Background: an optimization exercise with open tools, aiming at small area. Do not read the settings as production practice. Function was checked by simulation only, so behaviour that the tests miss may differ from the original. The series may have gaps, and a smaller design here may also do less where the tests do not look. No activity file was given, so power comes from the tool's default toggle rates.

**flow/design.v**
```verilog
module alu(
  input [15:0] a,
  input [15:0] b,
  input [15:0] s0,
  input [15:0] s1,
  input [5:0] sel,
  output [15:0] out
);
wire is_inc = sel[5:2] == 4'b0000;
wire is_sub = sel[5] & ~sel[4] & (sel[3] | sel[0]);
wire [15:0] p = is_inc ? {14'd0, sel[1:0]} : b;
wire [15:0] q = a ^ {16{is_sub}};
wire [15:0] sum;
wire co;
add16 add(.x(p), .y(q), .ci(is_sub), .s(sum), .co(co));
wire cf = ~co;
wire zf = a == b;           
wire of = (b[15] & ~a[15] & ~sum[15]) | (~b[15] & a[15] & sum[15]);
wire lt = sum[15] ^ of;
wire left = sel[1];
wire fill = sel[0] & s1[15];
wire [15:0] sh;
shr16 shr(.x(s1), .left(left), .fill(fill), .n(s0), .y(sh));
wire [15:0] prod;
mul16 mul(.a(s1), .b(s0), .y(prod));
wire f_inc   = sel[5:2] == 4'b0000;
wire f_not   = sel == 6'b000100;
wire f_sign  = {sel[5:2], sel[0]} == 5'b00011;
wire f_exts  = sel == 6'b000110;
wire f_b     = sel[5:3] == 3'b001;
wire f_and   = sel == 6'b010000;
wire f_or    = sel == 6'b010001;
wire f_xor   = sel[5:1] == 5'b01001;
wire f_shr   = sel[5:1] == 5'b01010;
wire f_shl   = sel == 6'b010110;
wire f_add   = sel[5:1] == 5'b10000;
wire f_mul   = sel == 6'b100010;
wire f_cmp   = sel[5:3] == 3'b101;
wire f_addz  = sel[5:4] == 2'b11;
wire addz_a  = f_addz & (s0[0] ^ sel[0]);      
wire en_sum  = f_inc | f_add | (f_addz & ~addz_a);
wire [3:0] t = ({4{f_not}}  & 4'b0011)
             | ({4{f_sign | f_exts | addz_a}} & 4'b1100)
             | ({4{f_b}}    & 4'b1010)
             | ({4{f_and}}  & 4'b1000)
             | ({4{f_or}}   & 4'b1110)
             | ({4{f_xor}}  & 4'b0110);
wire [3:0] t15 = f_sign ? 4'b0011 : t;
wire [15:0] ax = {a[15:8] | {8{f_exts & a[7]}}, a[7:0]};
logic flag;
always @* begin
  case (sel[2:0])
    3'd0: flag = zf;
    3'd1: flag = ~zf;
    3'd2: flag = lt;
    3'd3: flag = lt | zf;
    3'd4: flag = cf;
    3'd5: flag = cf | zf;
    default: flag = 1'b0;
  endcase
end
wire [15:0] shl = rev16(sh);
logic [15:0] r;
integer k;
always @* begin
  for (k = 0; k < 16; k = k + 1)
    r[k] = (en_sum & sum[k])
         | lut2(k == 15 ? t15 : t, ax[k], b[k])
         | (f_shr & sh[k])
         | (f_shl & shl[k])
         | (f_mul & prod[k]);
  r[0] = r[0] | (f_cmp & flag);
end
assign out = r;
function lut2(input [3:0] tt, input x, input y);
  lut2 = (tt[3] & x & y) | (tt[2] & x & ~y) | (tt[1] & ~x & y) | (tt[0] & ~x & ~y);
endfunction
function [15:0] rev16(input [15:0] x);
  integer k;
  begin
    for (k = 0; k < 16; k = k + 1)
      rev16[k] = x[15-k];
  end
endfunction
endmodule
module add16(
  input [15:0] x,
  input [15:0] y,
  input ci,
  output [15:0] s,
  output co
);
wire [8:0] c;
assign c[0] = ci;
genvar i;
generate
  for (i = 0; i < 8; i = i + 1) begin : lo
    fa fa(.a(x[i]), .b(y[i]), .c(c[i]), .s(s[i]), .co(c[i+1]));
  end
endgenerate
wire [8:0] c0;
wire [7:0] s0;
ha ha0(.a(x[8]), .b(y[8]), .s(s0[0]), .co(c0[1]));
wire [8:0] c1;
wire [7:0] s1;
xnor_g xs1(.a(x[8]), .b(y[8]), .y(s1[0]));
or_g oc1(.a(x[8]), .b(y[8]), .y(c1[1]));
generate
  for (i = 1; i < 8; i = i + 1) begin : hi
    fa fa0(.a(x[8+i]), .b(y[8+i]), .c(c0[i]), .s(s0[i]), .co(c0[i+1]));
    fa fa1(.a(x[8+i]), .b(y[8+i]), .c(c1[i]), .s(s1[i]), .co(c1[i+1]));
  end
endgenerate
assign s[15:8] = c[8] ? s1 : s0;
assign co = c[8] ? c1[8] : c0[8];
endmodule
module ha(input a, input b, output s, output co);
assign s = a ^ b;
assign co = a & b;
endmodule
module shr16(
  input [15:0] x,
  input left,
  input fill,
  input [15:0] n,
  output [15:0] y
);
wire [15:0] l0, l1, l2, l3, l4;    
genvar i;
generate
  for (i = 0; i < 16; i = i + 1) begin : st
    mux2i_g m0(.a(x[i]), .b(x[15-i]), .s(left), .y(l0[i]));
    mux2i_g m1(.a(l0[i]), .b(i + 1 < 16 ? l0[i+1] : ~fill), .s(n[0]), .y(l1[i]));
    mux2i_g m2(.a(l1[i]), .b(i + 2 < 16 ? l1[i+2] : fill), .s(n[1]), .y(l2[i]));
    mux2i_g m3(.a(l2[i]), .b(i + 4 < 16 ? l2[i+4] : ~fill), .s(n[2]), .y(l3[i]));
    mux2i_g m4(.a(l3[i]), .b(i + 8 < 16 ? l3[i+8] : fill), .s(n[3]), .y(l4[i]));
  end
endgenerate
assign y = (n[15:4] != 12'd0) ? {16{fill}} : ~l4;
endmodule
module mux2i_g(input a, input b, input s, output y);
assign y = ~(s ? b : a);
endmodule
module sel3(input u, input d, input h, input a, input b, input c, output y);
assign y = (u & a) | (d & b) | (h & c);
endmodule
module rd1(input p0_n, input p0, input p1_sel, input p1, output y);
assign y = (~p0_n & ~p0) | (p1_sel & p1);
endmodule
module decoder(
  input [17:0] insn,
  output sign,
  output [15:0] imm_mask,
  output [2:0] src_a,
  output [1:0] src_b,
  output [5:0] alu_sel,
  output wr_stk1,
  output pop,
  output push,
  output load_stk,
  output load_fp,
  output load_gp,
  output load_ip,
  output load_isr,
  output cpop,
  output cpush,
  output byt,
  output dmem_ren,
  output dmem_wen,
  output set_ien, clear_ien,
  output call,
  output pmem_wenh, pmem_wenl
);
assign imm_mask = calc_imm_mask(insn[17:14]);
assign {sign, src_a, src_b, alu_sel,
  load_stk, load_fp, load_gp, load_ip, load_isr,
  push, pop, cpush, cpop,
  wr_stk1, byt, dmem_ren, dmem_wen,
  set_ien, clear_ien, call, pmem_wenh, pmem_wenl} = decode(insn);
function [29:0] decode(input [17:0] insn);
  logic sign;
  logic [2:0] src_a;
  logic [1:0] pp;
  logic [4:0] load;
  sign = insn[11];
  src_a = {1'b0, insn[13:12]};
  pp = insn[7:6];
  load = src_a === 3'h3;
  decode = 30'd0;
  casex (insn)
    18'b11_xxxx_xxxx_xxxx_xxxx:  
      decode = {1'b0, 3'h0, 2'h1,  6'h0f,     18'b10000_1000_0000_00_000};
    18'b00_00xx_xxxx_xxxx_xxxx:  
      decode = {sign, 3'h3,   2'h1,  6'h20,   18'b00010_0010_0000_00_100};
    18'b00_0100_xxxx_xxxx_xxxx:  
      decode = {sign, 3'h3,   2'h1,  6'h20,   18'b00010_0000_0000_00_000};
    18'b00_0101_xxxx_xxxx_xxxx:  
      decode = {sign, src_a, 2'h1,  6'h20,   18'b01000_0000_0000_00_000};
    18'b00_0110_xxxx_xxxx_xxxx:  
      decode = {sign, 3'h3,   2'h1,  6'h30,  18'b00010_0100_0000_00_000};
    18'b00_1000_xxxx_xxxx_xxxx:  
      decode = {1'b0, src_a, 2'h1,  6'h0f,     18'b10000_1000_0110_00_000};
    18'b00_10xx_xxxx_xxxx_xxxx:  
      decode = {1'b0, src_a, 2'h1,  6'h20,   18'b10000_1000_0110_00_000};
    18'b00_1100_xxxx_xxxx_xxxx:  
      decode = {1'b0, src_a, 2'h1,  6'h0f,     18'b00000_0100_0101_00_000};
    18'b00_11xx_xxxx_xxxx_xxxx:  
      decode = {1'b0, src_a, 2'h1,  6'h20,   18'b00000_0100_0101_00_000};
    18'b01_0000_xxxx_xxxx_xxx0:  
      decode = {1'b0, src_a, 2'h1,  6'h0f,     18'b10000_1000_0010_00_000};
    18'b01_00xx_xxxx_xxxx_xxx0:  
      decode = {1'b0, src_a, 2'h1,  6'h20,   18'b10000_1000_0010_00_000};
    18'b01_0000_xxxx_xxxx_xxx1:  
      decode = {1'b0, src_a, 2'h1,  6'h0f,     18'b00000_0100_0001_00_000};
    18'b01_00xx_xxxx_xxxx_xxx1:  
      decode = {1'b0, src_a, 2'h1,  6'h20,   18'b00000_0100_0001_00_000};
    18'b01_01xx_xxxx_xxxx_xxxx:  
      decode = {1'b0, src_a, 2'h1,  6'h20,   18'b10000_1000_0000_00_000};
    18'b01_11xx_0xxx_xxxx_xxxx:  
      decode = {1'b0, 3'h0, 2'h0, insn[5:0],  18'b10000_0000_0000_00_000 | (pp << 11)};
    18'b01_11xx_1xxx_xx00_0x00:  
      decode = {1'b0, 3'h4, 2'h1,  6'h00,     18'b00010_0001_0000_00_000};
    18'b01_11xx_1xxx_xx00_0x01:  
      decode = {1'b0, 3'h0, 2'h1,  6'h00,     18'b00010_0110_0000_00_100};
    18'b01_11xx_1xxx_xx00_0x10:  
      decode = {1'b0, 3'h4, 2'h1,  6'h00,     18'b01000_0001_0000_00_000};
    18'b01_11xx_1xxx_xx00_0x11:  
      decode = {1'b0, 3'h1,   2'h1,  6'h00,     18'b00000_0010_0000_00_000};
    18'b01_11xx_1xxx_xx00_10x0:  
      decode = {1'b0, 3'h0, 2'h1,  6'h00,     18'b10000_0000_0010_00_000};
    18'b01_11xx_1xxx_xx00_1100:  
      decode = {1'b0, 3'h0, 2'h1,  6'h00,     18'b10000_0100_1001_00_000};
    18'b01_11xx_1xxx_xx00_1110:  
      decode = {1'b0, 3'h0, 2'h1,  6'h00,     18'b00000_0100_1001_00_000};
    18'b01_11xx_1xxx_xx00_10x1:  
      decode = {1'b0, 3'h0, 2'h1,  6'h00,     18'b10000_0000_0110_00_000};
    18'b01_11xx_1xxx_xx00_1101:  
      decode = {1'b0, 3'h0, 2'h1,  6'h00,     18'b10000_0100_1101_00_000};
    18'b01_11xx_1xxx_xx00_1111:  
      decode = {1'b0, 3'h0, 2'h1,  6'h00,     18'b00000_0100_1101_00_000};
    18'b01_11xx_1xxx_xxx1_xx0x:  
      decode = {1'b0, 3'h3,   2'h2,  6'h0f,     18'b00010_0010_0000_00_000};
    18'b01_11xx_1xxx_xxx1_xx1x:  
      decode = {1'b0, 3'h4, 2'h1,  6'h00,     18'b00010_0001_0000_10_000};
    18'b01_11xx_1xxx_xx1x_x000:  
      decode = {1'b0, 3'h0, 2'h1,  6'h00,     18'b01000_0100_0000_00_000};
    18'b01_11xx_1xxx_xx1x_x001:  
      decode = {1'b0, 3'h0, 2'h1,  6'h00,     18'b00100_0100_0000_00_000};
    18'b01_11xx_1xxx_xx1x_x010:  
      decode = {1'b0, 3'h0, 2'h1,  6'h00,     18'b00001_0100_0000_00_000};
    18'b01_11xx_1xxx_xx1x_x100:  
      decode = {1'b0, 3'h0, 2'h1,  6'h00,     18'b10000_0100_1000_00_010};
    18'b01_11xx_1xxx_xx1x_x101:  
      decode = {1'b0, 3'h0, 2'h1,  6'h00,     18'b10000_0100_1000_00_001};
  endcase
endfunction
function [15:0] calc_imm_mask(input [3:0] op);
begin
  casex (op)
    4'b11xx: calc_imm_mask = 16'hffff;  
    4'b0000: calc_imm_mask = 16'h3fff;  
    4'b0100: calc_imm_mask = 16'h0ffe;  
    default: calc_imm_mask = 16'h0fff;  
  endcase
end
endfunction
endmodule
module mul16(input [15:0] a, input [15:0] b, output [15:0] y);
wire p0_0 = ~(a[0] & b[0]);
wire p1_0 = ~(a[1] & b[0]);
wire p2_0 = ~(a[2] & b[0]);
wire p3_0 = ~(a[3] & b[0]);
wire p4_0 = ~(a[4] & b[0]);
wire p5_0 = ~(a[5] & b[0]);
wire p6_0 = ~(a[6] & b[0]);
wire p7_0 = ~(a[7] & b[0]);
wire p8_0 = ~(a[8] & b[0]);
wire p9_0 = ~(a[9] & b[0]);
wire p10_0 = ~(a[10] & b[0]);
wire p11_0 = ~(a[11] & b[0]);
wire p12_0 = ~(a[12] & b[0]);
wire p13_0 = ~(a[13] & b[0]);
wire p14_0 = ~(a[14] & b[0]);
wire p15_0 = ~(a[15] & b[0]);
wire p0_1 = ~(a[0] & b[1]);
wire p1_1 = ~(a[1] & b[1]);
wire p2_1 = ~(a[2] & b[1]);
wire p3_1 = ~(a[3] & b[1]);
wire p4_1 = ~(a[4] & b[1]);
wire p5_1 = ~(a[5] & b[1]);
wire p6_1 = ~(a[6] & b[1]);
wire p7_1 = ~(a[7] & b[1]);
wire p8_1 = ~(a[8] & b[1]);
wire p9_1 = ~(a[9] & b[1]);
wire p10_1 = ~(a[10] & b[1]);
wire p11_1 = ~(a[11] & b[1]);
wire p12_1 = ~(a[12] & b[1]);
wire p13_1 = ~(a[13] & b[1]);
wire p14_1 = ~(a[14] & b[1]);
wire p0_2 = ~(a[0] & b[2]);
wire p1_2 = ~(a[1] & b[2]);
wire p2_2 = ~(a[2] & b[2]);
wire p3_2 = ~(a[3] & b[2]);
wire p4_2 = ~(a[4] & b[2]);
wire p5_2 = ~(a[5] & b[2]);
wire p6_2 = ~(a[6] & b[2]);
wire p7_2 = ~(a[7] & b[2]);
wire p8_2 = ~(a[8] & b[2]);
wire p9_2 = ~(a[9] & b[2]);
wire p10_2 = ~(a[10] & b[2]);
wire p11_2 = ~(a[11] & b[2]);
wire p12_2 = ~(a[12] & b[2]);
wire p13_2 = ~(a[13] & b[2]);
wire p0_3 = ~(a[0] & b[3]);
wire p1_3 = ~(a[1] & b[3]);
wire p2_3 = ~(a[2] & b[3]);
wire p3_3 = ~(a[3] & b[3]);
wire p4_3 = ~(a[4] & b[3]);
wire p5_3 = ~(a[5] & b[3]);
wire p6_3 = ~(a[6] & b[3]);
wire p7_3 = ~(a[7] & b[3]);
wire p8_3 = ~(a[8] & b[3]);
wire p9_3 = ~(a[9] & b[3]);
wire p10_3 = ~(a[10] & b[3]);
wire p11_3 = ~(a[11] & b[3]);
wire p12_3 = ~(a[12] & b[3]);
wire p0_4 = ~(a[0] & b[4]);
wire p1_4 = ~(a[1] & b[4]);
wire p2_4 = ~(a[2] & b[4]);
wire p3_4 = ~(a[3] & b[4]);
wire p4_4 = ~(a[4] & b[4]);
wire p5_4 = ~(a[5] & b[4]);
wire p6_4 = ~(a[6] & b[4]);
wire p7_4 = ~(a[7] & b[4]);
wire p8_4 = ~(a[8] & b[4]);
wire p9_4 = ~(a[9] & b[4]);
wire p10_4 = ~(a[10] & b[4]);
wire p11_4 = ~(a[11] & b[4]);
wire p0_5 = ~(a[0] & b[5]);
wire p1_5 = ~(a[1] & b[5]);
wire p2_5 = ~(a[2] & b[5]);
wire p3_5 = ~(a[3] & b[5]);
wire p4_5 = ~(a[4] & b[5]);
wire p5_5 = ~(a[5] & b[5]);
wire p6_5 = ~(a[6] & b[5]);
wire p7_5 = ~(a[7] & b[5]);
wire p8_5 = ~(a[8] & b[5]);
wire p9_5 = ~(a[9] & b[5]);
wire p10_5 = ~(a[10] & b[5]);
wire p0_6 = ~(a[0] & b[6]);
wire p1_6 = ~(a[1] & b[6]);
wire p2_6 = ~(a[2] & b[6]);
wire p3_6 = ~(a[3] & b[6]);
wire p4_6 = ~(a[4] & b[6]);
wire p5_6 = ~(a[5] & b[6]);
wire p6_6 = ~(a[6] & b[6]);
wire p7_6 = ~(a[7] & b[6]);
wire p8_6 = ~(a[8] & b[6]);
wire p9_6 = ~(a[9] & b[6]);
wire p0_7 = ~(a[0] & b[7]);
wire p1_7 = ~(a[1] & b[7]);
wire p2_7 = ~(a[2] & b[7]);
wire p3_7 = ~(a[3] & b[7]);
wire p4_7 = ~(a[4] & b[7]);
wire p5_7 = ~(a[5] & b[7]);
wire p6_7 = ~(a[6] & b[7]);
wire p7_7 = ~(a[7] & b[7]);
wire p8_7 = ~(a[8] & b[7]);
wire p0_8 = ~(a[0] & b[8]);
wire p1_8 = ~(a[1] & b[8]);
wire p2_8 = ~(a[2] & b[8]);
wire p3_8 = ~(a[3] & b[8]);
wire p4_8 = ~(a[4] & b[8]);
wire p5_8 = ~(a[5] & b[8]);
wire p6_8 = ~(a[6] & b[8]);
wire p7_8 = ~(a[7] & b[8]);
wire p0_9 = ~(a[0] & b[9]);
wire p1_9 = ~(a[1] & b[9]);
wire p2_9 = ~(a[2] & b[9]);
wire p3_9 = ~(a[3] & b[9]);
wire p4_9 = ~(a[4] & b[9]);
wire p5_9 = ~(a[5] & b[9]);
wire p6_9 = ~(a[6] & b[9]);
wire p0_10 = ~(a[0] & b[10]);
wire p1_10 = ~(a[1] & b[10]);
wire p2_10 = ~(a[2] & b[10]);
wire p3_10 = ~(a[3] & b[10]);
wire p4_10 = ~(a[4] & b[10]);
wire p5_10 = ~(a[5] & b[10]);
wire p0_11 = ~(a[0] & b[11]);
wire p1_11 = ~(a[1] & b[11]);
wire p2_11 = ~(a[2] & b[11]);
wire p3_11 = ~(a[3] & b[11]);
wire p4_11 = ~(a[4] & b[11]);
wire p0_12 = ~(a[0] & b[12]);
wire p1_12 = ~(a[1] & b[12]);
wire p2_12 = ~(a[2] & b[12]);
wire p3_12 = ~(a[3] & b[12]);
wire p0_13 = ~(a[0] & b[13]);
wire p1_13 = ~(a[1] & b[13]);
wire p2_13 = ~(a[2] & b[13]);
wire p0_14 = ~(a[0] & b[14]);
wire p1_14 = ~(a[1] & b[14]);
wire p0_15 = ~(a[0] & b[15]);
wire s0, c0;
han ha0 (.a(p0_1), .b(p1_0), .s(s0), .co(c0));
wire s1, c1;
fa fa1 (.a(p0_2), .b(p1_1), .c(p2_0), .s(s1), .co(c1));
wire s2, c2;
han ha2 (.a(c0), .b(s1), .s(s2), .co(c2));
wire s3, c3;
fa fa3 (.a(p0_3), .b(p1_2), .c(p2_1), .s(s3), .co(c3));
wire s4, c4;
fa fa4 (.a(p3_0), .b(c1), .c(s3), .s(s4), .co(c4));
wire s5, c5;
han ha5 (.a(c2), .b(s4), .s(s5), .co(c5));
wire s6, c6;
fa fa6 (.a(p0_4), .b(p1_3), .c(p2_2), .s(s6), .co(c6));
wire s7, c7;
fa fa7 (.a(p3_1), .b(p4_0), .c(c3), .s(s7), .co(c7));
wire s8, c8;
fa fa8 (.a(s6), .b(c4), .c(s7), .s(s8), .co(c8));
wire s9, c9;
han ha9 (.a(c5), .b(s8), .s(s9), .co(c9));
wire s10, c10;
fa fa10 (.a(p0_5), .b(p1_4), .c(p2_3), .s(s10), .co(c10));
wire s11, c11;
fa fa11 (.a(p3_2), .b(p4_1), .c(p5_0), .s(s11), .co(c11));
wire s12, c12;
fa fa12 (.a(c6), .b(s10), .c(s11), .s(s12), .co(c12));
wire s13, c13;
fa fa13 (.a(c7), .b(s12), .c(c8), .s(s13), .co(c13));
wire s14, c14;
han ha14 (.a(c9), .b(s13), .s(s14), .co(c14));
wire s15, c15;
fa fa15 (.a(p0_6), .b(p1_5), .c(p2_4), .s(s15), .co(c15));
wire s16, c16;
fa fa16 (.a(p3_3), .b(p4_2), .c(p5_1), .s(s16), .co(c16));
wire s17, c17;
fa fa17 (.a(p6_0), .b(c10), .c(c11), .s(s17), .co(c17));
wire s18, c18;
fa fa18 (.a(s15), .b(s16), .c(c12), .s(s18), .co(c18));
wire s19, c19;
fa fa19 (.a(s17), .b(s18), .c(c13), .s(s19), .co(c19));
wire s20, c20;
han ha20 (.a(c14), .b(s19), .s(s20), .co(c20));
wire s21, c21;
fa fa21 (.a(p0_7), .b(p1_6), .c(p2_5), .s(s21), .co(c21));
wire s22, c22;
fa fa22 (.a(p3_4), .b(p4_3), .c(p5_2), .s(s22), .co(c22));
wire s23, c23;
fa fa23 (.a(p6_1), .b(p7_0), .c(c15), .s(s23), .co(c23));
wire s24, c24;
fa fa24 (.a(c16), .b(s21), .c(s22), .s(s24), .co(c24));
wire s25, c25;
fa fa25 (.a(c17), .b(s23), .c(s24), .s(s25), .co(c25));
wire s26, c26;
fa fa26 (.a(c18), .b(s25), .c(c19), .s(s26), .co(c26));
wire s27, c27;
han ha27 (.a(c20), .b(s26), .s(s27), .co(c27));
wire s28, c28;
fa fa28 (.a(p0_8), .b(p1_7), .c(p2_6), .s(s28), .co(c28));
wire s29, c29;
fa fa29 (.a(p3_5), .b(p4_4), .c(p5_3), .s(s29), .co(c29));
wire s30, c30;
fa fa30 (.a(p6_2), .b(p7_1), .c(p8_0), .s(s30), .co(c30));
wire s31, c31;
fa fa31 (.a(c21), .b(c22), .c(s28), .s(s31), .co(c31));
wire s32, c32;
fa fa32 (.a(s29), .b(s30), .c(c23), .s(s32), .co(c32));
wire s33, c33;
fa fa33 (.a(c24), .b(s31), .c(s32), .s(s33), .co(c33));
wire s34, c34;
fa fa34 (.a(c25), .b(s33), .c(c26), .s(s34), .co(c34));
wire s35, c35;
han ha35 (.a(c27), .b(s34), .s(s35), .co(c35));
wire s36, c36;
fa fa36 (.a(p0_9), .b(p1_8), .c(p2_7), .s(s36), .co(c36));
wire s37, c37;
fa fa37 (.a(p3_6), .b(p4_5), .c(p5_4), .s(s37), .co(c37));
wire s38, c38;
fa fa38 (.a(p6_3), .b(p7_2), .c(p8_1), .s(s38), .co(c38));
wire s39, c39;
fa fa39 (.a(p9_0), .b(c28), .c(c29), .s(s39), .co(c39));
wire s40, c40;
fa fa40 (.a(c30), .b(s36), .c(s37), .s(s40), .co(c40));
wire s41, c41;
fa fa41 (.a(s38), .b(c31), .c(s39), .s(s41), .co(c41));
wire s42, c42;
fa fa42 (.a(s40), .b(c32), .c(s41), .s(s42), .co(c42));
wire s43, c43;
fa fa43 (.a(c33), .b(s42), .c(c34), .s(s43), .co(c43));
wire s44, c44;
han ha44 (.a(c35), .b(s43), .s(s44), .co(c44));
wire s45, c45;
fa fa45 (.a(p0_10), .b(p10_0), .c(p1_9), .s(s45), .co(c45));
wire s46, c46;
fa fa46 (.a(p2_8), .b(p3_7), .c(p4_6), .s(s46), .co(c46));
wire s47, c47;
fa fa47 (.a(p5_5), .b(p6_4), .c(p7_3), .s(s47), .co(c47));
wire s48, c48;
fa fa48 (.a(p8_2), .b(p9_1), .c(c36), .s(s48), .co(c48));
wire s49, c49;
fa fa49 (.a(c37), .b(c38), .c(s45), .s(s49), .co(c49));
wire s50, c50;
fa fa50 (.a(s46), .b(s47), .c(c39), .s(s50), .co(c50));
wire s51, c51;
fa fa51 (.a(c40), .b(s48), .c(s49), .s(s51), .co(c51));
wire s52, c52;
fa fa52 (.a(c41), .b(s50), .c(s51), .s(s52), .co(c52));
wire s53, c53;
fa fa53 (.a(c42), .b(s52), .c(c43), .s(s53), .co(c53));
wire s54, c54;
han ha54 (.a(c44), .b(s53), .s(s54), .co(c54));
wire s55, c55;
fa fa55 (.a(p0_11), .b(p10_1), .c(p11_0), .s(s55), .co(c55));
wire s56, c56;
fa fa56 (.a(p1_10), .b(p2_9), .c(p3_8), .s(s56), .co(c56));
wire s57, c57;
fa fa57 (.a(p4_7), .b(p5_6), .c(p6_5), .s(s57), .co(c57));
wire s58, c58;
fa fa58 (.a(p7_4), .b(p8_3), .c(p9_2), .s(s58), .co(c58));
wire s59, c59;
fa fa59 (.a(c45), .b(c46), .c(c47), .s(s59), .co(c59));
wire s60, c60;
fa fa60 (.a(s55), .b(s56), .c(s57), .s(s60), .co(c60));
wire s61, c61;
fa fa61 (.a(s58), .b(c48), .c(c49), .s(s61), .co(c61));
wire s62, c62;
fa fa62 (.a(s59), .b(s60), .c(c50), .s(s62), .co(c62));
wire s63, c63;
fa fa63 (.a(c51), .b(s61), .c(s62), .s(s63), .co(c63));
wire s64, c64;
fa fa64 (.a(c52), .b(s63), .c(c53), .s(s64), .co(c64));
wire s65, c65;
han ha65 (.a(c54), .b(s64), .s(s65), .co(c65));
wire s66, c66;
fa fa66 (.a(p0_12), .b(p10_2), .c(p11_1), .s(s66), .co(c66));
wire s67, c67;
fa fa67 (.a(p12_0), .b(p1_11), .c(p2_10), .s(s67), .co(c67));
wire s68, c68;
fa fa68 (.a(p3_9), .b(p4_8), .c(p5_7), .s(s68), .co(c68));
wire s69, c69;
fa fa69 (.a(p6_6), .b(p7_5), .c(p8_4), .s(s69), .co(c69));
wire s70, c70;
fa fa70 (.a(p9_3), .b(c55), .c(c56), .s(s70), .co(c70));
wire s71, c71;
fa fa71 (.a(c57), .b(c58), .c(s66), .s(s71), .co(c71));
wire s72, c72;
fa fa72 (.a(s67), .b(s68), .c(s69), .s(s72), .co(c72));
wire s73, c73;
fa fa73 (.a(c59), .b(c60), .c(s70), .s(s73), .co(c73));
wire s74, c74;
fa fa74 (.a(s71), .b(s72), .c(c61), .s(s74), .co(c74));
wire s75, c75;
fa fa75 (.a(s73), .b(c62), .c(s74), .s(s75), .co(c75));
wire s76, c76;
fa fa76 (.a(c63), .b(s75), .c(c64), .s(s76), .co(c76));
wire s77, c77;
han ha77 (.a(c65), .b(s76), .s(s77), .co(c77));
wire s78, c78;
fa fa78 (.a(p0_13), .b(p10_3), .c(p11_2), .s(s78), .co(c78));
wire s79, c79;
fa fa79 (.a(p12_1), .b(p13_0), .c(p1_12), .s(s79), .co(c79));
wire s80, c80;
fa fa80 (.a(p2_11), .b(p3_10), .c(p4_9), .s(s80), .co(c80));
wire s81, c81;
fa fa81 (.a(p5_8), .b(p6_7), .c(p7_6), .s(s81), .co(c81));
wire s82, c82;
fa fa82 (.a(p8_5), .b(p9_4), .c(c66), .s(s82), .co(c82));
wire s83, c83;
fa fa83 (.a(c67), .b(c68), .c(c69), .s(s83), .co(c83));
wire s84, c84;
fa fa84 (.a(s78), .b(s79), .c(s80), .s(s84), .co(c84));
wire s85, c85;
fa fa85 (.a(s81), .b(c70), .c(c71), .s(s85), .co(c85));
wire s86, c86;
fa fa86 (.a(c72), .b(s82), .c(s83), .s(s86), .co(c86));
wire s87, c87;
fa fa87 (.a(s84), .b(c73), .c(s85), .s(s87), .co(c87));
wire s88, c88;
fa fa88 (.a(s86), .b(c74), .c(s87), .s(s88), .co(c88));
wire s89, c89;
fa fa89 (.a(c75), .b(s88), .c(c76), .s(s89), .co(c89));
wire s90, c90;
han ha90 (.a(c77), .b(s89), .s(s90), .co(c90));
wire s91, c91;
fa fa91 (.a(p0_14), .b(p10_4), .c(p11_3), .s(s91), .co(c91));
wire s92, c92;
fa fa92 (.a(p12_2), .b(p13_1), .c(p14_0), .s(s92), .co(c92));
wire s93, c93;
fa fa93 (.a(p1_13), .b(p2_12), .c(p3_11), .s(s93), .co(c93));
wire s94, c94;
fa fa94 (.a(p4_10), .b(p5_9), .c(p6_8), .s(s94), .co(c94));
wire s95, c95;
fa fa95 (.a(p7_7), .b(p8_6), .c(p9_5), .s(s95), .co(c95));
wire s96, c96;
fa fa96 (.a(c78), .b(c79), .c(c80), .s(s96), .co(c96));
wire s97, c97;
fa fa97 (.a(c81), .b(s91), .c(s92), .s(s97), .co(c97));
wire s98, c98;
fa fa98 (.a(s93), .b(s94), .c(s95), .s(s98), .co(c98));
wire s99, c99;
fa fa99 (.a(c82), .b(c83), .c(c84), .s(s99), .co(c99));
wire s100, c100;
fa fa100 (.a(s96), .b(s97), .c(s98), .s(s100), .co(c100));
wire s101, c101;
fa fa101 (.a(c85), .b(c86), .c(s99), .s(s101), .co(c101));
wire s102, c102;
fa fa102 (.a(s100), .b(c87), .c(s101), .s(s102), .co(c102));
wire s103, c103;
fa fa103 (.a(c88), .b(s102), .c(c89), .s(s103), .co(c103));
wire s104, c104;
han ha104 (.a(c90), .b(s103), .s(s104), .co(c104));
wire x105 = p0_15 ^ p10_5 ^ p11_4;
wire x106 = p12_3 ^ p13_2 ^ p14_1;
wire x107 = p15_0 ^ p1_14 ^ p2_13;
wire x108 = p3_12 ^ p4_11 ^ p5_10;
wire x109 = p6_9 ^ p7_8 ^ p8_7;
wire x110 = p9_6 ^ x105 ^ x106;
wire x111 = x107 ^ x108 ^ x109;
wire x112 = c91 ^ c92 ^ c93;
wire x113 = c94 ^ c95 ^ x110;
wire x114 = x111 ^ x112 ^ c96;
wire x115 = c97 ^ c98 ^ x113;
wire x116 = x114 ^ c99 ^ c100;
wire x117 = x115 ^ x116 ^ c101;
wire x118 = x117 ^ c102 ^ c103;
wire x119 = ~(c104 ^ x118);
assign y[0] = ~p0_0;
assign y[1] = ~s0;
assign y[2] = ~s2;
assign y[3] = ~s5;
assign y[4] = ~s9;
assign y[5] = ~s14;
assign y[6] = ~s20;
assign y[7] = ~s27;
assign y[8] = ~s35;
assign y[9] = ~s44;
assign y[10] = ~s54;
assign y[11] = ~s65;
assign y[12] = ~s77;
assign y[13] = ~s90;
assign y[14] = ~s104;
assign y[15] = ~x119;
endmodule
module fa(input a, input b, input c, output s, output co);
assign s = a ^ b ^ c;
assign co = (a & b) | (a & c) | (b & c);
endmodule
module han(input a, input b, output s, output co);
xnor_g xs(.a(a), .b(b), .y(s));
or_g oc(.a(a), .b(b), .y(co));
endmodule
module xnor_g(input a, input b, output y);
assign y = ~(a ^ b);
endmodule
module or_g(input a, input b, output y);
assign y = a | b;
endmodule
module cpu#(
  parameter CLOCK_HZ = 27_000_000
) (
  input  rst,
  input  clk,
  input  irq,
  output dmem_ren,
  output dmem_wen,
  output dmem_byt,
  output [14-1:0] dmem_addr,
  input  [15:0] dmem_rdata,
  output [15:0] dmem_wdata,
  output pmem_wenh, pmem_wenl,
  output [14-1:0] pmem_addr,
  input  [17:0] pmem_rdata,
  output [17:0] pmem_wdata
);
logic reg1, reg2;            
logic irq_pend, ien;
logic [17:0] insn;
logic [15:0] fp, gp, ip, isr;
logic addr_d0;               
wire ph_dec   = ~reg1 & ~reg2;
wire ph_exec  =  reg1 & ~reg2;
wire ph_rdmem =  reg1 &  reg2;
wire ph_fetch = ~reg1 &  reg2;
wire ph_half  = ~reg2;       
always @(posedge clk, posedge rst) begin
  if (rst) begin
    reg1 <= 1'b1;
    reg2 <= 1'b1;
  end else begin
    reg1 <= ~reg2;
    reg2 <= reg1;
  end
end
logic sign, wr_stk1;
logic [15:0] imm_mask;
logic [2:0] d_src_a;
logic [1:0] d_src_b;
logic [5:0] d_alu;
logic d_pop, d_push, d_stk, d_fp, d_gp, d_ip, d_isr, d_cpop, d_cpush, d_byt,
  d_ren, d_wen, d_set_ien, d_clear_ien, d_call, d_wenh, d_wenl;
decoder decoder(
  .insn(insn),
  .sign(sign),
  .imm_mask(imm_mask),
  .src_a(d_src_a),
  .src_b(d_src_b),
  .alu_sel(d_alu),
  .wr_stk1(wr_stk1),
  .pop(d_pop),
  .push(d_push),
  .load_stk(d_stk),
  .load_fp(d_fp),
  .load_gp(d_gp),
  .load_ip(d_ip),
  .load_isr(d_isr),
  .cpop(d_cpop),
  .cpush(d_cpush),
  .byt(d_byt),
  .dmem_ren(d_ren),
  .dmem_wen(d_wen),
  .set_ien(d_set_ien),
  .clear_ien(d_clear_ien),
  .call(d_call),
  .pmem_wenh(d_wenh),
  .pmem_wenl(d_wenl)
);
wire irq_masked = ien & irq;
wire np = ~irq_pend;
wire xp = np & ph_exec;      
wire stk_phase = d_ren ? ph_rdmem : ph_exec;
wire pop      = d_pop & xp;
wire push     = d_push & np & stk_phase;
wire load_stk = d_stk & np & stk_phase;
wire load_fp  = d_fp & xp;
wire load_gp  = d_gp & xp;
wire load_isr = d_isr & xp;
wire load_ip  = ((d_ip | irq_pend) & ph_exec) | (ph_fetch & ~irq_masked);
wire cpop     = d_cpop & xp;
wire cpush    = (d_cpush | irq_pend) & ph_dec;
wire set_ien  = d_set_ien & xp;
wire clear_ien = (d_clear_ien | irq_pend) & ph_exec;
assign dmem_ren  = ph_rdmem & d_ren;
assign dmem_wen  = d_wen & xp;
assign dmem_byt  = d_byt & np;
assign pmem_wenh = d_wenh & xp;
assign pmem_wenl = d_wenl & xp;
logic [15:0] stack0, stack1, cstack0, alu_out, stack_in;
logic [15:0] sp [0:15];
logic sa;
logic [3:0] sd;
logic snz;                   
wire s_rd0_n = ~(snz & ~sa);
wire s_rd1 = snz & sa;
rd1 s_rd[15:0] (.p0_n(s_rd0_n), .p0(sp[0]), .p1_sel(s_rd1), .p1(sp[1]), .y(stack1));
wire s_down = ~pop & (push | ~sa);
wire s0_ld = load_stk;
wire s0_po = ~load_stk & pop;
wire s0_h  = ~load_stk & ~pop & ~push;
wire [15:0] stack0_next;
sel3 s0_sel[15:0] (.u(s0_ld), .d(s0_po), .h(s0_h), .a(stack_in), .b(stack1), .c(stack0), .y(stack0_next));
always @(posedge clk, posedge rst) begin
  if (rst)
    stack0 <= 16'd0;
  else
    stack0 <= stack0_next;
end
always @(posedge clk, posedge rst) begin
  if (rst)
    sd <= 4'd0;
  else if (pop)
    sd <= (sd == 4'd0) ? 4'd0 : sd - 4'd1;
  else if (push)
    sd <= (sd == 4'd15) ? 4'd15 : sd + 4'd1;
end
always @(posedge clk, posedge rst) begin
  if (rst)
    snz <= 1'b0;
  else if (pop)
    snz <= sd[3:1] != 3'd0;
  else if (push)
    snz <= 1'b1;
end
always @(posedge clk, posedge rst) begin
  if (rst)
    sa <= 1'b0;
  else if (~push & ~pop)
    sa <= ~sa;
end
wire [15:0] sp_next [0:14];
genvar g, b;
generate
  for (g = 0; g < 15; g = g + 1) begin : sp_pos
    for (b = 0; b < 16; b = b + 1) begin : sp_bit
      mux2i_g m(.a(sp[g+1][b]), .b(g == 0 ? stack0[b] : sp[g-1][b]), .s(s_down), .y(sp_next[g][b]));
    end
  end
endgenerate
integer i;
always @(posedge clk) begin
  for (i = 0; i < 15; i = i + 1)
    sp[i] <= sp_next[i];
  sp[15] <= ~sp[14];
end
logic [15:0] cp [0:15];
logic ca;
logic [3:0] cd;
logic cnz;                   
wire [15:0] cstack1;
wire c_rd0_n = ~(cnz & ~ca);
wire c_rd1 = cnz & ca;
rd1 c_rd[15:0] (.p0_n(c_rd0_n), .p0(cp[0]), .p1_sel(c_rd1), .p1(cp[1]), .y(cstack1));
wire c_down = ~cpop & (cpush | ~ca);
wire c0_po = ~cpush & cpop;
wire c0_h  = ~cpush & ~cpop;
wire [15:0] cstack0_next;
sel3 c0_sel[15:0] (.u(cpush), .d(c0_po), .h(c0_h), .a(alu_out), .b(cstack1), .c(cstack0), .y(cstack0_next));
always @(posedge clk, posedge rst) begin
  if (rst)
    cstack0 <= 16'd0;
  else
    cstack0 <= cstack0_next;
end
always @(posedge clk, posedge rst) begin
  if (rst)
    cd <= 4'd0;
  else if (cpop)
    cd <= (cd == 4'd0) ? 4'd0 : cd - 4'd1;
  else if (cpush)
    cd <= (cd == 4'd15) ? 4'd15 : cd + 4'd1;
end
always @(posedge clk, posedge rst) begin
  if (rst)
    cnz <= 1'b0;
  else if (cpop)
    cnz <= cd[3:1] != 3'd0;
  else if (cpush)
    cnz <= 1'b1;
end
always @(posedge clk, posedge rst) begin
  if (rst)
    ca <= 1'b0;
  else if (~cpush & ~cpop)
    ca <= ~ca;
end
wire [15:0] cp_next [0:14];
generate
  for (g = 0; g < 15; g = g + 1) begin : cp_pos
    for (b = 0; b < 16; b = b + 1) begin : cp_bit
      mux2i_g m(.a(cp[g+1][b]), .b(g == 0 ? cstack0[b] : cp[g-1][b]), .s(c_down), .y(cp_next[g][b]));
    end
  end
endgenerate
always @(posedge clk) begin
  for (i = 0; i < 15; i = i + 1)
    cp[i] <= cp_next[i];
  cp[15] <= ~cp[14];
end
logic [15:0] src_a, src_b, imm;
wire a_fp   = ph_half & np & (d_src_a == 3'h1);
wire a_gp   = ph_half & np & (d_src_a == 3'h2);
wire a_ip   = ~ph_half | (d_src_a == 3'h3) | irq_pend | (d_call & ph_dec);
wire a_cstk = ph_half & np & (d_src_a == 3'h4);
assign src_a = a_fp ? fp
             : a_gp ? gp
             : a_ip ? ip
             : a_cstk ? cstack0
             : stack0;
assign imm = (insn[15:0] & imm_mask) | (sign ? {~imm_mask[15:10], 10'd0} : 16'd0);
assign src_b = irq_pend ? isr
             : d_src_b == 2'h0 ? stack1
             : d_src_b == 2'h1 ? imm
             : isr;
wire [5:0] alu_sel = ph_exec ? (irq_pend ? 6'h0f : d_alu)
                   : ph_fetch ? 6'h01 : 6'h00;
alu alu(
  .a(src_a),
  .b(src_b),
  .s0(stack0),
  .s1(stack1),
  .sel(alu_sel),
  .out(alu_out)
);
assign stack_in = dmem_ren ? (dmem_byt ? (addr_d0 ? {8'd0, dmem_rdata[15:8]}
                                                  : {8'd0, dmem_rdata[7:0]})
                                       : dmem_rdata)
                           : alu_out;
assign dmem_addr = alu_out[14-1:0];
assign pmem_addr = alu_out[14-1:0];
wire [15:0] wdata_raw = wr_stk1 ? stack1 : stack0;
assign dmem_wdata = alu_out[0] ? {wdata_raw[7:0], 8'd0} : wdata_raw;
assign pmem_wdata = {wdata_raw[1:0], wdata_raw};
always @(posedge clk, posedge rst) begin
  if (rst)
    fp <= 16'h4000;
  else if (load_fp)
    fp <= alu_out;
end
always @(posedge clk, posedge rst) begin
  if (rst)
    gp <= 16'h0100;
  else if (load_gp)
    gp <= alu_out;
end
always @(posedge clk, posedge rst) begin
  if (rst)
    ip <= 16'h0;
  else if (load_ip)
    ip <= alu_out;
end
always @(posedge clk, posedge rst) begin
  if (rst)
    isr <= 16'd0;
  else if (load_isr)
    isr <= alu_out;
end
always @(posedge clk, posedge rst) begin
  if (rst)
    insn <= 18'd0;
  else if (ph_fetch)
    insn <= pmem_rdata;
end
always @(posedge clk, posedge rst) begin
  if (rst)
    addr_d0 <= 1'b0;
  else
    addr_d0 <= alu_out[0];
end
always @(posedge clk, posedge rst) begin
  if (rst)
    ien <= 1'b1;
  else if (set_ien)
    ien <= 1'b1;
  else if (clear_ien)
    ien <= 1'b0;
end
always @(posedge clk, posedge rst) begin
  if (rst)
    irq_pend <= 1'b0;
  else if (ph_fetch)
    irq_pend <= irq_masked;
end
endmodule
```
**flow/flow/run.sh**
```bash
#!/bin/bash
set -euo pipefail
bash standard.sh \
  "BUFFER_PORTS_ARGS=-buffer_cell sky130_fd_sc_hd__buf_2" \
  "CTS_ARGS=-sink_clustering_enable -repair_clock_nets -sink_clustering_size 16 -sink_clustering_max_diameter 50 -buf_list sky130_fd_sc_hd__clkbuf_8 -dont_use_dummy_load" \
  finish > flow.log 2>&1
```
**flow/standard.sh**
```bash
#!/bin/bash
# synth_recipe.tcl (not shown) runs the flow's synth.tcl, then flattens the netlist and writes it again
# the make line also repeats each setting of config.mk as NAME=value (left out here)
make -C /OpenROAD-flow-scripts/flow DESIGN_CONFIG=/design/flow/config.mk WORK_HOME=/design/flow/orfs CLKGATE_MAP_FILE= SYNTH_SCRIPT=/design/flow/synth_recipe.tcl "${@:-finish}"
```
**flow/config.mk**
```make
export PLATFORM = sky130hd
export DESIGN_NAME = cpu
export DESIGN_NICKNAME = cpu
export VERILOG_FILES = /design/flow/design.v
export SDC_FILE = /design/flow/constraint.sdc
export NUM_CORES = 4
export LEC_CHECK = 0
export CAP_MARGIN = 20
export CORE_MARGIN = 2
export CORE_UTILIZATION = 45
export CTS_BUF_LIST = sky130_fd_sc_hd__clkbuf_8
export CTS_CLUSTER_DIAMETER = 50
export CTS_CLUSTER_SIZE = 16
export SLEW_MARGIN = 20
export SYNTH_HIERARCHICAL = 1
```
**flow/constraint.sdc**
```tcl
create_clock -name core_clock -period 11.5 [get_ports {clk}]
set_input_delay 2.3000 -clock core_clock [delete_from_list [all_inputs] [get_ports {clk}]]
set_output_delay 2.3000 -clock core_clock [all_outputs]
set_load 0.01 [all_outputs]
```
==> results.cfg, run 1 <==
[run_status]
status = no timing/DRC/antenna violations

[sta]
rsz0062_at_grt = no
hold_violations = 0
max-slew-margin-rel = 0.183
fin_crit_ns = 10.97
slew_viol_final = 0
setup_ws_ns = 0.530
setup_violations = 0

[critical_path]
crit_path_max_fanout = 20
slowest_stage = nor4_1
critPathLaunchType = flip-flop
cp-startpoint = insn[15]
r2r_cells = 30
path_class = reg2out
r2r_slack_ns = 1.49
reg2reg_from = sa
end_kind = primary output
cpLargestDelayFamily = adder cells
crit_arrival_ns = 8.67
slowest_delay_ns = 0.54
required_ns = 9.20

[finish]
num-nets-final = 2927
n_fill_cell = 5964
multiInputGateArea_um2 = 15500
final_common_cell = mux2i_1
final_cell_mix = mux2i_1 (593), dfxtp_1 (512), nand2_1 (306)
regArea_um2 = 13500
drive_gt1_frac = 0.157
synthToLayoutAreaGrowth_pct = 8.70

[synth]
synth_area_um2 = 30000
synth_xor_area_frac = 0.0232
yosys.area_share.simple = 0.0891
synth_ff_type = dfxtp_1
synth_edf_count = 0
synthesis.area_per_instance_um2 = 11.4
synth_compound_area_frac = 0.0835
synth_mux_area_frac = 0.236
ys_ff_latch = 643
syn_inst = 2629
yosysUniqueCellTypes = 93
synth_seq_area_share = 0.451
synthAdderAreaFrac = 0.0791
yosys_warnings = 13

[die]
dieArea_um2 = 68800
start_util = 0.456
die-height_um = 262
rows = 94
io-pin-count = 104
dieWidth_um = 262

[routing]
drt.antenna.violating_nets = 0
routed_wl_um = 78600
vias = 20331
dr.pass1.iters = 6
drc = 0

[clocking]
tritoncts = yes
ctsRootBufferMaster = clkbuf_8
cts_hold_buffers = 0
clk_pin_slew_worst_paths_ns = 0.08
cts.sinks = 643
clk_path_buf_depth = 3

[placed_design]
dpl-instance-area_um2 = 31600
gp_congestion = 0.937
port_buffers = 103
place_ws_ns = 0.785

[global_routing]
grt.total_usage = 0.225
grt_pass1_wl_um = 122000
grt_pass1_vias = 20524
antenna_found_initial = 2
grt-ovfl-total = 0

[power_and_ir_drop]
combPwrFrac = 0.460
p_sw_frac = 0.403
internal_power_mw = 5.34
p_seq_frac = 0.400
ir_drop_uv = 421
power_leakage_nw = 14.8

[flow_run]
max_cap_violations = 0

[worst_hold_path]
min-delay-start = cp[14][11]
hold_depth = 1
-- run 1: registers in the layout (all words and copies together), names as in the netlist, 4 cells and up --
register	count
insn	18
cd	4
stack0	16
cstack0	16
ip	16
sp	256
gp	16
sd	4
fp	16
cp	256
isr	16
-- run 1: per-module statistics from Yosys (local to each module, per instance), excerpt --
module | area (um^2) | times used | flip-flops and latches | cells inside
add16 | 146 | 1 | 0 | 10
alu | 1720 | 1 | 0 | 217
cpu | 17100 | 1 | 643 | 1235
decoder | 873 | 1 | 0 | 146
fa | 20.0 | 113 | 0 | 1
ha | 12.5 | 1 | 0 | 1
mul16 | 906 | 1 | 0 | 196
mux2i_g | 10.0 | 560 | 0 | 1
or_g | 6.26 | 15 | 0 | 1
rd1 | 15.0 | 32 | 0 | 1
sel3 | 13.8 | 32 | 0 | 2
shr16 | 219 | 1 | 0 | 25
xnor_g | 8.76 | 15 | 0 | 1
-- run 1: final timing paths --
kind,endpoint
min,cp[15][11]
max reg2reg,stack0[15]
max,dmem_wdata[10]
min reg2reg,cp[15][11]
min in group asynchronous,gp[3]
max in group asynchronous,stack0[6]
-- run 1: timing repair --
action                                  4_1_cts  5_1_grt
endpoints found under the setup margin        0       17
resized for setup                             0       10
buffers inserted                              0        2
-- run 1: per-layer routing --
metal	share of wire	GRT usage	wire, um	vias up
met5	0.00017	0	13	-
met4	0.036	0.0878	2870	2
met3	0.056	0.0436	4430	151
met2	0.46	0.356	35800	596
met1	0.45	0.303	35400	10128
li1	-	-	-	9454
-- run 1: cells in the mapped netlist, types with 8 or more instances --
master | number | area [um^2]
nand2_1 | 306 | 1150
nor2_1 | 79 | 297
o21ai_0 | 71 | 355
a221oi_1 | 8 | 70.1
and3_1 | 8 | 50.1
a21oi_1 | 39 | 195
mux2_2 | 74 | 833
mux2i_1 | 593 | 5940
and2_1 | 15 | 93.8
xnor2_1 | 53 | 464
a21oi_2 | 11 | 96.3
o22ai_1 | 17 | 106
clkbuf_1 | 43 | 161
a311oi_1 | 17 | 149
nand2b_1 | 11 | 68.8
or2_1 | 16 | 100
a31oi_1 | 15 | 93.8
nor2b_1 | 34 | 213
dfrtp_1 | 126 | 3150
buf_2 | 26 | 130
a222oi_1 | 40 | 400
ha_1 | 9 | 113
fa_1 | 113 | 2260
mux2_4 | 9 | 135
o211ai_1 | 8 | 60.1
nand3_1 | 19 | 95.1
nand3b_1 | 8 | 60.1
a21o_1 | 11 | 82.6
xor2_1 | 24 | 210
o2bb2ai_2 | 32 | 480
inv_1 | 107 | 402
dfxtp_1 | 512 | 10200
buf_6 | 8 | 90.1
buf_4 | 44 | 330
-- run 1: kinds of logic after synthesis --
group                      count (synthesis)
muxes                                    683
AOI/OAI and AO/OA                        313
DFF                                      643
and+or+nand+nor                          557
buffers and inverters                    231
xor gates and xnor gates                  78
other                                      2
adders and majority gates                122
-- run 1: through the flow --
step	hold WS (ns)	power [mW]
2_1_floorplan	0.352	7.01
3_3_place_gp	0.358	7.62
3_5_place_dp	0.362	7.72
4_1_cts	0.320	9.03
5_1_grt	0.340	9.54
6_report	0.328	8.96
-- run 1: power groups by stage --
stage	sequential (mW)	combinational [mW]	clock (mW)
floorplan	3.47	3.54	0
global placement	3.60	4.02	0
detailed placement	3.64	4.09	0
CTS	3.59	4.11	1.33
global route	3.68	4.45	1.41
finish	3.58	4.12	1.26
-- run 1: layout make-up --
cell class,count,share of cell area
diodes,3,0.000230
clock buffers,71,0.0300
inverters,107,0.0124
multi-input cells,1765,0.474
flip-flops and latches,643,0.415
well taps,864,0.0331
repair buffers,180,0.0353
Run 1, placed cells, one color a class:
Drawn at 2 px/um.
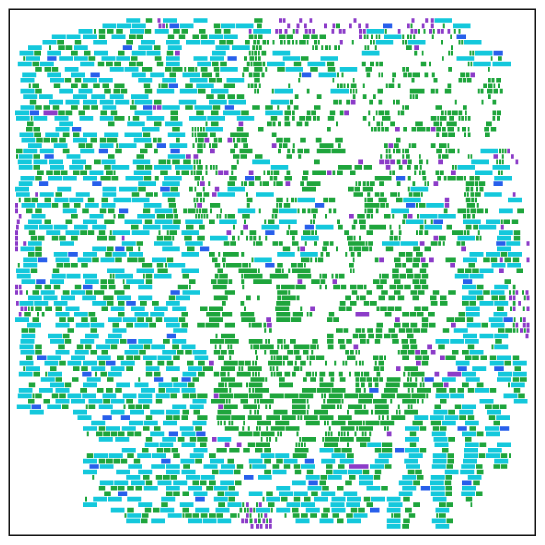
[purple] other buffers and delay cells | cells: 180 | share of their area: 3.6%
[cyan] flip-flops | cells: 643 | share of their area: 43%
[green] all other logic | cells: 1872 | share of their area: 50%
[blue] cells driving clock nets | cells: 71 | share of their area: 3.1%
post-layout utilization of the core: 0.495
final instance area: 32600 um^2
core area: 65900 um^2

Run 1, a small window of the routed layout:
Window x 177 to 217, y 177 to 217 um. Cells in gray, sequential cells in the stronger gray; small squares are vias.
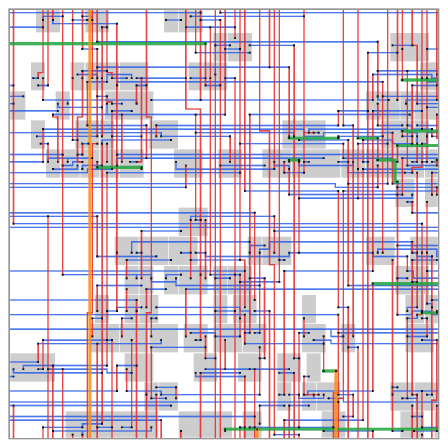
[red] met2
[orange] met4
[green] met3
[blue] met1
most frequent: nor2_1 (10), a31oi_1 (10), buf_4 (9)
cells with their middle in the window: 90
sequential cells in the window: 0

Run 1, the clock network:
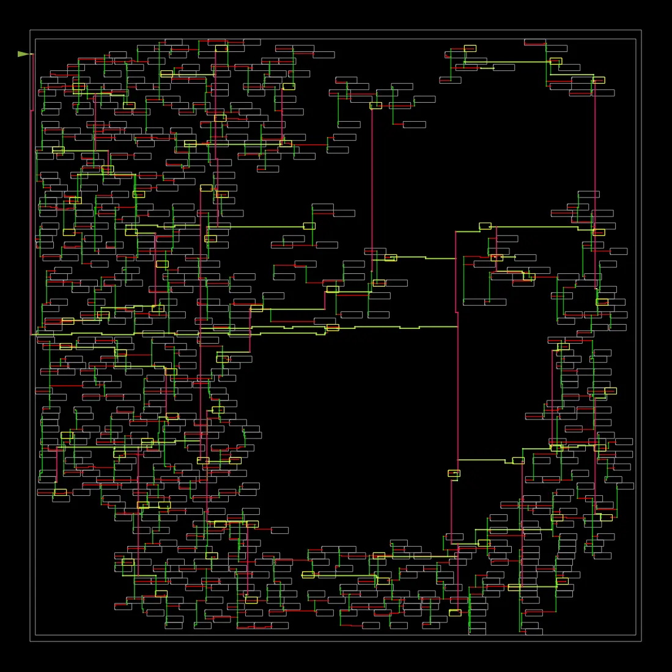
CTS buffer count: 71
skew final: 0.115 ns

Run 1, clock distribution:
Drawn at 2 px/um.
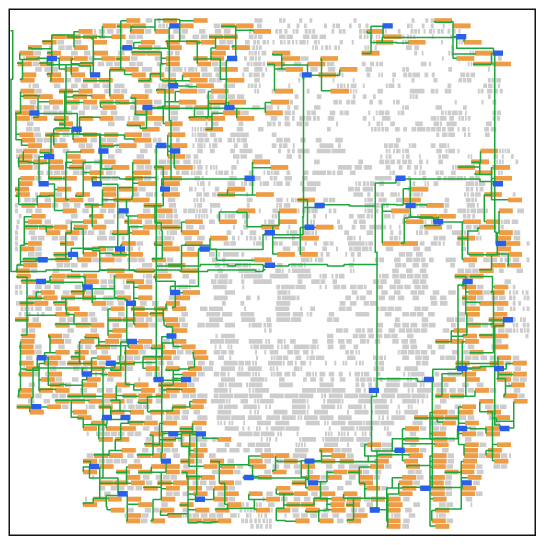
[blue] cells driving clock nets | count: 71
[orange] flip-flops | count: 643
[green] clock wires | length: 7430 um
flops lie: all over the die
routed clock nets: 72
clk latency of the worst-skew pair: 0.69 ns
Clock group: 1.26 mW
Clk pwr share: 0.141

## Run 2: what changed since run 1
--- a/flow/design.v
+++ b/flow/design.v
@@ -146,5 +146,26 @@
 endmodule
 module rd1(input p0_n, input p0, input p1_sel, input p1, output y);
-assign y = (~p0_n & ~p0) | (p1_sel & p1);
+wire n1;
+nand2_g g1(.a(p1_sel), .b(p1), .y(n1));
+o21ai_g g2(.a1(p0_n), .a2(p0), .b1(n1), .y(y));
+endmodule
+module ao5(input e1, input d1, input e2, input d2, input e3, input d3,
+           input e4, input d4, input e5, input d5, output y);
+wire n1, n2;
+a222oi_g g1(.a1(e1), .a2(d1), .b1(e2), .b2(d2), .c1(e3), .c2(d3), .y(n1));
+a22oi_g g2(.a1(e4), .a2(d4), .b1(e5), .b2(d5), .y(n2));
+nand2_g g3(.a(n1), .b(n2), .y(y));
+endmodule
+module nand2_g(input a, input b, output y);
+assign y = ~(a & b);
+endmodule
+module o21ai_g(input a1, input a2, input b1, output y);
+assign y = ~((a1 | a2) & b1);
+endmodule
+module a222oi_g(input a1, input a2, input b1, input b2, input c1, input c2, output y);
+assign y = ~((a1 & a2) | (b1 & b2) | (c1 & c2));
+endmodule
+module a22oi_g(input a1, input a2, input b1, input b2, output y);
+assign y = ~((a1 & a2) | (b1 & b2));
 endmodule
 module decoder(
@@ -748,5 +769,5 @@
 assign pmem_wenh = d_wenh & xp;
 assign pmem_wenl = d_wenl & xp;
-logic [15:0] stack0, stack1, cstack0, alu_out, stack_in;
+logic [15:0] stack0, stack1, cstack0, alu_out;
 logic [15:0] sp [0:15];
 logic sa;
@@ -757,9 +778,18 @@
 rd1 s_rd[15:0] (.p0_n(s_rd0_n), .p0(sp[0]), .p1_sel(s_rd1), .p1(sp[1]), .y(stack1));
 wire s_down = ~pop & (push | ~sa);
-wire s0_ld = load_stk;
-wire s0_po = ~load_stk & pop;
-wire s0_h  = ~load_stk & ~pop & ~push;
+wire s0_mem  = load_stk & dmem_ren;
+wire s0_hi   = s0_mem & dmem_byt & addr_d0;        
+wire s0_lo   = s0_mem & ~(dmem_byt & addr_d0);     
+wire s0_up   = s0_mem & ~dmem_byt;                 
+wire s0_alu  = load_stk & ~dmem_ren;
+wire s0_po   = ~load_stk & pop;
+wire s0_h    = ~load_stk & ~pop & ~push;
 wire [15:0] stack0_next;
-sel3 s0_sel[15:0] (.u(s0_ld), .d(s0_po), .h(s0_h), .a(stack_in), .b(stack1), .c(stack0), .y(stack0_next));
+ao5 s0_lo_sel[7:0] (.e1(s0_alu), .d1(alu_out[7:0]), .e2(s0_lo), .d2(dmem_rdata[7:0]),
+  .e3(s0_hi), .d3(dmem_rdata[15:8]), .e4(s0_po), .d4(stack1[7:0]), .e5(s0_h), .d5(stack0[7:0]),
+  .y(stack0_next[7:0]));
+ao5 s0_hi_sel[15:8] (.e1(s0_alu), .d1(alu_out[15:8]), .e2(s0_up), .d2(dmem_rdata[15:8]),
+  .e3(1'b0), .d3(1'b0), .e4(s0_po), .d4(stack1[15:8]), .e5(s0_h), .d5(stack0[15:8]),
+  .y(stack0_next[15:8]));
 always @(posedge clk, posedge rst) begin
   if (rst)
@@ -884,8 +914,4 @@
   .out(alu_out)
 );
-assign stack_in = dmem_ren ? (dmem_byt ? (addr_d0 ? {8'd0, dmem_rdata[15:8]}
-                                                  : {8'd0, dmem_rdata[7:0]})
-                                       : dmem_rdata)
-                           : alu_out;
 assign dmem_addr = alu_out[14-1:0];
 assign pmem_addr = alu_out[14-1:0];
==> flow/flow/run.sh (replaced) <==
#!/bin/bash
set -euo pipefail
bash standard.sh \
  "BUFFER_PORTS_ARGS=-buffer_cell sky130_fd_sc_hd__buf_1" \
  "CTS_ARGS=-sink_clustering_enable -repair_clock_nets -sink_clustering_size 30 -sink_clustering_max_diameter 60 -buf_list sky130_fd_sc_hd__clkbuf_16 -dont_use_dummy_load" \
  finish > flow.log 2>&1
Run 2, the clock network:
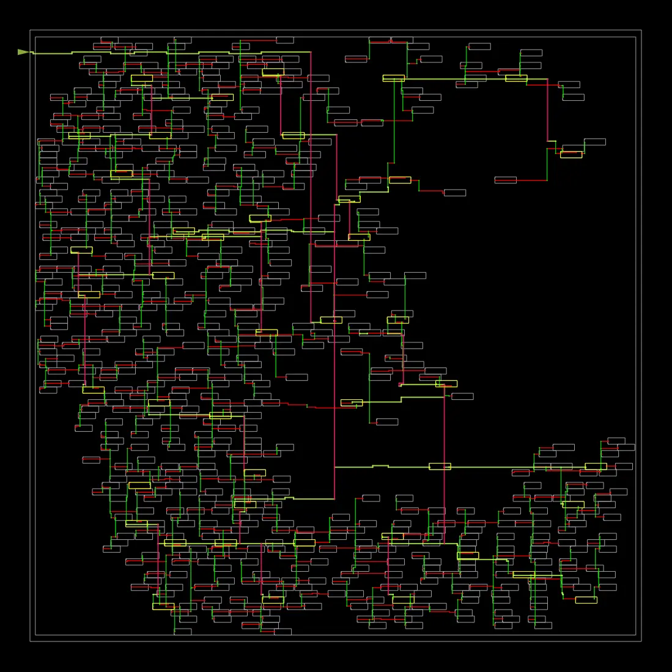
clk latency of the worst-skew pair: 0.61 ns
clk sinks: 643
num sequential: 643

Run 2, clock distribution:
Drawn at 2 px/um.
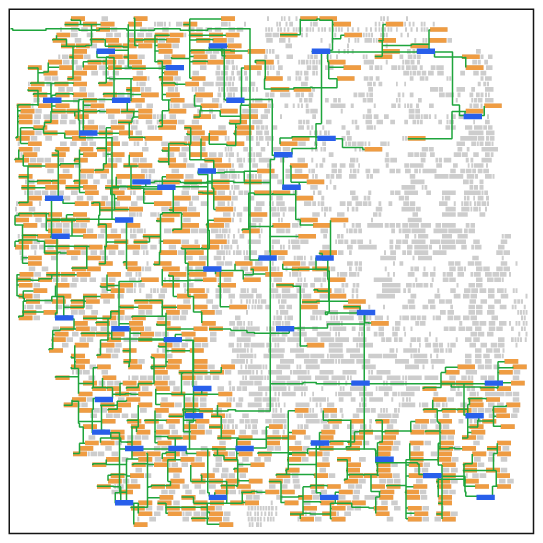
[green] clock wires | length: 6910 um
[orange] flip-flops | count: 643
[blue] cells driving clock nets | count: 44
flops lie: all over the die
routed clock nets: 45
skew final: 0.0966 ns
Clk pwr share: 0.127
Clock group: 1.38 mW

Run 2, a small window of the routed layout:
Window x 176 to 216, y 176 to 216 um. Cells in gray, sequential cells in the stronger gray; small squares are vias.
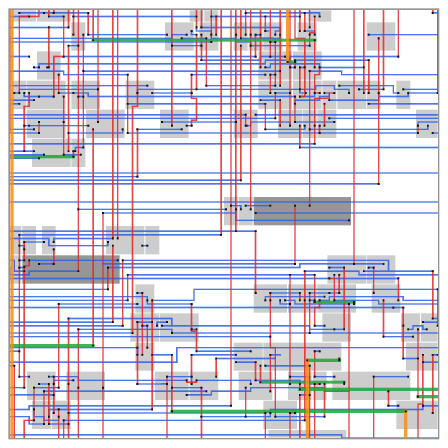
[red] met2
[orange] met4
[blue] met1
[green] met3
netlist names of flops here include: `insn` (2)
most frequent: mux2i_1 (9), a21o_1 (8), nand2_1 (7)
cells with their middle in the window: 68
sequential cells in the window: 2

Run 2, placed cells, one color a class:
Drawn at 2 px/um.
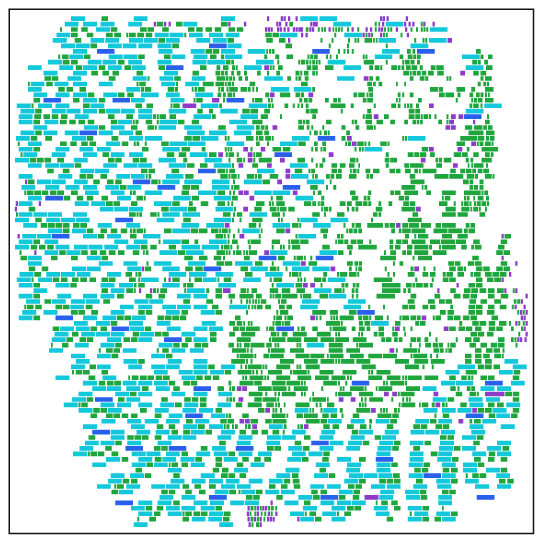
[cyan] flip-flops | cells: 643 | share of their area: 43%
[blue] cells driving clock nets | cells: 44 | share of their area: 3.5%
[green] all other logic | cells: 1890 | share of their area: 50%
[purple] other buffers and delay cells | cells: 181 | share of their area: 3.3%
final instance area: 32500 um^2
Seq/total area: 0.417
Placement Rows: 94
post-layout utilization of the core: 0.495
core area: 65600 um^2

==> results.cfg, run 2 <==
[finish]
final_common_cell = mux2i_1
top_regs = cp x256, sp x256, insn x18
multiInputGateArea_um2 = 15400
synthToLayoutAreaGrowth_pct = 8.98
regArea_um2 = 13500
drive_gt1_frac = 0.104
final_cell_mix = mux2i_1 (585), dfxtp_1 (512), nand2_1 (331)

[placed_design]
port_buffers = 103
dpl-instance-area_um2 = 31300
gp_congestion = 0.966
place_ws_ns = 0.527

[power_and_ir_drop]
power_leakage_nw = 14.5
ir_drop_uv = 450
p_total_mw = 10.9

[die]
dieArea_um2 = 68300
die-height_um = 261
dieWidth_um = 261

[global_routing]
grt-ovfl-total = 0
grt.total_usage = 0.221
grt_pass1_vias = 20193
grt_pass1_wl_um = 118000

[critical_path]
slowest_stage = dfrtp_1
critPathLaunchType = flip-flop
end_kind = primary output
crit_arrival_ns = 8.80
slowest_delay_ns = 0.65
required_ns = 9.20
path_class = reg2out

[flow_run]
max_cap_violations = 0

[sta]
hold_ws_ns = 0.354
fin_crit_ns = 11.10
setup_ws_ns = 0.404
hold_violations = 0
max-slew-margin-rel = 0.169
setup_violations = 0
rsz0062_at_grt = no
slew_viol_final = 0

[synth]
synth_top_area_frac = 0.344
synth_edf_count = 0
synthesis.area_per_instance_um2 = 11.3
synthTopCellsByArea = dfxtp_1 (34%), mux2i_1 (20%), dfrtp_1 (11%)
ys_ff_latch = 643
syn_inst = 2628
yosysUniqueCellTypes = 93
synth_ff_type = dfxtp_1
synth_top_area_cell = dfxtp_1
synth_area_um2 = 29800
yosys_warnings = 13

[run_status]
status = no timing/DRC/antenna violations

[routing]
drt.antenna.violating_nets = 0
drc = 0
top_layer_used = met4
vias = 20124
wl_met3_um = 4280
dr.pass1.iters = 5
wl_met2_um = 33500
routed_wl_um = 75700

[clocking]
clk_path_buf_depth = 3
tritoncts = yes
ctsRootBufferMaster = clkbuf_16
clk_pin_slew_worst_paths_ns = 0.07
-- run 2: changes by cell type after synthesis, moves of 5 or more --
cell	change
o21ai_1	+32
o2bb2ai_2	-32
nand2_1	+25
o21ai_0	-19
inv_1	-18
a22oi_2	+16
o22ai_2	+9
mux2i_1	-8
o22ai_1	-8
clkbuf_1	-6
mux2_1	+5
mux2_2	-5
-- run 2: stage by stage --
| step | instances | util |
|---|---|---|
| 2_1_floorplan | 2653 | - |
| 3_3_place_gp | 3576 | 0.477 |
| 3_5_place_dp | 3577 | 0.478 |
| 4_1_cts | 3621 | 0.495 |
| 5_1_grt | 3622 | 0.495 |
| 6_report | 3623 | 0.495 |
-- run 2: path summary, 6_finish.rpt --
kind                                start      endpoint  slack (ns)  depth (start not counted)
worst min register to register  sp[15][8]     sp[14][8]        0.35                          1
max in group asynchronous             rst        isr[1]        8.34                          3
worst min-delay path            sp[15][8]     sp[14][8]        0.35                          1
worst max register to register         sa    stack0[15]        1.42                         28
worst max-delay path              insn[4]  pmem_addr[0]        0.40                         26
min in group asynchronous             rst   cstack0[12]        1.86                          2
-- run 2: logic make-up (layout without fill, tap and decap cells) --
logic type	after synthesis	in the layout	share of synthesized area
AOI/OAI and AO/OA	316	316	0.0794
xor gates and xnor gates	78	78	0.0234
adders and majority gates	122	122	0.0797
buffers and inverters	209	314	0.0356
DFF	643	643	0.454
muxes	675	675	0.235
other	3	29	0.000378
and+or+nand+nor	582	582	0.0927
-- run 2: per-layer routing --
layer / GRT usage / vias to the layer above
li1: - / 9435
met1: 0.309 / 9975
met3: 0.0369 / 149
met2: 0.340 / 565
met5: 0 / -
met4: 0.0931 / 0
-- run 2: layout make-up --
type	instances	share of cell area
multi-input combinational	1801	0.474
antenna	1	0.0000770
inverter	89	0.0104
tap	864	0.0333
sequential	643	0.417
timing repair buffer	181	0.0315
clock buffer	44	0.0339
-- run 2: power breakdown --
group	total [mW]	internal [mW]	switching [mW]
logic	6.01	2.56	3.45
registers	3.50	3.04	0.466
clock network	1.38	0.675	0.705
-- run 2: per-module statistics from Yosys (local to each module, per instance), excerpt --
module,cell area [um^2],times used,flops+latches,cells inside
cpu,16900,1,643,1186
decoder,873,1,0,146
shr16,219,1,0,25
fa,20.0,113,0,1
ha,12.5,1,0,1
a22oi_g,12.5,16,0,1
mux2i_g,10.0,560,0,1
xnor_g,8.76,15,0,1
o21ai_g,5.00,32,0,1
nand2_g,3.75,48,0,1
-- run 2: timing repair --
item                       in CTS  in global routing
gates cloned                    0                  0
gates resized for setup         4                  2
setup endpoints to repair      14                 18
buffers inserted                0                  1
## Run 3: what changed since run 2
==> flow/flow/run.sh (replaced) <==
#!/bin/bash
set -euo pipefail
bash standard.sh \
  "BUFFER_PORTS_ARGS=-buffer_cell sky130_fd_sc_hd__buf_1" \
  "CTS_ARGS=-sink_clustering_enable -repair_clock_nets -sink_clustering_size 16 -sink_clustering_max_diameter 50 -buf_list sky130_fd_sc_hd__clkbuf_8 -dont_use_dummy_load" \
  finish > flow.log 2>&1
Run 3, a small window of the routed layout:
Window x 176 to 216, y 176 to 216 um. Cells in gray, sequential cells in the stronger gray; small squares are vias.
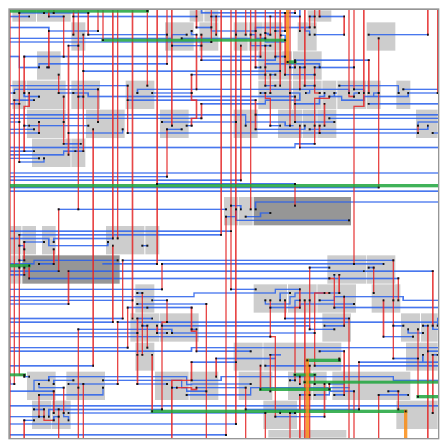
[blue] met1
[green] met3
[orange] met4
[red] met2
sequential cells in the window: 2
most frequent: mux2i_1 (9), a21o_1 (8), nand2_1 (7)
cells with their middle in the window: 68
netlist names of flops here include: `insn` (2)

Run 3, placed cells, one color a class:
Drawn at 2 px/um.
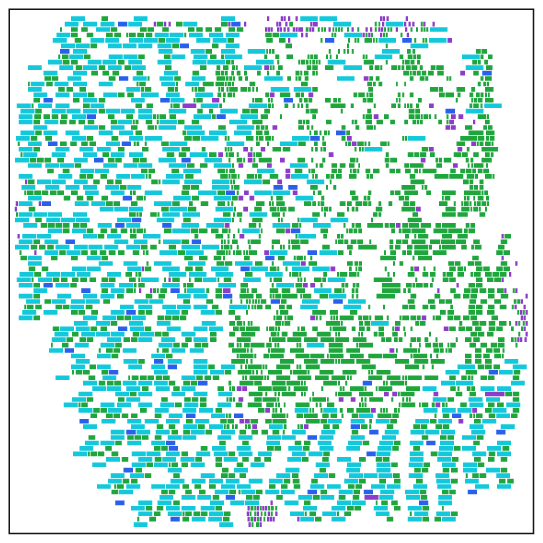
[cyan] flip-flops | cells: 643 | share of their area: 43%
[blue] cells driving clock nets | cells: 70 | share of their area: 3.1%
[purple] other buffers and delay cells | cells: 181 | share of their area: 3.3%
[green] all other logic | cells: 1890 | share of their area: 50%
final instance area: 32400 um^2
Seq/total area: 0.418

Run 3, wiring heat map:
Drawn at 1.5 px/um. 26 x 26 tiles, from dark blue (low) to red (high), scaled to the fullest tile. Values are wire area over tile area, all layers added.
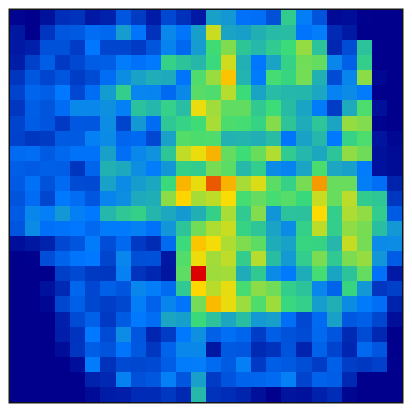
densest ninth of the die: center
tiles over half the peak: 17%
mean over tiles: 0.18
fullest tile: 0.64
nearly empty tiles: 9.8%
Vias: 20251
Routed WL: 76200 um
global-route usage over all layers: 0.224
WL per Instance: 20.9 um

Run 3, the clock network:
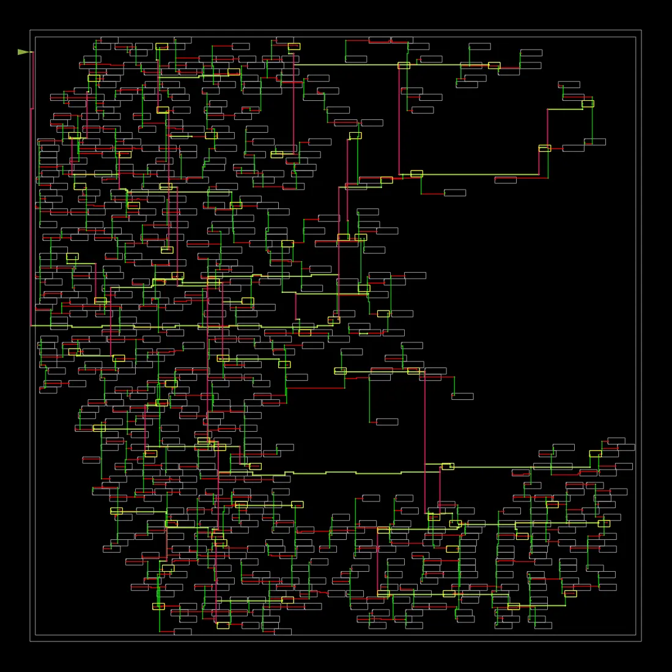
clk latency of the worst-skew pair: 0.69 ns
CTS buffer count: 70
skew final: 0.108 ns
Clock group: 1.26 mW
clkbuf count: 70

==> results.cfg, run 3 <==
[run_status]
status = no timing/DRC/antenna violations

[synth]
yosysMostFrequentCell = mux2i_1
synth_top_area_cell = dfxtp_1
syn_inst = 2628
yosysUniqueCellTypes = 93
synth_seq_area_share = 0.454
synth_xor_area_frac = 0.0234
synth_edf_count = 0
synth_mux_area_frac = 0.235
ys_top_cells_by_count = mux2i_1 (585), dfxtp_1 (512), nand2_1 (331)
synthesis.area_per_instance_um2 = 11.3
synth_ff_type = dfxtp_1
synth_compound_area_frac = 0.0794
synthAdderAreaFrac = 0.0797
yosys_warnings = 13
synth_top_area_frac = 0.344
ys_ff_latch = 643

[sta]
slew_viol_final = 0
rsz0062_at_grt = no
max-slew-margin-rel = 0.178
hold_violations = 0
setup_violations = 0

[die]
die-height_um = 261
dieArea_um2 = 68300
core_area_um2 = 65600
rows = 94
dieWidth_um = 261
io-pin-count = 104

[global_routing]
grt-busiest-layer = met2
grtUsageMet1 = 0.307
grt_pass1_vias = 20408
grt_pass1_wl_um = 118000
use_met2 = 0.342
antenna_found_initial = 2
grt-ovfl-total = 0

[routing]
drc = 0
drt.antenna.violating_nets = 0

[clocking]
cts_hold_buffers = 0
tritoncts = yes
clk_path_buf_depth = 3
ctsRootBufferMaster = clkbuf_8

[critical_path]
worst-path-stages = 26
required_ns = 9.20
cpLargestDelayFamily = adder cells
crit_arrival_ns = 8.81
crit_path_max_fanout = 27
slowest_delay_ns = 0.65
r2r_cells = 28
critPathLaunchType = flip-flop
path_class = reg2out
end_kind = primary output
r2r_slack_ns = 1.41

[flow_run]
max_cap_violations = 0

[placed_design]
placed_cells = 3577
gp_congestion = 0.966
port_buffers = 103

[finish]
synthToLayoutAreaGrowth_pct = 8.56
final-instance-count-excl-fill = 3651
n_fill_cell = 5939
top_regs = cp x256, sp x256, insn x18
final_cell_mix = mux2i_1 (585), dfxtp_1 (512), nand2_1 (331)
num-nets-final = 2945
fin_util = 0.493
drive_gt1_frac = 0.114
final_common_cell = mux2i_1

[power_and_ir_drop]
ir_drop_uv = 445
power_leakage_nw = 14.5

[worst_hold_path]
hold_depth = 1
## run 3: repair_timing
| action | 4_1_cts | 5_1_grt |
|---|---|---|
| endpoints found under the hold margin | 0 | 0 |
| setup buffers | 0 | 1 |
| gates resized for setup | 5 | 4 |
| setup endpoints to repair | 18 | 18 |
## run 3: per-layer routing
layer  routed length (um)  up-vias
li1                     -     9507
met1                34600     9996
met2                33700      581
met3                 4780      167
met4                 3200        0
met5                    0        -
## run 3: final cells by class
class,instances,area [um^2],area share
clock buffer,70,963,0.0298
tap,864,1080,0.0334
sequential,643,13500,0.418
antenna,3,7.51,0.000232
timing repair buffer,181,1020,0.0317
multi-input combinational,1801,15400,0.476
inverter,89,337,0.0104
## run 3: modules after synthesis (local to each module, per instance), excerpt
module | flops+latches | cell area (um^2)
xnor_g | 0 | 8.76
ha | 0 | 12.5
mux2i_g | 0 | 10.0
mul16 | 0 | 906
or_g | 0 | 6.26
decoder | 0 | 873
a222oi_g | 0 | 10.0
add16 | 0 | 146
alu | 0 | 1720
o21ai_g | 0 | 5.00
nand2_g | 0 | 3.75
sel3 | 0 | 13.8
## run 3: final timing paths
kind / start / end
min: sp[14][15] / sp[15][15]
max: insn[4] / pmem_addr[0]
max reg2reg: sa / stack0[15]
min reg2reg: sp[14][15] / sp[15][15]
max in group asynchronous: rst / isr[5]
min in group asynchronous: rst / cstack0[1]
## run 3: per-stage QoR
stage          total power, mW  hold slack, ns  setup slack [ns]  instance area [um^2]
2_1_floorplan             8.29           0.352            0.0798                 29900
3_3_place_gp              9.38           0.358             0.800                 31300
3_5_place_dp              9.53           0.360             0.527                 31300
4_1_cts                   10.8           0.359           0.00673                 32300
5_1_grt                   11.5           0.372            0.0161                 32400
6_report                  10.8           0.353             0.392                 32400
## run 3: cell families (layout without fill, tap and decap cells)
logic type	Yosys count	count (layout)
multiplexers	675	675
adder cells (fa/ha/maj)	122	122
XOR/XNOR	78	78
flip-flops	643	643
other	3	31
AND/OR/NAND/NOR	582	582
buffers and inverters	209	340
AO/OA/AOI/OAI	316	316
## run 3: where the power goes
part	leakage, nW	switching [mW]	internal, mW	total, mW
Combinational	8.04	3.45	2.54	5.99
Clock	0.503	0.717	0.540	1.26
Sequential	5.93	0.467	3.04	3.50
Total	14.5	4.64	6.12	10.8
## Run 4: what changed since run 3
--- a/flow/design.v
+++ b/flow/design.v
@@ -61,19 +61,16 @@
 end
 wire [15:0] shl = rev16(sh);
-logic [15:0] r;
-integer k;
-always @* begin
-  for (k = 0; k < 16; k = k + 1)
-    r[k] = (en_sum & sum[k])
-         | lut2(k == 15 ? t15 : t, ax[k], b[k])
-         | (f_shr & sh[k])
-         | (f_shl & shl[k])
-         | (f_mul & prod[k]);
-  r[0] = r[0] | (f_cmp & flag);
-end
-assign out = r;
-function lut2(input [3:0] tt, input x, input y);
-  lut2 = (tt[3] & x & y) | (tt[2] & x & ~y) | (tt[1] & ~x & y) | (tt[0] & ~x & ~y);
-endfunction
+wire [15:0] lut;
+wire [15:0] lx;
+genvar k;
+generate
+  for (k = 0; k < 16; k = k + 1) begin : outbit
+    wire [3:0] tk = (k == 15) ? t15 : t;
+    mux4_g lm(.d0(tk[0]), .d1(tk[1]), .d2(tk[2]), .d3(tk[3]), .s0(b[k]), .s1(ax[k]), .y(lut[k]));
+    ao4_g om(.e1(en_sum), .d1(sum[k]), .e2(f_shr), .d2(sh[k]), .e3(f_shl), .d3(shl[k]),
+             .e4(f_mul), .d4(prod[k]), .x(lx[k]), .y(out[k]));
+  end
+endgenerate
+assign lx = {lut[15:1], lut[0] | (f_cmp & flag)};
 function [15:0] rev16(input [15:0] x);
   integer k;
@@ -139,4 +136,11 @@
 assign y = (n[15:4] != 12'd0) ? {16{fill}} : ~l4;
 endmodule
+module mux4_g(input d0, input d1, input d2, input d3, input s0, input s1, output y);
+assign y = s1 ? (s0 ? d3 : d2) : (s0 ? d1 : d0);
+endmodule
+module ao4_g(input e1, input d1, input e2, input d2, input e3, input d3,
+             input e4, input d4, input x, output y);
+assign y = (e1 & d1) | (e2 & d2) | (e3 & d3) | (e4 & d4) | x;
+endmodule
 module mux2i_g(input a, input b, input s, output y);
 assign y = ~(s ? b : a);
Run 4, placed cells, one color a class:
Drawn at 2 px/um.
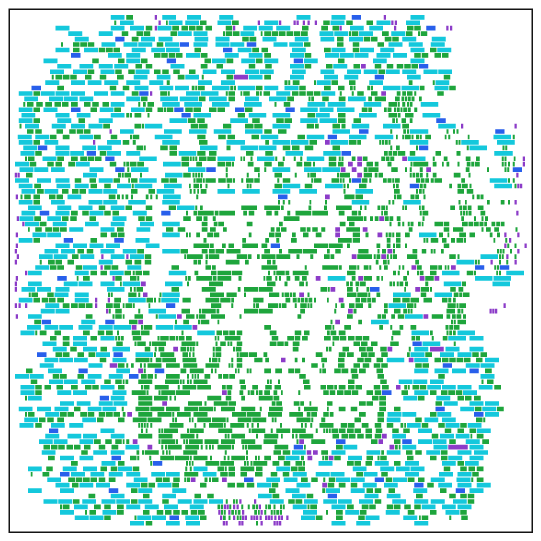
[cyan] flip-flops | cells: 643 | share of their area: 44%
[blue] cells driving clock nets | cells: 71 | share of their area: 3.1%
[green] all other logic | cells: 1869 | share of their area: 50%
[purple] other buffers and delay cells | cells: 168 | share of their area: 3.0%
final instance area: 32200 um^2
Seq/total area: 0.421
post-layout utilization of the core: 0.491
core area: 65500 um^2

Run 4, clock distribution:
Drawn at 2 px/um.
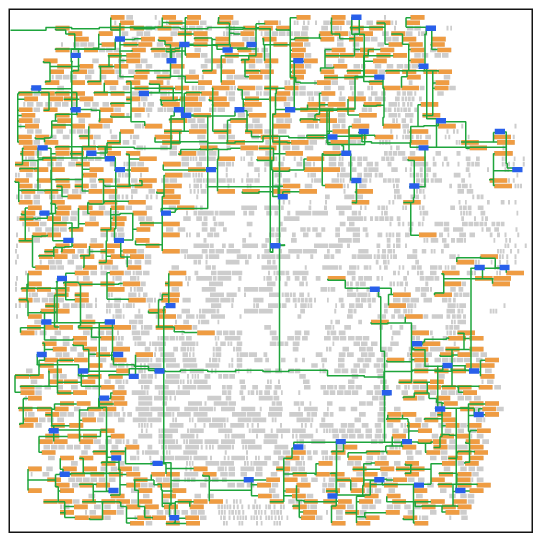
[green] clock wires | length: 7550 um
[orange] flip-flops | count: 643
[blue] cells driving clock nets | count: 71
routed clock nets: 72
Clk pwr share: 0.121
clk latency of the worst-skew pair: 0.70 ns
skew final: 0.113 ns

Run 4, wiring heat map:
Drawn at 1.5 px/um. 26 x 26 tiles, from dark blue (low) to red (high), scaled to the fullest tile. Values are wire area over tile area, all layers added.
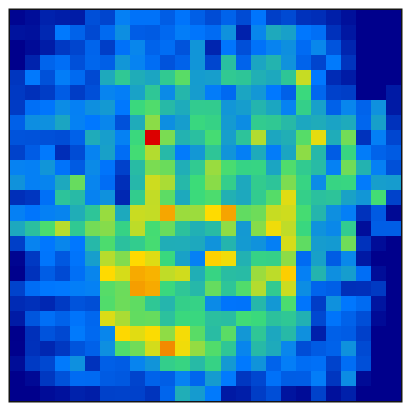
fullest tile: 0.57
nearly empty tiles: 7.0%
tiles over half the peak: 16%
WL per Instance: 20.5 um
Routed WL: 74000 um
global-route usage over all layers: 0.220
Vias: 19925

Run 4, the clock network:
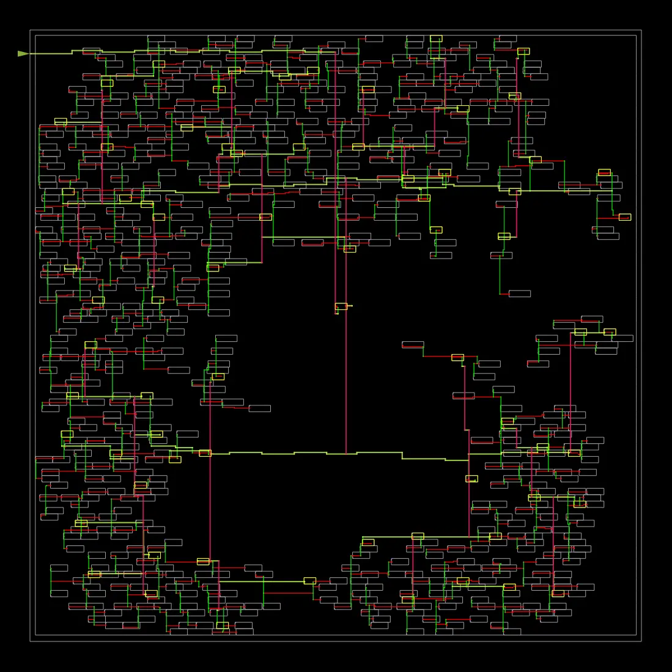
clkbuf count: 71
CTS buffer count: 71

==> results.cfg, run 4 <==
[synth]
async_flop_share = 0.204
synthTopCellsByArea = dfxtp_1 (35%), mux2i_1 (20%), dfrtp_1 (11%)
syn_inst = 2599
yosysMostFrequentCell = mux2i_1
synth_top_area_cell = dfxtp_1
synth_seq_area_share = 0.456
synth_area_um2 = 29700
ys_ff_latch = 643
synth_top_area_frac = 0.346
synth_ff_type = dfxtp_1
synthesis.area_per_instance_um2 = 11.4
yosysUniqueCellTypes = 88
synth_edf_count = 0
ys_top_cells_by_count = mux2i_1 (578), dfxtp_1 (512), nand2_1 (331)
yosys_warnings = 13

[critical_path]
cp-startpoint = sa
r2r_end = stack0[15]
cp-endpoint = pmem_addr[13]
path_class = reg2out
reg2reg_from = sa
r2r_cells = 26
crit_arrival_ns = 8.80
required_ns = 9.20
end_kind = primary output
crit_path_max_fanout = 12
r2r_slack_ns = 1.39
critPathLaunchType = flip-flop

[placed_design]
gp_congestion = 0.878
port_buffers = 103
place_ws_ns = 0.557
place_hpwl_um = 52400

[sta]
setup_violations = 0
max-slew-margin-rel = 0.206
max_clock_freq_mhz = 90.1
hold_violations = 0
worst_pin_slew_ns = 1.19
fin_crit_sh = 0.965
finalSetupTns_ns = 0
fin_crit_ns = 11.10
hold_ws_ns = 0.341
setup_ws_ns = 0.402
rsz0062_at_grt = no
slew_viol_final = 0

[routing]
viasPerCell = 5.51
drt.antenna.violating_nets = 0
dr.pass1.iters = 6
dr.first_iter.drc_count = 1404
drc = 0

[clocking]
ctsRootBufferMaster = clkbuf_8
clk_pin_slew_worst_paths_ns = 0.09
clk_path_buf_depth = 3
htreeDepth = 3
cts.sinks = 643
tritoncts = yes
cts_hold_buffers = 0

[finish]
num-nets-final = 2912
final_cell_mix = mux2i_1 (578), dfxtp_1 (512), nand2_1 (330)
drive_gt1_frac = 0.117
multiInputGateArea_um2 = 15300
top_regs = cp x256, sp x256, insn x18
regArea_um2 = 13500
final_common_cell = mux2i_1
synthToLayoutAreaGrowth_pct = 8.53
n_fill_cell = 5975

[global_routing]
grt-ovfl-total = 0
grt_pass1_wl_um = 116000
grt_pass1_vias = 20223
grt_max_degree = 167
antenna_found_initial = 5

[die]
start_util = 0.453
dieArea_um2 = 68000
dieWidth_um = 261
rows = 94
die-height_um = 261
io-pin-count = 104

[power_and_ir_drop]
power_leakage_nw = 14.3
power_density_nw_per_um2 = 325
ir_drop_uv = 342

[run_status]
status = no timing/DRC/antenna violations

[worst_hold_path]
hp-class = reg2reg

[flow_run]
max_cap_violations = 0
run 4: cell type report:
type	count	share of cell area
inverter	90	0.0107
tap	864	0.0336
timing repair buffer	168	0.0287
multi-input combinational	1779	0.476
clock buffer	71	0.0304
sequential	643	0.421
antenna	3	0.000233
run 4: logic make-up (layout without fill, tap and decap cells):
kind of cell    Yosys count  after routing  synth area share
simple gates            570            570            0.0900
flops                   643            643             0.456
mux                     677            677             0.240
xor+xnor                 78             78            0.0235
other cells               3             31          0.000380
buf+inv                 202            329            0.0338
fa+ha+maj               122            122            0.0801
compound gates          304            304            0.0759
run 4: worst min-delay path by stage:
stage,startpoint,endpoint,slack [ns],cells past startpoint
2_1_floorplan,cp[14][0],cp[15][0],0.35,1
3_3_place_gp,cp[14][14],cp[15][14],0.36,1
3_5_place_dp,cp[14][4],cp[15][4],0.36,1
4_1_cts,sp[1][4],sp[2][4],0.34,1
5_1_grt,sp[14][4],sp[15][4],0.34,1
6_report,sp[14][4],sp[15][4],0.34,1
run 4: routing by layer:
metal	share of wire	global-route usage	vias up
met2	0.45	0.344	558
met4	0.028	0.0690	6
met3	0.061	0.0411	136
met5	0.00054	0	-
li1	-	-	9371
met1	0.46	0.308	9854
run 4: modules after synthesis (local to each module, per instance), a selection:
module | cells inside | flip-flops and latches | cell area [um^2]
a222oi_g | 1 | 0 | 10.0
fa | 1 | 0 | 20.0
sel3 | 2 | 0 | 13.8
xnor_g | 1 | 0 | 8.76
o21ai_g | 1 | 0 | 5.00
ha | 1 | 0 | 12.5
mul16 | 196 | 0 | 906
decoder | 146 | 0 | 873
run 4: metrics by stage:
step / power (mW) / area [um^2] / util / std cells
after floorplan: 8.25 / 29800 / - / 2624
after global placement: 9.04 / 31100 / 0.475 / 3540
after detailed placement: 9.21 / 31100 / 0.475 / 3540
after CTS: 10.5 / 32100 / 0.490 / 3611
after global routing: 11.2 / 32200 / 0.491 / 3618
final: 10.5 / 32200 / 0.491 / 3618
run 4: critical path: stages (launching register included):
cell and delay (ns):
dfrtp_1 0.44, nand2b_1 0.54, o21ai_1 0.80, nand2_1 0.16, fa_1 0.50, fa_1 0.40
fa_1 0.42, fa_1 0.39, fa_1 0.39, fa_1 0.40, fa_1 0.39, fa_1 0.38
fa_1 0.38, fa_1 0.39, fa_1 0.39, fa_1 0.47, xnor2_1 0.18, inv_1 0.08
a222oi_1 0.36, nand2_1 0.44, buf_1 0.24
run 4: power by group:
group / internal (mW) / switching (mW) / total, mW / leakage, nW
registers: 3.04 / 0.501 / 3.54 / 5.92
logic: 2.50 / 3.15 / 5.65 / 7.91
clock network: 0.547 / 0.717 / 1.26 / 0.511
total: 6.09 / 4.36 / 10.5 / 14.3
run 4: what timing repair did:
action	4_1_cts	5_1_grt
gates resized for setup	1	6
buffers inserted	0	3
setup endpoints to repair	18	18
pin swaps	0	1
hold endpoints to repair	0	0
## Run 5: what changed since run 4
--- a/flow/design.v
+++ b/flow/design.v
@@ -15,5 +15,5 @@
 add16 add(.x(p), .y(q), .ci(is_sub), .s(sum), .co(co));
 wire cf = ~co;
-wire zf = a == b;           
+wire zf = sum == 16'd0;     
 wire of = (b[15] & ~a[15] & ~sum[15]) | (~b[15] & a[15] & sum[15]);
 wire lt = sum[15] ^ of;
@@ -953,10 +953,6 @@
     insn <= pmem_rdata;
 end
-always @(posedge clk, posedge rst) begin
-  if (rst)
-    addr_d0 <= 1'b0;
-  else
-    addr_d0 <= alu_out[0];
-end
+always @(posedge clk)
+  addr_d0 <= alu_out[0];
 always @(posedge clk, posedge rst) begin
   if (rst)
==> flow/flow/run.sh (replaced) <==
#!/bin/bash
set -euo pipefail
bash standard.sh \
  "BUFFER_PORTS_ARGS=-buffer_cell sky130_fd_sc_hd__buf_1" \
  "CTS_ARGS=-sink_clustering_enable -repair_clock_nets -sink_clustering_size 18 -sink_clustering_max_diameter 60 -buf_list sky130_fd_sc_hd__clkbuf_8 -dont_use_dummy_load" \
  finish > flow.log 2>&1
Run 5, wiring heat map:
Drawn at 1.5 px/um. 26 x 26 tiles, from dark blue (low) to red (high), scaled to the fullest tile. Values are wire area over tile area, all layers added.
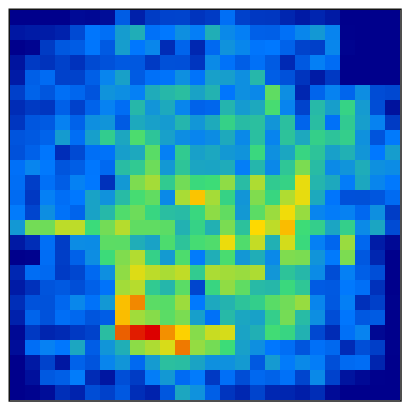
mean over tiles: 0.17
nearly empty tiles: 7.5%
densest ninth of the die: center
fullest tile: 0.59
tiles over half the peak: 15%
Routed WL: 73600 um
WL per Instance: 20.6 um
Vias: 19715

Run 5, a small window of the routed layout:
Window x 175 to 215, y 175 to 215 um. Cells in gray, sequential cells in the stronger gray; small squares are vias.
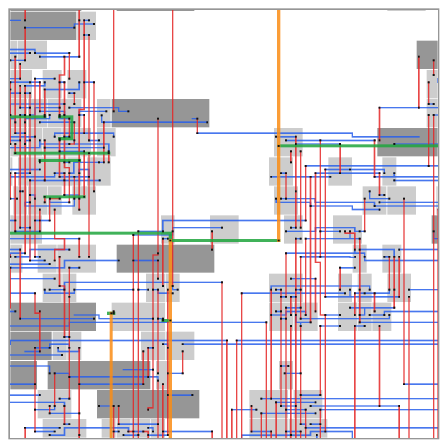
[blue] met1
[red] met2
[green] met3
[orange] met4
sequential cells in the window: 7
cells with their middle in the window: 76
netlist names of flops here include: `cd` (3)
most frequent: nand2_1 (10), nor2_1 (7), o21ai_0 (7)

Run 5, placed cells, one color a class:
Drawn at 2 px/um.
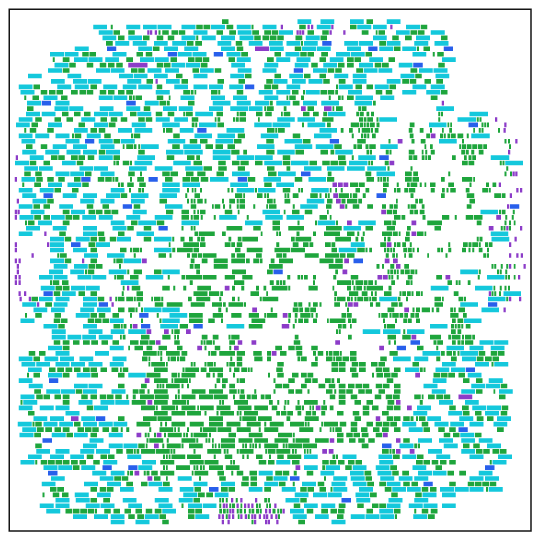
[purple] other buffers and delay cells | cells: 174 | share of their area: 3.2%
[blue] cells driving clock nets | cells: 50 | share of their area: 2.2%
[cyan] flip-flops | cells: 643 | share of their area: 44%
[green] all other logic | cells: 1853 | share of their area: 51%
final instance area: 31800 um^2
Seq/total area: 0.426

Run 5, the clock network:
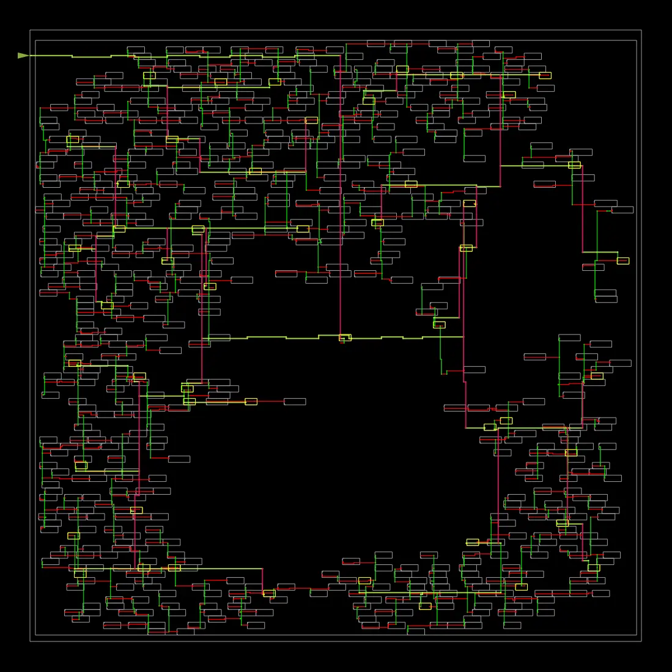
Clock group: 1.06 mW
CTS buffer count: 50
clkbuf count: 50
skew final: 0.117 ns

==> results.cfg, run 5 <==
[finish]
final_common_cell = mux2i_1
final_cell_mix = mux2i_1 (577), dfxtp_1 (513), nand2_1 (337)
synthToLayoutAreaGrowth_pct = 7.75
top_regs = cp x256, sp x256, insn x18
num-nets-final = 2879
n_fill_cell = 6008

[die]
start_util = 0.456
dieWidth_um = 260
core_area_um2 = 64700
rows = 93
dieArea_um2 = 67700
die-height_um = 260

[power_and_ir_drop]
power_density_nw_per_um2 = 323
ir_drop_uv = 344

[critical_path]
cp_common_cell = fa_1
cp-startpoint = sa
path_class = reg2out
end_kind = primary output
r2r_cells = 25

[synth]
async_flop_share = 0.202
yosysMostFrequentCell = mux2i_1
synthesis.area_per_instance_um2 = 11.4
yosysUniqueCellTypes = 90
synthTopCellsByArea = dfxtp_1 (35%), mux2i_1 (20%), dfrtp_1 (11%)
yosys_warnings = 13
synth_top_area_frac = 0.348
ys_ff_latch = 643

[routing]
dr.pass1.iters = 8
drt.antenna.violating_nets = 0
dr.first_iter.drc_count = 1430

[run_status]
status = no timing/DRC/antenna violations

[sta]
max-slew-margin-rel = 0.245
worst_pin_slew_ns = 1.13
finalSetupTns_ns = 0
slew_viol_final = 0
hold_ws_ns = 0.307
setup_violations = 0

[placed_design]
gp_congestion = 0.896

[worst_hold_path]
hold_depth = 1

[global_routing]
antenna_found_initial = 5
[run 5: cell count changes after synthesis, sizes merged, moves of 3 or more]
cell    change
a211oi      -3
a22oi       +3
buf         +3
clkbuf      -4
nand2       +6
nand4       -3
o21ai       -5
xnor2      -16
[run 5: cells by family after synthesis]
group	after synthesis	share of synthesized area
muxes	676	0.241
DFF	643	0.458
and+or+nand+nor	574	0.0914
AOI/OAI and AO/OA	302	0.0759
buffers and inverters	201	0.0344
adders and majority gates	120	0.0796
xor gates and xnor gates	63	0.0192
other	3	0.000381
[run 5: per-module statistics from Yosys (local to each module, per instance), a selection]
module | flip-flops and latches | cells | copies in the design | cell area (um^2)
xnor_g | 0 | 1 | 15 | 8.76
a222oi_g | 0 | 1 | 16 | 10.0
shr16 | 0 | 25 | 1 | 219
mux2i_g | 0 | 1 | 560 | 10.0
alu | 0 | 107 | 1 | 768
o21ai_g | 0 | 1 | 32 | 5.00
nand2_g | 0 | 1 | 48 | 3.75
add16 | 0 | 10 | 1 | 146
[run 5: power groups by stage]
stage	Combinational [mW]	Sequential (mW)	Clock [mW]
3_5_place_dp	5.63	3.59	0
5_1_grt	6.25	3.65	1.20
2_1_floorplan	4.77	3.47	0
3_3_place_gp	5.53	3.56	0
4_1_cts	5.66	3.55	1.12
6_report	5.68	3.54	1.06
[run 5: metrics by stage]
stage	utilization	total power, mW
5_1_grt	0.492	11.1
2_1_floorplan	-	8.25
3_5_place_dp	0.479	9.23
4_1_cts	0.490	10.3
3_3_place_gp	0.479	9.09
6_report	0.492	10.3
[run 5: area by class of cell]
cell class / count / area [um^2] / area share
Inverter: 90 / 343 / 0.0108
Antenna cell: 1 / 2.50 / 0.0000787
Sequential cell: 643 / 13500 / 0.426
Timing Repair Buffer: 174 / 976 / 0.0307
Tap cell: 855 / 1070 / 0.0336
Clock buffer: 50 / 688 / 0.0216
Multi-Input combinational cell: 1763 / 15200 / 0.478
[run 5: routing by layer]
metal | GRT usage | share of wire | up-vias
met4 | 0.0632 | 0.026 | 6
met3 | 0.0400 | 0.059 | 142
li1 | - | - | 9295
met2 | 0.348 | 0.45 | 495
met5 | 0 | 0.00046 | -
met1 | 0.305 | 0.46 | 9777
[run 5: worst min-delay path by stage]
stage / from / to
global route: cp[14][1] / cp[15][1]
global placement: cp[14][12] / cp[15][12]
CTS: cp[14][1] / cp[15][1]
finish: cp[14][1] / cp[15][1]
floorplan: cp[14][0] / cp[15][0]
detailed placement: cp[14][4] / cp[15][4]
[run 5: repair_timing]
item,CTS,global route
resized for setup,4,13
setup endpoints to repair,16,18
pin swaps,0,1
setup buffers,0,2
## Run 6: what changed since run 5
==> flow/flow/run.sh (replaced) <==
#!/bin/bash
set -euo pipefail
bash standard.sh \
  "BUFFER_PORTS_ARGS=-buffer_cell sky130_fd_sc_hd__buf_1" \
  "CTS_ARGS=-sink_clustering_enable -repair_clock_nets -sink_clustering_size 20 -sink_clustering_max_diameter 60 -buf_list sky130_fd_sc_hd__clkbuf_8 -dont_use_dummy_load" \
  finish > flow.log 2>&1
Run 6, placed cells, one color a class:
Drawn at 2 px/um.
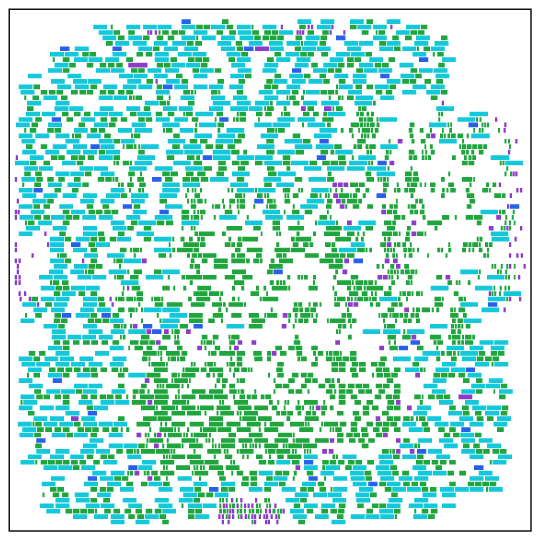
[purple] other buffers and delay cells | cells: 172 | share of their area: 3.1%
[cyan] flip-flops | cells: 643 | share of their area: 44%
[green] all other logic | cells: 1853 | share of their area: 51%
[blue] cells driving clock nets | cells: 48 | share of their area: 2.2%
Placement Rows: 93
post-layout utilization of the core: 0.491
Seq/total area: 0.426
core area: 64700 um^2
final instance area: 31800 um^2

Run 6, a small window of the routed layout:
Window x 175 to 215, y 175 to 215 um. Cells in gray, sequential cells in the stronger gray; small squares are vias.
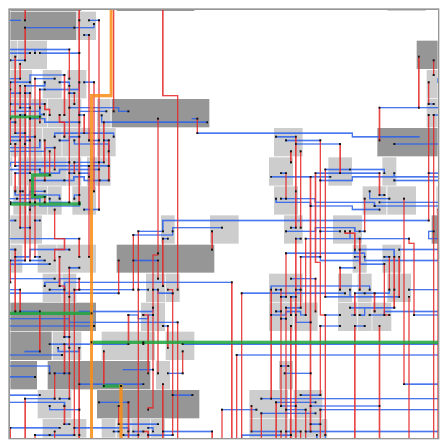
[orange] met4
[blue] met1
[green] met3
[red] met2
netlist names of flops here include: `cd` (3)
cells with their middle in the window: 76
sequential cells in the window: 7
most frequent: nand2_1 (10), nor2_1 (7), o21ai_0 (7)

Run 6, the clock network:
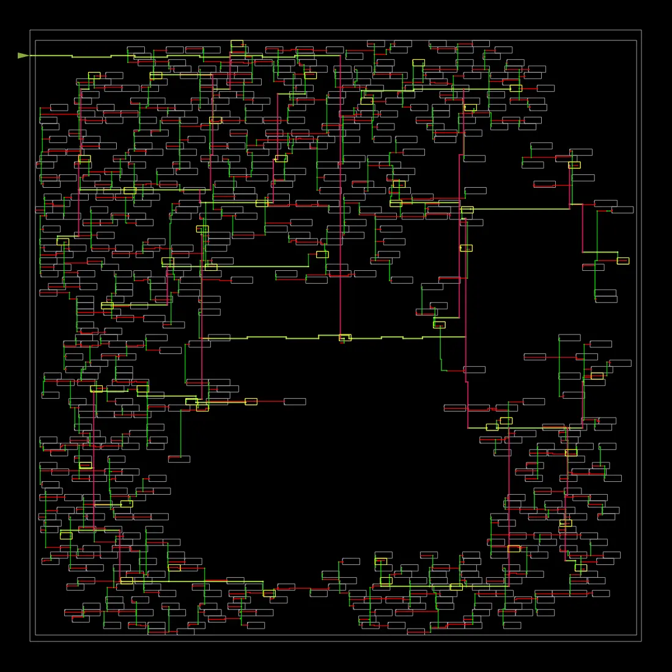
clkbuf count: 48
clk latency of the worst-skew pair: 0.72 ns

Run 6, wiring heat map:
Drawn at 1.5 px/um. 26 x 26 tiles, from dark blue (low) to red (high), scaled to the fullest tile. Values are wire area over tile area, all layers added.
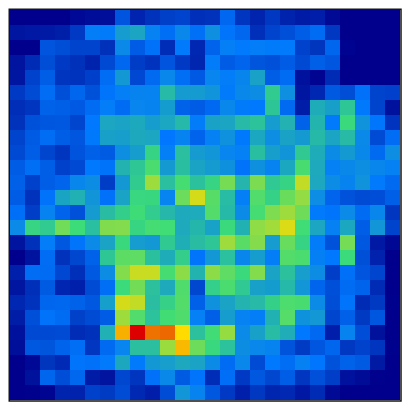
nearly empty tiles: 7.4%
densest ninth of the die: center
fullest tile: 0.67
mean over tiles: 0.17
WL per Instance: 20.6 um
Routed WL: 73600 um
global-route usage over all layers: 0.218

==> results.cfg, run 6 <==
[clocking]
ctsRootBufferMaster = clkbuf_8
htreeDepth = 2
cts_setup_buffers = 0
tritoncts = yes

[worst_hold_path]
hold_depth = 1
min-delay-start = cp[14][11]
min_to = cp[15][11]
hp-class = reg2reg

[finish]
n_fill_cell = 5988
drive_gt1_frac = 0.112
num-nets-final = 2875
final-instance-count-excl-fill = 3572

[synth]
async_flop_share = 0.202
synth_ff_type = dfxtp_1
synth_seq_area_share = 0.458
synthesis.area_per_instance_um2 = 11.4
synth_area_um2 = 29500
synth_top_area_cell = dfxtp_1
ys_ff_latch = 643
syn_inst = 2582

[global_routing]
antenna_found_initial = 6
grt_pass1_vias = 20129
grt_max_degree = 167
grt_pass1_wl_um = 116000

[placed_design]
gp_congestion = 0.896
placed_cells = 3522
dpl-instance-area_um2 = 31000
port_buffers = 103

[flow_run]
max_cap_violations = 0

[sta]
setup_violations = 0
fin_crit_sh = 0.968
fin_crit_ns = 11.14
slew_viol_final = 0
worst_pin_slew_ns = 1.12

[power_and_ir_drop]
combPwrFrac = 0.554
p_total_mw = 10.3
ir_drop_uv = 345
power_density_nw_per_um2 = 323
p_sw_frac = 0.422
p_sw_mw = 4.33

[die]
start_util = 0.456
dieArea_um2 = 67700
dieWidth_um = 260
die-height_um = 260
io-pin-count = 104

[critical_path]
r2r_slack_ns = 1.73
critPathLaunchType = flip-flop
required_ns = 9.20
r2r_end = stack0[15]
path_cells = nand2b_1 -> o21ai_1 -> nand2_1 -> fa_1 -> fa_1 -> fa_1 -> fa_1 -> fa_1 -> fa_1 -> fa_1 -> fa_1 -> fa_1 -> fa_1 -> fa_1 -> xnor2_1 -> inv_1 -> a222oi_1 -> nand2_1 -> buf_1
reg2reg_from = sa
end_kind = primary output

[routing]
drc = 0
dr.first_iter.drc_count = 1461
drt.antenna.violating_nets = 0

[run_status]
status = no timing/DRC/antenna violations
[run 6: cell counts after synthesis]
Identical to the previous run, type by type.
[run 6: cell type report]
class | instances | area (um^2) | area share
Inverter | 90 | 343 | 0.0108
Multi-Input combinational cell | 1763 | 15200 | 0.478
Antenna cell | 1 | 2.50 | 0.0000788
Timing Repair Buffer | 172 | 957 | 0.0301
Tap cell | 855 | 1070 | 0.0337
Sequential cell | 643 | 13500 | 0.426
Clock buffer | 48 | 661 | 0.0208
[run 6: worst max-delay path by stage]
stage / cells past startpoint / to / slack, ns / startpoint
4_1_cts: 27 / dmem_wdata[10] / 0.14 / insn[14]
2_1_floorplan: 8 / sp[0][0] / 0.08 / insn[16]
5_1_grt: 28 / dmem_wdata[9] / -0.01 / insn[17]
6_report: 19 / dmem_addr[13] / 0.36 / sa
3_5_place_dp: 27 / dmem_wdata[10] / 0.51 / insn[15]
3_3_place_gp: 27 / dmem_wdata[12] / 0.67 / insn[15]
[run 6: per-layer routing]
metal  track usage  share of wire  up-vias
met5             0        0.00063        -
met1         0.303           0.46     9806
met4        0.0621          0.025        8
met3        0.0391          0.059      127
met2         0.350           0.46      494
li1              -              -     9280
[run 6: kinds of logic (layout without fill, tap and decap cells)]
| kind of cell | Yosys count | in the layout | share of synthesized area |
|---|---|---|---|
| muxes | 676 | 676 | 0.241 |
| other | 3 | 29 | 0.000381 |
| and+or+nand+nor | 574 | 574 | 0.0914 |
| DFF | 643 | 643 | 0.458 |
| buffers and inverters | 201 | 310 | 0.0344 |
| AOI/OAI and AO/OA | 302 | 302 | 0.0759 |
| adders and majority gates | 120 | 120 | 0.0796 |
| xor gates and xnor gates | 63 | 63 | 0.0192 |
[run 6: timing repair]
| action | 4_1_cts | 5_1_grt |
|---|---|---|
| resized for setup | 4 | 10 |
| pin swaps | 0 | 0 |
| setup endpoints to repair | 16 | 18 |
[run 6: Yosys stat by module, one instance, submodules excluded, a selection]
module / cells / copies in the design / area, um^2 / flip-flops and latches
alu: 107 / 1 / 768 / 0
shr16: 25 / 1 / 219 / 0
add16: 10 / 1 / 146 / 0
mux4_g: 1 / 16 / 22.5 / 0
fa: 1 / 113 / 20.0 / 0
sel3: 2 / 16 / 13.8 / 0
a22oi_g: 1 / 16 / 12.5 / 0
a222oi_g: 1 / 16 / 10.0 / 0
mux2i_g: 1 / 560 / 10.0 / 0
xnor_g: 1 / 15 / 8.76 / 0
or_g: 1 / 15 / 6.26 / 0
o21ai_g: 1 / 32 / 5.00 / 0
nand2_g: 1 / 48 / 3.75 / 0
[run 6: power by group through the flow]
stage / clock [mW] / sequential, mW / combinational (mW)
detailed placement: 0 / 3.59 / 5.63
global route: 1.17 / 3.65 / 6.24
global placement: 0 / 3.56 / 5.53
CTS: 1.10 / 3.55 / 5.66
floorplan: 0 / 3.47 / 4.77
finish: 1.04 / 3.54 / 5.69
## Run 7: what changed since run 6
==> flow/flow/run.sh (replaced) <==
#!/bin/bash
set -euo pipefail
bash standard.sh \
  "BUFFER_PORTS_ARGS=-buffer_cell sky130_fd_sc_hd__buf_1" \
  "CTS_ARGS=-sink_clustering_enable -repair_clock_nets -sink_clustering_size 20 -sink_clustering_max_diameter 60 -buf_list sky130_fd_sc_hd__clkbuf_8 -dont_use_dummy_load" \
  "RECOVER_POWER=100" \
  finish > flow.log 2>&1
--- a/flow/config.mk
+++ b/flow/config.mk
@@ -6,5 +6,5 @@
 export NUM_CORES = 4
 export LEC_CHECK = 0
-export CAP_MARGIN = 20
+export CAP_MARGIN = 10
 export CORE_MARGIN = 2
 export CORE_UTILIZATION = 45
@@ -12,4 +12,4 @@
 export CTS_CLUSTER_DIAMETER = 50
 export CTS_CLUSTER_SIZE = 16
-export SLEW_MARGIN = 20
+export SLEW_MARGIN = 10
 export SYNTH_HIERARCHICAL = 1
Run 7, the clock network:
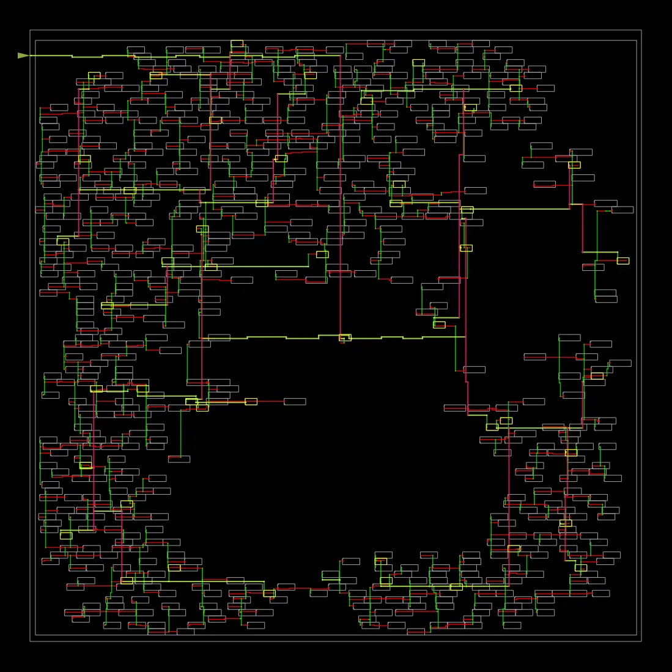
CTS buffer count: 48
skew final: 0.167 ns

Run 7, wiring heat map:
Drawn at 1.5 px/um. 26 x 26 tiles, from dark blue (low) to red (high), scaled to the fullest tile. Values are wire area over tile area, all layers added.
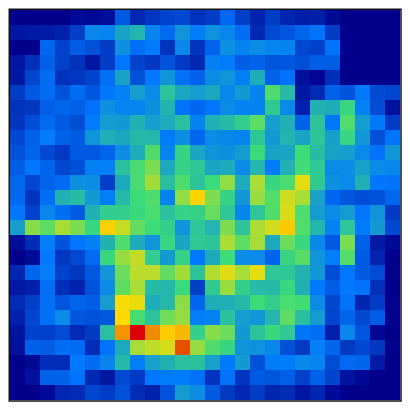
fullest tile: 0.62
tiles over half the peak: 12%
nearly empty tiles: 7.4%
densest ninth of the die: center
WL per Instance: 20.6 um
Routed WL: 73500 um
Vias: 19740

Run 7, a small window of the routed layout:
Window x 175 to 215, y 175 to 215 um. Cells in gray, sequential cells in the stronger gray; small squares are vias.
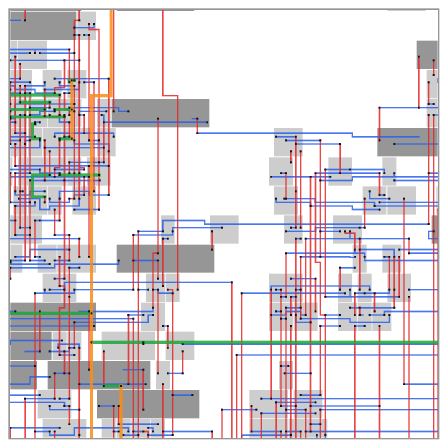
[red] met2
[orange] met4
[blue] met1
[green] met3
sequential cells in the window: 7
most frequent: nand2_1 (10), nor2_1 (7), o21ai_0 (7)
netlist names of flops here include: `cd` (3)
cells with their middle in the window: 76

Run 7, placed cells, one color a class:
Drawn at 2 px/um.
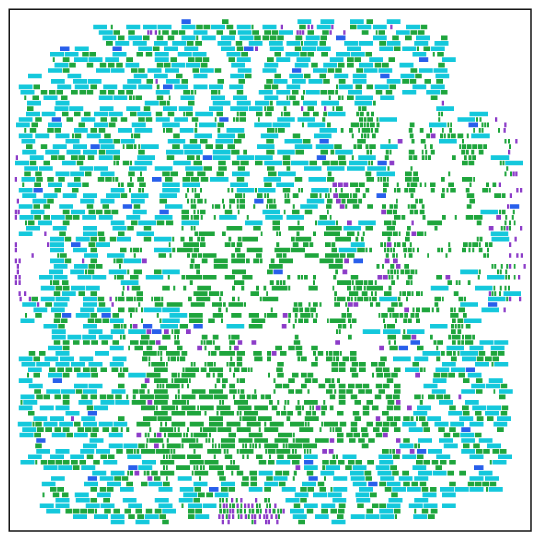
[green] all other logic | cells: 1853 | share of their area: 51%
[cyan] flip-flops | cells: 643 | share of their area: 44%
[blue] cells driving clock nets | cells: 48 | share of their area: 2.2%
[purple] other buffers and delay cells | cells: 171 | share of their area: 2.9%
final instance area: 31600 um^2
Seq/total area: 0.428
post-layout utilization of the core: 0.489

==> results.cfg, run 7 <==
[clocking]
insertion_delay_ns = 0.72
cts.sinks = 643
tritoncts = yes
htreeDepth = 2
ctsRootBufferMaster = clkbuf_8
clk_pin_slew_worst_paths_ns = 0.11

[critical_path]
required_ns = 9.20
path_class = reg2out
r2r_cells = 9
r2r_end = cp[0][11]
crit_path_max_fanout = 25
cp-endpoint = dmem_wdata[10]

[power_and_ir_drop]
p_total_mw = 10.5
power_leakage_nw = 14.1
power_density_nw_per_um2 = 332

[finish]
n_fill_cell = 6002
synthToLayoutAreaGrowth_pct = 7.15
num-nets-final = 2874
multiInputGateArea_um2 = 15100
drive_gt1_frac = 0.105

[synth]
ys_ff_latch = 643
synth_seq_area_share = 0.458
ys_top_cells_by_count = mux2i_1 (577), dfxtp_1 (513), nand2_1 (337)
syn_inst = 2582
synth_area_um2 = 29500
synthTopCellsByArea = dfxtp_1 (35%), mux2i_1 (20%), dfrtp_1 (11%)
yosys_warnings = 13
synth_top_area_frac = 0.348
yosysUniqueCellTypes = 90
synth_top_area_cell = dfxtp_1
yosysMostFrequentCell = mux2i_1
async_flop_share = 0.202

[die]
io-pin-count = 104
die-height_um = 260
dieWidth_um = 260
dieArea_um2 = 67700
core_area_um2 = 64700

[routing]
dr.pass1.iters = 7
drt.antenna.violating_nets = 0
dr.first_iter.drc_count = 1511
viasPerCell = 5.53

[sta]
fin_crit_sh = 0.962
slew_viol_final = 621
max_clock_freq_mhz = 90.4
worst_pin_slew_ns = 5.07
max-slew-margin-rel = -2.38

[placed_design]
port_buffers = 103

[run_status]
so_faults = max-capacitance violations, max-slew violations
status = failed layout checks

[global_routing]
grt_pass1_wl_um = 116000
grt_max_degree = 167
antenna_found_initial = 6
grt_pass1_vias = 20129
grt.total_usage = 0.218

[flow_run]
max_cap_violations = 7
==> run 7: cell counts after synthesis <==
No cell type changed its count.
==> run 7: metrics by stage <==
stage	hold slack (ns)	cell area (um^2)	cells	utilization
after CTS	0.331	31700	3570	0.489
after global routing	0.342	31600	3571	0.489
after detailed placement	0.362	31000	3522	0.479
after floorplan	0.352	29600	2607	-
after global placement	0.358	31000	3522	0.479
final	0.330	31600	3571	0.489
==> run 7: per-layer routing <==
metal	global-route usage	share of wire	vias to the layer above
li1	-	-	9277
met1	0.303	0.45	9772
met2	0.350	0.46	554
met3	0.0391	0.065	129
met4	0.0621	0.025	8
met5	0	0.00063	-
==> run 7: cell families after synthesis <==
group                    count (synthesis)  share of synthesized area
AO/OA/AOI/OAI                          302                     0.0759
XOR/XNOR                                63                     0.0192
adder cells (fa/ha/maj)                120                     0.0796
buffers and inverters                  201                     0.0344
flip-flops                             643                      0.458
multiplexers                           676                      0.241
other                                    3                   0.000381
AND/OR/NAND/NOR                        574                     0.0914
==> run 7: critical path, cell delays in order, from the launching register on <==
cell and delay [ns]:
dfrtp_1 0.64, nand4b_2 0.30, nor2_4 0.10, o2bb2ai_1 0.15, a31o_2 0.28, and2_1 0.29, or3_4 0.46, nor2_4 0.10
mux2_1 0.35, fa_1 0.45, fa_1 0.39, fa_1 0.38, fa_1 0.39, fa_1 0.39, fa_1 0.39, fa_1 0.41
fa_2 0.50, mux2_4 0.36, nor4_1 0.34, nand4_1 0.16, and3_1 0.21, a2111oi_2 0.27, a21oi_1 0.07, nand2_1 0.10
buf_4 0.28, nor2_1 0.08, a21oi_1 0.13, buf_1 0.17
==> run 7: cell type report <==
| cell class | count | share of cell area |
|---|---|---|
| antenna | 1 | 0.0000791 |
| clock buffer | 48 | 0.0209 |
| inverter | 90 | 0.0107 |
| multi-input combinational | 1763 | 0.479 |
| sequential | 643 | 0.428 |
| tap | 855 | 0.0338 |
| timing repair buffer | 171 | 0.0278 |
==> run 7: worst min-delay path by stage <==
stage,from,end,slack [ns],cells after the start
floorplan,cp[14][0],cp[15][0],0.35,1
global placement,cp[14][12],cp[15][12],0.36,1
detailed placement,cp[14][4],cp[15][4],0.36,1
CTS,cp[14][11],cp[15][11],0.33,1
global route,sp[0][14],sp[1][14],0.34,1
finish,cp[14][11],cp[15][11],0.33,1
==> run 7: modules after synthesis, one instance, submodules excluded, excerpt <==
module	cells inside	copies in the design	flip-flops and latches	cell area [um^2]
mul16	196	1	0	906
decoder	146	1	0	873
alu	107	1	0	768
shr16	25	1	0	219
add16	10	1	0	146
mux4_g	1	16	0	22.5
fa	1	113	0	20.0
ao4_g	3	16	0	18.8
sel3	2	16	0	13.8
ha	1	1	0	12.5
mux2i_g	1	560	0	10.0
xnor_g	1	15	0	8.76
o21ai_g	1	32	0	5.00
nand2_g	1	48	0	3.75
==> run 7: repair_timing <==
item / CTS / global route
pin swaps: 0 / 0
hold buffers: 0 / 0
gates resized for setup: 4 / 10
setup endpoints to repair: 16 / 18
==> run 7: power by group <==
group          total, mW  switching (mW)  internal, mW
clock               1.04           0.663         0.373
sequential          3.54           0.488          3.06
combinational       5.90            3.17          2.74
## Run 8: what changed since run 7
==> flow/flow/run.sh (replaced) <==
#!/bin/bash
set -euo pipefail
bash standard.sh \
  "BUFFER_PORTS_ARGS=-buffer_cell sky130_fd_sc_hd__buf_1" \
  "CTS_ARGS=-sink_clustering_enable -repair_clock_nets -sink_clustering_size 20 -sink_clustering_max_diameter 60 -buf_list sky130_fd_sc_hd__clkbuf_8 -dont_use_dummy_load" \
  finish > flow.log 2>&1
Run 8, wiring heat map:
Drawn at 1.5 px/um. 26 x 26 tiles, from dark blue (low) to red (high), scaled to the fullest tile. Values are wire area over tile area, all layers added.
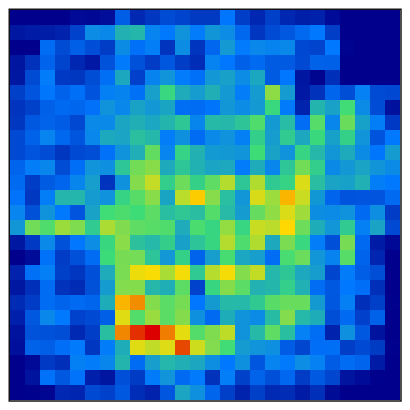
densest ninth of the die: center
tiles over half the peak: 16%
fullest tile: 0.60
Vias: 19653
Routed WL: 73500 um
WL per Instance: 20.6 um

Run 8, the clock network:
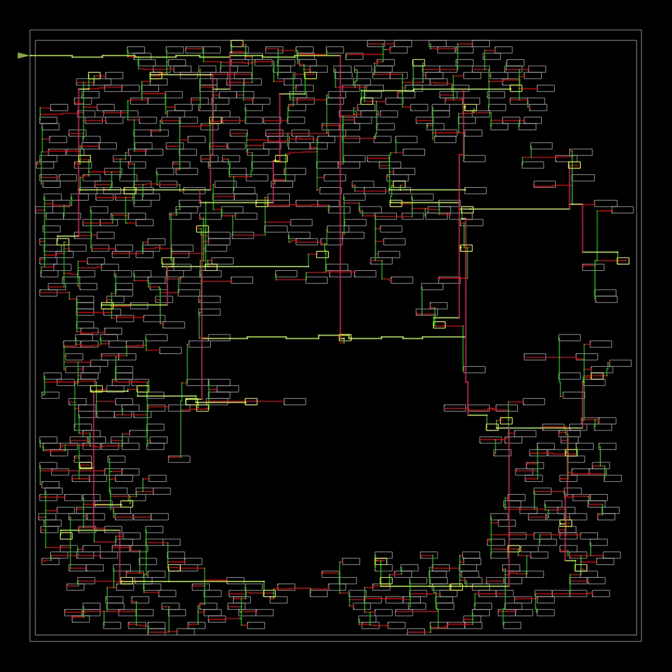
skew final: 0.166 ns
Clock group: 1.04 mW

Run 8, clock distribution:
Drawn at 2 px/um.
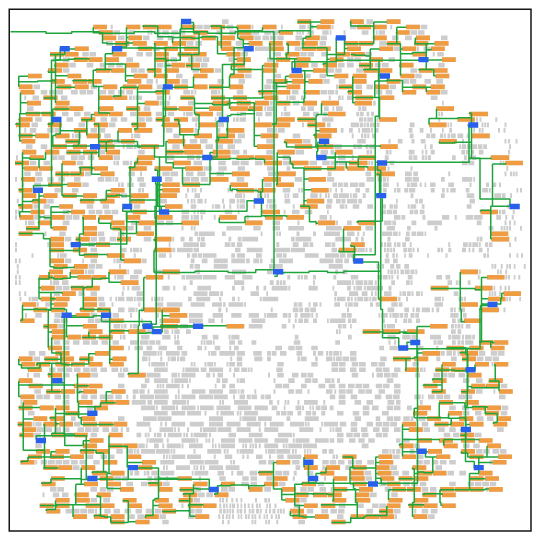
[blue] cells driving clock nets | count: 48
[orange] flip-flops | count: 643
[green] clock wires | length: 7020 um
routed clock nets: 49
Clk pwr share: 0.101

Run 8, a small window of the routed layout:
Window x 175 to 215, y 175 to 215 um. Cells in gray, sequential cells in the stronger gray; small squares are vias.
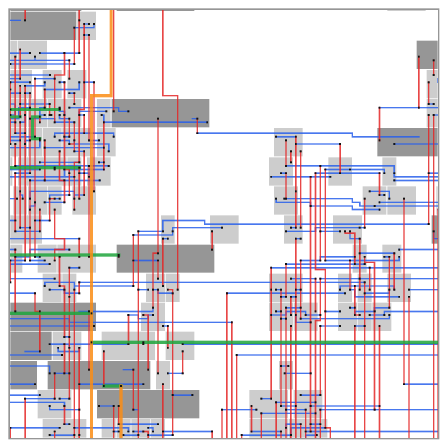
[green] met3
[orange] met4
[blue] met1
[red] met2
sequential cells in the window: 7
cells with their middle in the window: 76
most frequent: nand2_1 (10), nor2_1 (7), o21ai_0 (7)
netlist names of flops here include: `cd` (3)

==> results.cfg, run 8 <==
[run_status]
status = no timing/DRC/antenna violations

[global_routing]
grt.total_usage = 0.218
grt_pass1_vias = 20129
antenna_found_initial = 6
grt_pass1_wl_um = 116000
grt_max_degree = 167

[flow_run]
max_cap_violations = 0

[routing]
top_layer_used = met5
drt-met1-wl_um = 33500
drc = 0
wl_met2_um = 33500
viasPerCell = 5.50
dr.pass1.iters = 7

[critical_path]
slowest_stage = o21ai_1
cpLargestDelayFamily = adder cells
r2r_cells = 25
critPathLaunchType = flip-flop
cp_common_cell = fa_1
crit_path_max_fanout = 8
end_kind = primary output
r2r_slack_ns = 1.74
reg2reg_from = sa
slowest_delay_ns = 0.95
required_ns = 9.20

[die]
core_area_um2 = 64700
io-pin-count = 104
dieArea_um2 = 67700
start_util = 0.456
rows = 93

[finish]
drive_gt1_frac = 0.111
final_cell_mix = mux2i_1 (577), dfxtp_1 (513), nand2_1 (337)
design_area_um2 = 31700
num-nets-final = 2874
final-instance-count-excl-fill = 3571
synthToLayoutAreaGrowth_pct = 7.44
top_regs = cp x256, sp x256, insn x18

[synth]
synthesis.area_per_instance_um2 = 11.4
synthTopCellsByArea = dfxtp_1 (35%), mux2i_1 (20%), dfrtp_1 (11%)
synth_ff_type = dfxtp_1
synth_top_area_cell = dfxtp_1
synth_seq_area_share = 0.458
async_flop_share = 0.202
syn_inst = 2582
ys_top_cells_by_count = mux2i_1 (577), dfxtp_1 (513), nand2_1 (337)
synth_top_area_frac = 0.348
synth_edf_count = 0

[placed_design]
dpl-instance-area_um2 = 31000
place_hpwl_um = 52500
placed_cells = 3522
port_buffers = 103

[sta]
fin_crit_ns = 11.09
max_clock_freq_mhz = 90.1
finalSetupTns_ns = 0
max-slew-margin-rel = 0.185
slew_viol_final = 0
worst_pin_slew_ns = 1.22

[clocking]
cts_made_buffers = 48
cts.sinks = 643
clk_pin_slew_worst_paths_ns = 0.11
clk_path_buf_depth = 3
htreeDepth = 2
tritoncts = yes
cts_hold_buffers = 0
insertion_delay_ns = 0.72
ctsRootBufferMaster = clkbuf_8

[power_and_ir_drop]
power_leakage_nw = 14.2
ir_drop_uv = 342

[worst_hold_path]
min_to = cp[15][11]
hold_depth = 1
[run 8: cell counts after synthesis]
Identical to the previous run, type by type.
[run 8: timing repair]
item / 4_1_cts / 5_1_grt
gates resized for setup: 4 / 10
setup endpoints to repair: 16 / 18
pin swaps: 0 / 0
buffers inserted: 0 / 0
[run 8: worst reg2reg max path, stage by stage, from the launching register on]
cell	delay [ns]
dfrtp_1	0.43
nand2b_1	0.44
o21ai_1	0.96
nand2_1	0.20
fa_1	0.58
fa_1	0.44
fa_1	0.43
fa_1	0.40
fa_1	0.39
fa_1	0.38
fa_1	0.39
fa_1	0.39
fa_1	0.39
fa_1	0.38
fa_1	0.38
fa_1	0.48
or2_1	0.27
xor2_1	0.17
xnor2_1	0.21
xnor2_1	0.11
xnor2_1	0.25
xnor3_1	0.40
a222oi_1	0.32
nand2_1	0.40
a222oi_1	0.43
nand2_1	0.10
[run 8: Yosys stat by module (local to each module, per instance), a selection]
| module | cells inside | cell area, um^2 | flip-flops and latches |
|---|---|---|---|
| alu | 107 | 768 | 0 |
| o21ai_g | 1 | 5.00 | 0 |
| decoder | 146 | 873 | 0 |
| fa | 1 | 20.0 | 0 |
| mux2i_g | 1 | 10.0 | 0 |
| nand2_g | 1 | 3.75 | 0 |
| a22oi_g | 1 | 12.5 | 0 |
| a222oi_g | 1 | 10.0 | 0 |
| cpu | 1186 | 16900 | 643 |
| ha | 1 | 12.5 | 0 |
| sel3 | 2 | 13.8 | 0 |
| shr16 | 25 | 219 | 0 |
| xnor_g | 1 | 8.76 | 0 |
| add16 | 10 | 146 | 0 |
| or_g | 1 | 6.26 | 0 |
[run 8: where the power goes]
part	switching (mW)	internal, mW
Combinational	3.16	2.51
Sequential	0.490	3.05
Clock	0.664	0.373
Total	4.32	5.94
[run 8: layout make-up]
cell class | instances | area [um^2]
fillers | 5993 | 33000
multi-input cells | 1763 | 15200
flip-flops and latches | 643 | 13500
well taps | 855 | 1070
repair buffers | 171 | 922
clock buffers | 48 | 661
inverters | 90 | 343
diodes | 1 | 2.50
[run 8: per-layer routing]
metal / vias to the layer above / track usage
met4: 8 / 0.0621
met5: - / 0
li1: 9276 / -
met2: 516 / 0.350
met1: 9725 / 0.303
met3: 128 / 0.0391
[run 8: how the worst max path moves through the flow]
stage,cells after the start,end,startpoint
floorplan,8,sp[0][0],insn[16]
global placement,27,dmem_wdata[12],insn[15]
detailed placement,27,dmem_wdata[10],insn[15]
CTS,27,dmem_wdata[10],insn[14]
global route,28,dmem_wdata[9],insn[17]
finish,19,dmem_addr[13],sa
[run 8: cell families after synthesis]
kind of cell	Yosys count	synth area share
mux	676	0.241
compound gates	302	0.0759
xor+xnor	63	0.0192
simple gates	574	0.0914
buf+inv	201	0.0344
fa+ha+maj	120	0.0796
other cells	3	0.000381
flops	643	0.458
[run 8: stage by stage]
stage / util / hold WS, ns / power, mW / setup slack, ns
finish: 0.490 / 0.326 / 10.3 / 0.407
global route: 0.490 / 0.341 / 11.1 / -0.0130
CTS: 0.489 / 0.331 / 10.3 / 0.141
detailed placement: 0.479 / 0.362 / 9.23 / 0.514
global placement: 0.479 / 0.358 / 9.09 / 0.666
floorplan: - / 0.352 / 8.25 / 0.0798
## Run 9: what changed since run 8
--- a/flow/design.v
+++ b/flow/design.v
@@ -161,4 +161,8 @@
 nand2_g g3(.a(n1), .b(n2), .y(y));
 endmodule
+module ao4(input e1, input d1, input e2, input d2, input e3, input d3,
+           input e4, input d4, output y);
+assign y = (e1 & d1) | (e2 & d2) | (e3 & d3) | (e4 & d4);
+endmodule
 module nand2_g(input a, input b, output y);
 assign y = ~(a & b);
@@ -175,6 +179,5 @@
 module decoder(
   input [17:0] insn,
-  output sign,
-  output [15:0] imm_mask,
+  output [15:0] imm,
   output [2:0] src_a,
   output [1:0] src_b,
@@ -193,9 +196,12 @@
   output dmem_ren,
   output dmem_wen,
-  output set_ien, clear_ien,
+  output set_ien,
   output call,
   output pmem_wenh, pmem_wenl
 );
+logic sign, clear_ien;
+logic [15:0] imm_mask;
 assign imm_mask = calc_imm_mask(insn[17:14]);
+assign imm = (insn[15:0] & imm_mask) | (sign ? {~imm_mask[15:10], 10'd0} : 16'd0);
 assign {sign, src_a, src_b, alu_sel,
   load_stk, load_fp, load_gp, load_ip, load_isr,
@@ -720,15 +726,14 @@
   end
 end
-logic sign, wr_stk1;
-logic [15:0] imm_mask;
+logic wr_stk1;
+logic [15:0] imm;
 logic [2:0] d_src_a;
 logic [1:0] d_src_b;
 logic [5:0] d_alu;
 logic d_pop, d_push, d_stk, d_fp, d_gp, d_ip, d_isr, d_cpop, d_cpush, d_byt,
-  d_ren, d_wen, d_set_ien, d_clear_ien, d_call, d_wenh, d_wenl;
+  d_ren, d_wen, d_set_ien, d_call, d_wenh, d_wenl;
 decoder decoder(
   .insn(insn),
-  .sign(sign),
-  .imm_mask(imm_mask),
+  .imm(imm),
   .src_a(d_src_a),
   .src_b(d_src_b),
@@ -748,5 +753,4 @@
   .dmem_wen(d_wen),
   .set_ien(d_set_ien),
-  .clear_ien(d_clear_ien),
   .call(d_call),
   .pmem_wenh(d_wenh),
@@ -767,5 +771,5 @@
 wire cpush    = (d_cpush | irq_pend) & ph_dec;
 wire set_ien  = d_set_ien & xp;
-wire clear_ien = (d_clear_ien | irq_pend) & ph_exec;
+wire clear_ien = irq_pend & ph_exec;    
 assign dmem_ren  = ph_rdmem & d_ren;
 assign dmem_wen  = d_wen & xp;
@@ -793,7 +797,6 @@
   .e3(s0_hi), .d3(dmem_rdata[15:8]), .e4(s0_po), .d4(stack1[7:0]), .e5(s0_h), .d5(stack0[7:0]),
   .y(stack0_next[7:0]));
-ao5 s0_hi_sel[15:8] (.e1(s0_alu), .d1(alu_out[15:8]), .e2(s0_up), .d2(dmem_rdata[15:8]),
-  .e3(1'b0), .d3(1'b0), .e4(s0_po), .d4(stack1[15:8]), .e5(s0_h), .d5(stack0[15:8]),
-  .y(stack0_next[15:8]));
+ao4 s0_hi_sel[15:8] (.e1(s0_alu), .d1(alu_out[15:8]), .e2(s0_up), .d2(dmem_rdata[15:8]),
+  .e3(s0_po), .d3(stack1[15:8]), .e4(s0_h), .d4(stack0[15:8]), .y(stack0_next[15:8]));
 always @(posedge clk, posedge rst) begin
   if (rst)
@@ -893,5 +896,5 @@
   cp[15] <= ~cp[14];
 end
-logic [15:0] src_a, src_b, imm;
+logic [15:0] src_a, src_b;
 wire a_fp   = ph_half & np & (d_src_a == 3'h1);
 wire a_gp   = ph_half & np & (d_src_a == 3'h2);
@@ -903,5 +906,4 @@
              : a_cstk ? cstack0
              : stack0;
-assign imm = (insn[15:0] & imm_mask) | (sign ? {~imm_mask[15:10], 10'd0} : 16'd0);
 assign src_b = irq_pend ? isr
              : d_src_b == 2'h0 ? stack1
Run 9, wiring heat map:
Drawn at 1.5 px/um. 26 x 26 tiles, from dark blue (low) to red (high), scaled to the fullest tile. Values are wire area over tile area, all layers added.
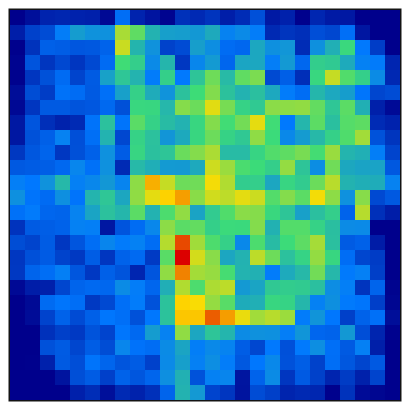
nearly empty tiles: 6.7%
fullest tile: 0.59
densest ninth of the die: center
tiles over half the peak: 18%
mean over tiles: 0.18
Vias: 19664
WL per Instance: 21.3 um
global-route usage over all layers: 0.225
Routed WL: 75300 um

Run 9, clock distribution:
Drawn at 2 px/um.
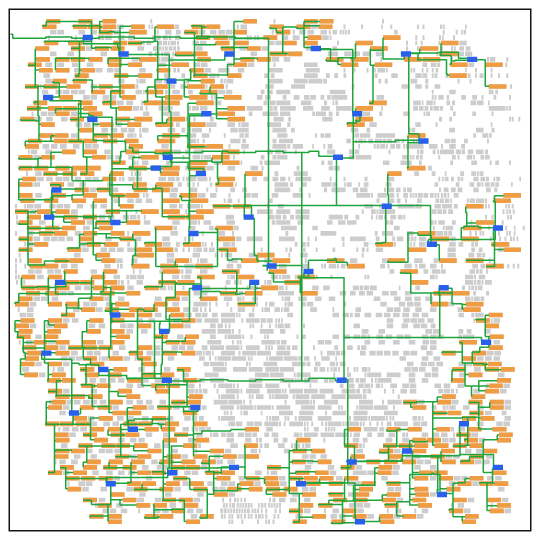
[orange] flip-flops | count: 643
[green] clock wires | length: 7330 um
[blue] cells driving clock nets | count: 50
flops lie: all over the die
Clk pwr share: 0.118
skew final: 0.0934 ns

Run 9, placed cells, one color a class:
Drawn at 2 px/um.
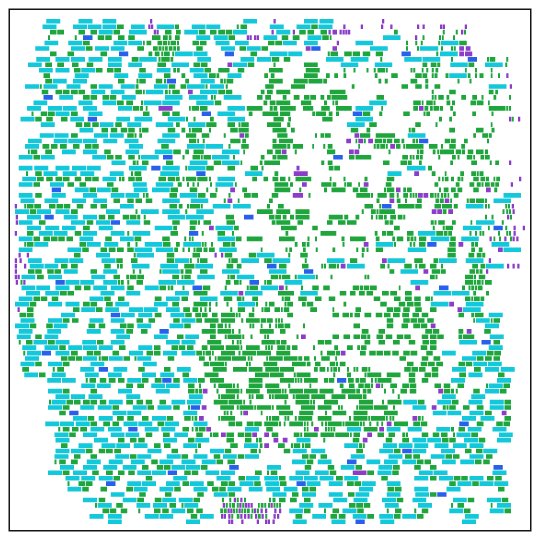
[purple] other buffers and delay cells | cells: 178 | share of their area: 3.3%
[blue] cells driving clock nets | cells: 50 | share of their area: 2.3%
[green] all other logic | cells: 1807 | share of their area: 50%
[cyan] flip-flops | cells: 643 | share of their area: 44%
post-layout utilization of the core: 0.490
final instance area: 31700 um^2
core area: 64600 um^2

Run 9, a small window of the routed layout:
Window x 175 to 215, y 175 to 215 um. Cells in gray, sequential cells in the stronger gray; small squares are vias.
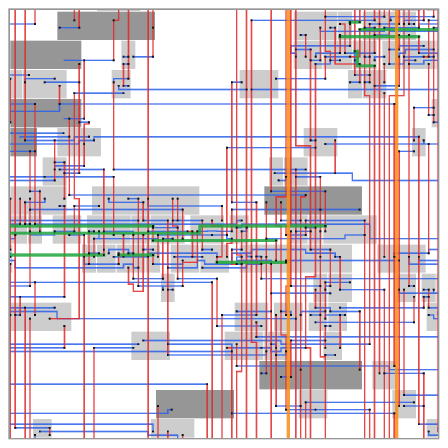
[blue] met1
[orange] met4
[red] met2
[green] met3
most frequent: nand2_1 (8), nor2_1 (8), buf_4 (5)
cells with their middle in the window: 71
sequential cells in the window: 6

==> results.cfg, run 9 <==
[run_status]
status = no timing/DRC/antenna violations

[placed_design]
gp_congestion = 0.951
place_hpwl_um = 53300
placed_cells = 3479
port_buffers = 103
dpl-instance-area_um2 = 30800
place_ws_ns = 0.617

[synth]
synth_ff_type = dfxtp_1
yosys.area_share.simple = 0.0887
yosysUniqueCellTypes = 93
synth_xor_area_frac = 0.0192
ys_top_cells_by_count = mux2i_1 (588), dfxtp_1 (513), nand2_1 (332)
async_flop_share = 0.202
synth_top_area_frac = 0.348
synth_compound_area_frac = 0.0720
synth_top_area_cell = dfxtp_1
synth_seq_area_share = 0.459
yosys_warnings = 13
yosysMostFrequentCell = mux2i_1
synthAdderAreaFrac = 0.0797
ys_ff_latch = 643
synth_mux_area_frac = 0.245
syn_inst = 2561
synth_top_family_by_area = multiplexers
synthTopCellsByArea = dfxtp_1 (35%), mux2i_1 (20%), dfrtp_1 (11%)
synthesis.area_per_instance_um2 = 11.5

[die]
rows = 93
die-height_um = 260
start_util = 0.456
dieArea_um2 = 67600
io-pin-count = 104
dieWidth_um = 260

[power_and_ir_drop]
p_total_mw = 9.08
power_density_nw_per_um2 = 287
combPwrFrac = 0.486
p_sw_mw = 3.75
p_seq_frac = 0.396
internal_power_mw = 5.34
p_sw_frac = 0.412
ir_drop_uv = 193
power_leakage_nw = 14.1

[sta]
hold_violations = 0
max-slew-margin-rel = 0.180
fin_crit_sh = 0.964
slew_viol_final = 0
finalSetupTns_ns = 0
setup_ws_ns = 0.419
fin_crit_ns = 11.08
worst_pin_slew_ns = 1.23
setup_violations = 0
max_clock_freq_mhz = 90.2

[routing]
drt.antenna.violating_nets = 0
drc = 0
dr.pass1.iters = 6
dr.first_iter.drc_count = 1610
viasPerCell = 5.56

[finish]
drive_gt1_frac = 0.117
synthToLayoutAreaGrowth_pct = 7.37
num-nets-final = 2837
top_regs = cp x256, sp x256, insn x18
final-instance-count-excl-fill = 3536
final_common_cell = mux2i_1
final_cell_mix = mux2i_1 (588), dfxtp_1 (513), nand2_1 (332)

[critical_path]
critPathLaunchType = flip-flop
path_class = reg2out
crit_path_max_fanout = 26
slowest_stage = fa_1
slowest_delay_ns = 0.45
end_kind = primary output
cp_common_cell = fa_1
crit_arrival_ns = 8.78
critPathBufInv = 3
cpLargestDelayFamily = adder cells
required_ns = 9.20

[clocking]
insertion_delay_ns = 0.69
htreeDepth = 2
cts.sinks = 643
tritoncts = yes
clk_pin_slew_worst_paths_ns = 0.11
clk_path_buf_depth = 3
cts_hold_buffers = 0
ctsRootBufferMaster = clkbuf_8
cts_made_buffers = 50

[flow_run]
max_cap_violations = 0

[global_routing]
grt_pass1_wl_um = 118000
grt_pass1_vias = 20157
grt_max_degree = 166
antenna_found_initial = 3
grt-ovfl-total = 0

[worst_hold_path]
hp-class = reg2reg
## run 9: cell count changes in the layout (fill, tap and decap cells not counted), sizes merged, moves of 7 or more
| cell | previous run | this run |
|---|---|---|
| conb | 28 | 0 |
| nor2b | 36 | 20 |
| a31oi | 18 | 6 |
| mux2i | 577 | 588 |
| a22oi | 20 | 29 |
| a222oi | 48 | 40 |
| buf | 171 | 178 |
| nand3 | 9 | 16 |
| o21ai | 78 | 71 |
## run 9: final timing paths
path                                from  cells past startpoint             end  slack, ns
worst max-delay path            insn[17]                     29  dmem_wdata[10]       0.42
worst min-delay path            sp[2][8]                      1        sp[1][8]       0.35
worst max register to register        sa                     25     cstack0[15]       1.71
worst min register to register  sp[2][8]                      1        sp[1][8]       0.35
max in group asynchronous            rst                      3      stack0[13]       8.18
min in group asynchronous            rst                      2         isr[10]       1.76
## run 9: power by group through the flow
stage	clock (mW)	combinational, mW	sequential [mW]
after floorplan	0	3.66	3.53
after global placement	0	4.30	3.62
after detailed placement	0	4.38	3.66
after CTS	1.13	4.40	3.61
after global routing	1.21	4.81	3.71
final	1.07	4.42	3.60
## run 9: timing repair
action / 4_1_cts / 5_1_grt
pin swaps: 0 / 2
gates resized for setup: 2 / 17
setup endpoints to repair: 8 / 20
setup buffers: 0 / 4
## run 9: per-layer routing
metal | track usage | wire, um
met1 | 0.304 | 33600
met2 | 0.364 | 34800
met3 | 0.0372 | 4450
met4 | 0.0790 | 2510
met5 | 0 | 7
## run 9: stage by stage
step	hold slack [ns]	util
CTS	0.355	0.488
global route	0.360	0.490
floorplan	0.352	-
detailed placement	0.359	0.478
finish	0.354	0.490
global placement	0.358	0.478
## run 9: logic make-up after synthesis
| logic type | after synthesis |
|---|---|
| AOI/OAI and AO/OA | 287 |
| xor gates and xnor gates | 63 |
| adders and majority gates | 120 |
| buffers and inverters | 201 |
| DFF | 643 |
| muxes | 688 |
| and+or+nand+nor | 559 |
## run 9: Yosys stat by module (local to each module, per instance), excerpt
module / cells / times used
a222oi_g: 1 / 8
add16: 10 / 1
alu: 107 / 1
cpu: 1161 / 1
decoder: 150 / 1
fa: 1 / 113
ha: 1 / 1
mul16: 196 / 1
mux2i_g: 1 / 560
nand2_g: 1 / 40
o21ai_g: 1 / 32
or_g: 1 / 15
sel3: 2 / 16
## run 9: final cells by class
cell class                 instances  area (um^2)
antenna                            3         7.51
clock buffer                      50          688
fill                            5906        32900
inverter                          90          340
multi-input combinational       1717        15000
sequential                       643        13500
tap                              855         1070
timing repair buffer             178          996
## run 9: worst reg2reg max path, delay by kind of cell (launching register included)
kind / cells / cell delay, ns
flops: 1 / 0.43
xor+xnor: 5 / 1.24
simple gates: 4 / 1.26
buf+inv: 1 / 0.07
fa+ha+maj: 12 / 5.04
compound gates: 3 / 1.67
## Run 10: what changed since run 9
--- a/flow/design.v
+++ b/flow/design.v
@@ -109,6 +109,18 @@
   end
 endgenerate
-assign s[15:8] = c[8] ? s1 : s0;
-assign co = c[8] ? c1[8] : c0[8];
+wire c8_n = ~c[8];
+wire [8:0] hs0 = {c0[8], s0};
+wire [8:0] hs1 = {c1[8], s1};
+wire [8:0] n1, n0, hs;
+genvar j;
+generate
+  for (j = 0; j < 9; j = j + 1) begin : pick
+    nand2_g g1(.a(c[8]), .b(hs1[j]), .y(n1[j]));
+    nand2_g g0(.a(c8_n), .b(hs0[j]), .y(n0[j]));
+    nand2_g g2(.a(n1[j]), .b(n0[j]), .y(hs[j]));
+  end
+endgenerate
+assign s[15:8] = hs[7:0];
+assign co = hs[8];
 endmodule
 module ha(input a, input b, output s, output co);
@@ -134,5 +146,7 @@
   end
 endgenerate
-assign y = (n[15:4] != 12'd0) ? {16{fill}} : ~l4;
+wire big = n[15:4] != 12'd0;
+wire nbf = ~(big & fill);
+o21ai_g ov[15:0] (.a1(big), .a2(l4), .b1(nbf), .y(y));
 endmodule
 module mux4_g(input d0, input d1, input d2, input d3, input s0, input s1, output y);
Run 10, placed cells, one color a class:
Drawn at 2 px/um.
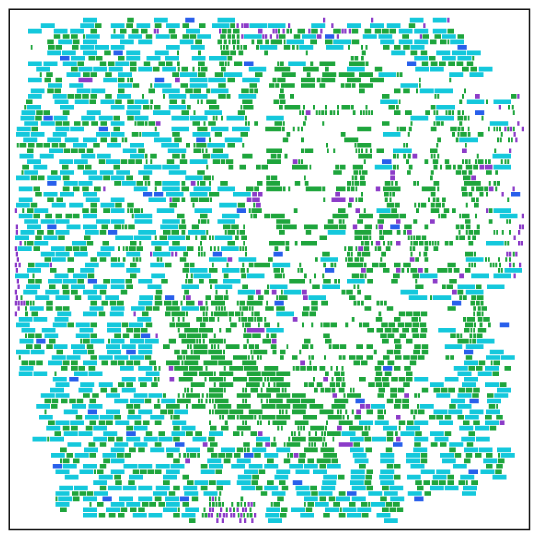
[purple] other buffers and delay cells | cells: 175 | share of their area: 3.2%
[blue] cells driving clock nets | cells: 49 | share of their area: 2.2%
[cyan] flip-flops | cells: 643 | share of their area: 44%
[green] all other logic | cells: 1826 | share of their area: 50%
core area: 64500 um^2
Seq/total area: 0.429
final instance area: 31600 um^2
post-layout utilization of the core: 0.490

Run 10, a small window of the routed layout:
Window x 175 to 215, y 175 to 215 um. Cells in gray, sequential cells in the stronger gray; small squares are vias.
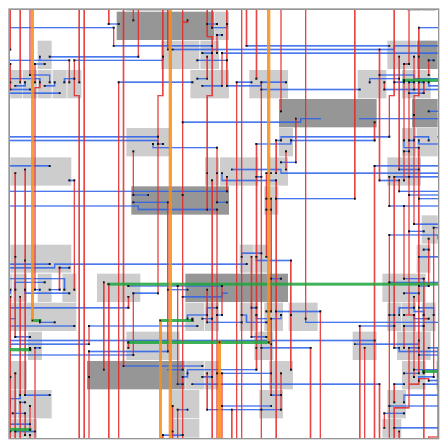
[blue] met1
[red] met2
[orange] met4
[green] met3
cells with their middle in the window: 66
sequential cells in the window: 5
most frequent: nand2_1 (21)
netlist names of flops here include: `isr` (3)

Run 10, wiring heat map:
Drawn at 1.5 px/um. 26 x 26 tiles, from dark blue (low) to red (high), scaled to the fullest tile. Values are wire area over tile area, all layers added.
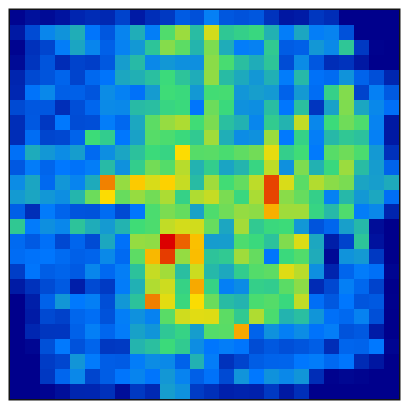
densest ninth of the die: center
nearly empty tiles: 6.8%
emptiest ninth of the die: south-west
mean over tiles: 0.18
WL per Instance: 21.6 um
Routed WL: 76600 um
Vias: 19736
global-route usage over all layers: 0.226

Run 10, the clock network:
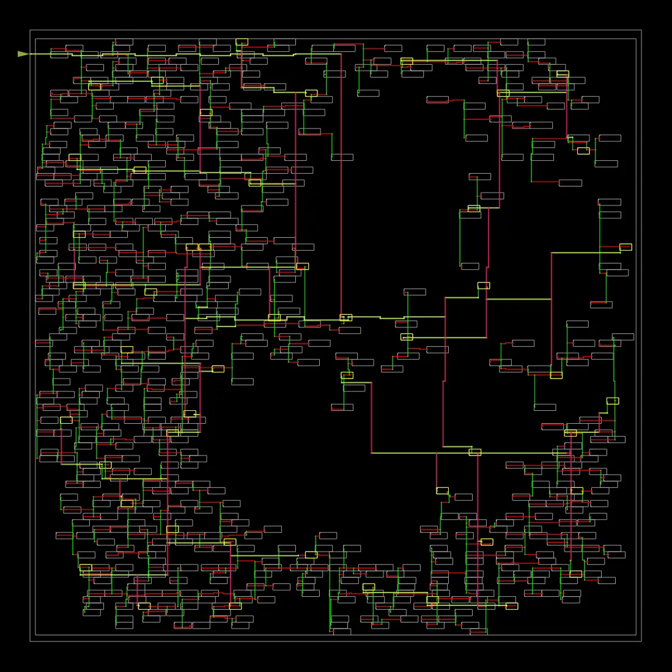
CTS buffer count: 49
Clock group: 1.07 mW
skew final: 0.126 ns
clkbuf count: 49

==> results.cfg, run 10 <==
[synth]
ys_top_cells_by_count = mux2i_1 (587), dfxtp_1 (513), nand2_1 (359)
synth_ff_type = dfxtp_1
yosysUniqueCellTypes = 92
synth_edf_count = 0
yosysMostFrequentCell = mux2i_1
synth_area_um2 = 29400
syn_inst = 2576
synth_top_area_frac = 0.350
synth_top_area_cell = dfxtp_1
ys_ff_latch = 643
yosys_warnings = 13
synthTopCellsByArea = dfxtp_1 (35%), mux2i_1 (20%), dfrtp_1 (11%)
synth_seq_area_share = 0.461
synthesis.area_per_instance_um2 = 11.4

[clocking]
clk_pin_slew_worst_paths_ns = 0.11
tritoncts = yes
cts.sinks = 643
insertion_delay_ns = 0.72
htreeDepth = 2
cts_hold_buffers = 0
clk_path_buf_depth = 3
ctsRootBufferMaster = clkbuf_8

[power_and_ir_drop]
power_leakage_nw = 14.0
ir_drop_uv = 229
power_density_nw_per_um2 = 284
p_total_mw = 8.96

[die]
dieArea_um2 = 67300
io-pin-count = 104
start_util = 0.455
dieWidth_um = 259
rows = 93
die-height_um = 259

[placed_design]
port_buffers = 103
place_hpwl_um = 54500
gp_congestion = 0.909

[worst_hold_path]
hp-class = reg2reg
min-delay-start = sp[14][10]
min_to = sp[15][10]
hold_depth = 1

[sta]
fin_crit_sh = 0.965
fin_crit_ns = 11.10
worst_pin_slew_ns = 1.30
hold_ws_ns = 0.323
hold_violations = 0
finalSetupTns_ns = 0
max-slew-margin-rel = 0.130
max_clock_freq_mhz = 90.1
slew_viol_final = 0
setup_violations = 0

[finish]
num-nets-final = 2852
multiInputGateArea_um2 = 15000
regArea_um2 = 13500
final_common_cell = mux2i_1
n_fill_cell = 5891
drive_gt1_frac = 0.110
top_regs = cp x256, sp x256, insn x18
synthToLayoutAreaGrowth_pct = 7.57

[critical_path]
slowest_stage = dfrtp_2
cpLargestDelayFamily = adder cells
cp_common_cell = fa_1
r2r_end = isr[15]
crit_arrival_ns = 8.80
critPathLaunchType = flip-flop
r2r_cells = 27
end_kind = primary output
reg2reg_from = sa
crit_path_max_fanout = 15
required_ns = 9.20
r2r_slack_ns = 1.37
path_class = reg2out
slowest_delay_ns = 0.52

[routing]
viasPerCell = 5.56
dr.first_iter.drc_count = 1454
drt.antenna.violating_nets = 0
drc = 0

[global_routing]
grt_max_degree = 167
grt_pass1_wl_um = 118000
grt_pass1_vias = 20117
antenna_found_initial = 4

[flow_run]
max_cap_violations = 0

[run_status]
status = no timing/DRC/antenna violations
## run 10: cell count changes in the layout (fill, tap and decap cells not counted), moves of 4 or more
cell and change:
nand2_1 +26, o21ai_1 +16, a21oi_2 -10, mux2_4 -9
a21oi_1 -5, buf_4 -4
## run 10: modules after synthesis (local to each module, per instance), excerpt
module | area [um^2] | flops+latches | copies in the design
a222oi_g | 10.0 | 0 | 8
o21ai_g | 5.00 | 0 | 48
or_g | 6.26 | 0 | 15
xnor_g | 8.76 | 0 | 15
ao4 | 18.8 | 0 | 8
mux2i_g | 10.0 | 0 | 560
shr16 | 55.1 | 0 | 1
## run 10: cell families after synthesis
kind of cell    share of synthesized area
compound gates                     0.0713
xor+xnor                           0.0193
fa+ha+maj                          0.0800
buf+inv                            0.0348
flops                               0.461
mux                                 0.241
simple gates                       0.0925
## run 10: worst max path at each step
stage / slack [ns] / startpoint / depth (start not counted) / end
global placement: 0.62 / insn[16] / 29 / dmem_wdata[8]
finish: 0.40 / insn[16] / 30 / dmem_wdata[12]
CTS: 0.02 / insn[17] / 29 / dmem_wdata[10]
floorplan: 0.50 / insn[15] / 9 / cp[0][0]
detailed placement: 0.39 / insn[16] / 29 / dmem_wdata[10]
global route: -0.01 / insn[13] / 30 / dmem_wdata[12]
## run 10: area by class of cell
| class | instances | area share |
|---|---|---|
| Multi-Input combinational cell | 1735 | 0.474 |
| Sequential cell | 643 | 0.429 |
| Tap cell | 855 | 0.0339 |
| Timing Repair Buffer | 175 | 0.0313 |
| Clock buffer | 49 | 0.0214 |
| Inverter | 91 | 0.0111 |
| Antenna cell | 2 | 0.000158 |
## run 10: per-layer routing
metal,share of wire,vias up,wire length [um],track usage
li1,-,9230,-,-
met5,0.00055,-,42,0
met2,0.46,537,35300,0.368
met3,0.055,156,4180,0.0407
met4,0.032,6,2470,0.0691
met1,0.45,9807,34600,0.307
## run 10: worst register-to-register path, stage by stage, from the launching register on
cell	delay (ns)
dfrtp_1	0.43
and2_1	0.59
buf_4	0.27
nand2_1	0.06
o21ai_1	0.43
buf_4	0.36
nand2_1	0.11
fa_1	0.46
fa_1	0.42
fa_1	0.48
fa_1	0.41
fa_1	0.38
fa_1	0.38
fa_1	0.39
fa_1	0.39
fa_1	0.39
fa_1	0.39
fa_1	0.39
fa_1	0.47
or2_1	0.27
xor2_1	0.16
xnor2_1	0.20
xnor2_1	0.11
xnor2_1	0.28
xnor3_1	0.43
a222oi_1	0.51
nand2_1	0.44
mux2_2	0.40
## run 10: stage by stage
step	worst slack [ns]	cell area [um^2]	cells
after floorplan	0.498	29400	2576
after global placement	0.619	30800	3493
after detailed placement	0.387	30800	3493
after CTS	0.0199	31400	3542
after global routing	-0.0139	31600	3549
final	0.398	31600	3550
## run 10: what timing repair did
item                                    4_1_cts  5_1_grt
buffers inserted                              0        5
gates resized for setup                       3       19
gates cloned                                  0        1
endpoints found under the setup margin       18       18
pin swaps                                     0        5
## run 10: report_power, final
group | leakage [nW] | switching (mW) | internal (mW)
registers | 5.95 | 0.515 | 3.07
clock network | 0.352 | 0.688 | 0.380
logic | 7.74 | 2.51 | 1.79
## Run 11: what changed since run 10
==> flow/flow/run.sh (replaced) <==
#!/bin/bash
set -euo pipefail
bash standard.sh \
  "BUFFER_PORTS_ARGS=-buffer_cell sky130_fd_sc_hd__buf_1" \
  "CTS_ARGS=-sink_clustering_enable -repair_clock_nets -sink_clustering_size 18 -sink_clustering_max_diameter 55 -buf_list sky130_fd_sc_hd__clkbuf_8 -dont_use_dummy_load" \
  finish > flow.log 2>&1
--- a/flow/config.mk
+++ b/flow/config.mk
@@ -8,5 +8,5 @@
 export CAP_MARGIN = 10
 export CORE_MARGIN = 2
-export CORE_UTILIZATION = 45
+export CORE_UTILIZATION = 50
 export CTS_BUF_LIST = sky130_fd_sc_hd__clkbuf_8
 export CTS_CLUSTER_DIAMETER = 50
Run 11, wiring heat map:
Drawn at 1.5 px/um. 25 x 25 tiles, from dark blue (low) to red (high), scaled to the fullest tile. Values are wire area over tile area, all layers added.
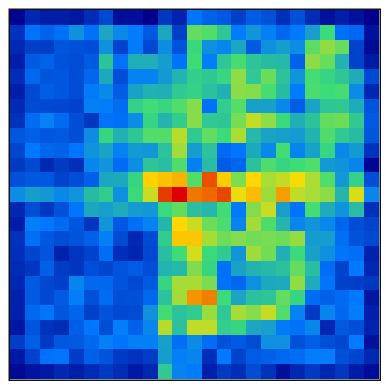
emptiest ninth of the die: south-west
tiles over half the peak: 18%
mean over tiles: 0.20
densest ninth of the die: center
nearly empty tiles: 0.60%
Routed WL: 73300 um
global-route usage over all layers: 0.244
WL per Instance: 21.2 um
Vias: 19665

Run 11, clock distribution:
Drawn at 2 px/um.
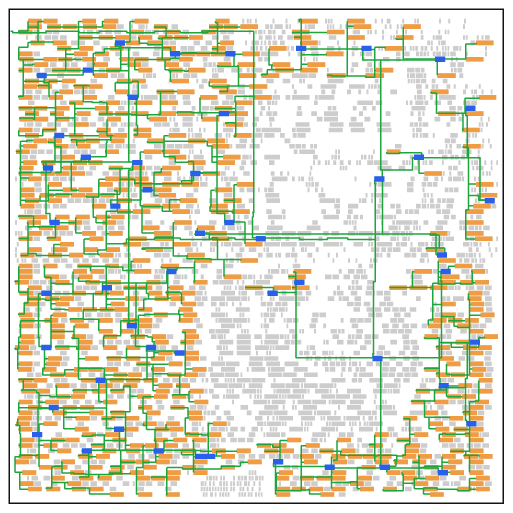
[blue] cells driving clock nets | count: 52
[green] clock wires | length: 6990 um
[orange] flip-flops | count: 643
routed clock nets: 53
skew final: 0.107 ns
clk latency of the worst-skew pair: 0.70 ns

Run 11, placed cells, one color a class:
Drawn at 2 px/um.
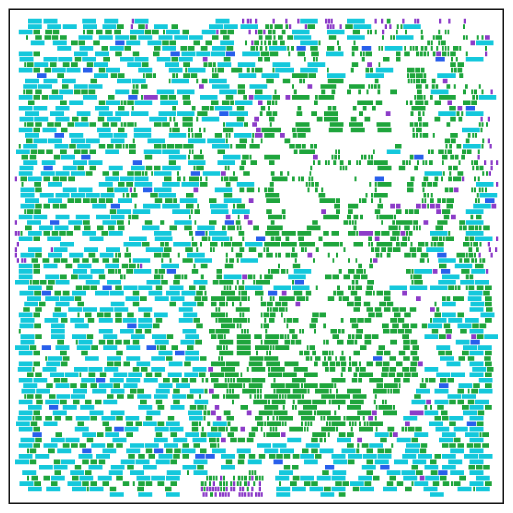
[blue] cells driving clock nets | cells: 52 | share of their area: 2.3%
[purple] other buffers and delay cells | cells: 174 | share of their area: 3.2%
[cyan] flip-flops | cells: 643 | share of their area: 44%
[green] all other logic | cells: 1826 | share of their area: 50%
core area: 57900 um^2
Placement Rows: 88
final instance area: 31400 um^2
post-layout utilization of the core: 0.543
Seq/total area: 0.430

Run 11, the clock network:
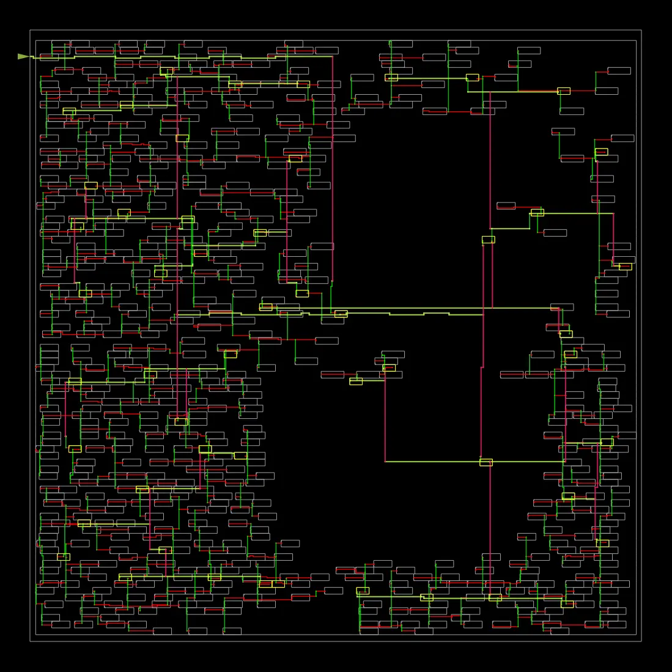
CTS buffer count: 52
clkbuf count: 52

==> results.cfg, run 11 <==
[run_status]
status = no timing/DRC/antenna violations

[clocking]
clk_pin_slew_worst_paths_ns = 0.09
cts.sinks = 643
htreeDepth = 2
clk_path_buf_depth = 3
tritoncts = yes
cts_hold_buffers = 0
ctsRootBufferMaster = clkbuf_8

[die]
dieArea_um2 = 60700
die-height_um = 246
io-pin-count = 104
dieWidth_um = 246
start_util = 0.507

[power_and_ir_drop]
internal_power_mw = 5.24
combPwrFrac = 0.476
power.share.clock = 0.120
p_sw_mw = 3.65
p_total_mw = 8.89
power_density_nw_per_um2 = 283
p_seq_frac = 0.403
p_sw_frac = 0.410
power_leakage_nw = 14.1
ir_drop_uv = 247

[synth]
synth_top_area_cell = dfxtp_1
synth_area_um2 = 29400
yosys_warnings = 13
ys_top_cells_by_count = mux2i_1 (587), dfxtp_1 (513), nand2_1 (359)
synth_top_area_frac = 0.350
synth_edf_count = 0
synthesis.area_per_instance_um2 = 11.4
yosysMostFrequentCell = mux2i_1
yosysUniqueCellTypes = 92
async_flop_share = 0.202
syn_inst = 2576
synthTopCellsByArea = dfxtp_1 (35%), mux2i_1 (20%), dfrtp_1 (11%)
synth_ff_type = dfxtp_1
synth_seq_area_share = 0.461

[global_routing]
antenna_found_initial = 2
grt_pass1_vias = 19867
grt-ovfl-total = 0
grt_pass1_wl_um = 114000
grt_max_degree = 168

[critical_path]
end_kind = primary output
cpLargestDelayFamily = adder cells
required_ns = 9.20
slowest_stage = fa_1
crit_path_max_fanout = 33
crit_arrival_ns = 8.71
cp_common_cell = fa_1
path_class = reg2out
critPathLaunchType = flip-flop

[flow_run]
max_cap_violations = 0

[worst_hold_path]
hp-class = reg2reg

[finish]
num-nets-final = 2854
top_regs = cp x256, sp x256, insn x18
drive_gt1_frac = 0.106

[sta]
hold_ws_ns = 0.382
finalSetupTns_ns = 0
max-slew-margin-rel = 0.185
fin_crit_ns = 11.01
fin_crit_sh = 0.957
setup_violations = 0
hold_violations = 0
slew_viol_final = 0
worst_pin_slew_ns = 1.22
max_clock_freq_mhz = 90.8

[placed_design]
port_buffers = 103
gp_congestion = 0.912
place_hpwl_um = 51900

[routing]
drt.antenna.violating_nets = 0
viasPerCell = 5.68
==> run 11: cells by family after synthesis <==
kind of cell             after synthesis  synth area share
AO/OA/AOI/OAI                        288            0.0713
buffers and inverters                198            0.0348
XOR/XNOR                              63            0.0193
AND/OR/NAND/NOR                      586            0.0925
flip-flops                           643             0.461
multiplexers                         678             0.241
adder cells (fa/ha/maj)              120            0.0800
==> run 11: layout make-up <==
type,count,area (um^2),share of cell area
Antenna cell,2,5.00,0.000159
Clock buffer,52,716,0.0228
Inverter,91,344,0.0109
Multi-Input combinational cell,1735,14900,0.475
Sequential cell,643,13500,0.430
Tap cell,765,957,0.0304
Timing Repair Buffer,174,961,0.0306
==> run 11: through the flow <==
| stage | instances | setup slack [ns] | instance area [um^2] |
|---|---|---|---|
| after floorplan | 2576 | 0.498 | 29400 |
| after global placement | 3406 | 0.664 | 30700 |
| after detailed placement | 3406 | 0.442 | 30700 |
| after CTS | 3458 | 0.101 | 31400 |
| after global routing | 3461 | 0.00782 | 31400 |
| final | 3462 | 0.491 | 31400 |
==> run 11: Yosys stat by module (local to each module, per instance), excerpt <==
| module | flip-flops and latches | times used | area, um^2 | cells inside |
|---|---|---|---|---|
| xnor_g | 0 | 15 | 8.76 | 1 |
| cpu | 643 | 1 | 16900 | 1161 |
| o21ai_g | 0 | 48 | 5.00 | 1 |
| a22oi_g | 0 | 8 | 12.5 | 1 |
| mux4_g | 0 | 16 | 22.5 | 1 |
| nand2_g | 0 | 67 | 3.75 | 1 |
| shr16 | 0 | 1 | 55.1 | 6 |
| mul16 | 0 | 1 | 906 | 196 |
| mux2i_g | 0 | 560 | 10.0 | 1 |
| decoder | 0 | 1 | 903 | 150 |
| add16 | 0 | 1 | 3.75 | 1 |
| alu | 0 | 1 | 768 | 107 |
| ha | 0 | 1 | 12.5 | 1 |
| a222oi_g | 0 | 8 | 10.0 | 1 |
| ao4 | 0 | 8 | 18.8 | 3 |
==> run 11: final timing paths <==
kind                       cells after the start  startpoint  slack (ns)            end
hold / removal                                 1   cp[14][5]        0.38      cp[15][5]
min in group asynchronous                      2         rst        1.73    cstack0[13]
setup / recovery                              31    insn[15]        0.49  dmem_wdata[8]
max in group asynchronous                      3         rst        8.19      stack0[3]
setup reg to reg                              28          sa        1.66    cstack0[15]
hold reg to reg                                1   cp[14][5]        0.38      cp[15][5]
==> run 11: power groups by stage <==
stage / combinational, mW / sequential [mW] / clock, mW
2_1_floorplan: 3.53 / 3.51 / 0
3_3_place_gp: 4.14 / 3.61 / 0
3_5_place_dp: 4.21 / 3.64 / 0
4_1_cts: 4.23 / 3.59 / 1.13
5_1_grt: 4.63 / 3.70 / 1.21
6_report: 4.23 / 3.58 / 1.07
==> run 11: repair_timing <==
| item | 4_1_cts | 5_1_grt |
|---|---|---|
| buffers inserted | 0 | 2 |
| setup endpoints to repair | 18 | 18 |
| pin swaps | 0 | 1 |
| cloned | 0 | 0 |
| gates resized for setup | 3 | 6 |
| endpoints found under the hold margin | 0 | 0 |
==> run 11: layer usage <==
metal / up-vias / wire (um) / global-route usage
li1: 9248 / - / -
met5: - / 13 / 0
met1: 9728 / 32200 / 0.326
met2: 538 / 33900 / 0.391
met3: 149 / 4450 / 0.0444
met4: 2 / 2730 / 0.0994

-- afterwards: timing with drivers on the ports --
The flow's constraints put no driver on any port. The routed layouts listed below were extracted and timed again, unchanged, in two steps. Step 1: set_driving_cell puts a clkbuf_16 on clk and a buf_2 on each other input, an assumption about the parent block. Step 2 adds t to the input delays and takes it off the output delays; t is the mean of the earliest and latest rising clock arrival at the registers after step 1. Input paths then give back, and output paths get back, about the clock's delay inside the block. Three values: ideal ports, drivers, drivers and shift; two values: the first two.
| run | t, ns | setup WS [ns] | worst register clock-pin slew, ns | pins driven straight from the clock port |
|---|---|---|---|---|
| run 1 | 0.690 | 0.530 / 0.473 / 1.163 | 0.10 / 0.10 | 1 |
| run 2 | 0.627 | 0.404 / 0.340 / 0.966 | 0.10 / 0.10 | 1 |
| run 3 | 0.691 | 0.392 / 0.338 / 1.028 | 0.10 / 0.10 | 1 |
| run 4 | 0.705 | 0.402 / 0.341 / 1.045 | 0.10 / 0.10 | 1 |
| run 5 | 0.712 | 0.370 / 0.305 / 1.017 | 0.11 / 0.11 | 1 |
| run 6 | 0.703 | 0.365 / 0.299 / 1.002 | 0.12 / 0.12 | 1 |
| run 7 | 0.702 | 0.438 / 0.373 / 1.057 | 0.12 / 0.12 | 1 |
| run 8 | 0.702 | 0.407 / 0.342 / 1.044 | 0.12 / 0.12 | 1 |
| run 9 | 0.708 | 0.419 / 0.354 / 1.061 | 0.12 / 0.12 | 1 |
| run 10 | 0.724 | 0.398 / 0.332 / 1.055 | 0.12 / 0.12 | 1 |
| run 11 | 0.700 | 0.491 / 0.433 / 1.133 | 0.11 / 0.11 | 1 |
